This design comes from an exercise in tuning for small area on the open sky130 flow, not from production work. The RTL was checked by simulation tests, not by an equivalence proof against the original design. Not every run is shown, and edits may drop behaviour that the tests do not exercise.

--- flow/design.v ---
`timescale 1ns / 1ps
module PCI_IN_DECODER(
	input PHY_CLK33_I,
	input PHY_RSTn_I,
	input IDSEL_I,
	input  FRAMEn_I,
	input  IRDYn_I,
	input [31:0]  AD_I,
	input [3:0] CBEn_I,
	input PAR_I,
	output   reg   ADD_IDSEL_O ,
	output   reg   ADD_FRAMEn_O ,
	output   reg   ADD_IRDYn_O ,
	output   reg   [31:0]  ADD_AD_O ,
	output   reg   [3:0] ADD_CBEn_O ,
	output   reg  CFG_FRAMEn_O,
	output   reg  CFG_IRDYn_O,
	output   reg [31:0]  CFG_AD_O ,
	output   reg [3:0] CFG_CBEn_O ,
	output   reg  MEM_FRAMEn_O,
	output   reg  MEM_IRDYn_O,
	output   reg [31:0]  MEM_AD_O ,
	output   reg [3:0] MEM_CBEn_O ,
	output   reg  HPMEM_FRAMEn_O,
	output   reg  HPMEM_IRDYn_O,
	output   reg [31:0]  HPMEM_AD_O ,
	output   reg [3:0] HPMEM_CBEn_O ,
    output  reg PGEN_PAR_O, 
    output  reg [31:0]  PGEN_AD_O, 
    output  reg [3:0]   PGEN_CBEn_O
    );
	always @(*)
		begin
			ADD_IDSEL_O <= IDSEL_I;
			ADD_FRAMEn_O <= FRAMEn_I;
			ADD_IRDYn_O <= IRDYn_I;
			ADD_AD_O <= AD_I;
			ADD_CBEn_O <= CBEn_I;
			CFG_FRAMEn_O <= FRAMEn_I;
			CFG_IRDYn_O  <= IRDYn_I;
			CFG_AD_O     <= AD_I;
			CFG_CBEn_O   <= CBEn_I;
			MEM_FRAMEn_O <= FRAMEn_I;
			MEM_IRDYn_O  <= IRDYn_I;
			MEM_AD_O     <= AD_I;
			MEM_CBEn_O   <= CBEn_I;
			HPMEM_FRAMEn_O <= FRAMEn_I;
			HPMEM_IRDYn_O  <= IRDYn_I;
			HPMEM_AD_O     <= AD_I;
			HPMEM_CBEn_O   <= CBEn_I;
			PGEN_PAR_O   <= PAR_I;
			PGEN_AD_O    <= AD_I;
			PGEN_CBEn_O  <= CBEn_I;
		end
endmodule
`timescale 1ns / 1ps
module PCI_OUT_ENCODER(
	input PHY_CLK33_I,
	input PHY_RSTn_I,
	output reg   TRDYn_O,
	output reg   TRDYn_DIR_O,
	output reg   DEVSELn_O,
	output reg   DEVSELn_DIR_O,
	output reg   STOPn_O ,
	output reg   STOPn_DIR_O,
	output reg  [31:0]  AD_O,
	output reg  AD_DIR_O,
	output reg INTA_O,
	input   ADD_TRDYn_I,
	input   ADD_TRDYn_DIR_I,
	input   ADD_DEVSELn_I,
	input   ADD_DEVSELn_DIR_I,
	input   ADD_STOPn_I,
	input   ADD_STOPn_DIR_I,
	input   CFG_TRDYn_I,
	input   CFG_TRDYn_DIR_I,
	input   CFG_DEVSELn_I,
	input   CFG_DEVSELn_DIR_I,
	input   CFG_STOPn_I,
	input   CFG_STOPn_DIR_I,
	input               CFG_AD_DIR_I,
	input [31:0]        CFG_AD_I,
    input   MEM_TRDYn_I,
	input   MEM_TRDYn_DIR_I,
	input   MEM_DEVSELn_I,
	input   MEM_DEVSELn_DIR_I,
	input   MEM_STOPn_I,
	input   MEM_STOPn_DIR_I,
	input               MEM_AD_DIR_I,
	input [31:0]        MEM_AD_I,
	input   HPMEM_TRDYn_I,
	input   HPMEM_TRDYn_DIR_I,
	input   HPMEM_DEVSELn_I,
	input   HPMEM_DEVSELn_DIR_I,
	input   HPMEM_STOPn_I,
	input   HPMEM_STOPn_DIR_I,
	input               HPMEM_AD_DIR_I,
	input [31:0]        HPMEM_AD_I,
	input ADD_OUTPUT_EN_I,
	input CFG_OUTPUT_EN_I,
	input MEM_OUTPUT_EN_I,
	input HPMEM_OUTPUT_EN_I
    );
	wire NO_EN = ~(ADD_OUTPUT_EN_I == 1 || CFG_OUTPUT_EN_I == 1 
	|| MEM_OUTPUT_EN_I == 1 || HPMEM_OUTPUT_EN_I == 1);
	always @(*)  
		if (PHY_RSTn_I == 0 || NO_EN == 1)
			begin
				TRDYn_O = 1;
				TRDYn_DIR_O = 0;
				DEVSELn_O = 1;
				DEVSELn_DIR_O = 0;
				STOPn_O = 1 ;
				STOPn_DIR_O = 0;
			    AD_O = 0;
				AD_DIR_O = 0;
				INTA_O = 0;
			end
		else if (ADD_OUTPUT_EN_I == 1)
			begin
				AD_O = 0;
				AD_DIR_O = 0;
				INTA_O = 0;
				TRDYn_O = ADD_TRDYn_I;
				TRDYn_DIR_O = ADD_TRDYn_DIR_I;
				DEVSELn_O = ADD_DEVSELn_I;
				DEVSELn_DIR_O = ADD_DEVSELn_DIR_I;
				STOPn_O = ADD_STOPn_I ;
				STOPn_DIR_O = ADD_STOPn_DIR_I;
			end
		else if (CFG_OUTPUT_EN_I == 1)
			begin
				TRDYn_O = CFG_TRDYn_I;
				TRDYn_DIR_O = CFG_TRDYn_DIR_I;
				DEVSELn_O = CFG_DEVSELn_I;
				DEVSELn_DIR_O = CFG_DEVSELn_DIR_I;
				STOPn_O = CFG_STOPn_I ;
				STOPn_DIR_O = CFG_STOPn_DIR_I;
				AD_O = CFG_AD_I;
				AD_DIR_O = CFG_AD_DIR_I;
				INTA_O = 0;
			end
		else if (MEM_OUTPUT_EN_I == 1)
			begin
				TRDYn_O = MEM_TRDYn_I;
				TRDYn_DIR_O = MEM_TRDYn_DIR_I;
				DEVSELn_O = MEM_DEVSELn_I;
				DEVSELn_DIR_O = MEM_DEVSELn_DIR_I;
				STOPn_O = MEM_STOPn_I ;
				STOPn_DIR_O = MEM_STOPn_DIR_I;
				AD_O = MEM_AD_I;
				AD_DIR_O = MEM_AD_DIR_I;
				INTA_O = 0;
			end
		else  
			begin
				TRDYn_O = HPMEM_TRDYn_I;
				TRDYn_DIR_O = HPMEM_TRDYn_DIR_I;
				DEVSELn_O = HPMEM_DEVSELn_I;
				DEVSELn_DIR_O = HPMEM_DEVSELn_DIR_I;
				STOPn_O = HPMEM_STOPn_I ;
				STOPn_DIR_O = HPMEM_STOPn_DIR_I;
				AD_O = HPMEM_AD_I;
				AD_DIR_O = HPMEM_AD_DIR_I;
				INTA_O = 0;
			end
endmodule
`timescale 1ns / 1ps
module PCI_DEFSM_ADD_DECODER(
	input PHY_CLK33_I,
	input PHY_RSTn_I,
	output reg DEFSM_ADD2CFG_O,
	output reg CFG_WR_O,
	input 	   DEFSM_CFG_END_I,
	output reg DEFSM_ADD2MEM_O,
	output reg MEM_WR_O,
	input 	   DEFSM_MEM_END_I,
	output reg DEFSM_ADD2HPMEM_O,
	output reg HPMEM_WR_O,
	input 	   DEFSM_HPMEM_END_I,
	output reg ADD_OUTPUT_EN_O,
	input [31:0] CFG_REG_0x04_I,
	input [31:0] CFG_REG_0x10_I,
	input [31:0] CFG_REG_0x11_I,
	output reg [23:2] PCI_ADD_O,
	input ADD_IDSEL_I,
	input  ADD_FRAMEn_I,
	input  ADD_IRDYn_I,
	output reg   ADD_TRDYn_O,
	output reg   ADD_TRDYn_DIR_O,
	output reg   ADD_DEVSELn_O,
	output reg   ADD_DEVSELn_DIR_O,
	output reg   ADD_STOPn_O ,
	output reg   ADD_STOPn_DIR_O,
	input [31:0]  ADD_AD_I,
	input [3:0] ADD_CBEn_I
    );
	localparam CFGREAD  = 4'b1010;
	localparam CFGWRITE = 4'b1011;
	localparam MEMREAD  = 4'b0110;
	localparam MEMWRITE = 4'b0111;
	localparam IDLE = 0;
	localparam CFG_ADD_DECODE = 1;
	localparam MEM_ADD_DECODE = 2;
	localparam HPMEM_ADD_DECODE = 3;
	localparam ADD_DECODED = 4;
	localparam ADD_ANALYZE = 5;
	reg [2:0] ADD_STATE;
	reg [3:0] BUS_CMD;
	reg [31:0] BUS_ADD;
	reg BUS_IDSEL;
	reg MEM_ADD_SEL;
	reg HPMEM_ADD_SEL;
	reg  ADD_DEVSELn_DIR_O_n;
	reg  ADD_DEVSELn_O_n;
	reg  ADD_OUTPUT_EN_O_n;
	reg [2:0] ADD_STATE_n;
	reg  ADD_STOPn_DIR_O_n;
	reg  ADD_STOPn_O_n;
	reg  ADD_TRDYn_DIR_O_n;
	reg  ADD_TRDYn_O_n;
	reg [31:0] BUS_ADD_n;
	reg [3:0] BUS_CMD_n;
	reg  BUS_IDSEL_n;
	reg  CFG_WR_O_n;
	reg  DEFSM_ADD2CFG_O_n;
	reg  DEFSM_ADD2HPMEM_O_n;
	reg  DEFSM_ADD2MEM_O_n;
	reg  HPMEM_ADD_SEL_n;
	reg  HPMEM_WR_O_n;
	reg  MEM_ADD_SEL_n;
	reg  MEM_WR_O_n;
	reg [23:2] PCI_ADD_O_n;
	always @(posedge PHY_CLK33_I)
		begin
			ADD_DEVSELn_DIR_O_n = ADD_DEVSELn_DIR_O;
			ADD_DEVSELn_O_n = ADD_DEVSELn_O;
			ADD_OUTPUT_EN_O_n = ADD_OUTPUT_EN_O;
			ADD_STATE_n = ADD_STATE;
			ADD_STOPn_DIR_O_n = ADD_STOPn_DIR_O;
			ADD_STOPn_O_n = ADD_STOPn_O;
			ADD_TRDYn_DIR_O_n = ADD_TRDYn_DIR_O;
			ADD_TRDYn_O_n = ADD_TRDYn_O;
			BUS_ADD_n = BUS_ADD;
			BUS_CMD_n = BUS_CMD;
			BUS_IDSEL_n = BUS_IDSEL;
			CFG_WR_O_n = CFG_WR_O;
			DEFSM_ADD2CFG_O_n = DEFSM_ADD2CFG_O;
			DEFSM_ADD2HPMEM_O_n = DEFSM_ADD2HPMEM_O;
			DEFSM_ADD2MEM_O_n = DEFSM_ADD2MEM_O;
			HPMEM_ADD_SEL_n = HPMEM_ADD_SEL;
			HPMEM_WR_O_n = HPMEM_WR_O;
			MEM_ADD_SEL_n = MEM_ADD_SEL;
			MEM_WR_O_n = MEM_WR_O;
			PCI_ADD_O_n = PCI_ADD_O;
		if ( PHY_RSTn_I == 0)
			begin
				DEFSM_ADD2CFG_O_n = 0;
				CFG_WR_O_n = 0;
				DEFSM_ADD2MEM_O_n = 0;
				MEM_WR_O_n = 0;
				DEFSM_ADD2HPMEM_O_n = 0;
				HPMEM_WR_O_n = 0;
				ADD_OUTPUT_EN_O_n = 0;
				PCI_ADD_O_n = 0;
				ADD_TRDYn_O_n = 1;
				ADD_TRDYn_DIR_O_n = 0;
				ADD_DEVSELn_O_n = 1;
				ADD_DEVSELn_DIR_O_n = 0;
				ADD_STOPn_O_n = 1;
				ADD_STOPn_DIR_O_n = 0;
				ADD_STATE_n = IDLE;
				BUS_CMD_n = 0;
				MEM_ADD_SEL_n = 0;
				HPMEM_ADD_SEL_n = 0;
			end
		else 
			begin
				case (ADD_STATE_n)
					IDLE :
						begin
							ADD_OUTPUT_EN_O_n = 1;
							ADD_TRDYn_O_n = 1;
							ADD_TRDYn_DIR_O_n = 0;
							ADD_DEVSELn_O_n = 1;
							ADD_DEVSELn_DIR_O_n = 0;
							ADD_STOPn_O_n = 1;
							ADD_STOPn_DIR_O_n = 0;	
							if (ADD_FRAMEn_I == 0)
								begin
									BUS_CMD_n = ADD_CBEn_I;
									BUS_ADD_n[31:0] = ADD_AD_I[31:0];
									BUS_IDSEL_n = ADD_IDSEL_I;
									PCI_ADD_O_n[23:2] = ADD_AD_I[23:2];
								    ADD_STATE_n = ADD_ANALYZE;
									if (BUS_IDSEL_n == 1 && BUS_ADD_n[10:8] == 3'b000 
										&& BUS_ADD_n[1:0] == 2'b00)
										ADD_STATE_n = CFG_ADD_DECODE;
									else if (CFG_REG_0x04_I[1] == 1 && BUS_ADD_n[31:20] == CFG_REG_0x11_I[31:20] )
										ADD_STATE_n = MEM_ADD_DECODE;
									else if (CFG_REG_0x04_I[1] == 1 && BUS_ADD_n[31:20] == CFG_REG_0x10_I[31:20])
										ADD_STATE_n = HPMEM_ADD_DECODE;
									else 
										ADD_STATE_n = IDLE;
							end
						end
					CFG_ADD_DECODE :
						begin
							if (BUS_CMD_n == CFGREAD)
								begin
									ADD_DEVSELn_DIR_O_n = 1;
									ADD_DEVSELn_O_n = 0;
									ADD_TRDYn_DIR_O_n = 1;
									ADD_STOPn_DIR_O_n = 1;
									ADD_STATE_n = ADD_DECODED;
									DEFSM_ADD2CFG_O_n = 1;
									CFG_WR_O_n = 0;
								end
							else if (BUS_CMD_n == CFGWRITE)
								begin
									ADD_DEVSELn_DIR_O_n = 1;
									ADD_DEVSELn_O_n = 0;
									ADD_TRDYn_DIR_O_n = 1;
									ADD_STOPn_DIR_O_n = 1;
									DEFSM_ADD2CFG_O_n = 1;
									ADD_STATE_n = ADD_DECODED;
									CFG_WR_O_n = 1;
								end
							else 
								ADD_STATE_n = IDLE;
						end
					MEM_ADD_DECODE :
						begin
							if (BUS_CMD_n == MEMREAD)
								begin
									ADD_DEVSELn_DIR_O_n = 1;
									ADD_DEVSELn_O_n = 0;
									ADD_TRDYn_DIR_O_n = 1;
									ADD_STOPn_DIR_O_n = 1;
									DEFSM_ADD2MEM_O_n = 1;
									ADD_STATE_n = ADD_DECODED;
									MEM_WR_O_n = 0;
								end
							else if (BUS_CMD_n == MEMWRITE)
								begin
									ADD_DEVSELn_DIR_O_n = 1;
									ADD_DEVSELn_O_n = 0;
									ADD_TRDYn_DIR_O_n = 1;
									ADD_STOPn_DIR_O_n = 1;
									DEFSM_ADD2MEM_O_n = 1;
									ADD_STATE_n = ADD_DECODED;
									MEM_WR_O_n = 1;
								end
							else 
								ADD_STATE_n = IDLE;
						end
					HPMEM_ADD_DECODE :
						begin
							if (BUS_CMD_n == MEMREAD)
								begin
									ADD_DEVSELn_DIR_O_n = 1;
									ADD_DEVSELn_O_n = 0;
									ADD_TRDYn_DIR_O_n = 1;
									ADD_STOPn_DIR_O_n = 1;
									DEFSM_ADD2HPMEM_O_n = 1;
									ADD_STATE_n = ADD_DECODED;
									HPMEM_WR_O_n = 0;
								end
							else if (BUS_CMD_n == MEMWRITE)
								begin
									ADD_DEVSELn_DIR_O_n = 1;
									ADD_DEVSELn_O_n = 0;
									ADD_TRDYn_DIR_O_n = 1;
									ADD_STOPn_DIR_O_n = 1;
									DEFSM_ADD2HPMEM_O_n = 1;
									ADD_STATE_n = ADD_DECODED;
									HPMEM_WR_O_n = 1;
								end
							else 
								ADD_STATE_n = IDLE;
						end
					ADD_DECODED :
						begin
							ADD_OUTPUT_EN_O_n = 0;  
							DEFSM_ADD2CFG_O_n = 0;
							DEFSM_ADD2MEM_O_n = 0 ;
							DEFSM_ADD2HPMEM_O_n = 0;
							if (DEFSM_CFG_END_I == 1 || DEFSM_MEM_END_I == 1 || DEFSM_HPMEM_END_I == 1)
								begin
									ADD_STATE_n = IDLE;
									ADD_OUTPUT_EN_O_n = 1;
									ADD_TRDYn_O_n = 1;
									ADD_TRDYn_DIR_O_n = 0;
									ADD_DEVSELn_O_n = 1;
									ADD_DEVSELn_DIR_O_n = 0;
									ADD_STOPn_O_n = 1;
									ADD_STOPn_DIR_O_n = 0;	
								end
						end
				endcase
			end
			ADD_DEVSELn_DIR_O <= ADD_DEVSELn_DIR_O_n;
			ADD_DEVSELn_O <= ADD_DEVSELn_O_n;
			ADD_OUTPUT_EN_O <= ADD_OUTPUT_EN_O_n;
			ADD_STATE <= ADD_STATE_n;
			ADD_STOPn_DIR_O <= ADD_STOPn_DIR_O_n;
			ADD_STOPn_O <= ADD_STOPn_O_n;
			ADD_TRDYn_DIR_O <= ADD_TRDYn_DIR_O_n;
			ADD_TRDYn_O <= ADD_TRDYn_O_n;
			BUS_ADD <= BUS_ADD_n;
			BUS_CMD <= BUS_CMD_n;
			BUS_IDSEL <= BUS_IDSEL_n;
			CFG_WR_O <= CFG_WR_O_n;
			DEFSM_ADD2CFG_O <= DEFSM_ADD2CFG_O_n;
			DEFSM_ADD2HPMEM_O <= DEFSM_ADD2HPMEM_O_n;
			DEFSM_ADD2MEM_O <= DEFSM_ADD2MEM_O_n;
			HPMEM_ADD_SEL <= HPMEM_ADD_SEL_n;
			HPMEM_WR_O <= HPMEM_WR_O_n;
			MEM_ADD_SEL <= MEM_ADD_SEL_n;
			MEM_WR_O <= MEM_WR_O_n;
			PCI_ADD_O <= PCI_ADD_O_n;
		end
endmodule
`timescale 1ns / 1ps
module PCI_DEFSM_CFG_MNG(
	input PHY_CLK33_I,
	input PHY_RSTn_I,
	output reg DEFSM_CFG_END_O,
	input      CFG_WR_I,
	input      DEFSM_ADD2CFG_I,
	output reg CFG_OUTPUT_EN_O,
	input CFG_STATE_ABORT_I,
	input [23:2] PCI_ADD_I,
	output reg [31:0] CFG_REG_0x04_O,
	output reg [31:0] CFG_REG_0x10_O,
	output reg [31:0] CFG_REG_0x11_O,
	output reg [31:0] CFG_REG_0x3C_O,
	input [31:0] CFG_REG_0x00_I,
	input [31:0] CFG_REG_0x08_I,
	input [31:0] CFG_REG_0x2C_I,
	output reg CFG_PAR_REQ_O,
	input  CFG_FRAMEn_I,
	input  CFG_IRDYn_I,
	output reg   CFG_TRDYn_O,
	output reg   CFG_TRDYn_DIR_O,
	output reg   CFG_DEVSELn_O,
	output reg   CFG_DEVSELn_DIR_O,
	output reg   CFG_STOPn_O ,
	output reg   CFG_STOPn_DIR_O,
	output reg  [31:0]  CFG_AD_O,
	output reg          CFG_AD_DIR_O,
	input [31:0]        CFG_AD_I,
	input [3:0]         CFG_CBEn_I
    );
	localparam READY = 0;
	localparam TERMINATE = 2;
	localparam WAITE = 1;
	reg [2:0] CFG_STATE;
	reg  CFG_AD_DIR_O_n;
	reg [31:0] CFG_AD_O_n;
	reg  CFG_DEVSELn_DIR_O_n;
	reg  CFG_DEVSELn_O_n;
	reg  CFG_OUTPUT_EN_O_n;
	reg  CFG_PAR_REQ_O_n;
	reg [31:0] CFG_REG_0x04_O_n;
	reg [31:0] CFG_REG_0x10_O_n;
	reg [31:0] CFG_REG_0x11_O_n;
	reg [31:0] CFG_REG_0x3C_O_n;
	reg [2:0] CFG_STATE_n;
	reg  CFG_STOPn_DIR_O_n;
	reg  CFG_STOPn_O_n;
	reg  CFG_TRDYn_DIR_O_n;
	reg  CFG_TRDYn_O_n;
	reg  DEFSM_CFG_END_O_n;
	always @(posedge PHY_CLK33_I)
		begin
			CFG_AD_DIR_O_n = CFG_AD_DIR_O;
			CFG_AD_O_n = CFG_AD_O;
			CFG_DEVSELn_DIR_O_n = CFG_DEVSELn_DIR_O;
			CFG_DEVSELn_O_n = CFG_DEVSELn_O;
			CFG_OUTPUT_EN_O_n = CFG_OUTPUT_EN_O;
			CFG_PAR_REQ_O_n = CFG_PAR_REQ_O;
			CFG_REG_0x04_O_n = CFG_REG_0x04_O;
			CFG_REG_0x10_O_n = CFG_REG_0x10_O;
			CFG_REG_0x11_O_n = CFG_REG_0x11_O;
			CFG_REG_0x3C_O_n = CFG_REG_0x3C_O;
			CFG_STATE_n = CFG_STATE;
			CFG_STOPn_DIR_O_n = CFG_STOPn_DIR_O;
			CFG_STOPn_O_n = CFG_STOPn_O;
			CFG_TRDYn_DIR_O_n = CFG_TRDYn_DIR_O;
			CFG_TRDYn_O_n = CFG_TRDYn_O;
			DEFSM_CFG_END_O_n = DEFSM_CFG_END_O;
		if (PHY_RSTn_I == 0)
			begin
				CFG_TRDYn_O_n = 1;
				CFG_TRDYn_DIR_O_n = 1;
				CFG_DEVSELn_O_n = 0;
				CFG_DEVSELn_DIR_O_n = 1;
				CFG_STOPn_O_n = 1;
				CFG_STOPn_DIR_O_n = 1;
				CFG_AD_O_n = 0;
				CFG_AD_DIR_O_n = 0;
				CFG_REG_0x04_O_n = 0;
				CFG_REG_0x04_O_n[21] = 1;
				CFG_REG_0x10_O_n = 0;
				CFG_REG_0x11_O_n = 0;
				CFG_REG_0x3C_O_n = 0;
				CFG_REG_0x3C_O_n[8] = 1;
				CFG_STATE_n = READY;
				CFG_PAR_REQ_O_n = 0;
				CFG_OUTPUT_EN_O_n = 0;
				DEFSM_CFG_END_O_n = 0;
			end
		else 
			begin
				if (CFG_STATE_ABORT_I == 1)
					CFG_REG_0x04_O_n[27] = 1;
				case (CFG_STATE_n)
					READY : 
						begin
							if (DEFSM_ADD2CFG_I == 1 || CFG_OUTPUT_EN_O_n == 1)
								begin
									CFG_OUTPUT_EN_O_n = 1;
									CFG_DEVSELn_O_n = 0;
									CFG_TRDYn_DIR_O_n = 1;
									CFG_DEVSELn_DIR_O_n = 1;
									CFG_STOPn_DIR_O_n = 1;
									if (CFG_WR_I == 0)  
										begin
											if (CFG_IRDYn_I == 0)
												begin
													CFG_AD_DIR_O_n = 1;
													case (PCI_ADD_I[7:2])
														6'b000000 :
															begin
																CFG_AD_O_n[31:24] = CFG_CBEn_I[3] == 0 ? CFG_REG_0x00_I[31:24] : 8'h00;
																CFG_AD_O_n[23:16] = CFG_CBEn_I[2] == 0 ? CFG_REG_0x00_I[23:16] : 8'h00;
																CFG_AD_O_n[15:8]  = CFG_CBEn_I[1] == 0 ? CFG_REG_0x00_I[15:8]  : 8'h00;
																CFG_AD_O_n[7:0]   = CFG_CBEn_I[0] == 0 ? CFG_REG_0x00_I[7:0]   : 8'h00;
															end
														6'b000001 : 
															begin
																CFG_AD_O_n[31:24] = CFG_CBEn_I[3] == 0 ? CFG_REG_0x04_O_n[31:24] : 8'h00;
																CFG_AD_O_n[23:16] = CFG_CBEn_I[2] == 0 ? CFG_REG_0x04_O_n[23:16] : 8'h00;
																CFG_AD_O_n[15:8]  = CFG_CBEn_I[1] == 0 ? CFG_REG_0x04_O_n[15:8]  : 8'h00;
																CFG_AD_O_n[7:0]   = CFG_CBEn_I[0] == 0 ? CFG_REG_0x04_O_n[7:0]   : 8'h00;
															end
														6'b000010 :
															begin
																CFG_AD_O_n[31:24] = CFG_CBEn_I[3] == 0 ? CFG_REG_0x08_I[31:24] : 8'h00;
																CFG_AD_O_n[23:16] = CFG_CBEn_I[2] == 0 ? CFG_REG_0x08_I[23:16] : 8'h00;
																CFG_AD_O_n[15:8]  = CFG_CBEn_I[1] == 0 ? CFG_REG_0x08_I[15:8]  : 8'h00;
																CFG_AD_O_n[7:0]   = CFG_CBEn_I[0] == 0 ? CFG_REG_0x08_I[7:0]   : 8'h00;
															end
														6'b000101 :
															begin
																CFG_AD_O_n[31:24] = CFG_CBEn_I[3] == 0 ? CFG_REG_0x11_O_n[31:24] : 8'h00;
																CFG_AD_O_n[23:20] = CFG_CBEn_I[2] == 0 ? CFG_REG_0x11_O_n[23:20] : 4'h00;
																CFG_AD_O_n[19:0] = 0;
															end
														6'b000100 :
															begin
																CFG_AD_O_n[31:24] = CFG_CBEn_I[3] == 0 ? CFG_REG_0x10_O_n[31:24] : 8'h00;
																CFG_AD_O_n[23:20] = CFG_CBEn_I[2] == 0 ? CFG_REG_0x10_O_n[23:20] : 4'h00;
																CFG_AD_O_n[19:4] = 0;
																CFG_AD_O_n[3:0] = 0;
															end
														6'b001011 : 
															begin
																CFG_AD_O_n[31:24] = CFG_CBEn_I[3] == 0 ? CFG_REG_0x2C_I[31:24] : 8'h00;
																CFG_AD_O_n[23:16] = CFG_CBEn_I[2] == 0 ? CFG_REG_0x2C_I[23:16] : 8'h00;
																CFG_AD_O_n[15:8]  = CFG_CBEn_I[1] == 0 ? CFG_REG_0x2C_I[15:8]  : 8'h00;
																CFG_AD_O_n[7:0]   = CFG_CBEn_I[0] == 0 ? CFG_REG_0x2C_I[7:0]   : 8'h00;
															end
														6'b001111 : 
															begin
																CFG_AD_O_n[31:24] = CFG_CBEn_I[3] == 0 ? CFG_REG_0x3C_O_n[31:24] : 8'h00;
																CFG_AD_O_n[23:16] = CFG_CBEn_I[2] == 0 ? CFG_REG_0x3C_O_n[23:16] : 8'h00;
																CFG_AD_O_n[15:8]  = CFG_CBEn_I[1] == 0 ? CFG_REG_0x3C_O_n[15:8]  : 8'h00;
																CFG_AD_O_n[7:0]   = CFG_CBEn_I[0] == 0 ? CFG_REG_0x3C_O_n[7:0]   : 8'h00;
															end
														default :
															CFG_AD_O_n = 0;
													endcase	
													CFG_TRDYn_O_n = 0;
													CFG_STOPn_O_n = 0;
													CFG_PAR_REQ_O_n = 1;
													CFG_STATE_n = WAITE;
												end
											end
										else	
											begin
												if (CFG_IRDYn_I == 0)
													begin
														case (PCI_ADD_I[7:2])
															6'b000001 :
																begin
																	if (CFG_CBEn_I[3] == 0 && CFG_AD_I[27] == 1)
																		CFG_REG_0x04_O_n[27] = 0;
																	if (CFG_CBEn_I[0] == 0)
																		begin
																			CFG_REG_0x04_O_n[1] = CFG_AD_I[1];
																			CFG_REG_0x04_O_n[10] = CFG_AD_I[10];
																		end
																end
															6'b000101 :
																begin
																	if (CFG_CBEn_I[3] == 0)
																		CFG_REG_0x11_O_n[31:24] = CFG_AD_I[31:24];
																	if (CFG_CBEn_I[2] == 0)
																		CFG_REG_0x11_O_n[23:20] = CFG_AD_I[23:20];
																end
															6'b000100 :
																begin
																	if (CFG_CBEn_I[3] == 0)
																		CFG_REG_0x10_O_n[31:24] = CFG_AD_I[31:24];
																	if (CFG_CBEn_I[2] == 0)
																		CFG_REG_0x10_O_n[23:20] = CFG_AD_I[23:20];
																end
															6'b001111 :
																begin
																	if (CFG_CBEn_I[0] == 0)
																		CFG_REG_0x3C_O_n[7:0] = CFG_AD_I[7:0];
																end
														endcase
														CFG_TRDYn_O_n = 0;
														CFG_STOPn_O_n = 0;
														CFG_STATE_n = WAITE;
													end
											end
									end
						end
						WAITE :
							begin
								CFG_STATE_n = TERMINATE;
								DEFSM_CFG_END_O_n = 1;
								CFG_PAR_REQ_O_n = 0;
								CFG_AD_DIR_O_n = 0;
								CFG_DEVSELn_O_n = 1;
								CFG_TRDYn_O_n = 1;
								CFG_STOPn_O_n = 1;
							end
						TERMINATE :
							begin
								CFG_OUTPUT_EN_O_n = 0;
								DEFSM_CFG_END_O_n = 0;
								CFG_STATE_n = READY;
							end
				endcase
			end
			CFG_AD_DIR_O <= CFG_AD_DIR_O_n;
			CFG_AD_O <= CFG_AD_O_n;
			CFG_DEVSELn_DIR_O <= CFG_DEVSELn_DIR_O_n;
			CFG_DEVSELn_O <= CFG_DEVSELn_O_n;
			CFG_OUTPUT_EN_O <= CFG_OUTPUT_EN_O_n;
			CFG_PAR_REQ_O <= CFG_PAR_REQ_O_n;
			CFG_REG_0x04_O <= CFG_REG_0x04_O_n;
			CFG_REG_0x10_O <= CFG_REG_0x10_O_n;
			CFG_REG_0x11_O <= CFG_REG_0x11_O_n;
			CFG_REG_0x3C_O <= CFG_REG_0x3C_O_n;
			CFG_STATE <= CFG_STATE_n;
			CFG_STOPn_DIR_O <= CFG_STOPn_DIR_O_n;
			CFG_STOPn_O <= CFG_STOPn_O_n;
			CFG_TRDYn_DIR_O <= CFG_TRDYn_DIR_O_n;
			CFG_TRDYn_O <= CFG_TRDYn_O_n;
			DEFSM_CFG_END_O <= DEFSM_CFG_END_O_n;
		end
endmodule
`timescale 1ns / 1ps
module PCI_DEFSM_MEM_MNG(
	input PHY_CLK33_I,
	input PHY_RSTn_I,
	output reg DEFSM_MEM_END_O,
	input      MEM_WR_I,
	input      DEFSM_ADD2MEM_I,
	output reg MEM_OUTPUT_EN_O,
	input [23:2] PCI_ADD_I,
	input [31:0] CFG_REG_0x04_I,
	output reg CFG_STATE_MEM_ABORT_O,
	output reg MEM_PAR_REQ_O,
	input  MEM_FRAMEn_I,
	input  MEM_IRDYn_I,
	output reg   MEM_TRDYn_O,
	output reg   MEM_TRDYn_DIR_O,
	output reg   MEM_DEVSELn_O,
	output reg   MEM_DEVSELn_DIR_O,
	output reg   MEM_STOPn_O ,
	output reg   MEM_STOPn_DIR_O,
	output reg  [31:0]  MEM_AD_O,
	output reg          MEM_AD_DIR_O,
	input [31:0]        MEM_AD_I,
	input [3:0]         MEM_CBEn_I,
	output reg [31:0] WB_DATA_O,
	input [31:0] WB_DATA_I,
	input WB_ACK_I,
	input WB_VALID_I,
	output reg [31:0] WB_ADD_O,
	output reg WB_STB_O,
	output reg WB_WE_O
    );
	localparam WB_MAX_LAT          = 4'd13;
	localparam READY       = 0;
	localparam MEM_READ_1  = 1;
	localparam MEM_READ_2  = 2;
	localparam MEM_WRITE_1 = 3;
	localparam TERMINATE   = 4;
	reg [2:0] MEM_STATE;
	reg [3:0] WISHBONE_WAIT;
	reg  CFG_STATE_MEM_ABORT_O_n;
	reg  DEFSM_MEM_END_O_n;
	reg  MEM_AD_DIR_O_n;
	reg [31:0] MEM_AD_O_n;
	reg  MEM_DEVSELn_DIR_O_n;
	reg  MEM_DEVSELn_O_n;
	reg  MEM_OUTPUT_EN_O_n;
	reg  MEM_PAR_REQ_O_n;
	reg [2:0] MEM_STATE_n;
	reg  MEM_STOPn_DIR_O_n;
	reg  MEM_STOPn_O_n;
	reg  MEM_TRDYn_DIR_O_n;
	reg  MEM_TRDYn_O_n;
	reg [31:0] WB_ADD_O_n;
	reg [31:0] WB_DATA_O_n;
	reg  WB_STB_O_n;
	reg  WB_WE_O_n;
	reg [3:0] WISHBONE_WAIT_n;
	always @(posedge PHY_CLK33_I)
		begin
			CFG_STATE_MEM_ABORT_O_n = CFG_STATE_MEM_ABORT_O;
			DEFSM_MEM_END_O_n = DEFSM_MEM_END_O;
			MEM_AD_DIR_O_n = MEM_AD_DIR_O;
			MEM_AD_O_n = MEM_AD_O;
			MEM_DEVSELn_DIR_O_n = MEM_DEVSELn_DIR_O;
			MEM_DEVSELn_O_n = MEM_DEVSELn_O;
			MEM_OUTPUT_EN_O_n = MEM_OUTPUT_EN_O;
			MEM_PAR_REQ_O_n = MEM_PAR_REQ_O;
			MEM_STATE_n = MEM_STATE;
			MEM_STOPn_DIR_O_n = MEM_STOPn_DIR_O;
			MEM_STOPn_O_n = MEM_STOPn_O;
			MEM_TRDYn_DIR_O_n = MEM_TRDYn_DIR_O;
			MEM_TRDYn_O_n = MEM_TRDYn_O;
			WB_ADD_O_n = WB_ADD_O;
			WB_DATA_O_n = WB_DATA_O;
			WB_STB_O_n = WB_STB_O;
			WB_WE_O_n = WB_WE_O;
			WISHBONE_WAIT_n = WISHBONE_WAIT;
		if (PHY_RSTn_I == 0)
			begin
				MEM_TRDYn_O_n = 1;
				MEM_TRDYn_DIR_O_n = 0;
				MEM_DEVSELn_O_n = 1;
				MEM_DEVSELn_DIR_O_n = 0;
				MEM_STOPn_O_n = 1;
				MEM_STOPn_DIR_O_n = 0;
				MEM_AD_O_n = 0;
				MEM_AD_DIR_O_n = 0;
				DEFSM_MEM_END_O_n = 0;
				MEM_OUTPUT_EN_O_n = 0;
				CFG_STATE_MEM_ABORT_O_n = 0;
				MEM_PAR_REQ_O_n = 0;	
				MEM_STATE_n = READY;	
				WISHBONE_WAIT_n = 0;
				WB_DATA_O_n = 0;
				WB_ADD_O_n = 0;
				WB_STB_O_n = 0;
				WB_WE_O_n = 0;
			end
		else
			begin
				case (MEM_STATE_n)
					READY :
						begin
							if (DEFSM_ADD2MEM_I == 1 || MEM_OUTPUT_EN_O_n == 1)
								begin
									MEM_OUTPUT_EN_O_n = 1;
									MEM_DEVSELn_O_n = 0;
									MEM_TRDYn_DIR_O_n = 1;
									MEM_DEVSELn_DIR_O_n = 1;
									MEM_STOPn_DIR_O_n = 1;
									if (MEM_WR_I == 0)  
										begin
											if (MEM_IRDYn_I == 0)
												MEM_AD_DIR_O_n = 1;  
												WB_ADD_O_n [19:2] = PCI_ADD_I[19:2];
												WB_ADD_O_n[1:0] = 0;
												WB_ADD_O_n[31:20] = 0;
												WB_STB_O_n = 1;
												WB_WE_O_n = 0;
												MEM_STATE_n = MEM_READ_1;
												WISHBONE_WAIT_n = 0;
										end
									else	 
										begin
												WB_ADD_O_n [19:2] = PCI_ADD_I[19:2];
												WB_ADD_O_n[1:0] = 0;
												WB_ADD_O_n[31:20] = 0;
												WB_DATA_O_n = MEM_AD_I;
												WB_STB_O_n = 1;
												WB_WE_O_n = 1;
												WISHBONE_WAIT_n = 0;
												MEM_STATE_n = MEM_WRITE_1;
										end
								end
						end
					MEM_WRITE_1 :
						begin
							if(WB_ACK_I == 1)
								begin
									WB_ADD_O_n = 0;
									WB_STB_O_n = 0;
									WB_WE_O_n = 0;
									WB_DATA_O_n = 0;
									MEM_TRDYn_O_n = 0;
									MEM_STOPn_O_n = 0;
									DEFSM_MEM_END_O_n = 1;
									MEM_STATE_n = TERMINATE;
								end
							else if (WISHBONE_WAIT_n == WB_MAX_LAT)
								begin
									WB_ADD_O_n = 0;
									WB_STB_O_n = 0;
									WB_WE_O_n  = 0;
									MEM_DEVSELn_O_n = 1;
									MEM_STOPn_O_n = 0;
									CFG_STATE_MEM_ABORT_O_n = 1;
									DEFSM_MEM_END_O_n = 1;
									MEM_STATE_n = TERMINATE;
								end
							else 
									WISHBONE_WAIT_n = WISHBONE_WAIT_n + 1;
						end
					MEM_READ_1 :
						begin
							if (WB_VALID_I == 1)
								begin
									WB_ADD_O_n = 0; 
									WB_STB_O_n = 0;
									WB_WE_O_n  = 0;
									MEM_TRDYn_O_n = 0;
									MEM_STOPn_O_n = 0;
									MEM_AD_O_n = WB_DATA_I;
									MEM_PAR_REQ_O_n = 1;
									DEFSM_MEM_END_O_n = 1;
									MEM_STATE_n = TERMINATE;
								end
							else if(WISHBONE_WAIT_n == WB_MAX_LAT)  
								begin
									WB_ADD_O_n = 0;
									WB_STB_O_n = 0;
									WB_WE_O_n  = 0;
									MEM_DEVSELn_O_n = 1;
									MEM_STOPn_O_n = 0;
									CFG_STATE_MEM_ABORT_O_n = 1;
									DEFSM_MEM_END_O_n = 1;
									MEM_STATE_n = TERMINATE;
								end
							else
								WISHBONE_WAIT_n = WISHBONE_WAIT_n + 1;
						end
					TERMINATE :
						begin
							WISHBONE_WAIT_n = 0;
							MEM_OUTPUT_EN_O_n = 0;
							CFG_STATE_MEM_ABORT_O_n = 0;
							MEM_STATE_n = READY;
							MEM_DEVSELn_O_n = 1;
							MEM_DEVSELn_DIR_O_n = 0;
							MEM_TRDYn_O_n = 1;
							MEM_AD_DIR_O_n = 0;
							MEM_STOPn_O_n = 1;
							MEM_STOPn_DIR_O_n = 0;
							MEM_PAR_REQ_O_n = 0;
							DEFSM_MEM_END_O_n = 0;
						end
				endcase			
			end
			CFG_STATE_MEM_ABORT_O <= CFG_STATE_MEM_ABORT_O_n;
			DEFSM_MEM_END_O <= DEFSM_MEM_END_O_n;
			MEM_AD_DIR_O <= MEM_AD_DIR_O_n;
			MEM_AD_O <= MEM_AD_O_n;
			MEM_DEVSELn_DIR_O <= MEM_DEVSELn_DIR_O_n;
			MEM_DEVSELn_O <= MEM_DEVSELn_O_n;
			MEM_OUTPUT_EN_O <= MEM_OUTPUT_EN_O_n;
			MEM_PAR_REQ_O <= MEM_PAR_REQ_O_n;
			MEM_STATE <= MEM_STATE_n;
			MEM_STOPn_DIR_O <= MEM_STOPn_DIR_O_n;
			MEM_STOPn_O <= MEM_STOPn_O_n;
			MEM_TRDYn_DIR_O <= MEM_TRDYn_DIR_O_n;
			MEM_TRDYn_O <= MEM_TRDYn_O_n;
			WB_ADD_O <= WB_ADD_O_n;
			WB_DATA_O <= WB_DATA_O_n;
			WB_STB_O <= WB_STB_O_n;
			WB_WE_O <= WB_WE_O_n;
			WISHBONE_WAIT <= WISHBONE_WAIT_n;
		end
endmodule
`timescale 1ns / 1ps
module PCI_DEFSM_HPMEM_MNG(
	input PHY_CLK33_I,
	input PHY_RSTn_I,
	output reg DEFSM_HPMEM_END_O,
	input      HPMEM_WR_I,
	input      DEFSM_ADD2HPMEM_I,
	output reg HPMEM_OUTPUT_EN_O,
	input [23:2] PCI_ADD_I,
	input [31:0] CFG_REG_0x04_I,
	output reg CFG_STATE_HPMEM_ABORT_O,
	output reg HPMEM_PAR_REQ_O,
	input  HPMEM_FRAMEn_I,
	input  HPMEM_IRDYn_I,
	output reg   HPMEM_TRDYn_O,
	output reg   HPMEM_TRDYn_DIR_O,
	output reg   HPMEM_DEVSELn_O,
	output reg   HPMEM_DEVSELn_DIR_O,
	output reg   HPMEM_STOPn_O ,
	output reg   HPMEM_STOPn_DIR_O,
	output reg  [31:0]  HPMEM_AD_O,
	output reg          HPMEM_AD_DIR_O,
	input [31:0]        HPMEM_AD_I,
	input [3:0]         HPMEM_CBEn_I,
	output HP_MEM_IDLE_O,
	input [31:0] HPRAM_DATA_I,
	output reg [31:0] HPRAM_DATA_O,
	output reg [11:0] HPRAM_ADD_O,
	output reg [3:0]  HPRAM_WEN_O
    );
	localparam READY       = 0;
	localparam WRITE       = 1;
	localparam READ        = 2;
	localparam TERMINATE   = 3;
	localparam WAITE_WRITE = 4;
	localparam WAITE_READ  = 5;
	reg [2:0] HPMEM_STATE;
	reg [31:0] prv_data;
	reg FIRST;
	assign HP_MEM_IDLE_O = (HPMEM_STATE == READY) ? 1'b1 : 1'b0;
	reg  CFG_STATE_HPMEM_ABORT_O_n;
	reg  DEFSM_HPMEM_END_O_n;
	reg  FIRST_n;
	reg  HPMEM_AD_DIR_O_n;
	reg [31:0] HPMEM_AD_O_n;
	reg  HPMEM_DEVSELn_DIR_O_n;
	reg  HPMEM_DEVSELn_O_n;
	reg  HPMEM_OUTPUT_EN_O_n;
	reg  HPMEM_PAR_REQ_O_n;
	reg [2:0] HPMEM_STATE_n;
	reg  HPMEM_STOPn_DIR_O_n;
	reg  HPMEM_STOPn_O_n;
	reg  HPMEM_TRDYn_DIR_O_n;
	reg  HPMEM_TRDYn_O_n;
	reg [11:0] HPRAM_ADD_O_n;
	reg [31:0] HPRAM_DATA_O_n;
	reg [3:0] HPRAM_WEN_O_n;
	always @(posedge PHY_CLK33_I)
		begin
			CFG_STATE_HPMEM_ABORT_O_n = CFG_STATE_HPMEM_ABORT_O;
			DEFSM_HPMEM_END_O_n = DEFSM_HPMEM_END_O;
			FIRST_n = FIRST;
			HPMEM_AD_DIR_O_n = HPMEM_AD_DIR_O;
			HPMEM_AD_O_n = HPMEM_AD_O;
			HPMEM_DEVSELn_DIR_O_n = HPMEM_DEVSELn_DIR_O;
			HPMEM_DEVSELn_O_n = HPMEM_DEVSELn_O;
			HPMEM_OUTPUT_EN_O_n = HPMEM_OUTPUT_EN_O;
			HPMEM_PAR_REQ_O_n = HPMEM_PAR_REQ_O;
			HPMEM_STATE_n = HPMEM_STATE;
			HPMEM_STOPn_DIR_O_n = HPMEM_STOPn_DIR_O;
			HPMEM_STOPn_O_n = HPMEM_STOPn_O;
			HPMEM_TRDYn_DIR_O_n = HPMEM_TRDYn_DIR_O;
			HPMEM_TRDYn_O_n = HPMEM_TRDYn_O;
			HPRAM_ADD_O_n = HPRAM_ADD_O;
			HPRAM_DATA_O_n = HPRAM_DATA_O;
			HPRAM_WEN_O_n = HPRAM_WEN_O;
		if (PHY_RSTn_I == 0)
			begin
				HPMEM_TRDYn_O_n = 1;
				HPMEM_TRDYn_DIR_O_n = 0;
				HPMEM_DEVSELn_O_n = 1;
				HPMEM_DEVSELn_DIR_O_n = 0;
				HPMEM_STOPn_O_n = 1;
				HPMEM_STOPn_DIR_O_n = 0;
				HPMEM_AD_O_n = 0;
				HPMEM_AD_DIR_O_n = 0;
				DEFSM_HPMEM_END_O_n = 0;
				HPMEM_OUTPUT_EN_O_n = 0;
				CFG_STATE_HPMEM_ABORT_O_n = 0;
				HPMEM_PAR_REQ_O_n = 0;
				HPRAM_WEN_O_n = 0;
				HPRAM_ADD_O_n = 0;				
				HPRAM_DATA_O_n = 0;	
				HPMEM_STATE_n = READY;				
			end
		else
			begin
				case (HPMEM_STATE_n)
					READY :
						begin
						DEFSM_HPMEM_END_O_n = 0;
							if (DEFSM_ADD2HPMEM_I == 1)
								begin
									HPMEM_OUTPUT_EN_O_n = 1;
									HPMEM_DEVSELn_O_n = 0;
									HPMEM_TRDYn_DIR_O_n = 1;
									HPMEM_DEVSELn_DIR_O_n = 1;
									HPMEM_STOPn_DIR_O_n = 1;
									HPMEM_STOPn_O_n = 1;
									HPMEM_TRDYn_O_n = 1;		
									HPRAM_ADD_O_n[11:0] = PCI_ADD_I[13:2];
									FIRST_n = 1;
									if (HPMEM_WR_I == 0)  
										begin
											HPMEM_AD_DIR_O_n = 1;  
											HPMEM_STATE_n = WAITE_READ;
										end
									else	 
										begin
										HPMEM_STATE_n = WRITE;
										end
								end
						end
					WAITE_READ :
					if (HPMEM_IRDYn_I == 0)
						begin
							HPMEM_STATE_n = READ;
							HPRAM_ADD_O_n = HPRAM_ADD_O_n + 1;
							HPMEM_AD_O_n[31:24] = HPMEM_CBEn_I[3] == 0 ? HPRAM_DATA_I[31:24] : 8'h00;
							HPMEM_AD_O_n[23:16] = HPMEM_CBEn_I[2] == 0 ? HPRAM_DATA_I[23:16] : 8'h00;
							HPMEM_AD_O_n[15:8]  = HPMEM_CBEn_I[1] == 0 ? HPRAM_DATA_I[15:8]  : 8'h00;
							HPMEM_AD_O_n[7:0]   = HPMEM_CBEn_I[0] == 0 ? HPRAM_DATA_I[7:0]   : 8'h00;
						end
					WAITE_WRITE :
						if (HPMEM_IRDYn_I == 0)
							begin
								HPMEM_STATE_n = WRITE;	
							end
					READ :
						begin
							if (HPMEM_IRDYn_I == 0)
								begin
									HPRAM_ADD_O_n = HPRAM_ADD_O_n + 1;
									HPMEM_AD_O_n[31:24] = HPMEM_CBEn_I[3] == 0 ? HPRAM_DATA_I[31:24] : 8'h00;
									HPMEM_AD_O_n[23:16] = HPMEM_CBEn_I[2] == 0 ? HPRAM_DATA_I[23:16] : 8'h00;
									HPMEM_AD_O_n[15:8]  = HPMEM_CBEn_I[1] == 0 ? HPRAM_DATA_I[15:8]  : 8'h00;
									HPMEM_AD_O_n[7:0]   = HPMEM_CBEn_I[0] == 0 ? HPRAM_DATA_I[7:0]   : 8'h00;
									HPMEM_TRDYn_O_n = 0;
									HPMEM_PAR_REQ_O_n = 1;
									FIRST_n = 0;
								end
							else if (FIRST_n == 0 && HPMEM_FRAMEn_I == 1)
									begin
										HPMEM_AD_DIR_O_n = 0;
										HPMEM_PAR_REQ_O_n = 0;
										HPMEM_TRDYn_O_n = 1;	
										DEFSM_HPMEM_END_O_n = 1;
										HPMEM_OUTPUT_EN_O_n = 0;
										CFG_STATE_HPMEM_ABORT_O_n = 0;
										HPMEM_STATE_n = READY;
										HPMEM_DEVSELn_O_n = 1;
										HPMEM_DEVSELn_DIR_O_n = 0;
										HPMEM_STOPn_O_n = 1;
										HPMEM_STOPn_DIR_O_n = 0;		
									end
							else 
							begin
								HPMEM_TRDYn_O_n = 1;
								HPMEM_PAR_REQ_O_n = 1;
							end
						end
					WRITE :
						begin
								HPRAM_DATA_O_n = HPMEM_AD_I;
							if (HPMEM_IRDYn_I == 0)
								begin
									if (HPMEM_CBEn_I[3] == 0)
										begin
											HPRAM_WEN_O_n[3] = 1;
										end
									else
										HPRAM_WEN_O_n[3] = 0;
									if (HPMEM_CBEn_I[2] == 0)
										begin
											HPRAM_WEN_O_n[2] = 1;
										end
									else
										HPRAM_WEN_O_n[2] = 0;
									if (HPMEM_CBEn_I[1] == 0)
										begin
											HPRAM_WEN_O_n[1] = 1;
										end
									else	
										HPRAM_WEN_O_n[1] = 0;
									if (HPMEM_CBEn_I[0] == 0)
										begin 
											HPRAM_WEN_O_n[0] = 1;
										end
									else
										HPRAM_WEN_O_n[0] = 0;
									HPMEM_TRDYn_O_n = 0;
									if (HPMEM_FRAMEn_I == 0 && FIRST_n == 0)
										begin
											HPRAM_ADD_O_n = HPRAM_ADD_O_n + 1;
										end
									FIRST_n = 0;
								end	
							else if (FIRST_n == 0 && HPMEM_FRAMEn_I == 1)
								begin
									HPMEM_STATE_n = TERMINATE;
									HPMEM_TRDYn_O_n = 1;
									DEFSM_HPMEM_END_O_n = 1;
									HPRAM_WEN_O_n = 0;
								end
							else
								HPRAM_WEN_O_n = 0;
						end
					TERMINATE :
						begin
							HPMEM_OUTPUT_EN_O_n = 0;
							CFG_STATE_HPMEM_ABORT_O_n = 0;
							HPRAM_WEN_O_n = 0;
							HPMEM_STATE_n = READY;
							HPMEM_DEVSELn_O_n = 1;
							HPMEM_DEVSELn_DIR_O_n = 0;
							HPMEM_TRDYn_O_n = 1;
							HPMEM_AD_DIR_O_n = 0;
							HPMEM_STOPn_O_n = 1;
							HPMEM_STOPn_DIR_O_n = 0;
							HPMEM_PAR_REQ_O_n = 0;
							DEFSM_HPMEM_END_O_n = 0;
						end	
				endcase			
			end
			CFG_STATE_HPMEM_ABORT_O <= CFG_STATE_HPMEM_ABORT_O_n;
			DEFSM_HPMEM_END_O <= DEFSM_HPMEM_END_O_n;
			FIRST <= FIRST_n;
			HPMEM_AD_DIR_O <= HPMEM_AD_DIR_O_n;
			HPMEM_AD_O <= HPMEM_AD_O_n;
			HPMEM_DEVSELn_DIR_O <= HPMEM_DEVSELn_DIR_O_n;
			HPMEM_DEVSELn_O <= HPMEM_DEVSELn_O_n;
			HPMEM_OUTPUT_EN_O <= HPMEM_OUTPUT_EN_O_n;
			HPMEM_PAR_REQ_O <= HPMEM_PAR_REQ_O_n;
			HPMEM_STATE <= HPMEM_STATE_n;
			HPMEM_STOPn_DIR_O <= HPMEM_STOPn_DIR_O_n;
			HPMEM_STOPn_O <= HPMEM_STOPn_O_n;
			HPMEM_TRDYn_DIR_O <= HPMEM_TRDYn_DIR_O_n;
			HPMEM_TRDYn_O <= HPMEM_TRDYn_O_n;
			HPRAM_ADD_O <= HPRAM_ADD_O_n;
			HPRAM_DATA_O <= HPRAM_DATA_O_n;
			HPRAM_WEN_O <= HPRAM_WEN_O_n;
		end
endmodule
`timescale 1ns / 1ps
module PCI_DEFSM_PAR(
	input PHY_CLK33_I,
	input PHY_RSTn_I,
	input  	     PGEN_PAR_I,
	output reg   PGEN_PAR_O,
	output reg   PGEN_PAR_DIR_O,
	input [31:0] PGEN_AD_I,
	input [3:0]  PGEN_CBEn_I,
	input MEM_PAR_REQ_I,
	input HPMEM_PAR_REQ_I,
	input CFG_PAR_REQ_I
    );
	wire PAR_REQ = (MEM_PAR_REQ_I == 1 || HPMEM_PAR_REQ_I == 1 || CFG_PAR_REQ_I == 1);
	always @(negedge PHY_CLK33_I)
		if (PHY_RSTn_I == 0)
			begin
				PGEN_PAR_DIR_O = 0;
				PGEN_PAR_O = 0;
			end
		else
			begin
				if (PAR_REQ == 1)
					begin
						PGEN_PAR_DIR_O = 1;
						PGEN_PAR_O =
						  ((  PGEN_AD_I[31] ^ PGEN_AD_I[30] ^ PGEN_AD_I[29] ^ PGEN_AD_I[28] ) ^
							( PGEN_AD_I[27] ^ PGEN_AD_I[26] ^ PGEN_AD_I[25] ^ PGEN_AD_I[24] ) ^
							( PGEN_AD_I[23] ^ PGEN_AD_I[22] ^ PGEN_AD_I[21] ^ PGEN_AD_I[20] ) ^
							( PGEN_AD_I[19] ^ PGEN_AD_I[18] ^ PGEN_AD_I[17] ^ PGEN_AD_I[16] ) ^
							( PGEN_AD_I[15] ^ PGEN_AD_I[14] ^ PGEN_AD_I[13] ^ PGEN_AD_I[12] ) ^
							( PGEN_AD_I[11] ^ PGEN_AD_I[10] ^ PGEN_AD_I[9]  ^ PGEN_AD_I[8]  ) ^
							( PGEN_AD_I[7]  ^ PGEN_AD_I[6]  ^ PGEN_AD_I[5]  ^ PGEN_AD_I[4]  ) ^
							( PGEN_AD_I[3]  ^ PGEN_AD_I[2]  ^ PGEN_AD_I[1]  ^ PGEN_AD_I[0]  ) ^
							( PGEN_CBEn_I[3] ^ PGEN_CBEn_I[2] ^ PGEN_CBEn_I[1] ^ PGEN_CBEn_I[0] ));
					end
				else
					begin
						PGEN_PAR_DIR_O = 0;
						PGEN_PAR_O  = 0;
					end
			end		
endmodule
`timescale 1ns / 1ps
module PCI_WB_DeFSM(
	input  PHY_CLK33_I,
	input  PHY_RSTn_I,
	input  IDSEL_I,
	input  FRAMEn_I,
	input  IRDYn_I,
	output    TRDYn_O ,
	output    TRDYn_DIR_O,
	output    DEVSELn_O ,
	output    DEVSELn_DIR_O ,
	output    STOPn_O ,
	output    STOPn_DIR_O ,
	input  	     PAR_I,
	output    PAR_O ,
	output    PAR_DIR_O ,
	output    PERRn_O,
	output    PERRn_DIR_O,
	output    SERRn_O,
	output    SERRn_DIR_O ,
	output   [31:0]  AD_O ,
	output   AD_DIR_O ,
	input [31:0]  AD_I,
	input [3:0] CBEn_I,
	output  INTA_O,
	output[31:0] WB_DATA_O ,
	input [31:0] WB_DATA_I,
	input WB_ACK_I,
	input WB_VALID_I,
	output  [31:0] WB_ADD_O ,
	output  WB_STB_O ,
	output  WB_WE_O ,
	output HP_MEM_IDLE_O,
	input  [31:0] HPRAM_DATA_I,
	output [31:0] HPRAM_DATA_O,
	output [11:0] HPRAM_ADD_O, 
	output [3:0] HPRAM_WEN_O
    );
	assign PERRn_O = 1'b1;
	assign PERRn_DIR_O = 1'b0;
	assign SERRn_O = 1'b1;
	assign SERRn_DIR_O = 1'b0;
	wire [31:0] ADD_AD_O;
	wire [3:0]  ADD_CBEn;
	wire [31:0] CFG_AD_O;
	wire [3:0]  CFG_CBEn; 
	wire [31:0] MEM_AD_O;
	wire [3:0]  MEM_CBEn; 
	wire [31:0] HPMEM_AD_O;
	wire [3:0]  HPMEM_CBEn; 
	wire [31:0] PGEN_AD_O;
	wire [3:0]  PGEN_CBEn; 
PCI_IN_DECODER PCI_IN_DECODER0 (
    .PHY_CLK33_I(PHY_CLK33_I), 
    .PHY_RSTn_I(PHY_RSTn_I), 
    .IDSEL_I(IDSEL_I), 
    .FRAMEn_I(FRAMEn_I), 
    .IRDYn_I(IRDYn_I), 
    .AD_I(AD_I), 
    .CBEn_I(CBEn_I), 
    .ADD_IDSEL_O(ADD_IDSEL), 
    .ADD_FRAMEn_O(ADD_FRAMEn), 
    .ADD_IRDYn_O(ADD_IRDYn), 
    .ADD_AD_O(ADD_AD_O), 
    .ADD_CBEn_O(ADD_CBEn), 
    .CFG_FRAMEn_O(CFG_FRAMEn), 
    .CFG_IRDYn_O(CFG_IRDYn), 
    .CFG_AD_O(CFG_AD_O), 
    .CFG_CBEn_O(CFG_CBEn),
	.MEM_FRAMEn_O(MEM_FRAMEn), 
    .MEM_IRDYn_O(MEM_IRDYn), 
    .MEM_AD_O(MEM_AD_O), 
    .MEM_CBEn_O(MEM_CBEn), 
	.HPMEM_FRAMEn_O(HPMEM_FRAMEn), 
    .HPMEM_IRDYn_O(HPMEM_IRDYn), 
    .HPMEM_AD_O(HPMEM_AD_O), 
    .HPMEM_CBEn_O(HPMEM_CBEn), 
    .PGEN_PAR_O(PGEN_PAR_O), 
    .PGEN_AD_O(PGEN_AD_O), 
    .PGEN_CBEn_O(PGEN_CBEn)
    );
	wire [31:0] CFG_AD_I;
	wire [31:0] MEM_AD_I;
	wire [31:0] HPMEM_AD_I;
PCI_OUT_ENCODER PCI_OUT_ENCODER0 (
    .PHY_CLK33_I(PHY_CLK33_I), 
    .PHY_RSTn_I(PHY_RSTn_I), 
    .TRDYn_O(TRDYn_O), 
    .TRDYn_DIR_O(TRDYn_DIR_O), 
    .DEVSELn_O(DEVSELn_O), 
    .DEVSELn_DIR_O(DEVSELn_DIR_O), 
    .STOPn_O(STOPn_O), 
    .STOPn_DIR_O(STOPn_DIR_O), 
    .AD_O(AD_O), 
    .AD_DIR_O(AD_DIR_O), 
    .INTA_O(INTA_O), 
    .ADD_TRDYn_I(ADD_TRDYn), 
    .ADD_TRDYn_DIR_I(ADD_TRDYn_DIR), 
    .ADD_DEVSELn_I(ADD_DEVSELn), 
    .ADD_DEVSELn_DIR_I(ADD_DEVSELn_DIR), 
    .ADD_STOPn_I(ADD_STOPn), 
    .ADD_STOPn_DIR_I(ADD_STOPn_DIR), 
    .CFG_TRDYn_I(CFG_TRDYn), 
    .CFG_TRDYn_DIR_I(CFG_TRDYn_DIR), 
    .CFG_DEVSELn_I(CFG_DEVSELn), 
    .CFG_DEVSELn_DIR_I(CFG_DEVSELn_DIR), 
    .CFG_STOPn_I(CFG_STOPn), 
    .CFG_STOPn_DIR_I(CFG_STOPn_DIR), 
    .CFG_AD_DIR_I(CFG_AD_DIR), 
    .CFG_AD_I(CFG_AD_I), 
	.MEM_TRDYn_I(MEM_TRDYn), 
    .MEM_TRDYn_DIR_I(MEM_TRDYn_DIR), 
    .MEM_DEVSELn_I(MEM_DEVSELn), 
    .MEM_DEVSELn_DIR_I(MEM_DEVSELn_DIR), 
    .MEM_STOPn_I(MEM_STOPn), 
    .MEM_STOPn_DIR_I(MEM_STOPn_DIR), 
    .MEM_AD_DIR_I(MEM_AD_DIR), 
    .MEM_AD_I(MEM_AD_I), 
	.HPMEM_TRDYn_I(HPMEM_TRDYn), 
    .HPMEM_TRDYn_DIR_I(HPMEM_TRDYn_DIR), 
    .HPMEM_DEVSELn_I(HPMEM_DEVSELn), 
    .HPMEM_DEVSELn_DIR_I(HPMEM_DEVSELn_DIR), 
    .HPMEM_STOPn_I(HPMEM_STOPn), 
    .HPMEM_STOPn_DIR_I(HPMEM_STOPn_DIR), 
    .HPMEM_AD_DIR_I(HPMEM_AD_DIR), 
    .HPMEM_AD_I(HPMEM_AD_I), 
    .ADD_OUTPUT_EN_I(ADD_OUTPUT_EN), 
    .CFG_OUTPUT_EN_I(CFG_OUTPUT_EN),
	.MEM_OUTPUT_EN_I(MEM_OUTPUT_EN),
	.HPMEM_OUTPUT_EN_I(HPMEM_OUTPUT_EN)
    );
	wire [23:2] PCI_ADD;
	parameter DEVICE_ID 		  = 16'hBBCC;
	parameter VENDOR_ID 		  = 16'h00AA;
	parameter DEVICE_CLASS 		  = 24'h118000;
	parameter DEVICE_REV  		  = 8'hF8;
	parameter SUBSYSTEM_ID 		  = 16'h0001;
	parameter SUBSYSTEM_VENDOR_ID = 16'h9876;
	wire [31:0] CFG_REG_0x00 = {DEVICE_ID,VENDOR_ID};
	wire [31:0] CFG_REG_0x08 = {DEVICE_CLASS ,DEVICE_REV};
	wire [31:0] CFG_REG_0x2C = {SUBSYSTEM_ID ,SUBSYSTEM_VENDOR_ID};
	wire [31:0] CFG_REG_0x04;
	wire [31:0] CFG_REG_0x10;
	wire [31:0] CFG_REG_0x11;
PCI_DEFSM_ADD_DECODER PCI_DEFSM_ADD_DECODER0 (
    .PHY_CLK33_I(PHY_CLK33_I), 
    .PHY_RSTn_I(PHY_RSTn_I), 
    .DEFSM_ADD2CFG_O(DEFSM_ADD2CFG), 
    .CFG_WR_O(CFG_WR), 
    .DEFSM_CFG_END_I(DEFSM_CFG_END), 
    .DEFSM_ADD2MEM_O(DEFSM_ADD2MEM), 
    .MEM_WR_O(MEM_WR), 
    .DEFSM_MEM_END_I(DEFSM_MEM_END), 
	.DEFSM_ADD2HPMEM_O(DEFSM_ADD2HPMEM), 
    .HPMEM_WR_O(HPMEM_WR), 
    .DEFSM_HPMEM_END_I(DEFSM_HPMEM_END),
    .ADD_OUTPUT_EN_O(ADD_OUTPUT_EN), 
    .CFG_REG_0x04_I(CFG_REG_0x04), 
    .CFG_REG_0x10_I(CFG_REG_0x10), 
	.CFG_REG_0x11_I(CFG_REG_0x11), 
    .PCI_ADD_O(PCI_ADD), 
    .ADD_IDSEL_I(ADD_IDSEL), 
    .ADD_FRAMEn_I(ADD_FRAMEn), 
    .ADD_IRDYn_I(ADD_IRDYn), 
    .ADD_TRDYn_O(ADD_TRDYn), 
    .ADD_TRDYn_DIR_O(ADD_TRDYn_DIR), 
    .ADD_DEVSELn_O(ADD_DEVSELn), 
    .ADD_DEVSELn_DIR_O(ADD_DEVSELn_DIR), 
    .ADD_STOPn_O(ADD_STOPn), 
    .ADD_STOPn_DIR_O(ADD_STOPn_DIR), 
    .ADD_AD_I(ADD_AD_O), 
    .ADD_CBEn_I(ADD_CBEn)
    );
PCI_DEFSM_CFG_MNG PCI_DEFSM_CFG_MNG0 (
    .PHY_CLK33_I(PHY_CLK33_I), 
    .PHY_RSTn_I(PHY_RSTn_I), 
    .DEFSM_CFG_END_O(DEFSM_CFG_END), 
    .CFG_WR_I(CFG_WR),
    .DEFSM_ADD2CFG_I(DEFSM_ADD2CFG), 
    .CFG_OUTPUT_EN_O(CFG_OUTPUT_EN), 
	.CFG_STATE_ABORT_I(CFG_STATE_MEM_ABORT || CFG_STATE_HPMEM_ABORT),
    .PCI_ADD_I(PCI_ADD), 
    .CFG_REG_0x04_O(CFG_REG_0x04), 
    .CFG_REG_0x10_O(CFG_REG_0x10), 
	.CFG_REG_0x11_O(CFG_REG_0x11),
    .CFG_REG_0x00_I(CFG_REG_0x00), 
    .CFG_REG_0x08_I(CFG_REG_0x08), 
    .CFG_REG_0x2C_I(CFG_REG_0x2C), 
    .CFG_PAR_REQ_O(CFG_PAR_REQ), 
    .CFG_FRAMEn_I(CFG_FRAMEn), 
    .CFG_IRDYn_I(CFG_IRDYn), 
    .CFG_TRDYn_O(CFG_TRDYn), 
    .CFG_TRDYn_DIR_O(CFG_TRDYn_DIR), 
    .CFG_DEVSELn_O(CFG_DEVSELn), 
    .CFG_DEVSELn_DIR_O(CFG_DEVSELn_DIR), 
    .CFG_STOPn_O(CFG_STOPn), 
    .CFG_STOPn_DIR_O(CFG_STOPn_DIR), 
    .CFG_AD_O(CFG_AD_I), 
    .CFG_AD_DIR_O(CFG_AD_DIR), 
    .CFG_AD_I(CFG_AD_O), 
    .CFG_CBEn_I(CFG_CBEn)
    );
PCI_DEFSM_MEM_MNG PCI_DEFSM_MEM_MNG0 (
    .PHY_CLK33_I(PHY_CLK33_I), 
    .PHY_RSTn_I(PHY_RSTn_I), 
    .DEFSM_MEM_END_O(DEFSM_MEM_END), 
    .MEM_WR_I(MEM_WR), 
    .DEFSM_ADD2MEM_I(DEFSM_ADD2MEM), 
    .MEM_OUTPUT_EN_O(MEM_OUTPUT_EN), 
    .PCI_ADD_I(PCI_ADD), 
    .CFG_REG_0x04_I(CFG_REG_0x04), 
    .CFG_STATE_MEM_ABORT_O(CFG_STATE_MEM_ABORT), 
    .MEM_PAR_REQ_O(MEM_PAR_REQ), 
    .MEM_FRAMEn_I(MEM_FRAMEn), 
    .MEM_IRDYn_I(MEM_IRDYn), 
    .MEM_TRDYn_O(MEM_TRDYn), 
    .MEM_TRDYn_DIR_O(MEM_TRDYn_DIR), 
    .MEM_DEVSELn_O(MEM_DEVSELn), 
    .MEM_DEVSELn_DIR_O(MEM_DEVSELn_DIR), 
    .MEM_STOPn_O(MEM_STOPn), 
    .MEM_STOPn_DIR_O(MEM_STOPn_DIR), 
    .MEM_AD_O(MEM_AD_I), 
    .MEM_AD_DIR_O(MEM_AD_DIR), 
    .MEM_AD_I(MEM_AD_O), 
    .MEM_CBEn_I(MEM_CBEn), 
    .WB_DATA_O(WB_DATA_O), 
    .WB_DATA_I(WB_DATA_I), 
    .WB_ACK_I(WB_ACK_I), 
    .WB_VALID_I(WB_VALID_I), 
    .WB_ADD_O(WB_ADD_O), 
    .WB_STB_O(WB_STB_O), 
    .WB_WE_O(WB_WE_O)
    );
PCI_DEFSM_HPMEM_MNG PCI_DEFSM_HPMEM_MNG0 (
    .PHY_CLK33_I(PHY_CLK33_I), 
    .PHY_RSTn_I(PHY_RSTn_I), 
    .DEFSM_HPMEM_END_O(DEFSM_HPMEM_END), 
    .HPMEM_WR_I(HPMEM_WR), 
    .DEFSM_ADD2HPMEM_I(DEFSM_ADD2HPMEM), 
    .HPMEM_OUTPUT_EN_O(HPMEM_OUTPUT_EN), 
    .PCI_ADD_I(PCI_ADD), 
    .CFG_REG_0x04_I(CFG_REG_0x04), 
    .CFG_STATE_HPMEM_ABORT_O(CFG_STATE_HPMEM_ABORT), 
    .HPMEM_PAR_REQ_O(HPMEM_PAR_REQ), 
    .HPMEM_FRAMEn_I(HPMEM_FRAMEn), 
    .HPMEM_IRDYn_I(HPMEM_IRDYn), 
    .HPMEM_TRDYn_O(HPMEM_TRDYn), 
    .HPMEM_TRDYn_DIR_O(HPMEM_TRDYn_DIR), 
    .HPMEM_DEVSELn_O(HPMEM_DEVSELn), 
    .HPMEM_DEVSELn_DIR_O(HPMEM_DEVSELn_DIR), 
    .HPMEM_STOPn_O(HPMEM_STOPn), 
    .HPMEM_STOPn_DIR_O(HPMEM_STOPn_DIR), 
    .HPMEM_AD_O(HPMEM_AD_I), 
    .HPMEM_AD_DIR_O(HPMEM_AD_DIR), 
    .HPMEM_AD_I(HPMEM_AD_O), 
    .HPMEM_CBEn_I(HPMEM_CBEn),
	.HP_MEM_IDLE_O(HP_MEM_IDLE_O),
	.HPRAM_DATA_I(HPRAM_DATA_I),
	.HPRAM_DATA_O(HPRAM_DATA_O),
	.HPRAM_ADD_O(HPRAM_ADD_O),
	.HPRAM_WEN_O(HPRAM_WEN_O)
    );
PCI_DEFSM_PAR PCI_DEFSM_PAR0 (
    .PHY_CLK33_I(PHY_CLK33_I), 
    .PHY_RSTn_I(PHY_RSTn_I), 
    .PGEN_PAR_I(PGEN_PAR_O), 
    .PGEN_PAR_O(PAR_O), 
    .PGEN_PAR_DIR_O(PAR_DIR_O), 
    .PGEN_AD_I(PGEN_AD_O), 
    .PGEN_CBEn_I(PGEN_CBEn), 
    .MEM_PAR_REQ_I(MEM_PAR_REQ),
    .HPMEM_PAR_REQ_I(HPMEM_PAR_REQ), 	
    .CFG_PAR_REQ_I(CFG_PAR_REQ)
    );
endmodule
--- flow/run.sh ---
#!/bin/bash
# synth_recipe.tcl (not shown) runs the flow's synth.tcl, then flattens the netlist and writes it again
# the make line also repeats each setting of config.mk as NAME=value (left out here)
make -C /OpenROAD-flow-scripts/flow DESIGN_CONFIG=/design/flow/config.mk WORK_HOME=/design/flow/orfs CLKGATE_MAP_FILE= SYNTH_SCRIPT=/design/flow/synth_recipe.tcl finish
--- flow/config.mk ---
export PLATFORM = sky130hd
export DESIGN_NAME = PCI_WB_DeFSM
export DESIGN_NICKNAME = PCI_WB_DeFSM
export VERILOG_FILES = /design/flow/design.v
export SDC_FILE = /design/flow/constraint.sdc
export NUM_CORES = 4
export LEC_CHECK = 0
export CAP_MARGIN = 20
export CORE_MARGIN = 2
export CORE_UTILIZATION = 40
export SLEW_MARGIN = 20
--- flow/constraint.sdc ---
create_clock -name core_clock -period 10.0 [get_ports {PHY_CLK33_I}]
set_input_delay 2.0000 -clock core_clock [delete_from_list [all_inputs] [get_ports {PHY_CLK33_I}]]
set_output_delay 2.0000 -clock core_clock [all_outputs]
set_load 0.01 [all_outputs]
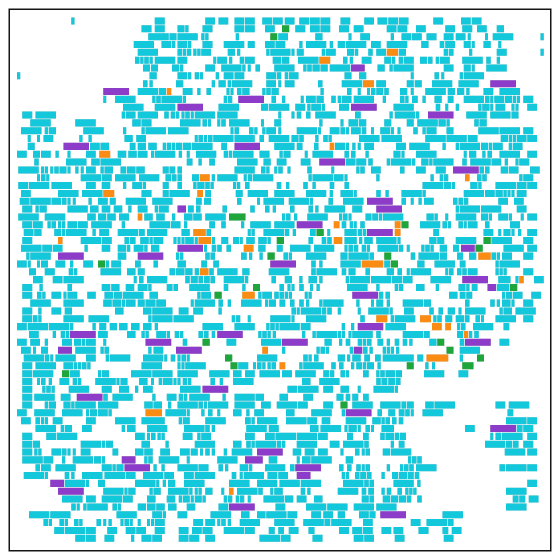
Figure 1: run 1, cells by drive strength.
color	size	cells
cyan	_0 and _1 cells	1,744
green	_3 and _4 cells	25
purple	_6 and larger	47
orange	_2 cells	34
Layout area overhead: 29.1%
PnR worst setup slack: 1270 ps

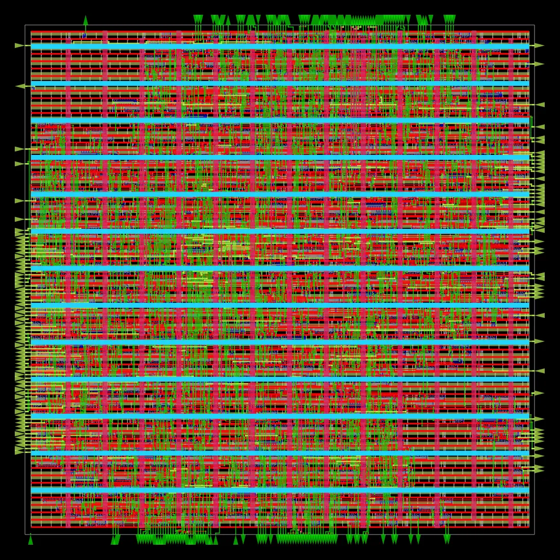
Figure 2: run 1, finished layout with every layer on.
final cell count without fillers: 2,298
drt total wl: 42,000 µm
Die W: 187 µm

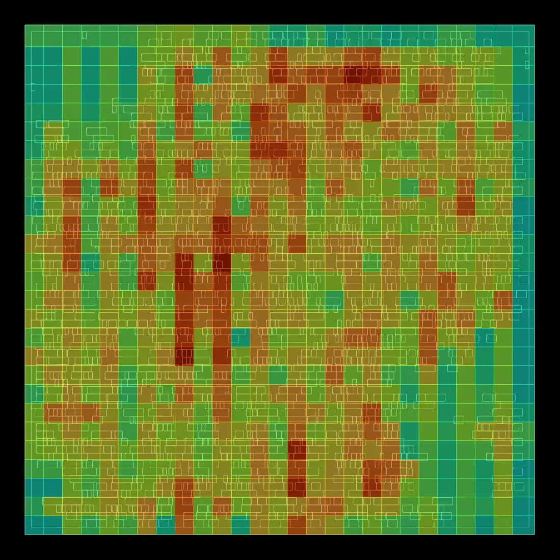
Figure 3: run 1, track usage over the die.
met3 GRT Util: 4.18%
gr busiest metal: met2
Layout Utilization: 52.1%

==> flow_metrics.py, run 1 <==
metrics = {
    "critical_path": {
        "cp_data_arrival_time_ps": 4250,
        "crit_required_ps": 5510,
        "path_common_cell": "xnor2_1",
        "crit_type": "primary input to register",
        "crit_buf_inv": 1,
        "cp-start-kind": "primary input",
        "end_kind": "register",
        "crit_path_top_delay_cell": "clkdlybuf4s50_1",
        "cp_top_family": "XOR/XNOR gates",
    },
    "logic_synthesis": {
        "yosysSeqAreaShare_pct": 45.9,
        "synth_top_area_cell": "dfxtp_1",
        "synthFlopType": "dfxtp_1",
        "avgSynthCellArea_um2": 8.23,
        "synthCells": 1636,
        "ys_types": 65,
        "async_flop_share_pct": 0,
        "ys_seq_elements": 308,
        "synth_top_area_share_pct": 45.7,
        "ys_warn_count": 62,
        "synth_edf_count": 1,
        "synthTopCellsByArea": "dfxtp_1, nand2_1, a21oi_1",
    },
    "route": {
        "drtIter0Drc": 944,
        "top_layer_used": "met4",
        "via_count": 12100,
        "dr.pass1.iters": 5,
        "ant_nets": 0,
        "met2_length_um": 19000,
        "routedWlPerCell_um": 18.3,
        "drt-vias-per-instance": 5.26,
        "wl_met1_um": 19800,
        "dr_wl_met3_um": 2110,
        "drc": 0,
    },
    "cts": {
        "root_buffer": "clkbuf_16",
        "clockBufferDepth": 3,
        "cts_buffers": 36,
        "clock_sinks": 308,
        "cts_tree": "built",
        "path_clk_slew_ps": 60,
        "cts_setup_buffers": 0,
        "ctsResizeCount": 0,
        "hold_buffers": 0,
        "htreeDepth": 2,
    },
    "flow_run": {
        "maxCapViolations": 0,
    },
    "place": {
        "gp_congestion": 0.895,
        "hpwlAfterDp_um": 29200,
        "io_buffers": 262,
    },
    "floorplanning": {
        "initial_core_util_pct": 40.3,
        "num_rows": 67,
        "pin_count": 269,
        "core_area_um2": 33400,
        "dieArea_um2": 35100,
    },
    "timing": {
        "tns_ps": 0,
        "worst_pin_slew_ps": 1040,
        "maxSlewViolCount": 0,
        "slew_headroom_pct": 30.6,
        "finClkSkew_ps": 67.8,
        "hold_ws_ps": 448,
        "hold_violations": 0,
        "setup_viol_count_final": 0,
    },
    "global_routing": {
        "grt_use_total_pct": 23.3,
        "grt_pass1_vias": 11500,
        "grt_pass1_wl_um": 65600,
        "overflow": 0,
        "antenna_found_initial": 0,
        "grt_start_max_net_pins": 77,
    },
    "final_layout": {
        "fillCellCount": 3238,
        "nets": 1939,
    },
    "worst_hold_path": {
        "holdCritPathClass": "register to register",
    },
    "run_status": {
        "run_status": "timing/DRC/antenna clean",
    },
}
[run 1: cells in the final DEF, fill, tap and decap left out, drive strengths merged, types with 23 or more instances in the layout]
cell type	count
clkdlybuf4s50	261
nor3	29
dfxtp	307
o21ai	42
xnor2	53
a21oi	183
mux2i	70
nand2	276
a22oi	36
nor2	205
clkbuf	52
a21boi	36
buf	23
nand3b	28
[run 1: flip-flops by register name, indices dropped and copies added, names as in the netlist, 2 cells and up]
register / flops
PCI_DEFSM_HPMEM_MNG0.HPMEM_AD_O: 32
PCI_DEFSM_HPMEM_MNG0.HPRAM_DATA_O: 32
PCI_DEFSM_MEM_MNG0.MEM_AD_O: 32
PCI_DEFSM_MEM_MNG0.WB_ADD_O: 32
PCI_DEFSM_MEM_MNG0.WB_DATA_O: 32
PCI_DEFSM_CFG_MNG0.CFG_AD_O: 25
PCI_DEFSM_ADD_DECODER0.PCI_ADD_O: 18
PCI_DEFSM_CFG_MNG0.CFG_REG_0x10_O: 12
PCI_DEFSM_CFG_MNG0.CFG_REG_0x11_O: 12
PCI_DEFSM_HPMEM_MNG0.HPRAM_ADD_O: 12
PCI_DEFSM_CFG_MNG0.CFG_REG_0x3C_O: 8
PCI_DEFSM_ADD_DECODER0.BUS_CMD: 4
PCI_DEFSM_HPMEM_MNG0.HPRAM_WEN_O: 4
PCI_DEFSM_MEM_MNG0.WISHBONE_WAIT: 4
PCI_DEFSM_ADD_DECODER0.ADD_STATE: 3
PCI_DEFSM_CFG_MNG0.CFG_REG_0x04_O: 3
PCI_DEFSM_HPMEM_MNG0.HPMEM_STATE: 3
PCI_DEFSM_MEM_MNG0.MEM_STATE: 3
PCI_DEFSM_CFG_MNG0.CFG_STATE: 2
[run 1: routing by layer]
metal | GRT usage (%) | up-vias
met5 | 0 | -
met4 | 6.72 | 0
met3 | 4.18 | 66
met2 | 36.8 | 326
met1 | 32.6 | 5761
li1 | - | 5932
[run 1: tightest hold or removal path, delay by kind of cell (launching register included)]
family / cells / cell delay (ps)
simple gates: 1 / 50
compound gates: 1 / 50
flops: 1 / 300
[run 1: cells by family (layout without fill, tap and decap cells)]
group                      Yosys count  in the layout  share of synthesized area (%)
AOI/OAI and AO/OA                  376            376                           17.1
xor gates and xnor gates            60             60                           4.06
adders and majority gates            6              6                          0.558
buffers and inverters              154            365                           4.85
DFF                                308            308                           45.9
muxes                               76             76                           5.71
other                                2              5                         0.0558
and+or+nand+nor                    654            654                           21.7
[run 1: Yosys cell counts, drive strengths merged, types with 22 or more instances]
library cell / count
nor3: 29
a21boi: 36
dfxtp: 307
clkbuf: 80
o21ai: 42
buf: 57
nand3: 22
a21oi: 183
nand2: 276
xnor2: 53
nor2: 205
nand3b: 28
a22oi: 36
mux2i: 70
[run 1: final timing paths]
check,from,endpoint,depth (start not counted)
worst max-delay path,AD_I[21],PCI_DEFSM_PAR0.PGEN_PAR_O,7
worst min-delay path,PCI_DEFSM_HPMEM_MNG0.HPMEM_AD_O[18],PCI_DEFSM_HPMEM_MNG0.HPMEM_AD_O[18],2
worst max register to register,PCI_DEFSM_CFG_MNG0.CFG_AD_DIR_O,PCI_DEFSM_PAR0.PGEN_PAR_O,3
worst min register to register,PCI_DEFSM_HPMEM_MNG0.HPMEM_AD_O[18],PCI_DEFSM_HPMEM_MNG0.HPMEM_AD_O[18],2
[run 1: through the flow]
step,worst slack (ps),std cells,area [µm²]
floorplan,1610,1639,13500
global placement,779,2234,16300
detailed placement,703,2234,16300
CTS,1280,2298,17400
global route,1220,2298,17400
finish,1270,2298,17400
[run 1: layout make-up]
cell class	count	area (µm²)	area share [%]
Sequential cell	308	6180	35.6
Timing Repair Buffer	284	2780	16.0
Inverter	16	65.1	0.374
Clock buffer	52	1040	6.00
Clock inverter	13	85.1	0.490
Tap cell	448	561	3.23
Multi-Input combinational cell	1177	6660	38.3
--- run 2 (changed files replaced; the others as in run 1) ---
removed: flow/run.sh
==> flow/design.v <==
`timescale 1ns / 1ps
module PCI_WB_DeFSM(
	input  PHY_CLK33_I,
	input  PHY_RSTn_I,
	input  IDSEL_I,
	input  FRAMEn_I,
	input  IRDYn_I,
	output TRDYn_O,
	output TRDYn_DIR_O,
	output DEVSELn_O,
	output DEVSELn_DIR_O,
	output STOPn_O,
	output STOPn_DIR_O,
	input  PAR_I,
	output reg PAR_O,
	output reg PAR_DIR_O,
	output PERRn_O,
	output PERRn_DIR_O,
	output SERRn_O,
	output SERRn_DIR_O,
	output [31:0] AD_O,
	output AD_DIR_O,
	input  [31:0] AD_I,
	input  [3:0] CBEn_I,
	output INTA_O,
	output [31:0] WB_DATA_O,
	input  [31:0] WB_DATA_I,
	input  WB_ACK_I,
	input  WB_VALID_I,
	output [31:0] WB_ADD_O,
	output WB_STB_O,
	output WB_WE_O,
	output HP_MEM_IDLE_O,
	input  [31:0] HPRAM_DATA_I,
	output [31:0] HPRAM_DATA_O,
	output reg [11:0] HPRAM_ADD_O,
	output reg [3:0] HPRAM_WEN_O
    );
	assign PERRn_O = 1'b1;
	assign PERRn_DIR_O = 1'b0;
	assign SERRn_O = 1'b1;
	assign SERRn_DIR_O = 1'b0;
	assign INTA_O = 1'b0;
	localparam S_IDLE     = 4'd0;   
	localparam S_DEC      = 4'd1;   
	localparam S_DEAD     = 4'd2;   
	localparam S_CLAIM    = 4'd3;   
	localparam S_CFG_ACK  = 4'd4;
	localparam S_CFG_TERM = 4'd5;
	localparam S_MEM_BUSY = 4'd6;   
	localparam S_MEM_TERM = 4'd7;
	localparam S_HP_WREAD = 4'd8;
	localparam S_HP_READ  = 4'd9;
	localparam S_HP_WRITE = 4'd10;
	localparam S_HP_TERM  = 4'd11;
	localparam T_CFG = 2'd0;
	localparam T_MEM = 2'd1;
	localparam T_HP  = 2'd2;
	reg [3:0]  st;
	reg [1:0]  tgt;
	reg        wr;
	reg [19:2] pci_add;
	reg        cmd1, cmd10, sta27;
	reg [11:0] bar10, bar14;
	reg [7:0]  intl;
	reg [3:0]  cnt;        
	reg        f1;         
	reg        f2;         
	reg [31:0] mem_ad;
	reg        mem_vld;
	reg [31:0] hp_ad;
	reg [3:0]  hp_be;
	reg [31:0] dreg;       
	wire rst = ~PHY_RSTn_I;
	wire hit_cfg = IDSEL_I && AD_I[10:8] == 3'b000 && AD_I[1:0] == 2'b00;
	wire hit_mem = cmd1 && AD_I[31:20] == bar14;
	wire hit_hp  = cmd1 && AD_I[31:20] == bar10;
	wire cmd_cfg = CBEn_I[3:1] == 3'b101;
	wire cmd_mem = CBEn_I[3:1] == 3'b011;
	wire s_idle  = st == S_IDLE;
	wire s_claim = st == S_CLAIM;
	wire s_cack  = st == S_CFG_ACK;
	wire s_cterm = st == S_CFG_TERM;
	wire s_mbusy = st == S_MEM_BUSY;
	wire s_mterm = st == S_MEM_TERM;
	wire s_hwrd  = st == S_HP_WREAD;
	wire s_hrd   = st == S_HP_READ;
	wire s_hwr   = st == S_HP_WRITE;
	wire s_hterm = st == S_HP_TERM;
	wire irdy = ~IRDYn_I;
	wire mem_done = wr ? WB_ACK_I : WB_VALID_I;
	wire hp_par  = ~f1 | f2;
	wire hp_trdy = ~f1 & f2;
	always @(posedge PHY_CLK33_I) begin
		if (rst) begin
			st <= S_IDLE;
			cmd1 <= 1'b0;
			cmd10 <= 1'b0;
			sta27 <= 1'b0;
			bar10 <= 12'd0;
			bar14 <= 12'd0;
			intl <= 8'd0;
			mem_vld <= 1'b0;
			hp_be <= 4'hF;
			HPRAM_ADD_O <= 12'd0;
		end else begin
			case (st)
				S_IDLE:
					if (!FRAMEn_I) begin
						if (hit_cfg)
							st <= cmd_cfg ? S_DEC : S_DEAD;
						else if (hit_mem || hit_hp)
							st <= cmd_mem ? S_DEC : S_DEAD;
					end
				S_DEC:  st <= S_CLAIM;
				S_DEAD: st <= S_IDLE;
				S_CLAIM:
					case (tgt)
						T_CFG:
							if (irdy) begin
								st <= S_CFG_ACK;
								if (wr)
									case (pci_add[7:2])
										6'd1: begin
											if (!CBEn_I[3] && AD_I[27]) sta27 <= 1'b0;
											if (!CBEn_I[0]) begin
												cmd1 <= AD_I[1];
												cmd10 <= AD_I[10];
											end
										end
										6'd4: begin
											if (!CBEn_I[3]) bar10[11:4] <= AD_I[31:24];
											if (!CBEn_I[2]) bar10[3:0] <= AD_I[23:20];
										end
										6'd5: begin
											if (!CBEn_I[3]) bar14[11:4] <= AD_I[31:24];
											if (!CBEn_I[2]) bar14[3:0] <= AD_I[23:20];
										end
										6'd15:
											if (!CBEn_I[0]) intl <= AD_I[7:0];
										default: ;
									endcase
							end
						T_MEM: st <= S_MEM_BUSY;
						default: begin
							HPRAM_ADD_O <= pci_add[13:2];
							st <= wr ? S_HP_WRITE : S_HP_WREAD;
						end
					endcase
				S_CFG_ACK:  st <= S_CFG_TERM;
				S_CFG_TERM: st <= S_IDLE;
				S_MEM_BUSY:
					if (mem_done) begin
						st <= S_MEM_TERM;
						if (!wr) mem_vld <= 1'b1;
					end else if (cnt == 4'd13) begin
						st <= S_MEM_TERM;
						sta27 <= 1'b1;
					end
				S_MEM_TERM: st <= S_IDLE;
				S_HP_WREAD:
					if (irdy) begin
						st <= S_HP_READ;
						HPRAM_ADD_O <= HPRAM_ADD_O + 12'd1;
						hp_be <= CBEn_I;
					end
				S_HP_READ:
					if (irdy) begin
						HPRAM_ADD_O <= HPRAM_ADD_O + 12'd1;
						hp_be <= CBEn_I;
					end else if (!f1 && FRAMEn_I)
						st <= S_DEAD;
				S_HP_WRITE:
					if (irdy) begin
						if (!FRAMEn_I && !f1) HPRAM_ADD_O <= HPRAM_ADD_O + 12'd1;
					end else if (!f1 && FRAMEn_I)
						st <= S_HP_TERM;
				S_HP_TERM: st <= S_IDLE;
				default: st <= S_IDLE;
			endcase
		end
	end
	always @(posedge PHY_CLK33_I) begin
		if (s_idle) begin
			pci_add <= AD_I[19:2];
			wr <= CBEn_I[0];
			tgt <= hit_cfg ? T_CFG : hit_mem ? T_MEM : T_HP;
		end
		if (s_claim)
			cnt <= (tgt == T_MEM) ? 4'd0 : CBEn_I;
		else if (s_mbusy)
			cnt <= cnt + 4'd1;
		if (s_claim) begin
			f1 <= ~wr & irdy;    
			if (tgt == T_HP) f1 <= 1'b1;
		end else if (s_mbusy) begin
			f2 <= mem_done;
		end else if (s_hwrd) begin
			f2 <= 1'b0;
		end else if (s_hrd) begin
			if (irdy) begin
				f1 <= 1'b0;
				f2 <= 1'b1;
			end else
				f2 <= f1;
		end else if (s_hwr) begin
			if (irdy) f1 <= 1'b0;
		end
		if (s_mbusy && mem_done && !wr)
			mem_ad <= WB_DATA_I;
		if ((s_hwrd || s_hrd) && irdy)
			hp_ad <= HPRAM_DATA_I;
		if (!(s_mbusy && wr))
			dreg <= AD_I;
	end
	always @(posedge PHY_CLK33_I)
		HPRAM_WEN_O <= (!rst && s_hwr && irdy) ? ~CBEn_I : 4'b0000;
	reg [31:0] cfg_rd;
	always @(*)
		case (pci_add[7:2])
			6'd0:  cfg_rd = 32'hBBCC00AA;
			6'd1:  cfg_rd = {4'b0, sta27, 5'b0, 1'b1, 10'b0, cmd10, 8'b0, cmd1, 1'b0};
			6'd2:  cfg_rd = 32'h118000F8;
			6'd4:  cfg_rd = {bar10, 20'd0};
			6'd5:  cfg_rd = {bar14, 20'd0};
			6'd11: cfg_rd = 32'h00019876;
			6'd15: cfg_rd = {23'd0, 1'b1, intl};
			default: cfg_rd = 32'd0;
		endcase
	wire [31:0] cfg_msk = {{8{~cnt[3]}}, {8{~cnt[2]}}, {8{~cnt[1]}}, {8{~cnt[0]}}};
	wire [31:0] hp_msk  = {{8{~hp_be[3]}}, {8{~hp_be[2]}}, {8{~hp_be[1]}}, {8{~hp_be[0]}}};
	assign AD_O = (tgt == T_CFG) ? (cfg_rd & cfg_msk) :
	              (tgt == T_MEM) ? (mem_vld ? mem_ad : 32'd0) :
	                               (hp_ad & hp_msk);
	wire act = !(s_idle || st == S_DEC || st == S_DEAD);
	assign TRDYn_DIR_O   = PHY_RSTn_I & act;
	assign DEVSELn_DIR_O = PHY_RSTn_I & act;
	assign STOPn_DIR_O   = PHY_RSTn_I & act;
	assign TRDYn_O   = ~(s_cack || (s_mterm && f2) || (s_hrd && hp_trdy) || (s_hwr && !f1));
	assign DEVSELn_O = s_cterm || (s_mterm && !f2);
	assign STOPn_O   = ~(s_cack || s_mterm);
	assign AD_DIR_O  = PHY_RSTn_I & ((s_cack && !wr) || ((s_mbusy || s_mterm) && f1) || s_hwrd || s_hrd);
	wire par_req = (s_cack && !wr) || (s_mterm && f2 && !wr) || (s_hrd && hp_par);
	always @(negedge PHY_CLK33_I) begin
		PAR_DIR_O <= PHY_RSTn_I & par_req;
		PAR_O <= ^{AD_I, CBEn_I};
	end
	assign WB_STB_O  = s_mbusy;
	assign WB_WE_O   = wr;
	assign WB_ADD_O  = {12'd0, pci_add[19:2], 2'b00};
	assign WB_DATA_O = dreg;
	assign HPRAM_DATA_O = dreg;
	assign HP_MEM_IDLE_O = !(s_hwrd || s_hrd || s_hwr || s_hterm);
endmodule
==> flow/flow/run.sh <==
#!/bin/bash
# The standard layout (standard.sh: unchanged synthesis, floorplan, power grid
# and tap cells), with two placement/CTS arguments changed:
#  - every input and output port still gets a buffer, but a sky130_fd_sc_hd__buf_1
#  - clock tree synthesis without dummy loads
# Each tool's full output stays in orfs/logs/; make's own output goes to flow_make.log.
set -euo pipefail
export BUFFER_PORTS_ARGS="-buffer_cell sky130_fd_sc_hd__buf_1"
export CTS_ARGS="-sink_clustering_enable -repair_clock_nets -dont_use_dummy_load"
bash standard.sh finish > flow_make.log 2>&1
==> flow/standard.sh <==
#!/bin/bash
# synth_recipe.tcl (not shown) runs the flow's synth.tcl, then flattens the netlist and writes it again
# the make line also repeats each setting of config.mk as NAME=value (left out here)
make -C /OpenROAD-flow-scripts/flow DESIGN_CONFIG=/design/flow/config.mk WORK_HOME=/design/flow/orfs CLKGATE_MAP_FILE= SYNTH_SCRIPT=/design/flow/synth_recipe.tcl "${@:-finish}"
==> flow_metrics.py, run 2 <==
metrics = {
    "critical_path": {
        "cp-start-kind": "primary input",
        "crit_path_top_delay_cell": "ha_1",
        "startpoint": "AD_I[9]",
        "r2r_end": "PAR_DIR_O",
        "crit_end": "PAR_O",
        "cp_data_arrival_time_ps": 3580,
        "cp_num_cells": 9,
        "reg2reg_depth": 4,
    },
    "route": {
        "dr_wl_met3_um": 1990,
        "dr.pass1.iters": 5,
    },
    "place": {
        "pre_cts_ws_ps": 1250,
        "hpwlAfterDp_um": 17600,
        "gp_congestion": 0.806,
    },
    "final_layout": {
        "mostFrequentLayoutCells": "buf_1, edfxtp_1, nand2_1",
        "syn2layout_area_growth_pct": 13.3,
        "reg_top3": "dreg (32), hp_ad (32), mem_ad (32)",
    },
    "floorplanning": {
        "core_area_um2": 21200,
        "num_rows": 53,
    },
    "global_routing": {
        "antenna_found_initial": 1,
        "grt_use_total_pct": 20.8,
    },
    "logic_synthesis": {
        "synthCells": 788,
        "synth_edf_count": 123,
        "synthFlopType": "edfxtp_1",
        "synth_top_area_cell": "edfxtp_1",
        "synth.most_common_cell": "edfxtp_1",
    },
    "timing": {
        "fin_ws_ps": 1790,
        "hold_ws_ps": 457,
        "slew_headroom_pct": 39.4,
        "tns_ps": 0,
        "worst_pin_slew_ps": 909,
        "finClkSkew_ps": 58.5,
    },
    "worst_hold_path": {
        "holdCritPathClass": "register to register",
    },
    "run_status": {
        "run_status": "timing/DRC/antenna clean",
    },
    "cts": {
        "path_clk_slew_ps": 50,
        "clock_sinks": 185,
        "cts_setup_buffers": 0,
    },
}
-- run 2: cell count changes in the layout (fill, tap and decap cells not counted), moves of 17 or more --
cell / delta
clkdlybuf4s50_1: -261
buf_1: +248
dfxtp_1: -243
nand2_1: -212
nor2_1: -154
a21oi_1: -135
edfxtp_1: +122
mux2i_1: -51
a21boi_0: -29
nand3_1: +27
nand3b_1: -26
a22oi_1: -22
clkbuf_16: -20
and2_1: -17
-- run 2: final cells by class --
type / instances / area [µm²] / area share [%]
diodes: 1 / 2.50 / 0.0254
clock buffers: 17 / 425 / 4.31
clock inverters: 2 / 7.51 / 0.0761
inverters: 18 / 67.6 / 0.685
multi-input cells: 497 / 3090 / 31.4
flip-flops and latches: 185 / 4930 / 50.1
well taps: 275 / 344 / 3.49
repair buffers: 255 / 983 / 9.97
-- run 2: kinds of logic (layout without fill, tap and decap cells) --
| kind of cell | Yosys count | after routing | share of synthesized area (%) |
|---|---|---|---|
| XOR/XNOR | 59 | 59 | 6.03 |
| multiplexers | 19 | 19 | 2.19 |
| AO/OA/AOI/OAI | 162 | 162 | 12.5 |
| flip-flops | 185 | 185 | 56.7 |
| AND/OR/NAND/NOR | 233 | 233 | 13.1 |
| adder cells (fa/ha/maj) | 5 | 5 | 0.719 |
| buffers and inverters | 123 | 292 | 8.66 |
| other | 2 | 20 | 0.0863 |
-- run 2: metrics by stage --
stage | cells
finish | 1250
global route | 1249
CTS | 1249
detailed placement | 1231
global placement | 1231
floorplan | 805
-- run 2: worst min-delay path by stage --
stage	start	end	slack, ps	depth (start not counted)
detailed placement	intl[5]	intl[5]	450	2
CTS	intl[3]	intl[3]	460	2
global placement	intl[6]	intl[6]	440	2
global route	intl[4]	intl[4]	470	2
floorplan	intl[4]	intl[4]	430	2
finish	intl[4]	intl[4]	460	2
-- run 2: metal layers --
metal,vias to the layer above,GRT usage (%)
met2,306,33.4
met1,3078,28.5
met3,10,5.39
met5,-,0
met4,0,4.11
li1,3159,-
-- run 2: worst min-delay path: stages (launching register included) --
cell and delay [ps]:
dfxtp_1 300, nand2_1 50, a21oi_1 60
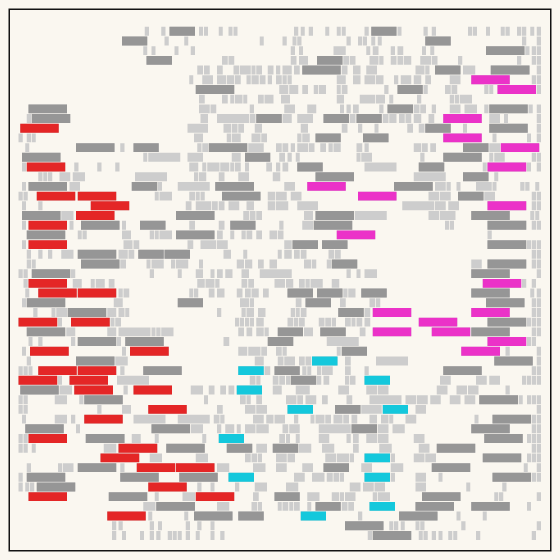
Figure 4: run 2, where the registers sit.
Other sequential cells in the stronger gray, the rest of the logic in the fainter gray.
color	netlist name	placed flops
red	`mem_ad`	32
magenta	`pci_add`	18
cyan	`bar10`	12
not colored	123
Reg area: 4930 µm²
Layout Utilization: 46.6%
fraction of area in registers: 50.1%

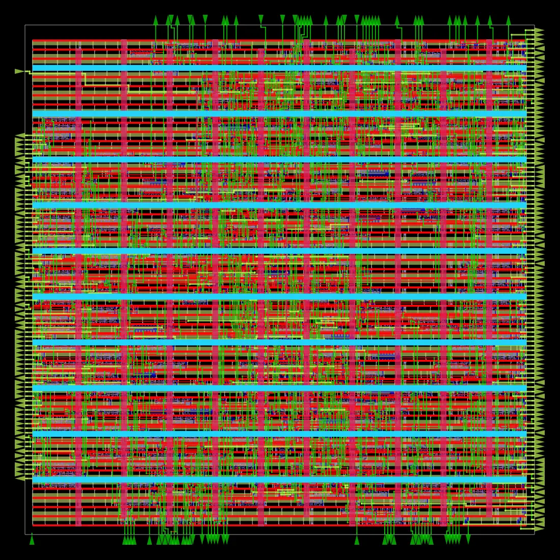
Figure 5: run 2, finished layout with every layer on.
final cell count without fillers: 1,250
Die W: 151 µm
drt total wl: 24,000 µm

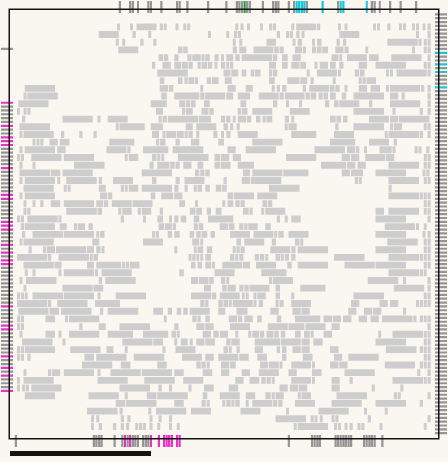
Figure 6: run 2, ports around the boundary.
Bar = 50 µm. Pins as bars across the die edge, other pins in gray.
color	port	pins	direction	edge
cyan	`HPRAM_ADD_O`	12	output	8 top, 4 right
green	`TRDYn_DIR_O`	1	output	top
magenta	`AD_O`	32	output	22 left, 10 bottom
all pins by edge	110 right, 77 left, 42 bottom, 40 top
port bufs: 248
Die Y-Extent: 151 µm

==> run 3: changes to the inputs <==
--- a/flow/flow/run.sh
+++ b/flow/flow/run.sh
@@ -6,5 +6,5 @@
 # Each tool's full output stays in orfs/logs/; make's own output goes to flow_make.log.
 set -euo pipefail
 export BUFFER_PORTS_ARGS="-buffer_cell sky130_fd_sc_hd__buf_1"
-export CTS_ARGS="-sink_clustering_enable -repair_clock_nets -dont_use_dummy_load"
+export CTS_ARGS="-sink_clustering_enable -repair_clock_nets -dont_use_dummy_load -buf_list {sky130_fd_sc_hd__clkbuf_8} -sink_clustering_size 20 -sink_clustering_max_diameter 80"
 bash standard.sh finish > flow_make.log 2>&1
==> flow_metrics.py, run 3 <==
metrics = {
    "logic_synthesis": {
        "synth.most_common_cell": "edfxtp_1",
        "synth_top_area_cell": "edfxtp_1",
        "ys_types": 62,
        "synth_edf_count": 123,
        "synthTopCellsByArea": "edfxtp_1, dfxtp_1, xnor2_1",
        "ys_warn_count": 1,
        "avgSynthCellArea_um2": 11.0,
        "async_flop_share_pct": 0,
        "ys_seq_elements": 185,
        "synthTopCellsByCount": "edfxtp_1, nand2_1, dfxtp_1",
        "yosysSeqAreaShare_pct": 56.7,
        "synth_top_area_share_pct": 42.5,
        "netlist_area_um2": 8700,
        "synthCells": 788,
        "synthFlopType": "edfxtp_1",
    },
    "critical_path": {
        "timing.rr.start": "st[1]",
        "slowest_delay_ps": 290,
        "path_cells": "buf_1 > inv_1 > ha_1 > xnor2_1 > xnor2_1 > xnor2_1 > xnor2_1 > xnor2_1 > xnor2_1",
        "reg2reg_depth": 4,
        "path_common_cell": "xnor2_1",
        "crit_required_ps": 5380,
        "r2r_slack_ps": 3360,
        "cp-start-kind": "primary input",
        "crit_path_top_delay_cell": "ha_1",
        "cp_data_arrival_time_ps": 3580,
        "end_kind": "register",
        "r2r_end": "PAR_DIR_O",
        "crit_path_max_fanout": 3,
        "crit_type": "primary input to register",
    },
    "place": {
        "gp_congestion": 0.806,
        "hpwlAfterDp_um": 17600,
        "io_buffers": 248,
        "place_inst": 1231,
    },
    "floorplanning": {
        "num_rows": 53,
        "initial_core_util_pct": 41.1,
        "die_x_um": 151,
        "core_area_um2": 21200,
        "pin_count": 269,
        "dieArea_um2": 22900,
        "dieHeight_um": 151,
    },
    "cts": {
        "clockBufferDepth": 2,
        "cts_tree": "built",
        "cts_setup_buffers": 0,
        "hold_buffers": 0,
        "ctsResizeCount": 0,
        "clock_sinks": 185,
        "root_buffer": "clkbuf_8",
        "cts_buffers": 17,
        "path_clk_slew_ps": 60,
        "htreeDepth": 4,
        "clock_latency_ps": 470,
    },
    "timing": {
        "tns_ps": 0,
        "setup_viol_count_final": 0,
        "maxSlewViolCount": 0,
        "slew_headroom_pct": 39.7,
        "finClkSkew_ps": 49.0,
        "rsz0062_at_grt": "false",
        "hold_violations": 0,
        "worst_pin_slew_ps": 905,
    },
    "worst_hold_path": {
        "holdCritPathClass": "register to register",
        "whs_endpoint": "intl[4]",
        "min-delay-start": "intl[4]",
        "worstHoldPathCells": 2,
    },
    "route": {
        "drc": 0,
        "routedWlPerCell_um": 19.2,
        "drt-vias-per-instance": 5.26,
        "drtIter0Drc": 444,
        "ant_nets": 0,
        "via_count": 6577,
        "dr.pass1.iters": 6,
        "wirelength_um": 24000,
    },
    "final_layout": {
        "drive_above_1_share_pct": 3.90,
        "reg_top3": "dreg (32), hp_ad (32), mem_ad (32)",
        "mostFrequentLayoutCells": "buf_1, edfxtp_1, nand2_1",
        "fillCellCount": 2049,
        "nets": 1089,
        "final_cells": 1250,
        "syn2layout_area_growth_pct": 11.1,
    },
    "global_routing": {
        "grt_pass1_wl_um": 35100,
        "grt_use_total_pct": 20.7,
        "grt_pass1_vias": 6155,
        "antenna_found_initial": 1,
        "grt_start_max_net_pins": 50,
        "overflow": 0,
    },
    "flow_run": {
        "maxCapViolations": 0,
    },
    "run_status": {
        "run_status": "timing/DRC/antenna clean",
    },
}
-- run 3: layout make-up --
cell class / count / area, µm² / area share [%]
sequential: 185 / 4930 / 51.0
multi-input combinational: 497 / 3090 / 32.0
timing repair buffer: 255 / 983 / 10.2
tap: 275 / 344 / 3.56
clock buffer: 17 / 234 / 2.42
inverter: 18 / 67.6 / 0.699
clock inverter: 2 / 7.51 / 0.0776
antenna: 1 / 2.50 / 0.0259
-- run 3: through the flow --
step                      setup slack [ps]  cell area, µm²  hold WS [ps]  utilization [%]
after detailed placement              1250            9430           450             44.6
after CTS                             1710            9670           460             45.7
after floorplan                       1730            8760           431                -
final                                 1800            9670           460             45.7
after global placement                1250            9430           439             44.6
after global routing                  1630            9670           474             45.7
-- run 3: critical path, delay by kind of cell --
kind       cells  cell delay, ps
buf+inv        2             200
xor+xnor       6            1080
fa+ha+maj      1             290
-- run 3: routing by layer --
layer  track usage (%)  wire length (µm)  vias up
met5                 0                 0        -
met4              4.39               188        0
met3              5.00              2000       12
met2              33.5             11000      309
met1              28.5             10800     3101
li1                  -                 -     3155
-- run 3: kinds of logic after synthesis --
group                    count (synthesis)  share of synthesized area (%)
buffers and inverters                  123                           8.66
XOR/XNOR                                59                           6.03
adder cells (fa/ha/maj)                  5                          0.719
other                                    2                         0.0863
multiplexers                            19                           2.19
AND/OR/NAND/NOR                        233                           13.1
AO/OA/AOI/OAI                          162                           12.5
flip-flops                             185                           56.7
-- run 3: worst max-delay path by stage --
stage / start / to / slack [ps] / depth (start not counted)
after floorplan: AD_I[8] / PAR_O / 1730 / 8
after global placement: AD_I[9] / PAR_O / 1250 / 9
after detailed placement: AD_I[8] / PAR_O / 1250 / 9
after CTS: AD_I[8] / PAR_O / 1710 / 9
after global routing: AD_I[9] / PAR_O / 1630 / 9
final: AD_I[9] / PAR_O / 1800 / 9
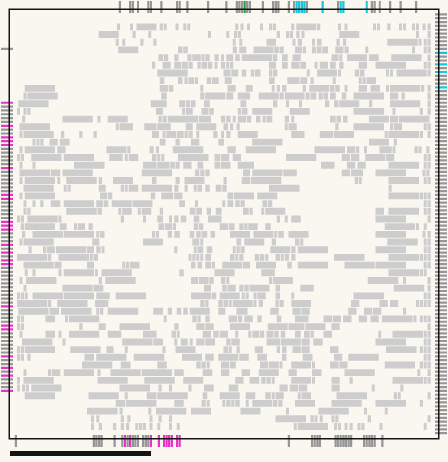
Figure 7: run 3, ports around the boundary.
Bar = 50 µm. Pins as bars across the die edge, other pins in gray.
color	port	pins	direction	edge
cyan	`HPRAM_ADD_O`	12	output	8 top, 4 right
magenta	`AD_O`	32	output	22 left, 10 bottom
green	`TRDYn_DIR_O`	1	output	top
all pins by edge	110 right, 77 left, 42 bottom, 40 top

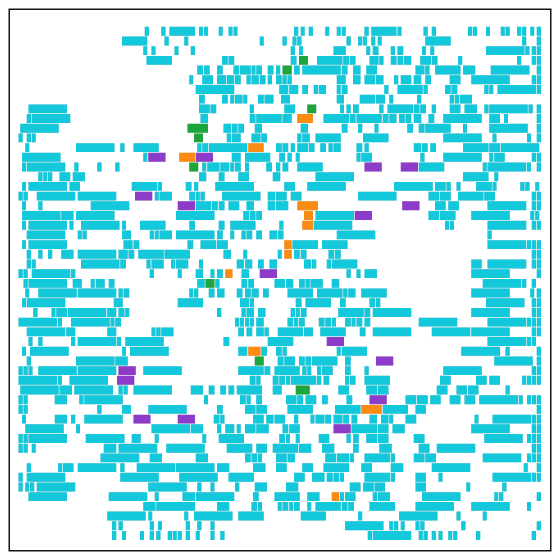
Figure 8: run 3, cells by drive strength.
PnR worst setup slack: 1800 ps
Non-clock buffers: 255

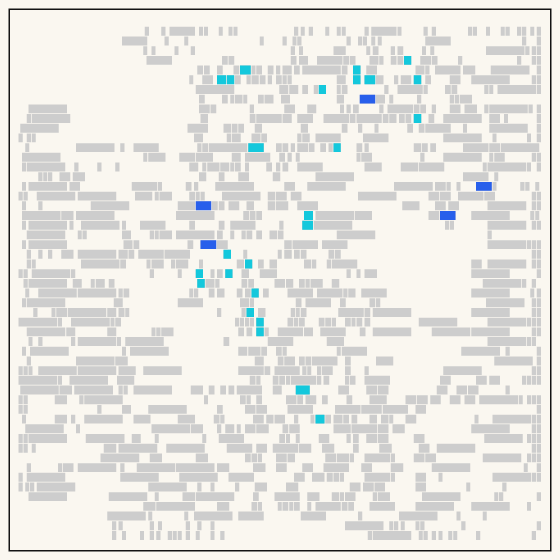
Figure 9: run 3, gate-type map.
color	family	cells
blue	adder and majority cells	5
cyan	AND and OR gates	25
commonest non-fill, non-tap cell in the layout: buf_1
fraction of area in multi-input gates: 32.0%

==> run 4: changes to the inputs <==
--- a/flow/flow/run.sh
+++ b/flow/flow/run.sh
@@ -6,5 +6,5 @@
 # Each tool's full output stays in orfs/logs/; make's own output goes to flow_make.log.
 set -euo pipefail
 export BUFFER_PORTS_ARGS="-buffer_cell sky130_fd_sc_hd__buf_1"
-export CTS_ARGS="-sink_clustering_enable -repair_clock_nets -dont_use_dummy_load -buf_list {sky130_fd_sc_hd__clkbuf_8} -sink_clustering_size 20 -sink_clustering_max_diameter 80"
+export CTS_ARGS="-sink_clustering_enable -repair_clock_nets -dont_use_dummy_load -sink_clustering_size 40 -sink_clustering_max_diameter 120"
 bash standard.sh finish > flow_make.log 2>&1
==> flow_metrics.py, run 4 <==
metrics = {
    "run_status": {
        "run_status": "timing/DRC/antenna clean",
    },
    "global_routing": {
        "antenna_found_initial": 1,
        "grt_pass1_wl_um": 35100,
        "grt_start_max_net_pins": 50,
        "grt_pass1_vias": 6121,
        "overflow": 0,
    },
    "cts": {
        "path_clk_slew_ps": 50,
        "clock_latency_ps": 460,
        "cts_tree": "built",
        "cts_buffers": 17,
        "clock_sinks": 185,
        "root_buffer": "clkbuf_16",
        "cts_setup_buffers": 0,
        "ctsResizeCount": 0,
        "hold_buffers": 0,
        "htreeDepth": 4,
    },
    "critical_path": {
        "crit_required_ps": 5370,
        "crit_type": "primary input to register",
        "path_cells": "buf_1 > inv_1 > ha_1 > xnor2_1 > xnor2_1 > xnor2_1 > xnor2_1 > xnor2_1 > xnor2_1",
        "crit_path_max_fanout": 3,
        "r2r_slack_ps": 3390,
        "slowest_delay_ps": 290,
        "timing.rr.start": "st[1]",
        "path_common_cell": "xnor2_1",
        "cp_top_family": "XOR/XNOR gates",
        "reg2reg_depth": 4,
        "cp_data_arrival_time_ps": 3580,
        "cp-start-kind": "primary input",
        "end_kind": "register",
        "cp_num_cells": 9,
        "r2r_end": "PAR_DIR_O",
    },
    "logic_synthesis": {
        "ys_seq_elements": 185,
        "ys_types": 62,
        "netlist_area_um2": 8700,
        "ys_warn_count": 1,
        "synthCells": 788,
        "synthFlopType": "edfxtp_1",
        "synthTopCellsByArea": "edfxtp_1, dfxtp_1, xnor2_1",
        "synth_top_area_share_pct": 42.5,
        "avgSynthCellArea_um2": 11.0,
        "synth_top_area_cell": "edfxtp_1",
        "async_flop_share_pct": 0,
        "synth_edf_count": 123,
        "synth.most_common_cell": "edfxtp_1",
        "yosysSeqAreaShare_pct": 56.7,
        "synthTopCellsByCount": "edfxtp_1, nand2_1, dfxtp_1",
    },
    "place": {
        "hpwlAfterDp_um": 17600,
        "gp_congestion": 0.806,
    },
    "final_layout": {
        "reg_top3": "dreg (32), hp_ad (32), mem_ad (32)",
        "drive_above_1_share_pct": 3.90,
        "nets": 1089,
        "utilization_pct": 46.6,
        "final_common_cell": "buf_1",
        "mostFrequentLayoutCells": "buf_1, edfxtp_1, nand2_1",
    },
    "route": {
        "via_count": 6553,
        "wirelength_um": 24000,
        "drtIter0Drc": 454,
        "ant_nets": 0,
        "drc": 0,
        "drt-vias-per-instance": 5.24,
        "routedWlPerCell_um": 19.2,
    },
    "timing": {
        "finClkSkew_ps": 58.5,
        "setup_viol_count_final": 0,
        "maxSlewViolCount": 0,
        "worst_pin_slew_ps": 909,
        "slew_headroom_pct": 39.4,
        "rsz0062_at_grt": "false",
        "hold_violations": 0,
        "tns_ps": 0,
    },
    "floorplanning": {
        "dieArea_um2": 22900,
        "dieHeight_um": 151,
        "die_x_um": 151,
        "initial_core_util_pct": 41.1,
        "pin_count": 269,
    },
    "worst_hold_path": {
        "whs_endpoint": "intl[4]",
        "worstHoldPathCells": 2,
        "min-delay-start": "intl[4]",
        "holdCritPathClass": "register to register",
    },
    "flow_run": {
        "maxCapViolations": 0,
    },
}
## run 4: cell counts after synthesis
No cell type changed its count.
## run 4: cell families after synthesis
kind of cell,share of synthesized area (%)
compound gates,12.5
simple gates,13.1
xor+xnor,6.03
fa+ha+maj,0.719
flops,56.7
other cells,0.0863
buf+inv,8.66
mux,2.19
## run 4: how the worst max path moves through the flow
stage                  from    end  slack (ps)
global placement    AD_I[9]  PAR_O        1250
finish              AD_I[9]  PAR_O        1790
global route        AD_I[9]  PAR_O        1620
CTS                 AD_I[8]  PAR_O        1700
floorplan           AD_I[8]  PAR_O        1730
detailed placement  AD_I[8]  PAR_O        1250
## run 4: layout make-up
| class | count | area, µm² |
|---|---|---|
| Clock buffer | 17 | 425 |
| Clock inverter | 2 | 7.51 |
| Inverter | 18 | 67.6 |
| Fill cell | 2031 | 11300 |
| Antenna cell | 1 | 2.50 |
| Tap cell | 275 | 344 |
| Timing Repair Buffer | 255 | 983 |
| Multi-Input combinational cell | 497 | 3090 |
| Sequential cell | 185 | 4930 |
## run 4: routing by layer
| metal | share of wire [%] | GRT usage, % | vias up | wire (µm) |
|---|---|---|---|---|
| li1 | - | - | 3159 | - |
| met1 | 45 | 28.5 | 3078 | 10900 |
| met2 | 46 | 33.4 | 306 | 11000 |
| met3 | 8.3 | 5.39 | 10 | 1990 |
| met4 | 0.65 | 4.11 | 0 | 157 |
| met5 | 0 | 0 | - | 0 |
## run 4: worst min-delay path: cells and delay by family, from the launching register on
| family | cells | cell delay (ps) |
|---|---|---|
| simple gates | 1 | 50 |
| compound gates | 1 | 60 |
| flops | 1 | 300 |
## run 4: metrics by stage
step | setup WS, ps | hold WS, ps | cell area (µm²) | std cells
final | 1790 | 457 | 9860 | 1250
after detailed placement | 1250 | 450 | 9430 | 1231
after CTS | 1700 | 458 | 9860 | 1249
after global routing | 1620 | 472 | 9860 | 1249
after global placement | 1250 | 439 | 9430 | 1231
after floorplan | 1730 | 431 | 8760 | 805
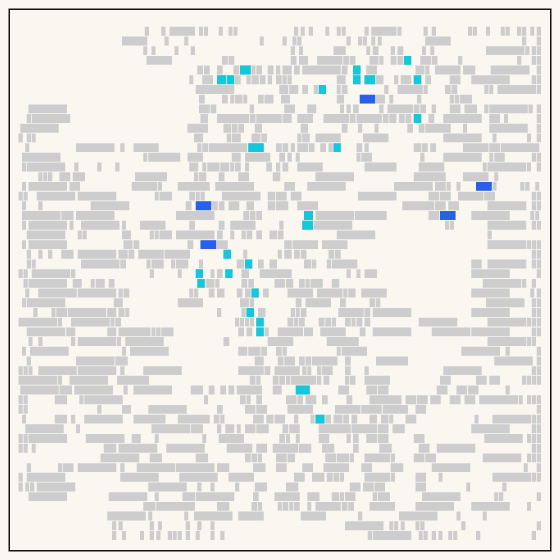
Figure 10: run 4, gate-type map.
color	family	cells
blue	adder and majority cells	5
cyan	AND and OR gates	25
fraction of area in multi-input gates: 31.4%

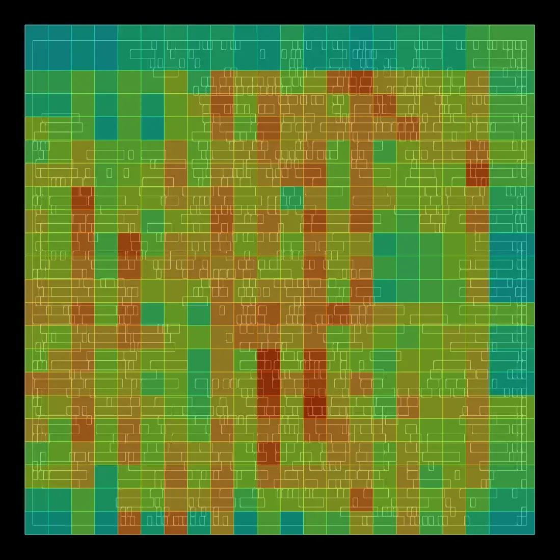
Figure 11: run 4, track usage over the die.
Total GRT Usage: 20.8%
GR Util met1: 28.5%

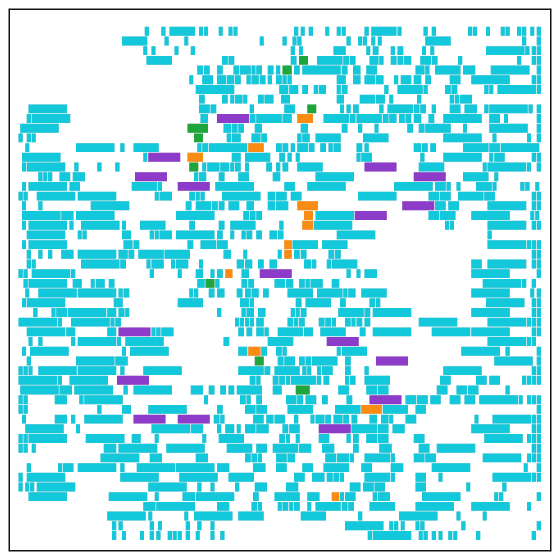
Figure 12: run 4, cells by drive strength.
color	size	cells
purple	_6 and larger	17
cyan	_0 and _1 cells	936
green	_3 and _4 cells	9
orange	_2 cells	12
post-route design area: 9860 µm²
Layout area overhead: 13.3%
PnR worst setup slack: 1790 ps

==> run 5: changes to the inputs <==
--- a/flow/flow/run.sh
+++ b/flow/flow/run.sh
@@ -6,5 +6,5 @@
 # Each tool's full output stays in orfs/logs/; make's own output goes to flow_make.log.
 set -euo pipefail
 export BUFFER_PORTS_ARGS="-buffer_cell sky130_fd_sc_hd__buf_1"
-export CTS_ARGS="-sink_clustering_enable -repair_clock_nets -dont_use_dummy_load -sink_clustering_size 40 -sink_clustering_max_diameter 120"
+export CTS_ARGS="-repair_clock_nets -dont_use_dummy_load -buf_list {sky130_fd_sc_hd__clkbuf_8}"
 bash standard.sh finish > flow_make.log 2>&1
==> flow_metrics.py, run 5 <==
metrics = {
    "floorplanning": {
        "core_area_um2": 21200,
        "dieHeight_um": 151,
        "pin_count": 269,
    },
    "logic_synthesis": {
        "ys_types": 62,
        "synth_top_area_share_pct": 42.5,
        "yosysSeqAreaShare_pct": 56.7,
        "synthFlopType": "edfxtp_1",
        "async_flop_share_pct": 0,
        "synthTopCellsByCount": "edfxtp_1, nand2_1, dfxtp_1",
        "ys_seq_elements": 185,
        "synth.most_common_cell": "edfxtp_1",
        "synth_edf_count": 123,
    },
    "timing": {
        "finClkSkew_ps": 49.0,
        "fin_ws_ps": 1800,
        "rsz0062_at_grt": "false",
        "slew_headroom_pct": 39.7,
        "maxSlewViolCount": 0,
    },
    "critical_path": {
        "end_kind": "register",
        "cp_num_cells": 9,
        "crit_path_top_delay_cell": "ha_1",
        "slowest_delay_ps": 290,
        "cp-start-kind": "primary input",
        "crit_path_max_fanout": 3,
        "crit_buf_inv": 2,
        "path_common_cell": "xnor2_1",
    },
    "cts": {
        "cts_tree": "built",
        "ctsResizeCount": 0,
        "htreeDepth": 4,
    },
    "route": {
        "drc": 0,
    },
    "place": {
        "place_inst": 1231,
    },
    "global_routing": {
        "grt_use_total_pct": 20.7,
        "grt_start_max_net_pins": 50,
        "overflow": 0,
    },
    "run_status": {
        "run_status": "timing/DRC/antenna clean",
    },
    "final_layout": {
        "final_common_cell": "buf_1",
        "final_cells": 1250,
        "reg_top3": "dreg (32), hp_ad (32), mem_ad (32)",
        "drive_above_1_share_pct": 3.90,
        "nets": 1089,
    },
}
run 5: cell counts after synthesis:
Identical to the previous run, type by type.
run 5: layout make-up:
cell class                 instances  area (µm²)
inverter                          18        67.6
antenna                            1        2.50
multi-input combinational        497        3090
clock inverter                     2        7.51
timing repair buffer             255         983
clock buffer                      17         234
fill                            2049       11500
sequential                       185        4930
tap                              275         344
run 5: worst reg2reg max path, stage by stage, from the launching register on:
cell and delay, ps:
dfxtp_1 850, nand2_1 160, nor3_1 160, o21ai_0 110, a21oi_1 300
run 5: stage by stage:
stage / hold slack, ps / cell area (µm²)
floorplan: 431 / 8760
global placement: 439 / 9430
detailed placement: 450 / 9430
CTS: 460 / 9670
global route: 474 / 9670
finish: 460 / 9670
run 5: cell families (layout without fill, tap and decap cells):
logic type | Yosys count | in the layout | share of synthesized area [%]
adders and majority gates | 5 | 5 | 0.719
AOI/OAI and AO/OA | 162 | 162 | 12.5
DFF | 185 | 185 | 56.7
other | 2 | 20 | 0.0863
xor gates and xnor gates | 59 | 59 | 6.03
buffers and inverters | 123 | 292 | 8.66
and+or+nand+nor | 233 | 233 | 13.1
muxes | 19 | 19 | 2.19
run 5: per-layer routing:
layer | global-route usage (%) | vias up | wire (µm) | part of all wire, %
met1 | 28.5 | 3101 | 10800 | 45
met4 | 4.39 | 0 | 188 | 0.78
met5 | 0 | - | 0 | 0
li1 | - | 3155 | - | -
met3 | 5.00 | 12 | 2000 | 8.3
met2 | 33.5 | 309 | 11000 | 46
run 5: final timing paths:
path               end  slack (ps)     from
max              PAR_O        1800  AD_I[9]
min            intl[4]         460  intl[4]
max reg2reg  PAR_DIR_O        3360    st[1]
min reg2reg    intl[4]         460  intl[4]
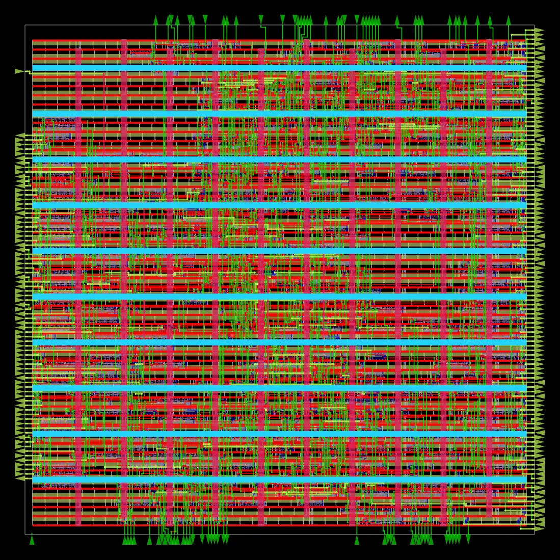
Figure 13: run 5, finished layout with every layer on.
Die ar.: 22,900 µm²
# rows: 53
Layout Utilization: 45.7%
drt total wl: 24,000 µm
post-route design area: 9670 µm²

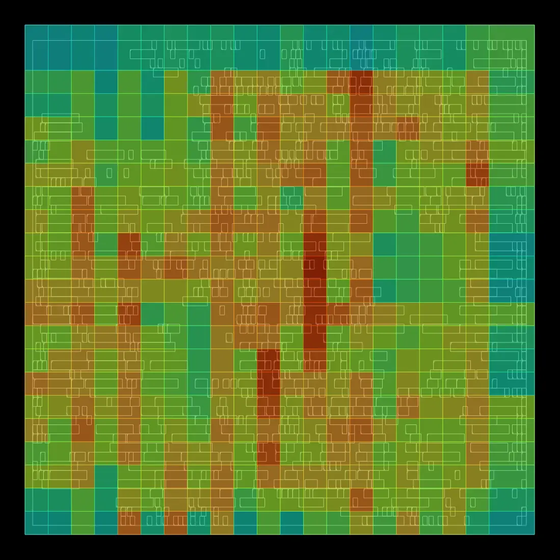
Figure 14: run 5, track usage over the die.
GR Util met1: 28.5%
per-cell routed wire length: 19.2 µm

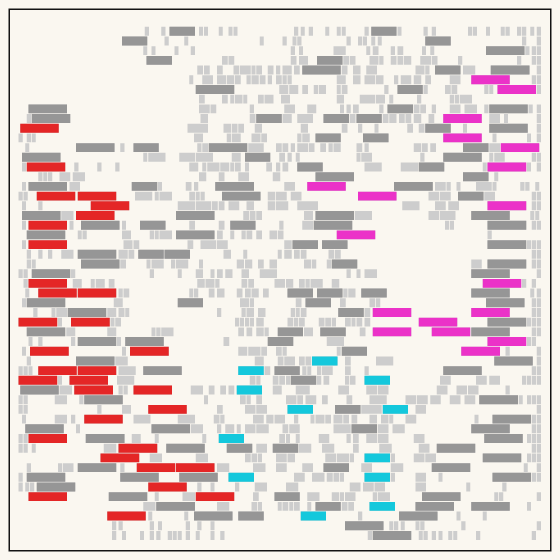
Figure 15: run 5, where the registers sit.
Other sequential cells in the stronger gray, the rest of the logic in the fainter gray.
color	netlist name	placed flops
red	`mem_ad`	32
cyan	`bar10`	12
magenta	`pci_add`	18
not colored	123
fraction of area in registers: 51.0%

==> run 6: changes to the inputs <==
--- a/flow/flow/run.sh
+++ b/flow/flow/run.sh
@@ -6,5 +6,5 @@
 # Each tool's full output stays in orfs/logs/; make's own output goes to flow_make.log.
 set -euo pipefail
 export BUFFER_PORTS_ARGS="-buffer_cell sky130_fd_sc_hd__buf_1"
-export CTS_ARGS="-repair_clock_nets -dont_use_dummy_load -buf_list {sky130_fd_sc_hd__clkbuf_8}"
+export CTS_ARGS="-sink_clustering_enable -repair_clock_nets -dont_use_dummy_load -buf_list {sky130_fd_sc_hd__clkbuf_8} -sink_clustering_size 30 -sink_clustering_max_diameter 150 -distance_between_buffers 200"
 bash standard.sh finish > flow_make.log 2>&1
==> flow_metrics.py, run 6 <==
metrics = {
    "logic_synthesis": {
        "ys_types": 62,
        "ys_warn_count": 1,
        "async_flop_share_pct": 0,
        "synthTopCellsByArea": "edfxtp_1, dfxtp_1, xnor2_1",
        "synthTopCellsByCount": "edfxtp_1, nand2_1, dfxtp_1",
        "synth_edf_count": 123,
        "synth_top_area_cell": "edfxtp_1",
        "synthFlopType": "edfxtp_1",
        "ys_seq_elements": 185,
        "yosysSeqAreaShare_pct": 56.7,
        "avgSynthCellArea_um2": 11.0,
        "synth_top_area_share_pct": 42.5,
        "synth.most_common_cell": "edfxtp_1",
        "netlist_area_um2": 8700,
        "synthCells": 788,
    },
    "flow_run": {
        "maxCapViolations": 0,
    },
    "cts": {
        "clock_latency_ps": 480,
        "cts_tree": "built",
        "clock_sinks": 185,
        "hold_buffers": 0,
        "htreeDepth": 4,
        "cts_buffers": 17,
        "path_clk_slew_ps": 60,
        "cts_setup_buffers": 0,
        "clockBufferDepth": 2,
        "root_buffer": "clkbuf_8",
        "ctsResizeCount": 0,
    },
    "timing": {
        "fin_ws_ps": 1800,
        "hold_ws_ps": 458,
        "slew_headroom_pct": 39.4,
        "finClkSkew_ps": 41.7,
        "tns_ps": 0,
        "maxSlewViolCount": 0,
        "rsz0062_at_grt": "false",
        "worst_pin_slew_ps": 909,
        "setup_viol_count_final": 0,
        "hold_violations": 0,
    },
    "critical_path": {
        "end_kind": "register",
        "path_cells": "buf_1 > inv_1 > ha_1 > xnor2_1 > xnor2_1 > xnor2_1 > xnor2_1 > xnor2_1 > xnor2_1",
        "cp_data_arrival_time_ps": 3590,
        "reg2reg_depth": 4,
        "crit_type": "primary input to register",
        "crit_required_ps": 5390,
        "crit_path_max_fanout": 3,
        "path_common_cell": "xnor2_1",
        "cp-start-kind": "primary input",
        "crit_buf_inv": 2,
        "crit_path_top_delay_cell": "ha_1",
        "cp_num_cells": 9,
        "slowest_delay_ps": 290,
        "cp_top_family": "XOR/XNOR gates",
    },
    "worst_hold_path": {
        "holdCritPathClass": "register to register",
        "worstHoldPathCells": 2,
    },
    "floorplanning": {
        "initial_core_util_pct": 41.1,
        "dieArea_um2": 22900,
        "pin_count": 269,
        "num_rows": 53,
        "dieHeight_um": 151,
        "die_x_um": 151,
        "core_area_um2": 21200,
    },
    "route": {
        "drtIter0Drc": 446,
        "wirelength_um": 24000,
        "via_count": 6560,
        "drt-vias-per-instance": 5.25,
        "ant_nets": 0,
        "dr.pass1.iters": 5,
        "drc": 0,
    },
    "global_routing": {
        "grt_start_max_net_pins": 50,
        "grt_pass1_vias": 6135,
        "grt_use_total_pct": 20.9,
        "grt_pass1_wl_um": 35100,
        "overflow": 0,
        "antenna_found_initial": 1,
    },
    "final_layout": {
        "nets": 1089,
        "mostFrequentLayoutCells": "buf_1, edfxtp_1, nand2_1",
        "syn2layout_area_growth_pct": 11.1,
        "fillCellCount": 2049,
        "final_common_cell": "buf_1",
        "drive_above_1_share_pct": 3.90,
        "reg_top3": "dreg (32), hp_ad (32), mem_ad (32)",
        "utilization_pct": 45.7,
    },
    "place": {
        "io_buffers": 248,
        "hpwlAfterDp_um": 17600,
        "gp_congestion": 0.806,
        "pre_cts_ws_ps": 1250,
    },
    "run_status": {
        "run_status": "timing/DRC/antenna clean",
    },
}
-- run 6: worst register-to-register path: cells and delay by family, from the launching register on --
kind | cells | cell delay, ps
DFF | 1 | 840
AOI/OAI and AO/OA | 2 | 400
and+or+nand+nor | 2 | 310
-- run 6: kinds of logic (layout without fill, tap and decap cells) --
logic type      after synthesis  count (layout)  share of synthesized area (%)
fa+ha+maj                     5               5                          0.719
simple gates                233             233                           13.1
other cells                   2              20                         0.0863
compound gates              162             162                           12.5
flops                       185             185                           56.7
mux                          19              19                           2.19
xor+xnor                     59              59                           6.03
buf+inv                     123             292                           8.66
-- run 6: per-stage QoR --
stage / instance area, µm² / std cells
2_1_floorplan: 8760 / 805
3_5_place_dp: 9430 / 1231
3_3_place_gp: 9430 / 1231
5_1_grt: 9670 / 1249
6_report: 9670 / 1250
4_1_cts: 9670 / 1249
-- run 6: worst paths after layout --
path	to	from	slack [ps]
max	PAR_O	AD_I[9]	1800
min	intl[4]	intl[4]	460
max reg2reg	PAR_DIR_O	st[1]	3370
min reg2reg	intl[4]	intl[4]	460
-- run 6: final cells by class --
cell class	instances	area, µm²	area share, %
clock inverters	2	7.51	0.0776
well taps	275	344	3.56
flip-flops and latches	185	4930	51.0
multi-input cells	497	3090	32.0
repair buffers	255	983	10.2
inverters	18	67.6	0.699
clock buffers	17	234	2.42
diodes	1	2.50	0.0259
-- run 6: routing by layer --
metal,share of wire (%),global-route usage (%),wire (µm)
met5,0,0,0
met4,0.86,5.51,206
met3,8.3,5.30,2000
met2,46,33.3,11000
met1,45,28.4,10800
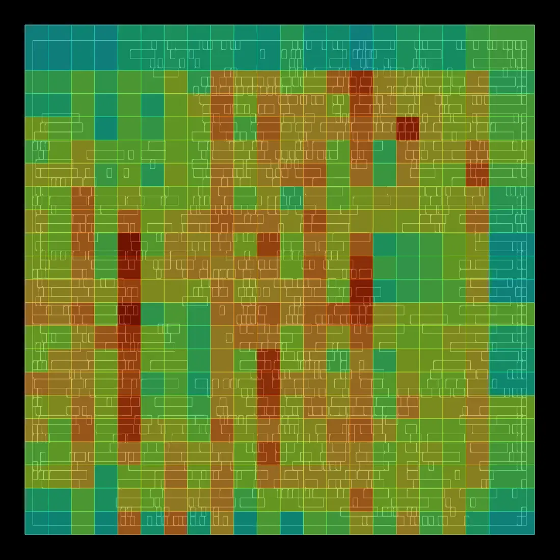
Figure 16: run 6, track usage over the die.
met3 GRT Util: 5.30%
per-cell routed wire length: 19.2 µm

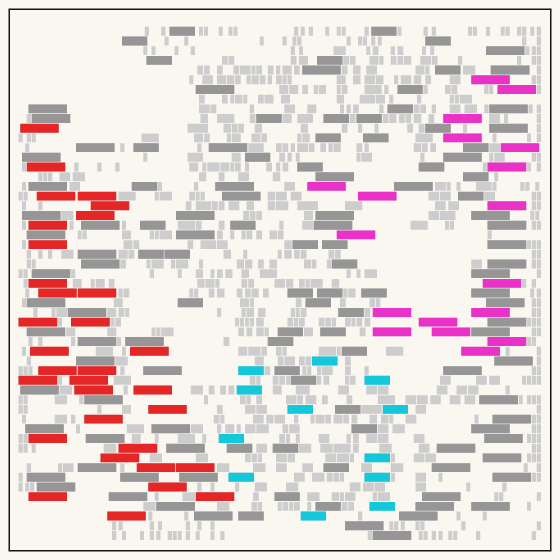
Figure 17: run 6, where the registers sit.
Other sequential cells in the stronger gray, the rest of the logic in the fainter gray.
color	netlist name	placed flops
magenta	`pci_add`	18
red	`mem_ad`	32
cyan	`bar10`	12

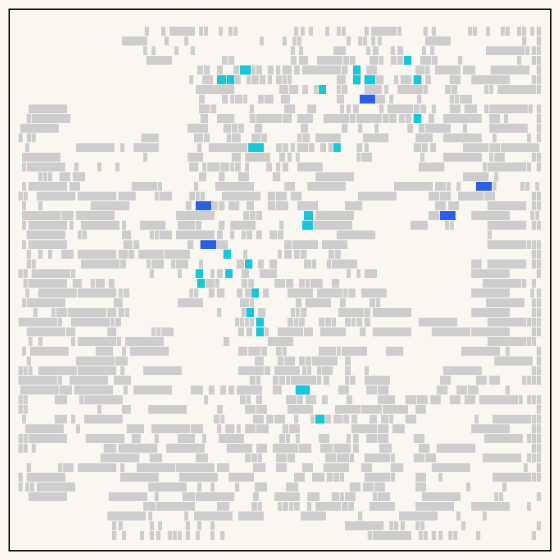
Figure 18: run 6, gate-type map.
fraction of area in multi-input gates: 32.0%

==> run 7: changes to the inputs <==
==> flow/run.sh (new file) <==
#!/bin/bash
# synth_recipe.tcl (not shown) runs the flow's synth.tcl, then flattens the netlist and writes it again
# the make line also repeats each setting of config.mk as NAME=value (left out here)
make -C /OpenROAD-flow-scripts/flow DESIGN_CONFIG=/design/flow/config.mk WORK_HOME=/design/flow/orfs CLKGATE_MAP_FILE= SYNTH_SCRIPT=/design/flow/synth_recipe.tcl finish
removed: flow/flow/run.sh
removed: flow/standard.sh
==> flow_metrics.py, run 7 <==
metrics = {
    "run_status": {
        "run_status": "timing/DRC/antenna clean",
    },
    "place": {
        "pre_cts_ws_ps": 955,
        "place_inst": 1231,
        "gp_congestion": 0.838,
        "io_buffers": 248,
        "placed_cell_area_um2": 11000,
    },
    "timing": {
        "worst_pin_slew_ps": 890,
        "finClkSkew_ps": 26.4,
        "hold_violations": 0,
        "tns_ps": 0,
        "fin_ws_ps": 1450,
        "rsz0062_at_grt": "false",
        "hold_ws_ps": 468,
    },
    "route": {
        "routedWlPerCell_um": 19.4,
        "via_count": 6679,
        "wirelength_um": 24500,
        "drtIter0Drc": 432,
        "ant_nets": 0,
    },
    "final_layout": {
        "reg_top3": "dreg (32), hp_ad (32), mem_ad (32)",
        "drive_above_1_share_pct": 5.36,
        "antenna_cells": 0,
        "nets": 1089,
    },
    "cts": {
        "cts_tree": "built",
        "ctsResizeCount": 0,
        "hold_buffers": 0,
        "clock_sinks": 185,
        "clock_latency_ps": 450,
        "path_clk_slew_ps": 70,
        "htreeDepth": 4,
    },
    "floorplanning": {
        "initial_core_util_pct": 41.1,
        "die_x_um": 151,
    },
    "logic_synthesis": {
        "ys_types": 62,
        "synthFlopType": "edfxtp_1",
        "synth.most_common_cell": "edfxtp_1",
        "ys_seq_elements": 185,
        "async_flop_share_pct": 0,
        "netlist_area_um2": 8700,
        "ys_warn_count": 1,
        "synth_top_area_cell": "edfxtp_1",
        "yosysSeqAreaShare_pct": 56.7,
        "synth_top_area_share_pct": 42.5,
    },
    "critical_path": {
        "crit_path_max_fanout": 3,
        "cp_data_arrival_time_ps": 3930,
        "crit_required_ps": 5380,
        "end_kind": "register",
        "path_cells": "clkdlybuf4s50_1 > inv_1 > ha_1 > xnor2_1 > xnor2_1 > xnor2_1 > xnor2_1 > xnor2_1 > xnor2_1",
        "crit_path_top_delay_cell": "clkdlybuf4s50_1",
        "crit_type": "primary input to register",
    },
    "global_routing": {
        "grt_start_max_net_pins": 50,
        "grt_pass1_wl_um": 36100,
        "overflow": 0,
    },
    "worst_hold_path": {
        "holdCritPathClass": "register to register",
    },
}
==> run 7: kinds of logic (layout without fill, tap and decap cells) <==
kind of cell | count (synthesis) | after routing | synth area share (%)
buffers and inverters | 123 | 307 | 8.66
XOR/XNOR | 59 | 59 | 6.03
adder cells (fa/ha/maj) | 5 | 5 | 0.719
AO/OA/AOI/OAI | 162 | 162 | 12.5
multiplexers | 19 | 19 | 2.19
other | 2 | 19 | 0.0863
flip-flops | 185 | 185 | 56.7
AND/OR/NAND/NOR | 233 | 233 | 13.1
==> run 7: metal layers <==
metal,routed length [µm],part of all wire [%],global-route usage [%],up-vias
met5,12,0.049,0,-
met4,252,1.0,4.91,2
met3,2420,9.9,6.35,22
met2,11300,46,33.7,294
met1,10500,43,28.5,3191
li1,-,-,-,3170
==> run 7: path summary, 6_finish.rpt <==
kind,cells past startpoint,from,end,slack [ps]
setup reg to reg,4,st[1],PAR_DIR_O,3310
hold / removal,2,intl[3],intl[3],470
setup / recovery,9,AD_I[8],PAR_O,1450
hold reg to reg,2,intl[3],intl[3],470
==> run 7: worst min-delay path, stage by stage, from the launching register on <==
cell,delay (ps)
dfxtp_1,310
nand2_1,50
a21oi_1,60
==> run 7: layout make-up <==
| cell class | count | area (µm²) |
|---|---|---|
| timing repair buffer | 255 | 2530 |
| inverter | 18 | 67.6 |
| multi-input combinational | 497 | 3090 |
| clock buffer | 19 | 475 |
| fill | 1875 | 9570 |
| sequential | 185 | 4930 |
| tap | 275 | 344 |
| clock inverter | 15 | 130 |
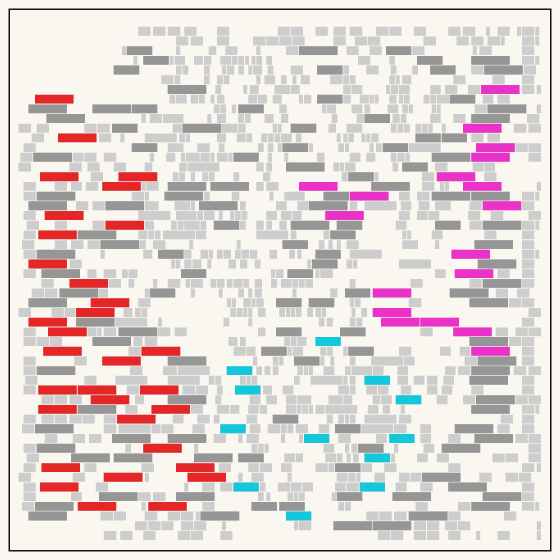
Figure 19: run 7, where the registers sit.
Other sequential cells in the stronger gray, the rest of the logic in the fainter gray.
color	netlist name	placed flops
magenta	`pci_add`	18
red	`mem_ad`	32
cyan	`bar10`	12
Layout Utilization: 54.7%
fraction of area in registers: 42.6%

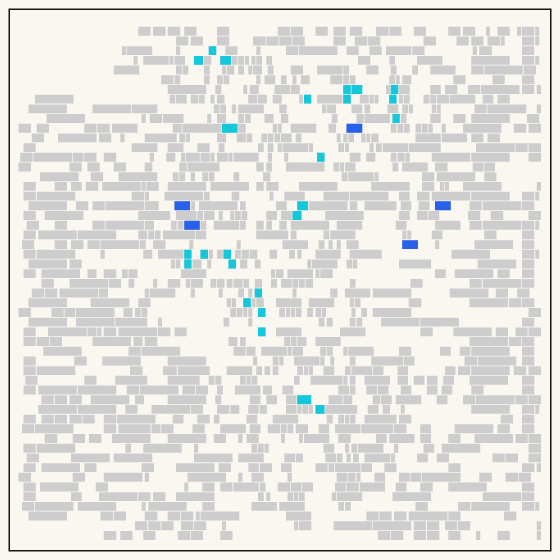
Figure 20: run 7, gate-type map.
color	family	cells
cyan	AND and OR gates	25
blue	adder and majority cells	5
commonest non-fill, non-tap cell in the layout: clkdlybuf4s50_1
fraction of area in multi-input gates: 26.7%
final cell count without fillers: 1,264

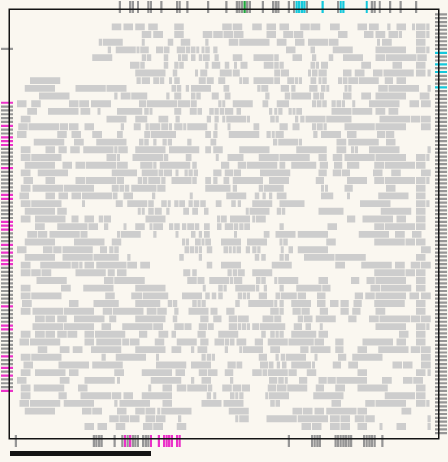
Figure 21: run 7, ports around the boundary.
Bar = 50 µm. Pins as bars across the die edge, other pins in gray.
color	port	pins	direction	edge
green	`TRDYn_DIR_O`	1	output	top
cyan	`HPRAM_ADD_O`	12	output	8 top, 4 right
magenta	`AD_O`	32	output	22 left, 10 bottom
all pins by edge	110 right, 77 left, 42 bottom, 40 top

==> run 8: changes to the inputs <==
--- a/flow/design.v
+++ b/flow/design.v
@@ -72,6 +72,17 @@
 	reg [3:0]  hp_be;
 	reg [31:0] dreg;       
 	wire rst = ~PHY_RSTn_I;
+	wire        a_inc;
+	wire [12:0] a_c;
+	wire [11:0] a_sum;
+	assign a_c[0] = a_inc;
+	genvar gi;
+	generate
+		for (gi = 0; gi < 12; gi = gi + 1) begin : g_ainc
+			assign a_sum[gi]   = HPRAM_ADD_O[gi] ^ a_c[gi];
+			assign a_c[gi + 1] = HPRAM_ADD_O[gi] & a_c[gi];
+		end
+	endgenerate
 	wire hit_cfg = IDSEL_I && AD_I[10:8] == 3'b000 && AD_I[1:0] == 2'b00;
 	wire hit_mem = cmd1 && AD_I[31:20] == bar14;
 	wire hit_hp  = cmd1 && AD_I[31:20] == bar10;
@@ -88,6 +99,7 @@
 	wire s_hwr   = st == S_HP_WRITE;
 	wire s_hterm = st == S_HP_TERM;
 	wire irdy = ~IRDYn_I;
+	assign a_inc = irdy && (s_hwrd || s_hrd || (s_hwr && !FRAMEn_I && !f1));
 	wire mem_done = wr ? WB_ACK_I : WB_VALID_I;
 	wire hp_par  = ~f1 | f2;
 	wire hp_trdy = ~f1 & f2;
@@ -161,23 +173,21 @@
 				S_HP_WREAD:
 					if (irdy) begin
 						st <= S_HP_READ;
-						HPRAM_ADD_O <= HPRAM_ADD_O + 12'd1;
 						hp_be <= CBEn_I;
 					end
 				S_HP_READ:
 					if (irdy) begin
-						HPRAM_ADD_O <= HPRAM_ADD_O + 12'd1;
 						hp_be <= CBEn_I;
 					end else if (!f1 && FRAMEn_I)
 						st <= S_DEAD;
 				S_HP_WRITE:
-					if (irdy) begin
-						if (!FRAMEn_I && !f1) HPRAM_ADD_O <= HPRAM_ADD_O + 12'd1;
-					end else if (!f1 && FRAMEn_I)
+					if (!irdy && !f1 && FRAMEn_I)
 						st <= S_HP_TERM;
 				S_HP_TERM: st <= S_IDLE;
 				default: st <= S_IDLE;
 			endcase
+			if (!(s_claim && tgt == T_HP))
+				HPRAM_ADD_O <= a_sum;
 		end
 	end
 	always @(posedge PHY_CLK33_I) begin
@@ -229,9 +239,10 @@
 		endcase
 	wire [31:0] cfg_msk = {{8{~cnt[3]}}, {8{~cnt[2]}}, {8{~cnt[1]}}, {8{~cnt[0]}}};
 	wire [31:0] hp_msk  = {{8{~hp_be[3]}}, {8{~hp_be[2]}}, {8{~hp_be[1]}}, {8{~hp_be[0]}}};
-	assign AD_O = (tgt == T_CFG) ? (cfg_rd & cfg_msk) :
-	              (tgt == T_MEM) ? (mem_vld ? mem_ad : 32'd0) :
-	                               (hp_ad & hp_msk);
+	wire sel_c = tgt == T_CFG;
+	wire sel_m = tgt == T_MEM && mem_vld;
+	wire sel_h = tgt == T_HP;
+	assign AD_O = (cfg_rd & cfg_msk & {32{sel_c}}) | (mem_ad & {32{sel_m}}) | (hp_ad & hp_msk & {32{sel_h}});
 	wire act = !(s_idle || st == S_DEC || st == S_DEAD);
 	assign TRDYn_DIR_O   = PHY_RSTn_I & act;
 	assign DEVSELn_DIR_O = PHY_RSTn_I & act;
==> flow/flow/run.sh (new file) <==
#!/bin/bash
# The standard layout (standard.sh: unchanged synthesis, floorplan, power grid
# and tap cells), with two placement/CTS arguments changed:
#  - every input and output port still gets a buffer, but a sky130_fd_sc_hd__buf_1
#  - clock tree synthesis without dummy loads, with clkbuf_8 buffers in clusters of up to 20 sinks
# Each tool's full output stays in orfs/logs/; make's own output goes to flow_make.log.
set -euo pipefail
export BUFFER_PORTS_ARGS="-buffer_cell sky130_fd_sc_hd__buf_1"
export CTS_ARGS="-sink_clustering_enable -repair_clock_nets -dont_use_dummy_load -buf_list {sky130_fd_sc_hd__clkbuf_8} -sink_clustering_size 20 -sink_clustering_max_diameter 80"
bash standard.sh finish > flow_make.log 2>&1
==> flow/standard.sh (new file) <==
#!/bin/bash
# synth_recipe.tcl (not shown) runs the flow's synth.tcl, then flattens the netlist and writes it again
# the make line also repeats each setting of config.mk as NAME=value (left out here)
make -C /OpenROAD-flow-scripts/flow DESIGN_CONFIG=/design/flow/config.mk WORK_HOME=/design/flow/orfs CLKGATE_MAP_FILE= SYNTH_SCRIPT=/design/flow/synth_recipe.tcl "${@:-finish}"
removed: flow/run.sh
==> flow_metrics.py, run 8 <==
metrics = {
    "cts": {
        "cts_buffers": 17,
        "root_buffer": "clkbuf_8",
        "cts_setup_buffers": 0,
        "clock_latency_ps": 460,
        "clockBufferDepth": 2,
        "hold_buffers": 0,
        "clock_sinks": 185,
        "ctsResizeCount": 0,
        "cts_tree": "built",
        "htreeDepth": 4,
        "path_clk_slew_ps": 70,
    },
    "critical_path": {
        "crit_buf_inv": 1,
        "cp_top_family": "XOR/XNOR gates",
        "crit_required_ps": 5380,
        "path_cells": "buf_1 > xor2_1 > xnor2_1 > xnor2_1 > xnor2_1 > xnor2_1 > xnor2_1",
        "crit_type": "primary input to register",
        "r2r_slack_ps": 3290,
        "path_common_cell": "xnor2_1",
        "slowest_delay_ps": 550,
        "end_kind": "register",
        "cp_data_arrival_time_ps": 3570,
        "cp-start-kind": "primary input",
        "crit_path_top_delay_cell": "buf_1",
    },
    "logic_synthesis": {
        "avgSynthCellArea_um2": 11.5,
        "synth_edf_count": 123,
        "synth_top_area_cell": "edfxtp_1",
        "synthTopCellsByArea": "edfxtp_1, dfxtp_1, xnor2_1",
        "ys_warn_count": 1,
        "synth.most_common_cell": "edfxtp_1",
        "netlist_area_um2": 8680,
        "yosysSeqAreaShare_pct": 56.8,
        "synthTopCellsByCount": "edfxtp_1, dfxtp_1, nor2_1",
        "async_flop_share_pct": 0,
        "ys_types": 60,
        "ys_seq_elements": 185,
        "synth_top_area_share_pct": 42.5,
        "synthFlopType": "edfxtp_1",
        "synthCells": 757,
    },
    "route": {
        "routedWlPerCell_um": 18.9,
        "ant_nets": 0,
        "dr.pass1.iters": 5,
        "via_count": 6262,
        "drt-vias-per-instance": 5.13,
        "wirelength_um": 23000,
        "drtIter0Drc": 319,
        "drc": 0,
    },
    "timing": {
        "slew_headroom_pct": 32.6,
        "setup_viol_count_final": 0,
        "tns_ps": 0,
        "worst_pin_slew_ps": 1010,
        "finClkSkew_ps": 23.6,
        "rsz0062_at_grt": "false",
        "hold_violations": 0,
    },
    "final_layout": {
        "fillCellCount": 2017,
        "reg_top3": "dreg (32), hp_ad (32), mem_ad (32)",
        "drive_above_1_share_pct": 4.44,
        "final_common_cell": "buf_1",
        "nets": 1070,
        "antenna_cells": 0,
        "mostFrequentLayoutCells": "buf_1, edfxtp_1, dfxtp_1",
    },
    "run_status": {
        "run_status": "timing/DRC/antenna clean",
    },
    "floorplanning": {
        "num_rows": 53,
        "pin_count": 269,
        "dieHeight_um": 151,
        "core_area_um2": 21200,
        "dieArea_um2": 22900,
        "initial_core_util_pct": 41.0,
        "die_x_um": 151,
    },
    "place": {
        "hpwlAfterDp_um": 17000,
        "gp_congestion": 0.788,
        "io_buffers": 248,
    },
    "global_routing": {
        "grt_pass1_wl_um": 33700,
        "grt_start_max_net_pins": 53,
        "overflow": 0,
        "antenna_found_initial": 0,
        "grt_pass1_vias": 5858,
    },
    "worst_hold_path": {
        "holdCritPathClass": "register to register",
    },
    "flow_run": {
        "maxCapViolations": 0,
    },
}
==> run 8: per-stage QoR <==
stage	hold slack (ps)	cell area [µm²]	util [%]	setup WS (ps)	std cells
6_report	482	9740	46.0	1800	1220
3_5_place_dp	467	9480	44.8	1280	1201
2_1_floorplan	440	8750	-	1730	774
4_1_cts	486	9720	46.0	1750	1219
5_1_grt	520	9740	46.0	1670	1220
3_3_place_gp	452	9480	44.8	1330	1201
==> run 8: logic make-up (layout without fill, tap and decap cells) <==
| kind of cell | count (synthesis) | in the layout | share of synthesized area (%) |
|---|---|---|---|
| simple gates | 208 | 208 | 12.4 |
| flops | 185 | 185 | 56.8 |
| compound gates | 121 | 121 | 9.34 |
| buf+inv | 121 | 292 | 7.91 |
| xor+xnor | 61 | 61 | 6.15 |
| mux | 44 | 44 | 5.09 |
| fa+ha+maj | 15 | 15 | 2.16 |
| other cells | 2 | 19 | 0.0865 |
==> run 8: layout make-up <==
class	count	area [µm²]	area share, %
well taps	275	344	3.53
flip-flops and latches	185	4930	50.7
clock inverters	2	7.51	0.0771
inverters	17	63.8	0.655
multi-input cells	468	3150	32.4
repair buffers	256	1000	10.3
clock buffers	17	234	2.40
==> run 8: worst register-to-register path: stages (launching register included) <==
cell and delay, ps:
dfxtp_1 790, nand2_1 410, a21oi_1 210, o21ai_0 90, a21oi_1 160
==> run 8: final timing paths <==
path,to,start,cells past startpoint
hold reg to reg,mem_vld,mem_vld,2
hold / removal,mem_vld,mem_vld,2
setup / recovery,PAR_O,CBEn_I[2],7
setup reg to reg,PAR_DIR_O,st[3],4
==> run 8: layer usage <==
layer,global-route usage [%],wire (µm),vias up
met2,31.3,10400,294
met1,27.4,10300,2931
met4,5.51,402,0
met5,0,0,-
li1,-,-,3010
met3,5.27,1960,27
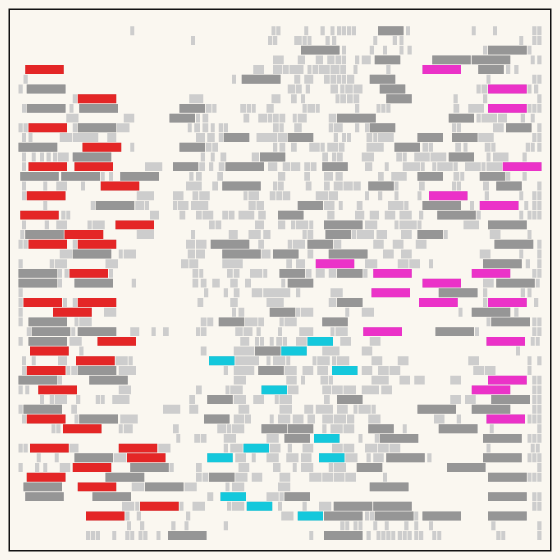
Figure 22: run 8, where the registers sit.
Other sequential cells in the stronger gray, the rest of the logic in the fainter gray.
Layout Utilization: 46.0%
fraction of area in registers: 50.7%

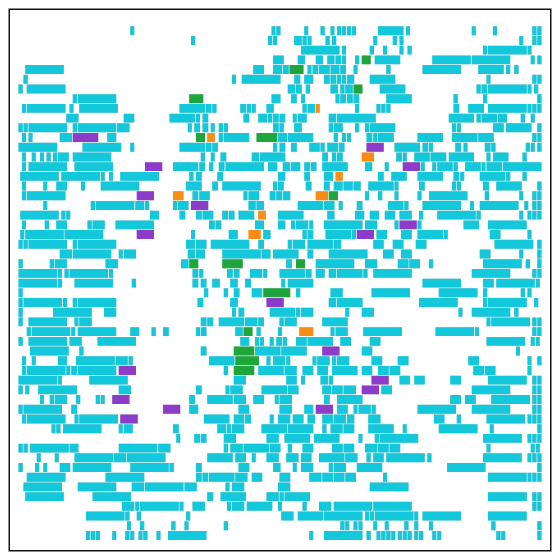
Figure 23: run 8, cells by drive strength.
Layout area overhead: 12.2%
PnR worst setup slack: 1800 ps
post-route design area: 9740 µm²
Non-clock buffers: 256

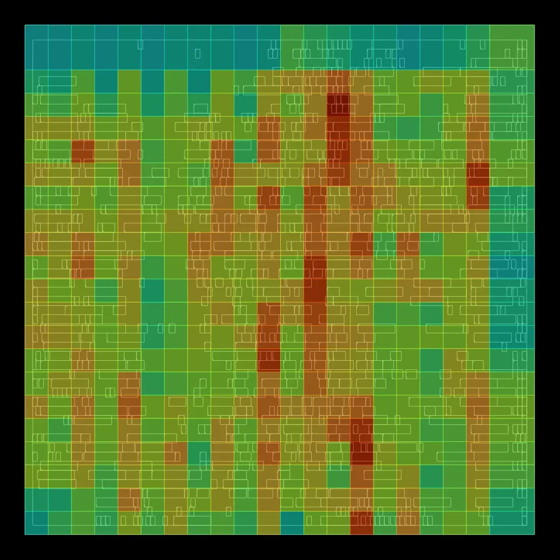
Figure 24: run 8, track usage over the die.
met3 GRT Util: 5.27%
Total GRT Usage: 20.0%

==> run 9: changes to the inputs <==
--- a/flow/design.v
+++ b/flow/design.v
@@ -34,7 +34,7 @@
 	input  [31:0] HPRAM_DATA_I,
 	output [31:0] HPRAM_DATA_O,
 	output reg [11:0] HPRAM_ADD_O,
-	output reg [3:0] HPRAM_WEN_O
+	output [3:0] HPRAM_WEN_O
     );
 	assign PERRn_O = 1'b1;
 	assign PERRn_DIR_O = 1'b0;
@@ -196,12 +196,15 @@
 			wr <= CBEn_I[0];
 			tgt <= hit_cfg ? T_CFG : hit_mem ? T_MEM : T_HP;
 		end
-		if (s_claim)
-			cnt <= (tgt == T_MEM) ? 4'd0 : CBEn_I;
+		if ((s_claim && tgt != T_MEM) || s_hwr)
+			cnt <= CBEn_I;
+		else if (s_claim)
+			cnt <= 4'd0;
 		else if (s_mbusy)
 			cnt <= cnt + 4'd1;
 		if (s_claim) begin
 			f1 <= ~wr & irdy;    
+			f2 <= 1'b0;
 			if (tgt == T_HP) f1 <= 1'b1;
 		end else if (s_mbusy) begin
 			f2 <= mem_done;
@@ -214,6 +217,7 @@
 			end else
 				f2 <= f1;
 		end else if (s_hwr) begin
+			f2 <= irdy;
 			if (irdy) f1 <= 1'b0;
 		end
 		if (s_mbusy && mem_done && !wr)
@@ -223,8 +227,7 @@
 		if (!(s_mbusy && wr))
 			dreg <= AD_I;
 	end
-	always @(posedge PHY_CLK33_I)
-		HPRAM_WEN_O <= (!rst && s_hwr && irdy) ? ~CBEn_I : 4'b0000;
+	assign HPRAM_WEN_O = (s_hwr && f2) ? ~cnt : 4'b0000;
 	reg [31:0] cfg_rd;
 	always @(*)
 		case (pci_add[7:2])
==> flow_metrics.py, run 9 <==
metrics = {
    "critical_path": {
        "end_kind": "register",
        "slowest_delay_ps": 320,
        "crit_required_ps": 5380,
        "path_common_cell": "xnor2_1",
        "cp_data_arrival_time_ps": 3500,
        "crit_type": "primary input to register",
        "cp-start-kind": "primary input",
        "path_cells": "buf_1 > inv_1 > ha_1 > xnor2_1 > xnor2_1 > xnor2_1 > xnor2_1 > xnor2_1 > xnor2_1",
    },
    "final_layout": {
        "mostFrequentLayoutCells": "buf_1, edfxtp_1, nand2_1",
        "fillCellCount": 2031,
        "drive_above_1_share_pct": 4.38,
        "syn2layout_area_growth_pct": 12.6,
        "multi_input_area_um2": 3150,
        "antenna_cells": 0,
        "reg_top3": "dreg (32), hp_ad (32), mem_ad (32)",
    },
    "floorplanning": {
        "pin_count": 269,
        "dieArea_um2": 22700,
        "num_rows": 53,
        "die_x_um": 151,
        "dieHeight_um": 151,
        "core_area_um2": 21000,
        "initial_core_util_pct": 40.9,
    },
    "timing": {
        "slew_headroom_pct": 35.3,
        "maxSlewViolCount": 0,
        "hold_violations": 0,
        "finClkSkew_ps": 39.2,
        "worst_pin_slew_ps": 963,
        "setup_viol_count_final": 0,
        "rsz0062_at_grt": "false",
        "hold_ws_ps": 477,
        "tns_ps": 0,
    },
    "global_routing": {
        "grt_use_total_pct": 20.2,
        "grt.busiest_layer": "met2",
        "grt_pass1_wl_um": 33900,
        "grt_pass1_vias": 5888,
        "antenna_found_initial": 0,
        "grt_util_met3_pct": 5.24,
    },
    "logic_synthesis": {
        "synth_edf_count": 122,
        "yosysSeqAreaShare_pct": 56.4,
        "ys_types": 65,
        "synth_top_area_cell": "edfxtp_1",
        "synthCells": 761,
        "synth_top_area_share_pct": 42.6,
        "async_flop_share_pct": 0,
        "synthTopCellsByCount": "edfxtp_1, nand2_1, dfxtp_1",
    },
    "cts": {
        "ctsResizeCount": 0,
        "clock_sinks": 181,
        "root_buffer": "clkbuf_8",
        "cts_setup_buffers": 0,
        "path_clk_slew_ps": 70,
        "clockBufferDepth": 2,
        "cts_tree": "built",
    },
    "route": {
        "dr.pass1.iters": 5,
        "via_count": 6296,
        "drtIter0Drc": 350,
        "ant_nets": 0,
        "drt-vias-per-instance": 5.11,
    },
    "place": {
        "gp_congestion": 0.858,
        "place_inst": 1215,
        "hpwlAfterDp_um": 16900,
    },
    "worst_hold_path": {
        "worstHoldPathCells": 2,
        "holdCritPathClass": "register to register",
    },
    "run_status": {
        "run_status": "timing/DRC/antenna clean",
    },
    "flow_run": {
        "maxCapViolations": 0,
    },
}
[run 9: layer usage]
metal,vias up,share of wire (%)
li1,3034,-
met1,2952,45
met2,298,46
met3,12,8.4
met4,0,0.92
met5,-,0
[run 9: worst max-delay path: cells and delay by family]
family | cells | cell delay (ps)
xor gates and xnor gates | 6 | 990
adders and majority gates | 1 | 320
buffers and inverters | 2 | 190
[run 9: worst paths after layout]
kind                     to    start
hold / removal        cmd10    cmd10
setup / recovery      PAR_O  AD_I[8]
hold reg to reg       cmd10    cmd10
setup reg to reg  PAR_DIR_O    st[3]
[run 9: cell families (layout without fill, tap and decap cells)]
group | Yosys count | in the layout | synth area share, %
adders and majority gates | 15 | 15 | 2.18
other | 2 | 19 | 0.0874
DFF | 181 | 181 | 56.4
AOI/OAI and AO/OA | 127 | 127 | 9.67
xor gates and xnor gates | 61 | 61 | 6.22
muxes | 45 | 45 | 5.24
and+or+nand+nor | 207 | 207 | 12.3
buffers and inverters | 123 | 303 | 7.92
[run 9: layout make-up]
type | count | share of cell area [%]
clock buffers | 17 | 2.42
clock inverters | 2 | 0.0776
inverters | 28 | 1.09
multi-input cells | 474 | 32.5
flip-flops and latches | 181 | 50.1
well taps | 275 | 3.56
repair buffers | 256 | 10.2
[run 9: stage by stage]
| stage | utilization (%) | cell area (µm²) | worst slack (ps) |
|---|---|---|---|
| CTS | 46.0 | 9680 | 1860 |
| global route | 46.0 | 9680 | 1740 |
| floorplan | - | 8660 | 1730 |
| detailed placement | 44.9 | 9440 | 1400 |
| global placement | 44.9 | 9440 | 1430 |
| finish | 46.0 | 9680 | 1880 |
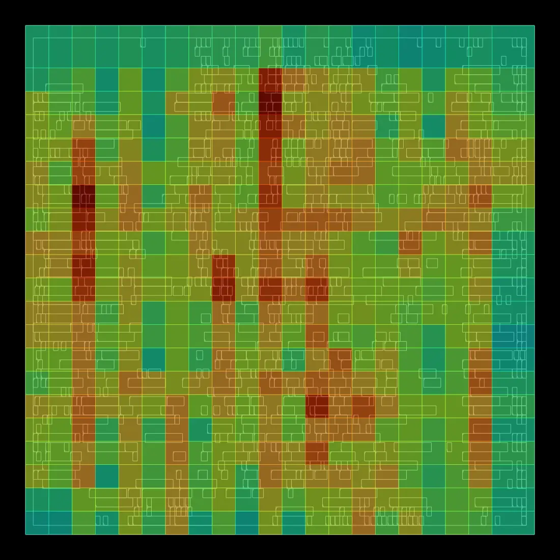
Figure 25: run 9, track usage over the die.
grt met2 use: 32.5%
per-cell routed wire length: 18.6 µm
Layout Utilization: 46.0%

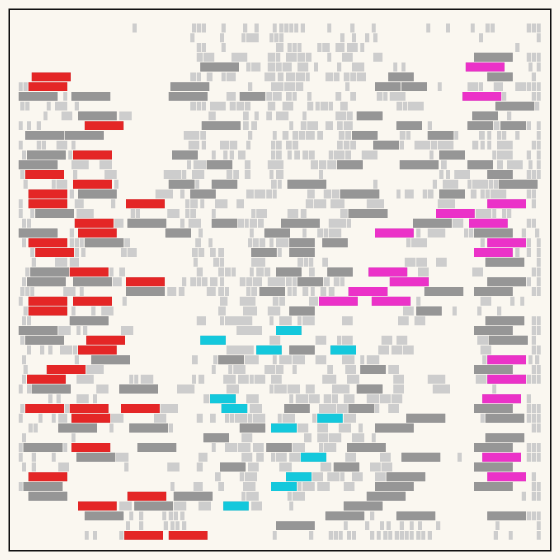
Figure 26: run 9, where the registers sit.
Other sequential cells in the stronger gray, the rest of the logic in the fainter gray.
color	netlist name	placed flops	where
red	`mem_ad`	32	a column on the left
cyan	`bar10`	12	bottom center
magenta	`pci_add`	18	middle right
not colored	119
Reg area: 4840 µm²
fraction of area in registers: 50.1%

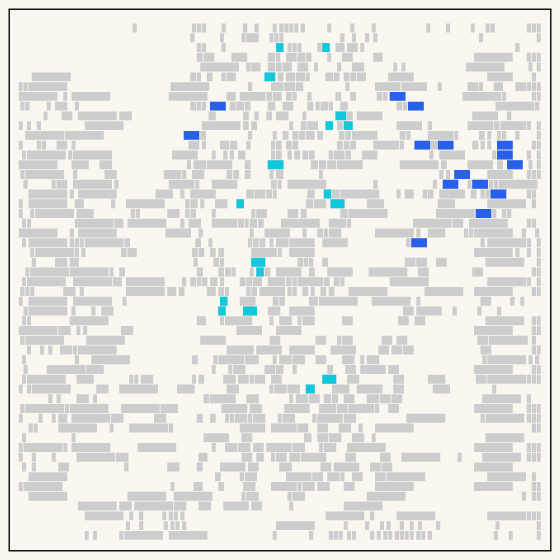
Figure 27: run 9, gate-type map.
color	family	cells
blue	adder and majority cells	15
cyan	AND and OR gates	17
fraction of area in multi-input gates: 32.5%
final cell count without fillers: 1,233
commonest non-fill, non-tap cell in the layout: buf_1

==> run 10: changes to the inputs <==
--- a/flow/design.v
+++ b/flow/design.v
@@ -41,22 +41,16 @@
 	assign SERRn_O = 1'b1;
 	assign SERRn_DIR_O = 1'b0;
 	assign INTA_O = 1'b0;
-	localparam S_IDLE     = 4'd0;   
-	localparam S_DEC      = 4'd1;   
-	localparam S_DEAD     = 4'd2;   
-	localparam S_CLAIM    = 4'd3;   
-	localparam S_CFG_ACK  = 4'd4;
-	localparam S_CFG_TERM = 4'd5;
-	localparam S_MEM_BUSY = 4'd6;   
-	localparam S_MEM_TERM = 4'd7;
-	localparam S_HP_WREAD = 4'd8;
-	localparam S_HP_READ  = 4'd9;
-	localparam S_HP_WRITE = 4'd10;
-	localparam S_HP_TERM  = 4'd11;
+	localparam S_IDLE  = 3'd0;   
+	localparam S_DEC   = 3'd1;   
+	localparam S_DEAD  = 3'd2;   
+	localparam S_CLAIM = 3'd3;   
+	localparam S_P1    = 3'd4;
+	localparam S_P2    = 3'd5;
 	localparam T_CFG = 2'd0;
 	localparam T_MEM = 2'd1;
 	localparam T_HP  = 2'd2;
-	reg [3:0]  st;
+	reg [2:0]  st;
 	reg [1:0]  tgt;
 	reg        wr;
 	reg [19:2] pci_add;
@@ -90,14 +84,19 @@
 	wire cmd_mem = CBEn_I[3:1] == 3'b011;
 	wire s_idle  = st == S_IDLE;
 	wire s_claim = st == S_CLAIM;
-	wire s_cack  = st == S_CFG_ACK;
-	wire s_cterm = st == S_CFG_TERM;
-	wire s_mbusy = st == S_MEM_BUSY;
-	wire s_mterm = st == S_MEM_TERM;
-	wire s_hwrd  = st == S_HP_WREAD;
-	wire s_hrd   = st == S_HP_READ;
-	wire s_hwr   = st == S_HP_WRITE;
-	wire s_hterm = st == S_HP_TERM;
+	wire p1 = st == S_P1;
+	wire p2 = st == S_P2;
+	wire t_c = tgt == T_CFG;
+	wire t_m = tgt == T_MEM;
+	wire t_h = tgt == T_HP;
+	wire s_cack  = p1 && t_c;
+	wire s_cterm = p2 && t_c;
+	wire s_mbusy = p1 && t_m;
+	wire s_mterm = p2 && t_m;
+	wire s_hwrd  = p1 && t_h && !wr;
+	wire s_hrd   = p2 && t_h && !wr;
+	wire s_hwr   = p1 && t_h && wr;
+	wire s_hterm = p2 && t_h && wr;
 	wire irdy = ~IRDYn_I;
 	assign a_inc = irdy && (s_hwrd || s_hrd || (s_hwr && !FRAMEn_I && !f1));
 	wire mem_done = wr ? WB_ACK_I : WB_VALID_I;
@@ -130,7 +129,7 @@
 					case (tgt)
 						T_CFG:
 							if (irdy) begin
-								st <= S_CFG_ACK;
+								st <= S_P1;
 								if (wr)
 									case (pci_add[7:2])
 										6'd1: begin
@@ -153,37 +152,38 @@
 										default: ;
 									endcase
 							end
-						T_MEM: st <= S_MEM_BUSY;
+						T_MEM: st <= S_P1;
 						default: begin
 							HPRAM_ADD_O <= pci_add[13:2];
-							st <= wr ? S_HP_WRITE : S_HP_WREAD;
+							st <= S_P1;
 						end
 					endcase
-				S_CFG_ACK:  st <= S_CFG_TERM;
-				S_CFG_TERM: st <= S_IDLE;
-				S_MEM_BUSY:
-					if (mem_done) begin
-						st <= S_MEM_TERM;
-						if (!wr) mem_vld <= 1'b1;
-					end else if (cnt == 4'd13) begin
-						st <= S_MEM_TERM;
-						sta27 <= 1'b1;
-					end
-				S_MEM_TERM: st <= S_IDLE;
-				S_HP_WREAD:
-					if (irdy) begin
-						st <= S_HP_READ;
-						hp_be <= CBEn_I;
-					end
-				S_HP_READ:
-					if (irdy) begin
-						hp_be <= CBEn_I;
-					end else if (!f1 && FRAMEn_I)
-						st <= S_DEAD;
-				S_HP_WRITE:
-					if (!irdy && !f1 && FRAMEn_I)
-						st <= S_HP_TERM;
-				S_HP_TERM: st <= S_IDLE;
+				S_P1:
+					if (t_c)
+						st <= S_P2;
+					else if (t_m) begin
+						if (mem_done) begin
+							st <= S_P2;
+							if (!wr) mem_vld <= 1'b1;
+						end else if (cnt == 4'd13) begin
+							st <= S_P2;
+							sta27 <= 1'b1;
+						end
+					end else if (!wr) begin
+						if (irdy) begin
+							st <= S_P2;
+							hp_be <= CBEn_I;
+						end
+					end else if (!irdy && !f1 && FRAMEn_I)
+						st <= S_P2;
+				S_P2:
+					if (t_h && !wr) begin
+						if (irdy)
+							hp_be <= CBEn_I;
+						else if (!f1 && FRAMEn_I)
+							st <= S_DEAD;
+					end else
+						st <= S_IDLE;
 				default: st <= S_IDLE;
 			endcase
 			if (!(s_claim && tgt == T_HP))
@@ -246,7 +246,7 @@
 	wire sel_m = tgt == T_MEM && mem_vld;
 	wire sel_h = tgt == T_HP;
 	assign AD_O = (cfg_rd & cfg_msk & {32{sel_c}}) | (mem_ad & {32{sel_m}}) | (hp_ad & hp_msk & {32{sel_h}});
-	wire act = !(s_idle || st == S_DEC || st == S_DEAD);
+	wire act = st[2] | (st == S_CLAIM);
 	assign TRDYn_DIR_O   = PHY_RSTn_I & act;
 	assign DEVSELn_DIR_O = PHY_RSTn_I & act;
 	assign STOPn_DIR_O   = PHY_RSTn_I & act;
==> flow_metrics.py, run 10 <==
metrics = {
    "run_status": {
        "run_status": "timing/DRC/antenna clean",
    },
    "route": {
        "dr.pass1.iters": 4,
        "via_count": 6180,
        "drt-vias-per-instance": 5.03,
        "ant_nets": 0,
    },
    "critical_path": {
        "crit_required_ps": 5340,
        "crit_path_max_fanout": 3,
        "startpoint": "AD_I[8]",
        "r2r_slack_ps": 3380,
        "cp-start-kind": "primary input",
        "r2r_end": "PAR_DIR_O",
    },
    "place": {
        "hpwlAfterDp_um": 17000,
        "gp_congestion": 0.853,
        "io_buffers": 248,
        "placed_cell_area_um2": 9260,
    },
    "timing": {
        "tns_ps": 0,
        "finClkSkew_ps": 23.3,
        "fin_ws_ps": 1700,
        "slew_headroom_pct": 35.9,
        "hold_violations": 0,
        "setup_viol_count_final": 0,
    },
    "floorplanning": {
        "num_rows": 53,
        "initial_core_util_pct": 40.4,
        "core_area_um2": 20800,
        "dieHeight_um": 149,
    },
    "cts": {
        "cts_tree": "built",
        "cts_buffers": 17,
        "htreeDepth": 4,
        "clock_latency_ps": 450,
        "clockBufferDepth": 2,
        "cts_setup_buffers": 0,
        "hold_buffers": 0,
        "clock_sinks": 180,
    },
    "final_layout": {
        "reg_top3": "dreg (32), hp_ad (32), mem_ad (32)",
        "drive_above_1_share_pct": 4.30,
        "syn2layout_area_growth_pct": 12.9,
        "mostFrequentLayoutCells": "buf_1, edfxtp_1, nand2_1",
    },
    "logic_synthesis": {
        "netlist_area_um2": 8410,
        "async_flop_share_pct": 0,
        "yosysSeqAreaShare_pct": 57.3,
        "avgSynthCellArea_um2": 11.1,
        "synth_top_area_cell": "edfxtp_1",
        "synthFlopType": "edfxtp_1",
    },
    "flow_run": {
        "maxCapViolations": 0,
    },
    "worst_hold_path": {
        "holdCritPathClass": "register to register",
        "worstHoldPathCells": 2,
    },
    "global_routing": {
        "antenna_found_initial": 0,
        "grt_pass1_wl_um": 33100,
        "grt_start_max_net_pins": 51,
    },
}
run 10: routing by layer:
layer / GRT usage, % / vias to the layer above / routed length (µm)
li1: - / 3013 / -
met1: 26.8 / 2863 / 10100
met2: 32.7 / 289 / 10400
met3: 5.17 / 15 / 1800
met4: 5.33 / 0 / 273
met5: 0 / - / 0
run 10: how the worst min path moves through the flow:
stage / start / slack (ps) / to
2_1_floorplan: intl[4] / 430 / intl[4]
3_3_place_gp: intl[4] / 440 / intl[4]
3_5_place_dp: intl[4] / 440 / intl[4]
4_1_cts: intl[4] / 460 / intl[4]
5_1_grt: intl[6] / 480 / intl[6]
6_report: intl[4] / 460 / intl[4]
run 10: final cells by class:
| type | count | area [µm²] |
|---|---|---|
| Tap cell | 275 | 344 |
| Clock buffer | 17 | 234 |
| Timing Repair Buffer | 255 | 983 |
| Inverter | 14 | 52.6 |
| Sequential cell | 180 | 4820 |
| Clock inverter | 2 | 7.51 |
| Fill cell | 2013 | 11300 |
| Multi-Input combinational cell | 485 | 3050 |
run 10: critical path, stage by stage:
cell and delay (ps):
buf_1 140, inv_1 60, ha_1 360, xnor2_1 210, xnor2_1 150, xnor2_1 180, xnor2_1 170, xnor2_1 170
xnor2_1 190
run 10: cells by family (layout without fill, tap and decap cells):
family / count (synthesis) / count (layout) / synth area share, %
XOR/XNOR: 61 / 61 / 6.35
buffers and inverters: 111 / 288 / 7.38
adder cells (fa/ha/maj): 15 / 15 / 2.23
multiplexers: 23 / 23 / 2.77
AND/OR/NAND/NOR: 234 / 234 / 13.6
AO/OA/AOI/OAI: 133 / 133 / 10.2
flip-flops: 180 / 180 / 57.3
other: 2 / 19 / 0.0893
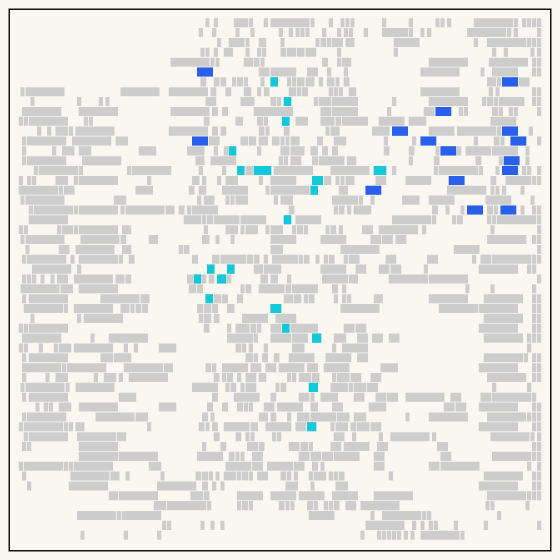
Figure 28: run 10, gate-type map.
color	family	cells
blue	adder and majority cells	15
cyan	AND and OR gates	20
fraction of area in multi-input gates: 32.1%
final cell count without fillers: 1,228

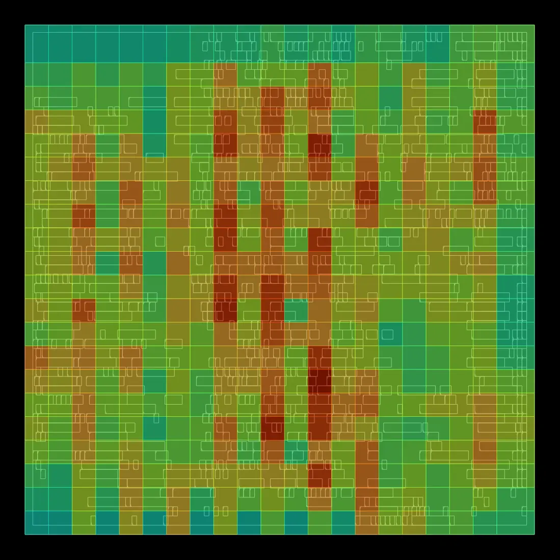
Figure 29: run 10, track usage over the die.
per-cell routed wire length: 18.4 µm
GR Util met1: 26.8%
Total GRT Usage: 20.1%
met3 GRT Util: 5.17%
Layout Utilization: 45.6%

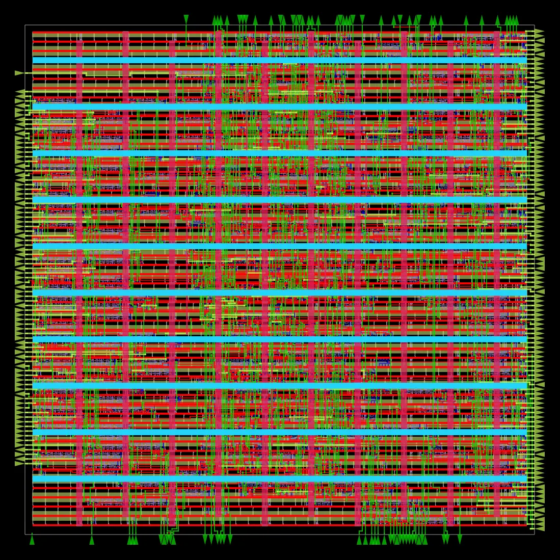
Figure 30: run 10, finished layout with every layer on.
Die ar.: 22,200 µm²
num ports: 269
post-route design area: 9500 µm²

==> run 11: changes to the inputs <==
--- a/flow/design.v
+++ b/flow/design.v
@@ -165,7 +165,7 @@
 						if (mem_done) begin
 							st <= S_P2;
 							if (!wr) mem_vld <= 1'b1;
-						end else if (cnt == 4'd13) begin
+						end else if (cnt == 4'b0100) begin
 							st <= S_P2;
 							sta27 <= 1'b1;
 						end
@@ -201,7 +201,7 @@
 		else if (s_claim)
 			cnt <= 4'd0;
 		else if (s_mbusy)
-			cnt <= cnt + 4'd1;
+			cnt <= {cnt[2:0], ~(cnt[3] ^ cnt[2])};   
 		if (s_claim) begin
 			f1 <= ~wr & irdy;    
 			f2 <= 1'b0;
--- a/flow/config.mk
+++ b/flow/config.mk
@@ -7,5 +7,5 @@
 export LEC_CHECK = 0
 export CAP_MARGIN = 20
 export CORE_MARGIN = 2
-export CORE_UTILIZATION = 40
+export CORE_UTILIZATION = 60
 export SLEW_MARGIN = 20
==> flow_metrics.py, run 11 <==
metrics = {
    "logic_synthesis": {
        "synthFlopType": "edfxtp_1",
        "avgSynthCellArea_um2": 11.5,
        "synthCells": 732,
        "netlist_area_um2": 8400,
        "synthTopCellsByArea": "edfxtp_1, dfxtp_1, xnor2_1",
        "ys_seq_elements": 180,
        "synth.most_common_cell": "edfxtp_1",
        "synthTopCellsByCount": "edfxtp_1, nor2_1, nand2_1",
        "ys_warn_count": 1,
        "synth_edf_count": 122,
        "yosysSeqAreaShare_pct": 57.4,
        "synth_top_area_share_pct": 43.6,
        "async_flop_share_pct": 0,
        "synth_top_area_cell": "edfxtp_1",
        "ys_types": 57,
    },
    "critical_path": {
        "crit_type": "primary input to register",
        "crit_path_max_fanout": 3,
        "end_kind": "register",
        "crit_required_ps": 5380,
        "cp-start-kind": "primary input",
        "cp_data_arrival_time_ps": 3530,
    },
    "timing": {
        "rsz0062_at_grt": "false",
        "setup_viol_count_final": 0,
        "finClkSkew_ps": 23.4,
        "slew_headroom_pct": 35.9,
        "tns_ps": 0,
        "hold_ws_ps": 472,
        "worst_pin_slew_ps": 959,
        "hold_violations": 0,
        "maxSlewViolCount": 0,
    },
    "global_routing": {
        "grt_use_total_pct": 27.1,
        "antenna_found_initial": 0,
        "grt_start_max_net_pins": 52,
        "grt_pass1_wl_um": 30600,
        "grt_pass1_vias": 5882,
        "overflow": 0,
    },
    "final_layout": {
        "fillCellCount": 1135,
        "drive_above_1_share_pct": 3.67,
        "syn2layout_area_growth_pct": 11.2,
        "nets": 1050,
        "reg_top3": "dreg (32), hp_ad (32), mem_ad (32)",
        "antenna_cells": 0,
        "multi_input_area_um2": 3000,
        "final_common_cell": "buf_1",
        "mostFrequentLayoutCells": "buf_1, edfxtp_1, nor2_1",
    },
    "place": {
        "hpwlAfterDp_um": 15200,
        "gp_congestion": 0.850,
        "io_buffers": 248,
    },
    "cts": {
        "clock_latency_ps": 460,
        "path_clk_slew_ps": 70,
        "clock_sinks": 180,
        "cts_tree": "built",
        "cts_buffers": 17,
        "ctsResizeCount": 0,
        "root_buffer": "clkbuf_8",
        "cts_setup_buffers": 0,
        "clockBufferDepth": 2,
        "hold_buffers": 0,
        "htreeDepth": 4,
    },
    "route": {
        "via_count": 6100,
        "ant_nets": 0,
        "drc": 0,
        "dr.pass1.iters": 6,
        "wirelength_um": 20300,
        "drtIter0Drc": 514,
        "drt-vias-per-instance": 5.52,
        "routedWlPerCell_um": 18.4,
    },
    "floorplanning": {
        "num_rows": 43,
        "core_area_um2": 13800,
        "dieArea_um2": 15000,
        "pin_count": 269,
        "initial_core_util_pct": 61.0,
    },
    "flow_run": {
        "maxCapViolations": 0,
    },
    "worst_hold_path": {
        "holdCritPathClass": "register to register",
    },
    "run_status": {
        "run_status": "timing/DRC/antenna clean",
    },
}
-- run 11: cell count changes after synthesis, moves of 3 or more --
| cell | delta |
|---|---|
| nand2_1 | -40 |
| mux2i_1 | +27 |
| a21oi_1 | -18 |
| o21ai_0 | -7 |
| a31oi_1 | -6 |
| buf_2 | -3 |
| nor2_1 | +26 |
| a22oi_1 | -3 |
| nand4_1 | -3 |
| inv_1 | +3 |
| and3_1 | +3 |
-- run 11: cell type report --
class                           instances  area share (%)
Clock buffer                           17            2.51
Timing Repair Buffer                  255            10.5
Inverter                               17           0.683
Multi-Input combinational cell        455            32.1
Clock inverter                          2          0.0804
Tap cell                              180            2.41
Sequential cell                       180            51.7
-- run 11: kinds of logic after synthesis --
family / after synthesis / synth area share (%)
fa+ha+maj: 14 / 2.09
xor+xnor: 59 / 6.15
mux: 49 / 5.85
simple gates: 214 / 12.5
buf+inv: 114 / 7.75
compound gates: 100 / 8.18
flops: 180 / 57.4
other cells: 2 / 0.0894
-- run 11: final timing paths --
| kind | cells after the start | endpoint | slack [ps] | startpoint |
|---|---|---|---|---|
| hold reg to reg | 2 | mem_vld | 470 | mem_vld |
| hold / removal | 2 | mem_vld | 470 | mem_vld |
| setup / recovery | 9 | PAR_O | 1860 | AD_I[8] |
| setup reg to reg | 5 | PAR_DIR_O | 3210 | st[2] |
-- run 11: layer usage --
| metal | wire length, µm | up-vias | GRT usage [%] |
|---|---|---|---|
| met5 | 0 | - | 0 |
| met3 | 1200 | 37 | 5.76 |
| met4 | 475 | 0 | 9.20 |
| met1 | 8100 | 2931 | 34.3 |
| met2 | 10600 | 227 | 46.5 |
| li1 | - | 2905 | - |
-- run 11: stage by stage --
stage                     instance area, µm²  setup WS [ps]  std cells  utilization (%)
after floorplan                         8460           1730        749                -
after global placement                  9100           1400       1088             66.1
after detailed placement                9100           1410       1088             66.1
after CTS                               9340           1870       1106             67.8
after global routing                    9340           1760       1106             67.8
final                                   9340           1860       1106             67.8
-- run 11: critical path, stage by stage --
cell	delay, ps
buf_1	130
inv_1	70
ha_1	330
xnor2_1	200
xnor2_1	160
xnor2_1	100
xnor2_1	250
xnor2_1	160
xnor2_1	130
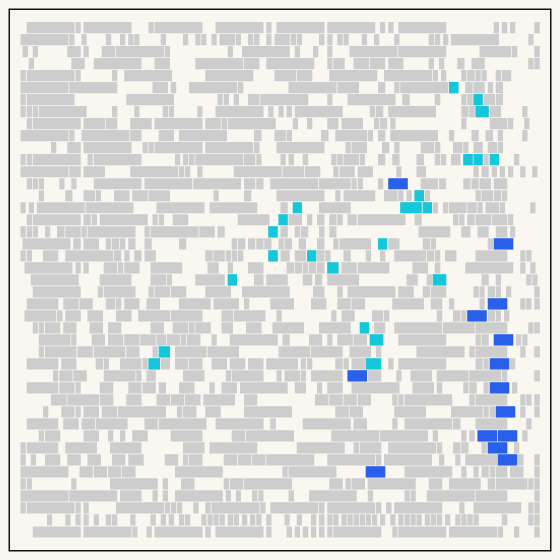
Figure 31: run 11, gate-type map.
color	family	cells
cyan	AND and OR gates	23
blue	adder and majority cells	14
final cell count without fillers: 1,106
fraction of area in multi-input gates: 32.1%

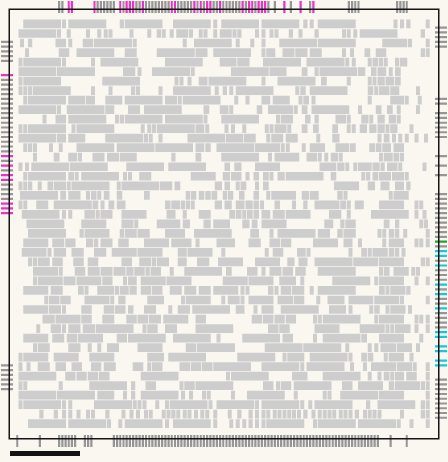
Figure 32: run 11, ports around the boundary.
Bar = 20 µm. Pins as bars across the die edge, other pins in gray.
color	port	pins	direction	edge
cyan	`HPRAM_ADD_O`	12	output	right
green	`TRDYn_DIR_O`	1	output	right
magenta	`AD_O`	32	output	24 top, 8 left
Die W: 122 µm
Die Y-Extent: 122 µm

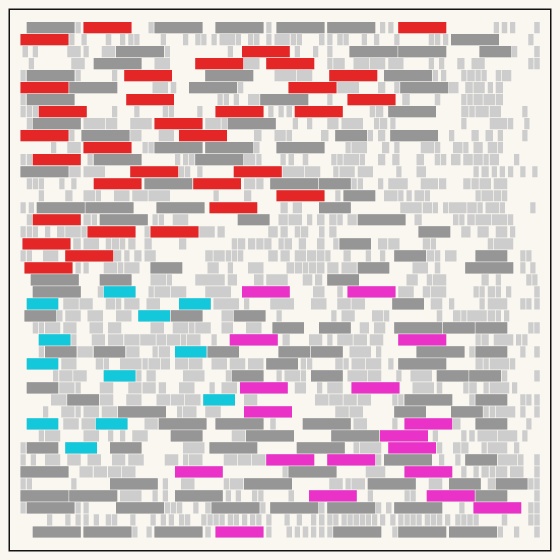
Figure 33: run 11, where the registers sit.
Other sequential cells in the stronger gray, the rest of the logic in the fainter gray.
color	netlist name	placed flops
cyan	`bar10`	12
magenta	`pci_add`	18
red	`mem_ad`	32
not colored	118
Layout Utilization: 67.8%
Reg area: 4820 µm²

==> run 12: changes to the inputs <==
--- a/flow/flow/run.sh
+++ b/flow/flow/run.sh
@@ -6,5 +6,6 @@
 # Each tool's full output stays in orfs/logs/; make's own output goes to flow_make.log.
 set -euo pipefail
 export BUFFER_PORTS_ARGS="-buffer_cell sky130_fd_sc_hd__buf_1"
+export SKIP_REPAIR_TIE_FANOUT=1
 export CTS_ARGS="-sink_clustering_enable -repair_clock_nets -dont_use_dummy_load -buf_list {sky130_fd_sc_hd__clkbuf_8} -sink_clustering_size 20 -sink_clustering_max_diameter 80"
 bash standard.sh finish > flow_make.log 2>&1
--- a/flow/config.mk
+++ b/flow/config.mk
@@ -7,5 +7,5 @@
 export LEC_CHECK = 0
 export CAP_MARGIN = 20
 export CORE_MARGIN = 2
-export CORE_UTILIZATION = 60
+export CORE_UTILIZATION = 40
 export SLEW_MARGIN = 20
==> flow_metrics.py, run 12 <==
metrics = {
    "route": {
        "routedWlPerCell_um": 18.7,
        "drc": 0,
        "drtIter0Drc": 324,
        "ant_nets": 0,
        "wirelength_um": 22200,
        "drt-vias-per-instance": 5.12,
        "via_count": 6066,
    },
    "timing": {
        "hold_ws_ps": 468,
        "hold_violations": 0,
        "slew_headroom_pct": 33.6,
        "worst_pin_slew_ps": 993,
        "finClkSkew_ps": 46.1,
        "rsz0062_at_grt": "false",
        "setup_viol_count_final": 0,
        "tns_ps": 0,
    },
    "final_layout": {
        "mostFrequentLayoutCells": "buf_1, edfxtp_1, nor2_1",
        "drive_above_1_share_pct": 3.74,
        "antenna_cells": 0,
        "nets": 1033,
        "multi_input_area_um2": 2940,
        "reg_top3": "dreg (32), hp_ad (32), mem_ad (32)",
        "syn2layout_area_growth_pct": 11.8,
        "seq_area_um2": 4820,
    },
    "logic_synthesis": {
        "synth_edf_count": 122,
        "ys_warn_count": 1,
        "synth.most_common_cell": "edfxtp_1",
        "ys_seq_elements": 180,
        "synth_top_area_cell": "edfxtp_1",
        "avgSynthCellArea_um2": 11.5,
        "synthFlopType": "edfxtp_1",
        "synthTopCellsByCount": "edfxtp_1, nor2_1, nand2_1",
        "synthTopCellsByArea": "edfxtp_1, dfxtp_1, xnor2_1",
        "ys_types": 57,
        "yosysSeqAreaShare_pct": 57.4,
    },
    "cts": {
        "htreeDepth": 4,
        "clock_latency_ps": 470,
        "clockBufferDepth": 2,
        "cts_buffers": 17,
        "ctsResizeCount": 0,
        "cts_tree": "built",
        "hold_buffers": 0,
    },
    "floorplanning": {
        "pin_count": 269,
        "initial_core_util_pct": 40.3,
        "num_rows": 53,
        "core_area_um2": 20800,
    },
    "global_routing": {
        "grt_pass1_wl_um": 32900,
        "grt_pass1_vias": 5747,
        "overflow": 0,
    },
    "place": {
        "hpwlAfterDp_um": 16600,
        "gp_congestion": 0.822,
        "pre_cts_ws_ps": 1400,
        "io_buffers": 248,
    },
    "critical_path": {
        "end_kind": "register",
        "crit_type": "primary input to register",
        "crit_path_max_fanout": 3,
        "cp-start-kind": "primary input",
    },
    "flow_run": {
        "maxCapViolations": 0,
    },
    "run_status": {
        "run_status": "timing/DRC/antenna clean",
    },
}
## run 12: cell counts after synthesis
Identical to the previous run, type by type.
## run 12: layout make-up
cell class              count  share of cell area, %
flip-flops and latches    180                   51.4
multi-input cells         438                   31.3
repair buffers            255                   10.5
well taps                 275                   3.66
clock buffers              17                   2.49
inverters                  17                  0.679
clock inverters             2                 0.0799
## run 12: path summary, 6_finish.rpt
kind                to    start  slack [ps]  depth (start not counted)
min            mem_vld  mem_vld         470                          2
max              PAR_O  AD_I[8]        1880                          9
min reg2reg    mem_vld  mem_vld         470                          2
max reg2reg  PAR_DIR_O    st[2]        3250                          5
## run 12: critical path, cell delays in order
cell and delay, ps:
buf_1 140, inv_1 60, ha_1 310, xnor2_1 200, xnor2_1 160, xnor2_1 160, xnor2_1 170, xnor2_1 160
xnor2_1 130
## run 12: logic make-up (layout without fill, tap and decap cells)
family,after synthesis,in the layout,share of synthesized area [%]
AND/OR/NAND/NOR,214,214,12.5
buffers and inverters,114,291,7.75
adder cells (fa/ha/maj),14,14,2.09
other,2,2,0.0894
AO/OA/AOI/OAI,100,100,8.18
multiplexers,49,49,5.85
flip-flops,180,180,57.4
XOR/XNOR,59,59,6.15
## run 12: through the flow
step | instances | utilization (%) | area, µm²
2_1_floorplan | 732 | - | 8400
3_3_place_gp | 1166 | 44.0 | 9160
3_5_place_dp | 1166 | 44.0 | 9160
4_1_cts | 1184 | 45.1 | 9390
5_1_grt | 1184 | 45.1 | 9390
6_report | 1184 | 45.1 | 9390
## run 12: routing by layer
metal	wire (µm)	GRT usage, %	vias up
met2	10300	31.9	289
met5	0	0	-
met4	198	4.10	0
li1	-	-	2892
met3	1900	6.06	16
met1	9790	26.5	2869
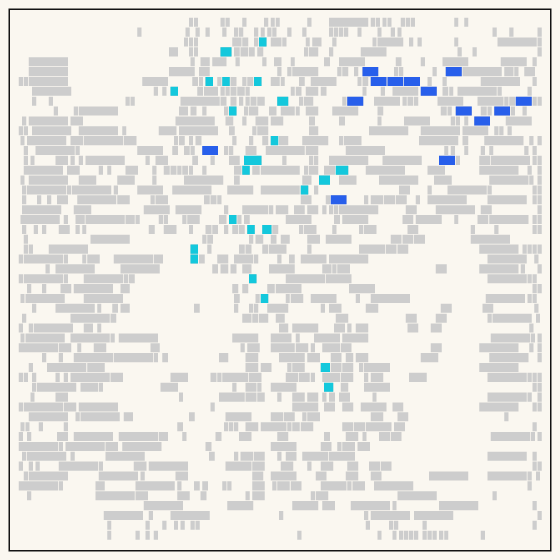
Figure 34: run 12, gate-type map.
final cell count without fillers: 1,184
fraction of area in multi-input gates: 31.3%

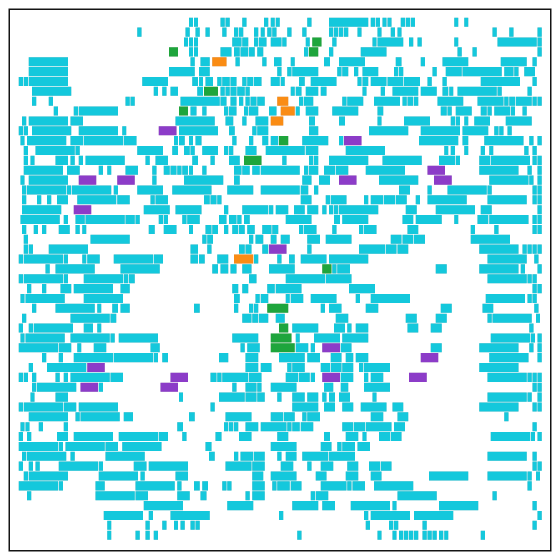
Figure 35: run 12, cells by drive strength.
PnR worst setup slack: 1880 ps
post-route design area: 9390 µm²
Non-clock buffers: 255

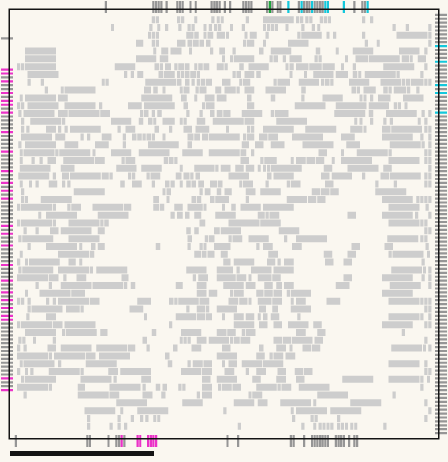
Figure 36: run 12, ports around the boundary.
Bar = 50 µm. Pins as bars across the die edge, other pins in gray.
Die Y-Extent: 149 µm
Die W: 149 µm

==> run 13: changes to the inputs <==
--- a/flow/flow/run.sh
+++ b/flow/flow/run.sh
@@ -6,6 +6,5 @@
 # Each tool's full output stays in orfs/logs/; make's own output goes to flow_make.log.
 set -euo pipefail
 export BUFFER_PORTS_ARGS="-buffer_cell sky130_fd_sc_hd__buf_1"
-export SKIP_REPAIR_TIE_FANOUT=1
 export CTS_ARGS="-sink_clustering_enable -repair_clock_nets -dont_use_dummy_load -buf_list {sky130_fd_sc_hd__clkbuf_8} -sink_clustering_size 20 -sink_clustering_max_diameter 80"
 bash standard.sh finish > flow_make.log 2>&1
==> flow_metrics.py, run 13 <==
metrics = {
    "run_status": {
        "run_status": "timing/DRC/antenna clean",
    },
    "flow_run": {
        "maxCapViolations": 0,
    },
    "critical_path": {
        "startpoint": "AD_I[9]",
        "r2r_slack_ps": 3220,
        "end_kind": "register",
        "reg2reg_depth": 5,
        "crit_type": "primary input to register",
        "crit_path_max_fanout": 3,
        "timing.rr.start": "st[2]",
    },
    "timing": {
        "tns_ps": 0,
        "rsz0062_at_grt": "false",
        "setup_viol_count_final": 0,
        "hold_violations": 0,
        "maxSlewViolCount": 0,
        "finClkSkew_ps": 34.3,
    },
    "logic_synthesis": {
        "synth_top_area_cell": "edfxtp_1",
        "synth.most_common_cell": "edfxtp_1",
        "synthMuxAreaShare_pct": 5.85,
        "synthXorXnorAreaFrac_pct": 6.15,
        "synthSimpleGateAreaFrac_pct": 12.5,
        "synthCells": 732,
        "async_flop_share_pct": 0,
        "synth_top_area_share_pct": 43.6,
        "ys_seq_elements": 180,
        "avgSynthCellArea_um2": 11.5,
        "netlist_area_um2": 8400,
        "yosysSeqAreaShare_pct": 57.4,
        "synthTopCellsByArea": "edfxtp_1, dfxtp_1, xnor2_1",
        "synth_fa_ha_area_share_pct": 2.09,
        "ys_warn_count": 1,
        "synthTopCellsByCount": "edfxtp_1, nor2_1, nand2_1",
    },
    "final_layout": {
        "mostFrequentLayoutCells": "buf_1, edfxtp_1, nor2_1",
        "final_common_cell": "buf_1",
        "design_area_um2": 9450,
        "drive_above_1_share_pct": 3.68,
        "fillCellCount": 2020,
    },
    "cts": {
        "path_clk_slew_ps": 70,
        "hold_buffers": 0,
        "root_buffer": "clkbuf_8",
        "clock_sinks": 180,
        "clock_latency_ps": 470,
        "htreeDepth": 4,
        "cts_buffers": 17,
        "clockBufferDepth": 2,
    },
    "floorplanning": {
        "pin_count": 269,
        "num_rows": 53,
        "core_area_um2": 20800,
        "dieArea_um2": 22200,
    },
    "worst_hold_path": {
        "holdCritPathClass": "register to register",
        "min-delay-start": "mem_vld",
    },
    "route": {
        "dr.pass1.iters": 5,
        "drc": 0,
        "drtIter0Drc": 370,
    },
    "global_routing": {
        "overflow": 0,
        "grt_pass1_wl_um": 33700,
        "antenna_found_initial": 0,
        "grt_start_max_net_pins": 52,
    },
    "place": {
        "hpwlAfterDp_um": 17000,
        "placed_cell_area_um2": 9220,
        "place_inst": 1182,
        "gp_congestion": 0.838,
    },
}
==> run 13: cell counts after synthesis <==
No cell type changed its count.
==> run 13: area by class of cell <==
cell class	count	area (µm²)	area share, %
inverter	17	63.8	0.675
clock buffer	17	234	2.48
tap	275	344	3.64
clock inverter	2	7.51	0.0794
timing repair buffer	254	976	10.3
multi-input combinational	455	3000	31.8
sequential	180	4820	51.0
==> run 13: worst min-delay path by stage <==
stage	to	slack, ps
6_report	mem_vld	480
3_5_place_dp	hp_be[2]	460
2_1_floorplan	mem_vld	430
4_1_cts	hp_be[2]	480
5_1_grt	hp_be[2]	500
3_3_place_gp	mem_vld	450
==> run 13: kinds of logic after synthesis <==
logic type | count (synthesis)
mux | 49
fa+ha+maj | 14
buf+inv | 114
xor+xnor | 59
compound gates | 100
flops | 180
other cells | 2
simple gates | 214
==> run 13: metal layers <==
layer  global-route usage (%)  part of all wire [%]  up-vias  routed length (µm)
li1                         -                     -     2904                   -
met1                     27.6                    44     2822                9840
met2                     32.5                    46      312               10500
met3                     5.60                   8.9       14                2010
met4                     5.57                   1.1        0                 242
met5                        0                     0        -                   0
==> run 13: metrics by stage <==
stage                     hold WS [ps]  setup slack (ps)
final                              477              1830
after detailed placement           462              1310
after global placement             445              1330
after CTS                          480              1790
after floorplan                    432              1730
after global routing               503              1590
==> run 13: worst max-delay path, stage by stage <==
cell and delay (ps):
buf_1 160, inv_1 60, ha_1 310, xnor2_1 210, xnor2_1 160, xnor2_1 110, xnor2_1 240, xnor2_1 160
xnor2_1 150
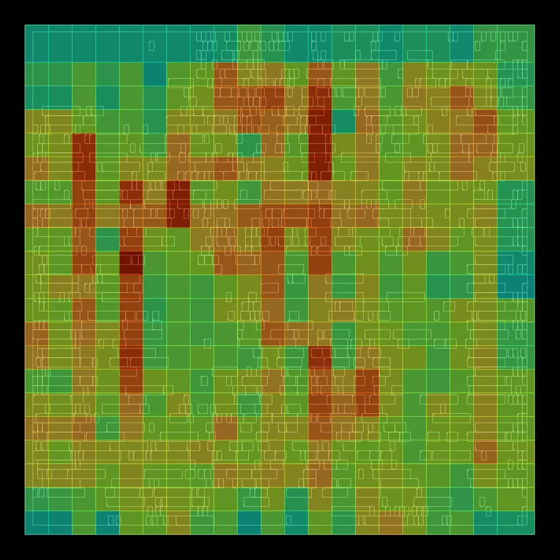
Figure 37: run 13, track usage over the die.
Total GRT Usage: 20.4%
GR Util met1: 27.6%
Layout Utilization: 45.4%
per-cell routed wire length: 18.8 µm
met3 GRT Util: 5.60%

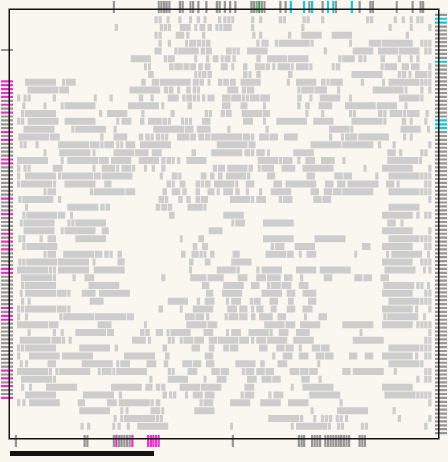
Figure 38: run 13, ports around the boundary.
Bar = 50 µm. Pins as bars across the die edge, other pins in gray.
color	port	pins	direction	edge
magenta	`AD_O`	32	output	25 left, 7 bottom
green	`TRDYn_DIR_O`	1	output	top
cyan	`HPRAM_ADD_O`	12	output	6 top, 6 right
all pins by edge	108 right, 83 left, 41 top, 37 bottom

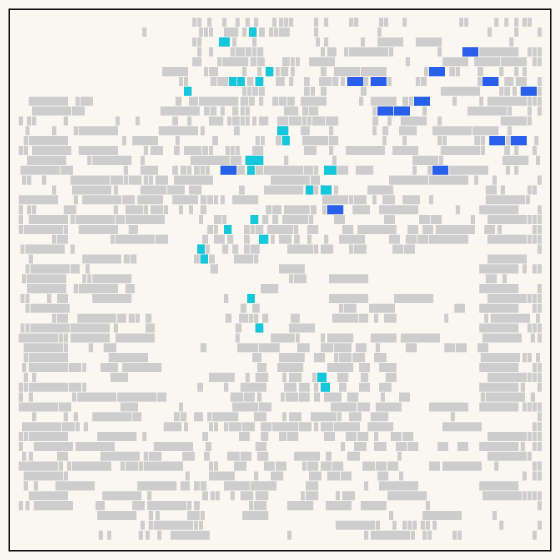
Figure 39: run 13, gate-type map.
fraction of area in multi-input gates: 31.8%
final cell count without fillers: 1,200

==> run 14: changes to the inputs <==
==> flow/flow/run.sh (replaced) <==
#!/bin/bash
# The standard layout (standard.sh: unchanged synthesis, floorplan, power grid
# and tap cells), with these placement/CTS settings changed:
#  - every input and output port still gets a buffer, but a sky130_fd_sc_hd__buf_1
#  - the constant outputs keep synthesis's single tie-high and tie-low cells
#    instead of one tie cell per output
#  - clock tree synthesis without dummy loads, with clkbuf_8 buffers
# Each tool's full output stays in orfs/logs/; make's own output goes to flow_make.log.
set -euo pipefail
export BUFFER_PORTS_ARGS="-buffer_cell sky130_fd_sc_hd__buf_1"
export SKIP_REPAIR_TIE_FANOUT=1
export RECOVER_POWER=100
export CTS_ARGS="-sink_clustering_enable -repair_clock_nets -dont_use_dummy_load -buf_list {sky130_fd_sc_hd__clkbuf_8} -sink_clustering_size 20 -sink_clustering_max_diameter 80"
bash standard.sh finish > flow_make.log 2>&1
==> flow_metrics.py, run 14 <==
metrics = {
    "floorplanning": {
        "num_rows": 53,
        "core_area_um2": 20800,
        "initial_core_util_pct": 40.3,
        "die_x_um": 149,
        "pin_count": 269,
    },
    "critical_path": {
        "slowest_delay_ps": 310,
        "path_cells": "buf_1 > inv_1 > ha_1 > xnor2_1 > xnor2_1 > xnor2_1 > xnor2_1 > xnor2_1 > xnor2_1",
        "timing.rr.start": "st[2]",
        "cp-start-kind": "primary input",
        "reg2reg_depth": 5,
        "crit_type": "primary input to register",
        "crit_path_max_fanout": 3,
        "crit_path_top_delay_cell": "ha_1",
        "path_common_cell": "xnor2_1",
        "end_kind": "register",
        "crit_required_ps": 5380,
        "r2r_slack_ps": 3260,
    },
    "final_layout": {
        "drive_above_1_share_pct": 2.31,
        "antenna_cells": 0,
        "reg_top3": "dreg (32), hp_ad (32), mem_ad (32)",
        "syn2layout_area_growth_pct": 10.9,
        "nets": 1033,
    },
    "cts": {
        "cts_buffers": 17,
        "htreeDepth": 4,
        "clockBufferDepth": 2,
        "cts_tree": "built",
        "hold_buffers": 0,
    },
    "timing": {
        "hold_violations": 0,
        "maxSlewViolCount": 160,
        "hold_ws_ps": 467,
        "worst_pin_slew_ps": 2870,
        "tns_ps": 0,
        "slew_headroom_pct": -92.3,
        "finClkSkew_ps": 46.6,
    },
    "logic_synthesis": {
        "ys_types": 57,
        "synthFlopType": "edfxtp_1",
        "synthCells": 732,
        "synth_edf_count": 122,
        "avgSynthCellArea_um2": 11.5,
        "ys_seq_elements": 180,
        "synthTopCellsByCount": "edfxtp_1, nor2_1, nand2_1",
    },
    "route": {
        "routedWlPerCell_um": 18.7,
        "drt-vias-per-instance": 5.14,
        "via_count": 6089,
        "drtIter0Drc": 344,
        "drc": 0,
        "dr.pass1.iters": 5,
    },
    "flow_run": {
        "maxCapViolations": 5,
    },
    "global_routing": {
        "grt_pass1_wl_um": 32900,
        "grt_start_max_net_pins": 51,
        "antenna_found_initial": 0,
        "grt_use_total_pct": 19.8,
    },
    "worst_hold_path": {
        "min-delay-start": "mem_vld",
        "whs_endpoint": "mem_vld",
    },
    "run_status": {
        "run_status": "finished with violations",
        "violations": "capacitance limit, slew limit",
    },
}
-- run 14: cell counts after synthesis --
Identical to the previous run, type by type.
-- run 14: worst max path at each step --
stage	from	end	slack [ps]	cells past startpoint
after floorplan	AD_I[8]	PAR_O	1730	8
after global placement	AD_I[8]	PAR_O	1360	9
after detailed placement	AD_I[8]	PAR_O	1400	9
after CTS	AD_I[8]	PAR_O	1850	9
after global routing	AD_I[8]	PAR_O	1750	9
final	AD_I[8]	PAR_O	1880	9
-- run 14: area by class of cell --
cell class | instances | area, µm² | share of cell area, %
Clock buffer | 17 | 234 | 2.51
Clock inverter | 2 | 7.51 | 0.0806
Inverter | 17 | 63.8 | 0.685
Multi-Input combinational cell | 438 | 2880 | 30.9
Sequential cell | 180 | 4820 | 51.8
Tap cell | 275 | 344 | 3.69
Timing Repair Buffer | 255 | 961 | 10.3
-- run 14: through the flow --
stage / area (µm²) / utilization (%) / setup WS [ps]
floorplan: 8400 / - / 1730
detailed placement: 9160 / 44.0 / 1400
global route: 9320 / 44.7 / 1750
CTS: 9390 / 45.1 / 1850
global placement: 9160 / 44.0 / 1360
finish: 9320 / 44.7 / 1880
-- run 14: logic make-up after synthesis --
| family | synth area share (%) |
|---|---|
| mux | 5.85 |
| xor+xnor | 6.15 |
| buf+inv | 7.75 |
| fa+ha+maj | 2.09 |
| other cells | 0.0894 |
| simple gates | 12.5 |
| flops | 57.4 |
| compound gates | 8.18 |
-- run 14: worst max-delay path, delay by kind of cell --
kind / cells / cell delay (ps)
xor+xnor: 6 / 980
buf+inv: 2 / 200
fa+ha+maj: 1 / 310
-- run 14: layer usage --
layer | vias up | global-route usage [%] | wire [µm]
li1 | 2892 | - | -
met1 | 2887 | 26.5 | 9720
met2 | 298 | 31.9 | 10300
met3 | 12 | 6.06 | 1910
met4 | 0 | 4.10 | 192
met5 | - | 0 | 0
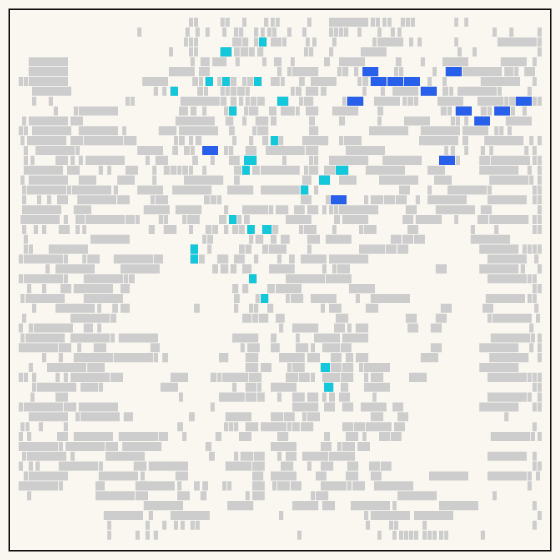
Figure 40: run 14, gate-type map.
fraction of area in multi-input gates: 30.9%
final cell count without fillers: 1,184

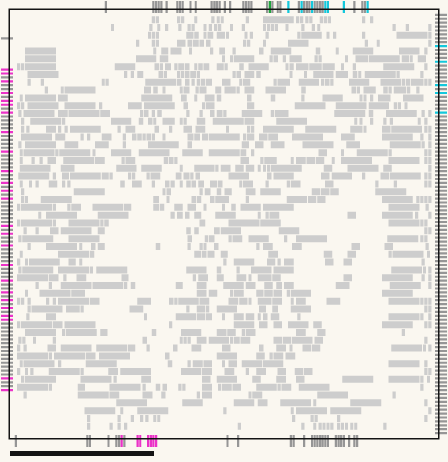
Figure 41: run 14, ports around the boundary.
Bar = 50 µm. Pins as bars across the die edge, other pins in gray.
color	port	pins	direction	edge
green	`TRDYn_DIR_O`	1	output	top
cyan	`HPRAM_ADD_O`	12	output	7 top, 5 right
magenta	`AD_O`	32	output	25 left, 7 bottom

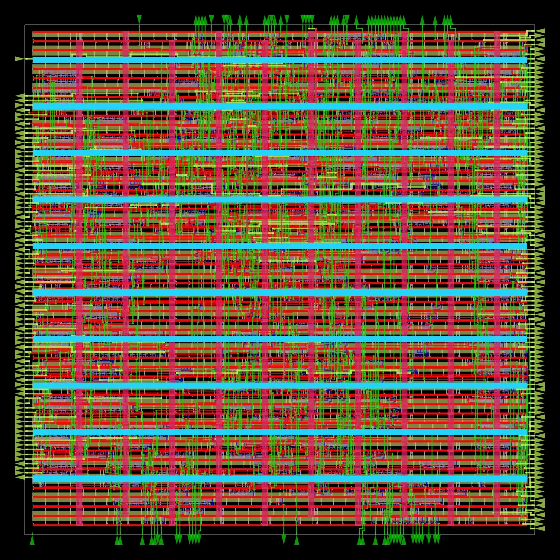
Figure 42: run 14, finished layout with every layer on.
Die ar.: 22,200 µm²
post-route design area: 9320 µm²
drt total wl: 22,200 µm

==> run 15: changes to the inputs <==
--- a/flow/flow/run.sh
+++ b/flow/flow/run.sh
@@ -9,6 +9,5 @@
 set -euo pipefail
 export BUFFER_PORTS_ARGS="-buffer_cell sky130_fd_sc_hd__buf_1"
 export SKIP_REPAIR_TIE_FANOUT=1
-export RECOVER_POWER=100
 export CTS_ARGS="-sink_clustering_enable -repair_clock_nets -dont_use_dummy_load -buf_list {sky130_fd_sc_hd__clkbuf_8} -sink_clustering_size 20 -sink_clustering_max_diameter 80"
 bash standard.sh finish > flow_make.log 2>&1
==> flow_metrics.py, run 15 <==
metrics = {
    "cts": {
        "clockBufferDepth": 2,
        "cts_buffers": 17,
        "clock_latency_ps": 470,
        "ctsResizeCount": 0,
        "path_clk_slew_ps": 60,
        "cts_setup_buffers": 0,
        "root_buffer": "clkbuf_8",
        "clock_sinks": 180,
        "cts_tree": "built",
        "htreeDepth": 4,
        "hold_buffers": 0,
    },
    "timing": {
        "rsz0062_at_grt": "false",
        "hold_violations": 0,
        "tns_ps": 0,
        "worst_pin_slew_ps": 993,
        "maxSlewViolCount": 0,
        "slew_headroom_pct": 33.6,
        "finClkSkew_ps": 46.1,
        "hold_ws_ps": 468,
        "setup_viol_count_final": 0,
    },
    "critical_path": {
        "cp_data_arrival_time_ps": 3500,
        "cp-start-kind": "primary input",
        "crit_path_max_fanout": 3,
        "crit_required_ps": 5380,
        "crit_type": "primary input to register",
        "end_kind": "register",
        "r2r_slack_ps": 3250,
    },
    "logic_synthesis": {
        "netlist_area_um2": 8400,
        "synth.most_common_cell": "edfxtp_1",
        "ys_types": 57,
        "avgSynthCellArea_um2": 11.5,
        "synthTopCellsByArea": "edfxtp_1, dfxtp_1, xnor2_1",
        "synth_edf_count": 122,
        "yosysSeqAreaShare_pct": 57.4,
        "synthCells": 732,
        "ys_warn_count": 1,
        "synth_top_area_share_pct": 43.6,
        "synthFlopType": "edfxtp_1",
        "async_flop_share_pct": 0,
        "synthTopCellsByCount": "edfxtp_1, nor2_1, nand2_1",
        "synth_top_area_cell": "edfxtp_1",
        "ys_seq_elements": 180,
    },
    "run_status": {
        "run_status": "timing/DRC/antenna clean",
    },
    "place": {
        "gp_congestion": 0.822,
        "hpwlAfterDp_um": 16600,
        "io_buffers": 248,
        "place_inst": 1166,
    },
    "global_routing": {
        "overflow": 0,
        "grt_pass1_vias": 5747,
        "antenna_found_initial": 0,
        "grt_pass1_wl_um": 32900,
        "grt_start_max_net_pins": 51,
    },
    "floorplanning": {
        "dieHeight_um": 149,
        "pin_count": 269,
        "initial_core_util_pct": 40.3,
        "die_x_um": 149,
        "dieArea_um2": 22200,
        "core_area_um2": 20800,
        "num_rows": 53,
    },
    "route": {
        "ant_nets": 0,
        "dr.pass1.iters": 5,
        "drt-vias-per-instance": 5.12,
        "drtIter0Drc": 324,
        "via_count": 6066,
        "drc": 0,
    },
    "final_layout": {
        "reg_top3": "dreg (32), hp_ad (32), mem_ad (32)",
        "drive_above_1_share_pct": 3.74,
        "mostFrequentLayoutCells": "buf_1, edfxtp_1, nor2_1",
        "nets": 1033,
        "final_common_cell": "buf_1",
        "final_cells": 1184,
        "fillCellCount": 2048,
        "multi_input_area_um2": 2940,
        "antenna_cells": 0,
        "syn2layout_area_growth_pct": 11.8,
        "seq_area_um2": 4820,
    },
    "flow_run": {
        "maxCapViolations": 0,
    },
    "worst_hold_path": {
        "holdCritPathClass": "register to register",
    },
}
-- run 15: cell counts after synthesis --
Identical to the previous run, type by type.
-- run 15: layer usage --
metal	part of all wire [%]	wire length, µm	up-vias	global-route usage [%]
met5	0	0	-	0
met3	8.6	1900	16	6.06
met4	0.89	198	0	4.10
li1	-	-	2892	-
met2	46	10300	289	31.9
met1	44	9790	2869	26.5
-- run 15: cells by family (layout without fill, tap and decap cells) --
kind of cell	count (synthesis)	count (layout)	synth area share (%)
buffers and inverters	114	291	7.75
DFF	180	180	57.4
xor gates and xnor gates	59	59	6.15
other	2	2	0.0894
AOI/OAI and AO/OA	100	100	8.18
adders and majority gates	14	14	2.09
muxes	49	49	5.85
and+or+nand+nor	214	214	12.5
-- run 15: worst max-delay path: stages --
cell	delay (ps)
buf_1	140
inv_1	60
ha_1	310
xnor2_1	200
xnor2_1	160
xnor2_1	160
xnor2_1	170
xnor2_1	160
xnor2_1	130
-- run 15: cell type report --
| class | count | share of cell area (%) |
|---|---|---|
| multi-input combinational | 438 | 31.3 |
| timing repair buffer | 255 | 10.5 |
| clock buffer | 17 | 2.49 |
| clock inverter | 2 | 0.0799 |
| sequential | 180 | 51.4 |
| inverter | 17 | 0.679 |
| tap | 275 | 3.66 |
-- run 15: metrics by stage --
stage	setup WS (ps)	instance area (µm²)	util (%)
2_1_floorplan	1730	8400	-
3_3_place_gp	1360	9160	44.0
3_5_place_dp	1400	9160	44.0
4_1_cts	1850	9390	45.1
5_1_grt	1750	9390	45.1
6_report	1880	9390	45.1
-- run 15: path summary, 6_finish.rpt --
check	cells past startpoint	end	from
max	9	PAR_O	AD_I[8]
min	2	mem_vld	mem_vld
max reg2reg	5	PAR_DIR_O	st[2]
min reg2reg	2	mem_vld	mem_vld
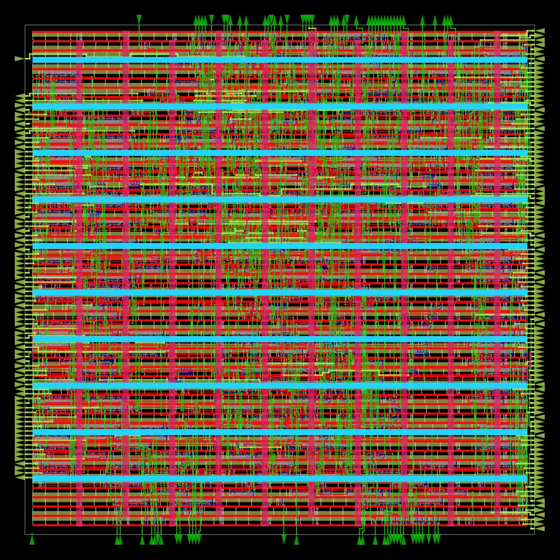
Figure 43: run 15, finished layout with every layer on.
Layout Utilization: 45.1%
drt total wl: 22,200 µm
post-route design area: 9390 µm²

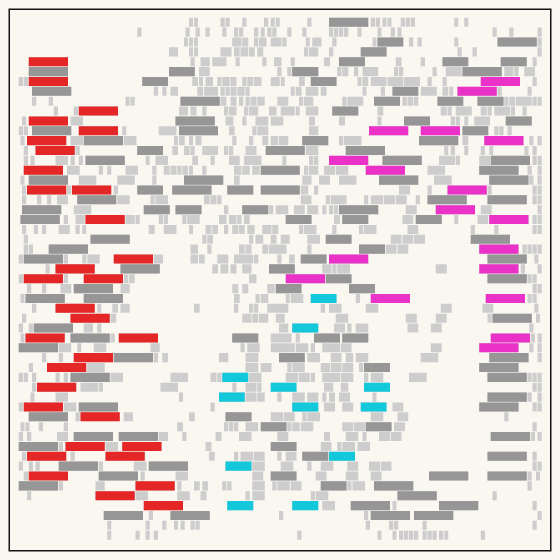
Figure 44: run 15, where the registers sit.
Other sequential cells in the stronger gray, the rest of the logic in the fainter gray.
fraction of area in registers: 51.4%

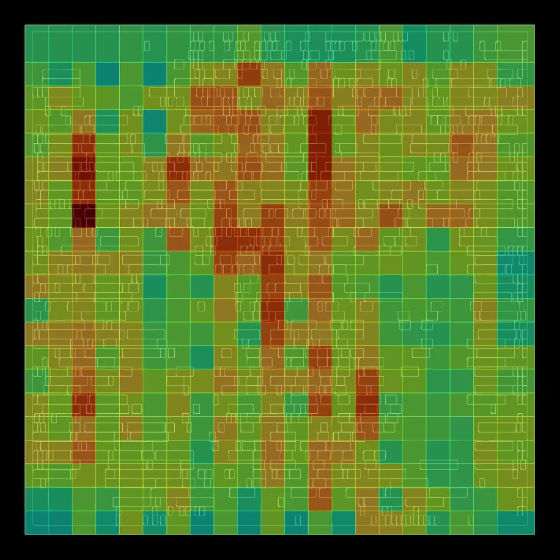
Figure 45: run 15, track usage over the die.
per-cell routed wire length: 18.7 µm
grt met2 use: 31.9%
Total GRT Usage: 19.8%
met3 GRT Util: 6.06%

==> run 16: changes to the inputs <==
--- a/flow/flow/run.sh
+++ b/flow/flow/run.sh
@@ -9,5 +9,6 @@
 set -euo pipefail
 export BUFFER_PORTS_ARGS="-buffer_cell sky130_fd_sc_hd__buf_1"
 export SKIP_REPAIR_TIE_FANOUT=1
+export REMOVE_ABC_BUFFERS=1
 export CTS_ARGS="-sink_clustering_enable -repair_clock_nets -dont_use_dummy_load -buf_list {sky130_fd_sc_hd__clkbuf_8} -sink_clustering_size 20 -sink_clustering_max_diameter 80"
 bash standard.sh finish > flow_make.log 2>&1
--- a/flow/config.mk
+++ b/flow/config.mk
@@ -8,4 +8,5 @@
 export CAP_MARGIN = 20
 export CORE_MARGIN = 2
 export CORE_UTILIZATION = 40
+export GPL_TIMING_DRIVEN = 0
 export SLEW_MARGIN = 20
==> flow_metrics.py, run 16 <==
metrics = {
    "worst_hold_path": {
        "min-delay-start": "mem_vld",
        "worstHoldPathCells": 2,
        "holdCritPathClass": "register to register",
        "whs_endpoint": "mem_vld",
    },
    "logic_synthesis": {
        "synthMuxAreaShare_pct": 5.85,
        "netlist_area_um2": 8400,
        "synthXorXnorAreaFrac_pct": 6.15,
        "synthTopCellsByCount": "edfxtp_1, nor2_1, nand2_1",
        "synth.most_common_cell": "edfxtp_1",
        "ys_warn_count": 1,
        "ys_types": 57,
        "async_flop_share_pct": 0,
        "yosysSeqAreaShare_pct": 57.4,
        "synthTopCellsByArea": "edfxtp_1, dfxtp_1, xnor2_1",
        "synth_fa_ha_area_share_pct": 2.09,
        "synth_top_area_share_pct": 43.6,
        "synth_compound_area_share_pct": 8.18,
        "synthSimpleGateAreaFrac_pct": 12.5,
        "synth_top_family_by_area": "simple AND/OR/NAND/NOR gates",
        "avgSynthCellArea_um2": 11.5,
        "synthFlopType": "edfxtp_1",
        "synthCells": 732,
        "synth_edf_count": 122,
        "ys_seq_elements": 180,
    },
    "final_layout": {
        "syn2layout_area_growth_pct": 12.9,
        "multi_input_area_um2": 2950,
        "fillCellCount": 2038,
        "mostFrequentLayoutCells": "buf_1, edfxtp_1, nor2_1",
        "reg_top3": "dreg (32), hp_ad (32), mem_ad (32)",
        "seq_area_um2": 4820,
        "drive_above_1_share_pct": 4.40,
        "final_common_cell": "buf_1",
        "antenna_cells": 0,
        "nets": 1034,
    },
    "route": {
        "dr.pass1.iters": 5,
        "drtIter0Drc": 307,
        "drc": 0,
        "routedWlPerCell_um": 18.7,
        "drt-vias-per-instance": 5.05,
        "ant_nets": 0,
        "via_count": 5984,
    },
    "floorplanning": {
        "pin_count": 269,
        "num_rows": 53,
        "dieHeight_um": 149,
        "initial_core_util_pct": 40.3,
        "die_x_um": 149,
        "core_area_um2": 20800,
        "dieArea_um2": 22200,
    },
    "place": {
        "placed_cell_area_um2": 9240,
        "place_inst": 1167,
        "pre_cts_ws_ps": 1270,
        "gp_congestion": 0.889,
        "hpwlAfterDp_um": 16800,
    },
    "critical_path": {
        "crit_path_top_delay_cell": "ha_1",
        "reg2reg_depth": 5,
        "crit_required_ps": 5390,
        "r2r_end": "PAR_DIR_O",
        "slowest_delay_ps": 340,
        "timing.rr.start": "st[2]",
        "end_kind": "register",
        "path_cells": "buf_1 > inv_1 > ha_1 > xnor2_1 > xnor2_1 > xnor2_1 > xnor2_1 > xnor2_1 > xnor2_1",
        "cp_data_arrival_time_ps": 3580,
        "cp-start-kind": "primary input",
        "crit_path_max_fanout": 3,
        "crit_type": "primary input to register",
    },
    "global_routing": {
        "grt_use_total_pct": 19.9,
        "overflow": 0,
        "antenna_found_initial": 0,
        "grt_pass1_wl_um": 32900,
        "grt_start_max_net_pins": 36,
        "grt_pass1_vias": 5853,
    },
    "cts": {
        "cts_tree": "built",
        "clockBufferDepth": 2,
        "path_clk_slew_ps": 70,
        "clock_latency_ps": 460,
        "hold_buffers": 0,
        "htreeDepth": 4,
        "cts_setup_buffers": 0,
        "root_buffer": "clkbuf_8",
        "clock_sinks": 180,
        "ctsResizeCount": 0,
        "cts_buffers": 17,
    },
    "flow_run": {
        "maxCapViolations": 0,
    },
    "timing": {
        "fin_ws_ps": 1810,
        "slew_headroom_pct": 41.6,
        "worst_pin_slew_ps": 873,
        "hold_violations": 0,
        "rsz0062_at_grt": "false",
        "setup_viol_count_final": 0,
        "maxSlewViolCount": 0,
        "tns_ps": 0,
        "hold_ws_ps": 478,
    },
    "run_status": {
        "run_status": "timing/DRC/antenna clean",
    },
}
[run 16: cell counts after synthesis]
No cell type changed its count.
[run 16: layout make-up]
class	instances	share of cell area [%]
Tap cell	275	3.63
Clock buffer	17	2.47
Timing Repair Buffer	256	11.2
Sequential cell	180	50.9
Clock inverter	2	0.0792
Inverter	17	0.686
Multi-Input combinational cell	438	31.1
[run 16: routing by layer]
metal  vias up  wire length [µm]  global-route usage, %
met2       261             10500                   32.8
li1       2904                 -                      -
met4         0               197                   4.62
met1      2803              9930                   26.4
met3        16              1570                   5.11
met5         -                 0                      0
[run 16: worst max-delay path by stage]
stage	start	end	slack (ps)	cells past startpoint
finish	AD_I[8]	PAR_O	1810	9
global route	AD_I[8]	PAR_O	1680	9
CTS	AD_I[8]	PAR_O	1740	9
detailed placement	AD_I[8]	PAR_O	1270	9
global placement	PHY_RSTn_I	PAR_DIR_O	720	3
floorplan	AD_I[8]	PAR_O	1730	8
[run 16: cells by family (layout without fill, tap and decap cells)]
family          after synthesis  count (layout)
mux                          49              49
xor+xnor                     59              59
flops                       180             180
other cells                   2               2
compound gates              100             100
buf+inv                     114             292
simple gates                214             214
fa+ha+maj                    14              14
[run 16: worst max-delay path: cells and delay by family]
family,cells,cell delay (ps)
buf+inv,2,200
fa+ha+maj,1,340
xor+xnor,6,1030
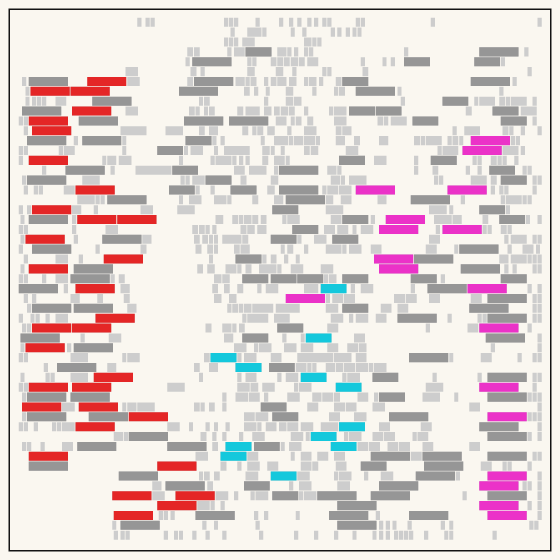
Figure 46: run 16, where the registers sit.
Other sequential cells in the stronger gray, the rest of the logic in the fainter gray.
Layout Utilization: 45.5%
fraction of area in registers: 50.9%

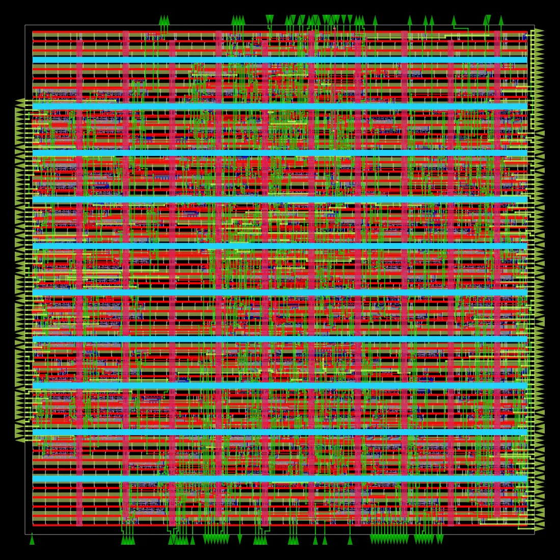
Figure 47: run 16, finished layout with every layer on.
drt total wl: 22,200 µm
post-route design area: 9480 µm²
final cell count without fillers: 1,185

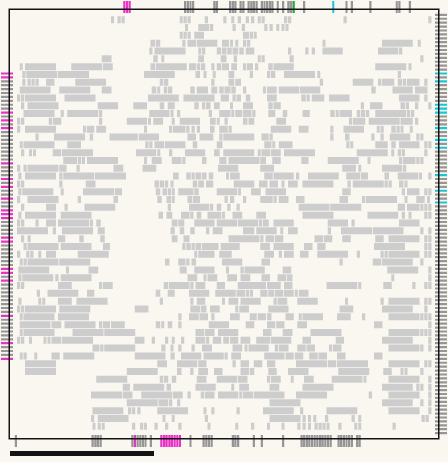
Figure 48: run 16, ports around the boundary.
Bar = 50 µm. Pins as bars across the die edge, other pins in gray.
color	port	pins	direction	edge
magenta	`AD_O`	32	output	20 left, 9 bottom, 3 top
green	`TRDYn_DIR_O`	1	output	top
cyan	`HPRAM_ADD_O`	12	output	11 right, 1 top
all pins by edge	108 right, 74 left, 51 bottom, 36 top

==> run 17: changes to the inputs <==
--- a/flow/flow/run.sh
+++ b/flow/flow/run.sh
@@ -4,11 +4,13 @@
 #  - every input and output port still gets a buffer, but a sky130_fd_sc_hd__buf_1
 #  - the constant outputs keep synthesis's single tie-high and tie-low cells
 #    instead of one tie cell per output
+#  - after global placement, gates off the critical paths are downsized
+#    (flow/post_gpl.tcl); repair_design runs after it as usual
 #  - clock tree synthesis without dummy loads, with clkbuf_8 buffers
 # Each tool's full output stays in orfs/logs/; make's own output goes to flow_make.log.
 set -euo pipefail
 export BUFFER_PORTS_ARGS="-buffer_cell sky130_fd_sc_hd__buf_1"
 export SKIP_REPAIR_TIE_FANOUT=1
-export REMOVE_ABC_BUFFERS=1
+export POST_GLOBAL_PLACE_TCL="$(pwd)/flow/post_gpl.tcl"
 export CTS_ARGS="-sink_clustering_enable -repair_clock_nets -dont_use_dummy_load -buf_list {sky130_fd_sc_hd__clkbuf_8} -sink_clustering_size 20 -sink_clustering_max_diameter 80"
 bash standard.sh finish > flow_make.log 2>&1
==> flow/flow/post_gpl.tcl (new file) <==
# After global placement: downsize gates on paths with positive slack
# (synthesis maps for speed); the next step's repair_design then fixes any
# slew or capacitance limit this breaks.
log_cmd repair_timing -recover_power 100 -verbose
--- a/flow/config.mk
+++ b/flow/config.mk
@@ -8,5 +8,4 @@
 export CAP_MARGIN = 20
 export CORE_MARGIN = 2
 export CORE_UTILIZATION = 40
-export GPL_TIMING_DRIVEN = 0
 export SLEW_MARGIN = 20
==> flow_metrics.py, run 17 <==
metrics = {
    "run_status": {
        "run_status": "timing/DRC/antenna clean",
    },
    "logic_synthesis": {
        "netlist_area_um2": 8400,
        "synth_top_area_share_pct": 43.6,
        "synthCells": 732,
        "synth.most_common_cell": "edfxtp_1",
        "synthTopCellsByCount": "edfxtp_1, nor2_1, nand2_1",
        "synth_top_area_cell": "edfxtp_1",
        "ys_seq_elements": 180,
        "ys_types": 57,
        "yosysSeqAreaShare_pct": 57.4,
        "avgSynthCellArea_um2": 11.5,
        "ys_warn_count": 1,
        "async_flop_share_pct": 0,
        "synthTopCellsByArea": "edfxtp_1, dfxtp_1, xnor2_1",
        "synth_edf_count": 122,
        "synthFlopType": "edfxtp_1",
    },
    "final_layout": {
        "final_common_cell": "buf_1",
        "mostFrequentLayoutCells": "buf_1, edfxtp_1, nor2_1",
        "seq_area_um2": 4820,
        "nets": 1038,
        "syn2layout_area_growth_pct": 12.5,
        "reg_top3": "dreg (32), hp_ad (32), mem_ad (32)",
        "fillCellCount": 2016,
        "multi_input_area_um2": 2900,
        "antenna_cells": 0,
        "drive_above_1_share_pct": 3.72,
    },
    "critical_path": {
        "end_kind": "register",
        "cp_top_family": "XOR/XNOR gates",
        "crit_buf_inv": 2,
        "path_cells": "buf_1 > inv_1 > ha_1 > xnor2_1 > xnor2_1 > xnor2_1 > xnor2_1 > xnor2_1 > xnor2_1",
        "reg2reg_depth": 5,
        "crit_path_top_delay_cell": "ha_1",
        "crit_type": "primary input to register",
        "cp_num_cells": 9,
        "cp_data_arrival_time_ps": 3510,
        "crit_path_max_fanout": 3,
        "path_common_cell": "xnor2_1",
        "cp-start-kind": "primary input",
        "slowest_delay_ps": 310,
        "crit_required_ps": 5380,
    },
    "route": {
        "dr.pass1.iters": 6,
        "routedWlPerCell_um": 18.6,
        "drt-vias-per-instance": 5.04,
        "via_count": 5993,
        "drtIter0Drc": 361,
        "drc": 0,
        "ant_nets": 0,
    },
    "global_routing": {
        "antenna_found_initial": 0,
        "grt_pass1_wl_um": 32900,
        "grt_use_total_pct": 19.8,
        "overflow": 0,
        "grt_pass1_vias": 5718,
        "grt_start_max_net_pins": 36,
    },
    "timing": {
        "tns_ps": 0,
        "worst_pin_slew_ps": 874,
        "setup_viol_count_final": 0,
        "hold_violations": 0,
        "slew_headroom_pct": 41.5,
        "finClkSkew_ps": 44.6,
        "rsz0062_at_grt": "false",
        "maxSlewViolCount": 0,
    },
    "flow_run": {
        "maxCapViolations": 0,
    },
    "cts": {
        "ctsResizeCount": 0,
        "cts_setup_buffers": 0,
        "clockBufferDepth": 2,
        "cts_buffers": 17,
        "hold_buffers": 0,
        "cts_tree": "built",
        "clock_sinks": 180,
        "htreeDepth": 4,
        "path_clk_slew_ps": 70,
        "root_buffer": "clkbuf_8",
        "clock_latency_ps": 470,
    },
    "worst_hold_path": {
        "worstHoldPathCells": 2,
        "holdCritPathClass": "register to register",
    },
    "floorplanning": {
        "num_rows": 53,
        "dieHeight_um": 149,
        "dieArea_um2": 22200,
        "pin_count": 269,
        "core_area_um2": 20800,
        "initial_core_util_pct": 40.3,
        "die_x_um": 149,
    },
    "place": {
        "io_buffers": 248,
        "hpwlAfterDp_um": 16900,
    },
}
==> run 17: layout make-up <==
type / instances / area share [%]
Multi-Input combinational cell: 438 / 30.7
Timing Repair Buffer: 260 / 11.4
Tap cell: 275 / 3.64
Inverter: 17 / 0.675
Clock buffer: 17 / 2.48
Clock inverter: 2 / 0.0795
Sequential cell: 180 / 51.1
==> run 17: through the flow <==
step	setup slack (ps)	hold slack (ps)	utilization, %	std cells	area (µm²)
2_1_floorplan	1730	432	-	732	8400
3_3_place_gp	1360	443	44.0	1166	9160
3_5_place_dp	1390	456	44.2	1171	9210
4_1_cts	1840	472	45.4	1189	9450
5_1_grt	1760	489	45.4	1189	9450
6_report	1870	472	45.4	1189	9450
==> run 17: metal layers <==
metal  track usage, %  vias up  wire (µm)
met2             31.9      281      10300
met1             26.2     2791       9590
li1                 -     2900          -
met3             5.32       21       1860
met4             6.24        0        335
met5                0        -          0
==> run 17: kinds of logic after synthesis <==
logic type / Yosys count / synth area share, %
fa+ha+maj: 14 / 2.09
flops: 180 / 57.4
compound gates: 100 / 8.18
buf+inv: 114 / 7.75
other cells: 2 / 0.0894
simple gates: 214 / 12.5
xor+xnor: 59 / 6.15
mux: 49 / 5.85
==> run 17: worst paths after layout <==
path / from / endpoint / slack, ps
setup / recovery: AD_I[8] / PAR_O / 1870
hold / removal: mem_vld / mem_vld / 470
setup reg to reg: st[2] / PAR_DIR_O / 3310
hold reg to reg: mem_vld / mem_vld / 470
==> run 17: tightest hold or removal path, delay by kind of cell (launching register included) <==
kind,cells,cell delay (ps)
flip-flops,1,320
AND/OR/NAND/NOR,2,110
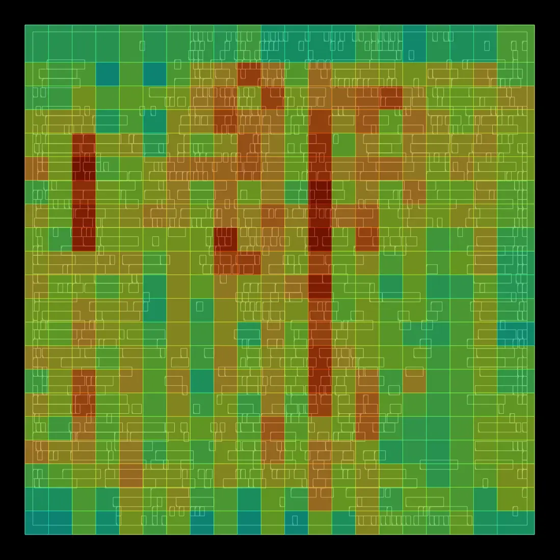
Figure 49: run 17, track usage over the die.
GR Util met1: 26.2%
met3 GRT Util: 5.32%

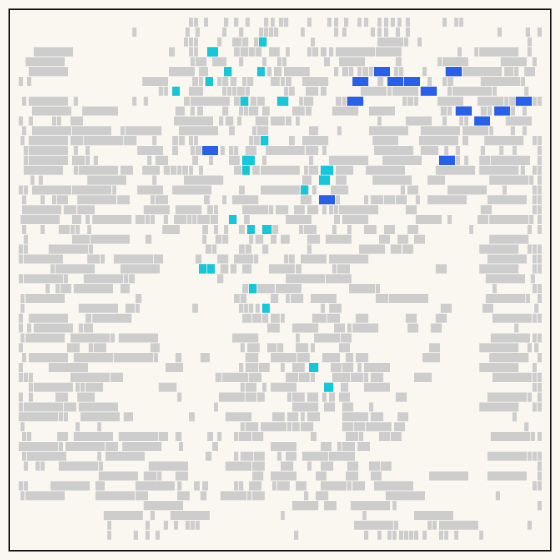
Figure 50: run 17, gate-type map.
color	family	cells
blue	adder and majority cells	14
cyan	AND and OR gates	23
final cell count without fillers: 1,189
fraction of area in multi-input gates: 30.7%

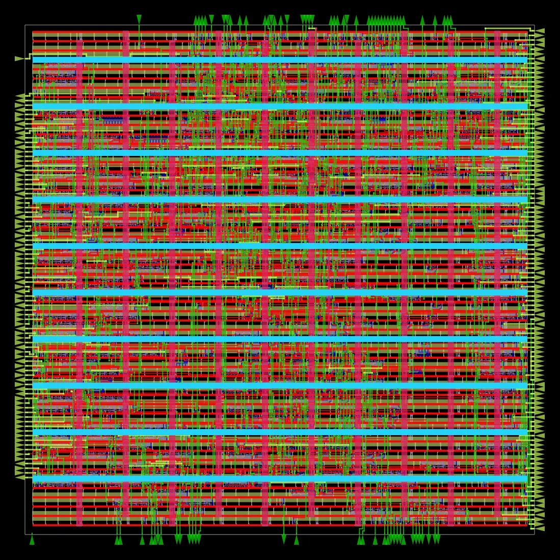
Figure 51: run 17, finished layout with every layer on.
Layout Utilization: 45.4%
post-route design area: 9450 µm²
drt total wl: 22,100 µm

==> run 18: changes to the inputs <==
==> flow/flow/run.sh (replaced) <==
#!/bin/bash
# The standard layout (standard.sh: unchanged synthesis, floorplan, power grid
# and tap cells), with these placement/CTS settings changed:
#  - every input and output port still gets a buffer, but a sky130_fd_sc_hd__buf_1
#  - the constant outputs keep synthesis's single tie-high and tie-low cells
#    instead of one tie cell per output
#  - clock tree synthesis without dummy loads, with clkbuf_8 buffers
# Each tool's full output stays in orfs/logs/; make's own output goes to flow_make.log.
set -euo pipefail
export BUFFER_PORTS_ARGS="-buffer_cell sky130_fd_sc_hd__buf_1"
export SKIP_REPAIR_TIE_FANOUT=1
export CTS_ARGS="-sink_clustering_enable -repair_clock_nets -dont_use_dummy_load -buf_list {sky130_fd_sc_hd__clkbuf_8} -sink_clustering_size 20 -sink_clustering_max_diameter 80 -sink_clustering_levels 2"
bash standard.sh finish > flow_make.log 2>&1
removed: flow/flow/post_gpl.tcl
==> flow_metrics.py, run 18 <==
metrics = {
    "floorplanning": {
        "num_rows": 53,
        "dieHeight_um": 149,
        "core_area_um2": 20800,
        "dieArea_um2": 22200,
    },
    "flow_run": {
        "maxCapViolations": 0,
    },
    "cts": {
        "cts_setup_buffers": 0,
        "clock_sinks": 180,
        "root_buffer": "clkbuf_8",
        "cts_buffers": 17,
        "path_clk_slew_ps": 60,
        "clockBufferDepth": 2,
        "htreeDepth": 4,
    },
    "route": {
        "via_count": 6066,
        "drc": 0,
        "top_layer_used": "met4",
        "routedWlPerCell_um": 18.7,
        "dr.pass1.iters": 5,
        "met2_length_um": 10300,
    },
    "final_layout": {
        "nets": 1033,
        "fillCellCount": 2048,
        "final_common_cell": "buf_1",
        "drive_above_1_share_pct": 3.74,
        "reg_top3": "dreg (32), hp_ad (32), mem_ad (32)",
        "design_area_um2": 9390,
        "mostFrequentLayoutCells": "buf_1, edfxtp_1, nor2_1",
    },
    "logic_synthesis": {
        "ys_warn_count": 1,
        "synth_top_area_cell": "edfxtp_1",
        "synth.most_common_cell": "edfxtp_1",
        "synthFlopType": "edfxtp_1",
        "synthXorXnorAreaFrac_pct": 6.15,
        "yosysSeqAreaShare_pct": 57.4,
        "synthTopCellsByArea": "edfxtp_1, dfxtp_1, xnor2_1",
        "synthTopCellsByCount": "edfxtp_1, nor2_1, nand2_1",
        "synth_fa_ha_area_share_pct": 2.09,
        "synth_top_area_share_pct": 43.6,
        "ys_seq_elements": 180,
        "netlist_area_um2": 8400,
    },
    "timing": {
        "finClkSkew_ps": 46.1,
        "maxSlewViolCount": 0,
        "hold_violations": 0,
        "rsz0062_at_grt": "false",
        "setup_viol_count_final": 0,
        "fin_ws_ps": 1880,
        "tns_ps": 0,
    },
    "place": {
        "io_buffers": 248,
        "gp_congestion": 0.822,
        "hpwlAfterDp_um": 16600,
    },
    "critical_path": {
        "path_common_cell": "xnor2_1",
        "slowest_delay_ps": 310,
        "crit_required_ps": 5380,
        "crit_path_max_fanout": 3,
        "end_kind": "register",
        "cp_data_arrival_time_ps": 3500,
        "cp-start-kind": "primary input",
    },
    "run_status": {
        "run_status": "timing/DRC/antenna clean",
    },
    "global_routing": {
        "overflow": 0,
        "grt_pass1_vias": 5747,
        "grt_start_max_net_pins": 51,
    },
    "worst_hold_path": {
        "holdCritPathClass": "register to register",
    },
}
==> run 18: cell counts after synthesis <==
No cell type changed its count.
==> run 18: logic make-up after synthesis <==
group           after synthesis
compound gates              100
xor+xnor                     59
fa+ha+maj                    14
buf+inv                     114
flops                       180
mux                          49
other cells                   2
simple gates                214
==> run 18: final cells by class <==
class / count / area, µm² / share of cell area [%]
clock buffer: 17 / 234 / 2.49
clock inverter: 2 / 7.51 / 0.0799
inverter: 17 / 63.8 / 0.679
multi-input combinational: 438 / 2940 / 31.3
sequential: 180 / 4820 / 51.4
tap: 275 / 344 / 3.66
timing repair buffer: 255 / 983 / 10.5
==> run 18: through the flow <==
stage	util [%]	hold slack, ps	instances
after CTS	45.1	469	1184
after floorplan	-	432	732
after global placement	44.0	443	1166
after detailed placement	44.0	453	1166
final	45.1	468	1184
after global routing	45.1	484	1184
==> run 18: final timing paths <==
check / slack, ps / start / end / cells after the start
worst max-delay path: 1880 / AD_I[8] / PAR_O / 9
worst min-delay path: 470 / mem_vld / mem_vld / 2
worst max register to register: 3250 / st[2] / PAR_DIR_O / 5
worst min register to register: 470 / mem_vld / mem_vld / 2
==> run 18: worst max-delay path: cells and delay by family <==
| family | cells | cell delay (ps) |
|---|---|---|
| XOR/XNOR | 6 | 980 |
| adder cells (fa/ha/maj) | 1 | 310 |
| buffers and inverters | 2 | 200 |
==> run 18: per-layer routing <==
layer / GRT usage [%] / vias up
met5: 0 / -
met2: 31.9 / 289
li1: - / 2892
met4: 4.10 / 0
met1: 26.5 / 2869
met3: 6.06 / 16
==> run 19: changes to the inputs <==
--- a/flow/flow/run.sh
+++ b/flow/flow/run.sh
@@ -9,5 +9,5 @@
 set -euo pipefail
 export BUFFER_PORTS_ARGS="-buffer_cell sky130_fd_sc_hd__buf_1"
 export SKIP_REPAIR_TIE_FANOUT=1
-export CTS_ARGS="-sink_clustering_enable -repair_clock_nets -dont_use_dummy_load -buf_list {sky130_fd_sc_hd__clkbuf_8} -sink_clustering_size 20 -sink_clustering_max_diameter 80 -sink_clustering_levels 2"
+export CTS_ARGS="-sink_clustering_enable -repair_clock_nets -dont_use_dummy_load -buf_list {sky130_fd_sc_hd__clkbuf_8} -sink_clustering_size 20 -sink_clustering_max_diameter 80 -sink_clustering_levels 1"
 bash standard.sh finish > flow_make.log 2>&1
==> flow_metrics.py, run 19 <==
metrics = {
    "timing": {
        "setup_viol_count_final": 0,
        "worst_pin_slew_ps": 993,
        "tns_ps": 0,
        "rsz0062_at_grt": "false",
        "slew_headroom_pct": 33.6,
        "hold_ws_ps": 468,
    },
    "cts": {
        "path_clk_slew_ps": 60,
        "ctsResizeCount": 0,
        "clock_sinks": 180,
        "cts_buffers": 17,
        "cts_tree": "built",
        "hold_buffers": 0,
        "clock_latency_ps": 470,
        "cts_setup_buffers": 0,
    },
    "final_layout": {
        "antenna_cells": 0,
        "utilization_pct": 45.1,
        "nets": 1033,
        "reg_top3": "dreg (32), hp_ad (32), mem_ad (32)",
        "syn2layout_area_growth_pct": 11.8,
        "fillCellCount": 2048,
        "drive_above_1_share_pct": 3.74,
    },
    "logic_synthesis": {
        "synthFlopType": "edfxtp_1",
        "async_flop_share_pct": 0,
        "synth_compound_area_share_pct": 8.18,
        "ys_seq_elements": 180,
        "synthTopCellsByCount": "edfxtp_1, nor2_1, nand2_1",
        "synth_top_area_cell": "edfxtp_1",
        "synth.most_common_cell": "edfxtp_1",
        "ys_types": 57,
        "synth_fa_ha_area_share_pct": 2.09,
        "synth_edf_count": 122,
        "synth_top_area_share_pct": 43.6,
        "synthTopCellsByArea": "edfxtp_1, dfxtp_1, xnor2_1",
        "yosysSeqAreaShare_pct": 57.4,
        "synth_top_family_by_area": "simple AND/OR/NAND/NOR gates",
        "netlist_area_um2": 8400,
    },
    "floorplanning": {
        "dieHeight_um": 149,
        "initial_core_util_pct": 40.3,
        "pin_count": 269,
        "dieArea_um2": 22200,
        "num_rows": 53,
        "core_area_um2": 20800,
        "die_x_um": 149,
    },
    "critical_path": {
        "reg2reg_depth": 5,
        "crit_required_ps": 5380,
        "cp_data_arrival_time_ps": 3500,
        "timing.rr.start": "st[2]",
        "r2r_slack_ps": 3250,
        "end_kind": "register",
        "r2r_end": "PAR_DIR_O",
        "crit_path_max_fanout": 3,
    },
    "global_routing": {
        "grt_start_max_net_pins": 51,
        "grt_pass1_vias": 5747,
        "overflow": 0,
    },
    "flow_run": {
        "maxCapViolations": 0,
    },
    "route": {
        "dr.pass1.iters": 5,
        "ant_nets": 0,
        "via_count": 6066,
        "wirelength_um": 22200,
        "drc": 0,
        "drt-vias-per-instance": 5.12,
    },
    "run_status": {
        "run_status": "timing/DRC/antenna clean",
    },
    "place": {
        "hpwlAfterDp_um": 16600,
    },
}
==> run 19: cell counts after synthesis <==
No cell type changed its count.
==> run 19: worst min-delay path by stage <==
stage | to | from | cells past startpoint
3_3_place_gp | mem_vld | mem_vld | 2
4_1_cts | mem_vld | mem_vld | 2
3_5_place_dp | mem_vld | mem_vld | 2
5_1_grt | mem_vld | mem_vld | 2
6_report | mem_vld | mem_vld | 2
2_1_floorplan | mem_vld | mem_vld | 2
==> run 19: area by class of cell <==
class | count | share of cell area [%]
inverter | 17 | 0.679
sequential | 180 | 51.4
clock buffer | 17 | 2.49
tap | 275 | 3.66
timing repair buffer | 255 | 10.5
clock inverter | 2 | 0.0799
multi-input combinational | 438 | 31.3
==> run 19: cell families after synthesis <==
kind of cell               count (synthesis)
buffers and inverters                    114
DFF                                      180
AOI/OAI and AO/OA                        100
xor gates and xnor gates                  59
muxes                                     49
and+or+nand+nor                          214
adders and majority gates                 14
other                                      2
==> run 19: metrics by stage <==
step | setup WS, ps | cell area (µm²)
6_report | 1880 | 9390
5_1_grt | 1750 | 9390
4_1_cts | 1850 | 9390
3_5_place_dp | 1400 | 9160
3_3_place_gp | 1360 | 9160
2_1_floorplan | 1730 | 8400
==> run 19: layer usage <==
layer / track usage [%] / vias up / wire length, µm
li1: - / 2892 / -
met1: 26.5 / 2869 / 9790
met2: 31.9 / 289 / 10300
met3: 6.06 / 16 / 1900
met4: 4.10 / 0 / 198
met5: 0 / - / 0
==> run 19: worst max-delay path: stages <==
cell and delay [ps]:
buf_1 140, inv_1 60, ha_1 310, xnor2_1 200, xnor2_1 160, xnor2_1 160, xnor2_1 170, xnor2_1 160
xnor2_1 130
==> run 20: changes to the inputs <==
==> flow/run.sh (new file) <==
#!/bin/bash
# synth_recipe.tcl (not shown) runs the flow's synth.tcl, then flattens the netlist and writes it again
# the make line also repeats each setting of config.mk as NAME=value (left out here)
make -C /OpenROAD-flow-scripts/flow DESIGN_CONFIG=/design/flow/config.mk WORK_HOME=/design/flow/orfs CLKGATE_MAP_FILE= SYNTH_SCRIPT=/design/flow/synth_recipe.tcl finish
--- a/flow/config.mk
+++ b/flow/config.mk
@@ -8,4 +8,5 @@
 export CAP_MARGIN = 20
 export CORE_MARGIN = 2
 export CORE_UTILIZATION = 40
+export CTS_BUF_LIST = sky130_fd_sc_hd__clkbuf_8
 export SLEW_MARGIN = 20
removed: flow/flow/run.sh
removed: flow/standard.sh
==> flow_metrics.py, run 20 <==
metrics = {
    "run_status": {
        "run_status": "timing/DRC/antenna clean",
    },
    "logic_synthesis": {
        "synth_compound_area_share_pct": 8.18,
        "netlist_area_um2": 8400,
        "yosysSeqAreaShare_pct": 57.4,
        "synth_top_area_share_pct": 43.6,
        "synthTopCellsByCount": "edfxtp_1, nor2_1, nand2_1",
        "synth_edf_count": 122,
        "synth_fa_ha_area_share_pct": 2.09,
        "avgSynthCellArea_um2": 11.5,
        "synthSimpleGateAreaFrac_pct": 12.5,
        "ys_warn_count": 1,
        "synth_top_area_cell": "edfxtp_1",
        "ys_types": 57,
        "async_flop_share_pct": 0,
        "synth_top_family_by_area": "simple AND/OR/NAND/NOR gates",
        "synthXorXnorAreaFrac_pct": 6.15,
        "synth.most_common_cell": "edfxtp_1",
        "synthMuxAreaShare_pct": 5.85,
        "synthFlopType": "edfxtp_1",
        "synthCells": 732,
        "synthTopCellsByArea": "edfxtp_1, dfxtp_1, xnor2_1",
        "ys_seq_elements": 180,
    },
    "global_routing": {
        "grt_pass1_wl_um": 34600,
        "grt_start_max_net_pins": 51,
        "grt_use_total_pct": 20.8,
        "antenna_found_initial": 0,
        "overflow": 0,
        "grt_pass1_vias": 5944,
    },
    "timing": {
        "rsz0062_at_grt": "false",
        "slew_headroom_pct": 34.8,
        "worst_pin_slew_ps": 976,
        "tns_ps": 0,
        "hold_violations": 0,
        "setup_viol_count_final": 0,
        "finClkSkew_ps": 7.33,
        "maxSlewViolCount": 0,
    },
    "place": {
        "io_buffers": 248,
        "gp_congestion": 0.822,
        "hpwlAfterDp_um": 17200,
    },
    "flow_run": {
        "maxCapViolations": 0,
    },
    "route": {
        "wirelength_um": 23000,
        "ant_nets": 0,
        "drc": 0,
        "drtIter0Drc": 324,
        "via_count": 6103,
        "dr.pass1.iters": 5,
        "drt-vias-per-instance": 5.02,
        "routedWlPerCell_um": 18.9,
    },
    "final_layout": {
        "nets": 1050,
        "fillCellCount": 1865,
        "antenna_cells": 0,
        "syn2layout_area_growth_pct": 32.7,
        "drive_above_1_share_pct": 5.31,
        "mostFrequentLayoutCells": "clkdlybuf4s50_1, edfxtp_1, nor2_1",
        "reg_top3": "dreg (32), hp_ad (32), mem_ad (32)",
    },
    "critical_path": {
        "crit_path_max_fanout": 3,
        "crit_type": "primary input to register",
        "cp_data_arrival_time_ps": 3950,
        "end_kind": "register",
        "cp-start-kind": "primary input",
        "crit_required_ps": 5390,
    },
    "floorplanning": {
        "num_rows": 53,
        "die_x_um": 149,
        "initial_core_util_pct": 40.3,
        "dieHeight_um": 149,
        "core_area_um2": 20800,
        "pin_count": 269,
        "dieArea_um2": 22200,
    },
    "cts": {
        "root_buffer": "clkbuf_8",
        "cts_tree": "built",
        "clock_sinks": 180,
        "clockBufferDepth": 2,
        "path_clk_slew_ps": 100,
        "ctsResizeCount": 0,
        "hold_buffers": 0,
        "htreeDepth": 4,
        "clock_latency_ps": 460,
        "cts_buffers": 17,
        "cts_setup_buffers": 0,
    },
    "worst_hold_path": {
        "holdCritPathClass": "register to register",
    },
}
## run 20: cell types whose count changed in the layout (fill, tap and decap cells not counted), sizes merged
cell	delta
clkbuf	+1
inv	+7
clkdlybuf4s50	+248
buf	-248
clkinv	+3
clkinvlp	+4
conb	+17
## run 20: worst paths after layout
kind              startpoint         to  slack [ps]  cells past startpoint
setup / recovery     AD_I[8]      PAR_O        1440                      9
hold / removal       mem_vld    mem_vld         490                      2
setup reg to reg       st[2]  PAR_DIR_O        3250                      5
hold reg to reg      mem_vld    mem_vld         490                      2
## run 20: cell families after synthesis
| kind of cell | after synthesis |
|---|---|
| AND/OR/NAND/NOR | 214 |
| other | 2 |
| XOR/XNOR | 59 |
| AO/OA/AOI/OAI | 100 |
| adder cells (fa/ha/maj) | 14 |
| flip-flops | 180 |
| multiplexers | 49 |
| buffers and inverters | 114 |
## run 20: per-stage QoR
step | area (µm²) | hold slack [ps] | setup WS, ps | std cells
floorplan | 8460 | 432 | 1730 | 749
global placement | 10800 | 447 | 925 | 1183
detailed placement | 10800 | 467 | 946 | 1183
CTS | 11100 | 492 | 1430 | 1216
global route | 11100 | 511 | 1410 | 1216
finish | 11100 | 486 | 1440 | 1216
## run 20: layout make-up
type / count / area [µm²] / area share (%)
timing repair buffer: 255 / 2530 / 22.7
clock inverter: 16 / 129 / 1.16
multi-input combinational: 455 / 3000 / 26.9
sequential: 180 / 4820 / 43.3
tap: 275 / 344 / 3.09
clock buffer: 18 / 248 / 2.22
inverter: 17 / 63.8 / 0.572
## run 20: metal layers
| layer | global-route usage, % | part of all wire [%] | up-vias |
|---|---|---|---|
| met5 | 0 | 0 | - |
| met4 | 5.43 | 1.2 | 0 |
| met3 | 6.39 | 9.2 | 19 |
| met2 | 34.0 | 46 | 283 |
| met1 | 27.1 | 43 | 2874 |
| li1 | - | - | 2927 |
## run 20: worst max-delay path, stage by stage
cell and delay, ps:
clkdlybuf4s50_1 540, inv_1 70, ha_1 330, xnor2_1 200, xnor2_1 150, xnor2_1 170
xnor2_1 180, xnor2_1 160, xnor2_1 140
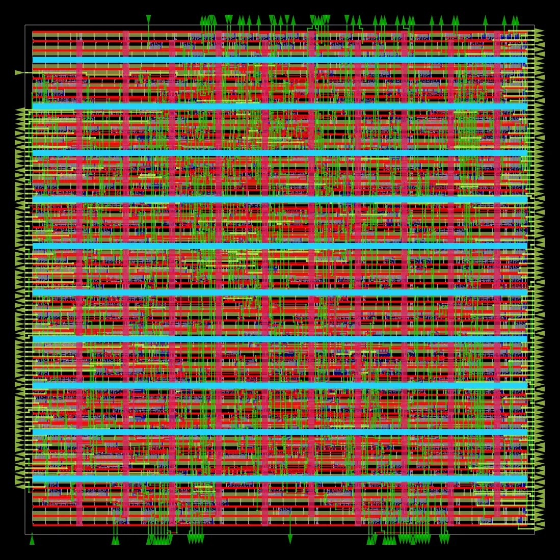
Figure 52: run 20, finished layout with every layer on.
Layout Utilization: 53.5%
final cell count without fillers: 1,216
post-route design area: 11,100 µm²

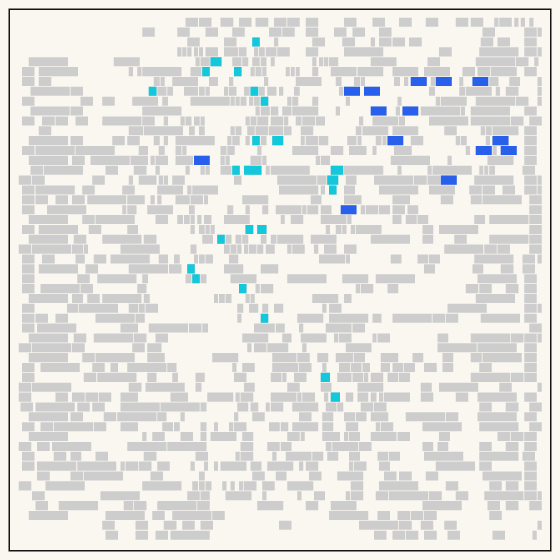
Figure 53: run 20, gate-type map.
color	family	cells
blue	adder and majority cells	14
cyan	AND and OR gates	23
fraction of area in multi-input gates: 26.9%
commonest non-fill, non-tap cell in the layout: clkdlybuf4s50_1

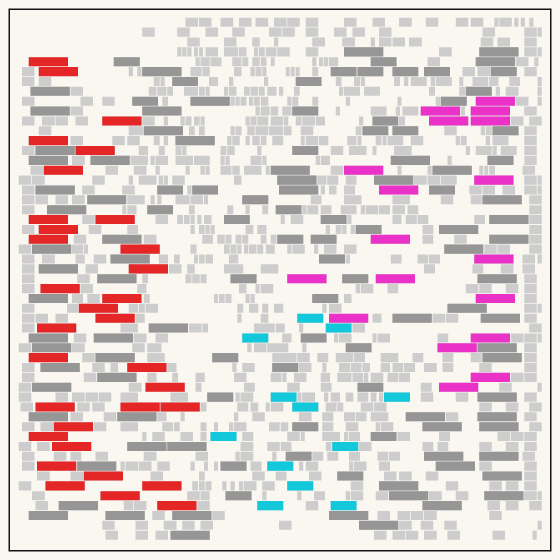
Figure 54: run 20, where the registers sit.
Other sequential cells in the stronger gray, the rest of the logic in the fainter gray.
fraction of area in registers: 43.3%

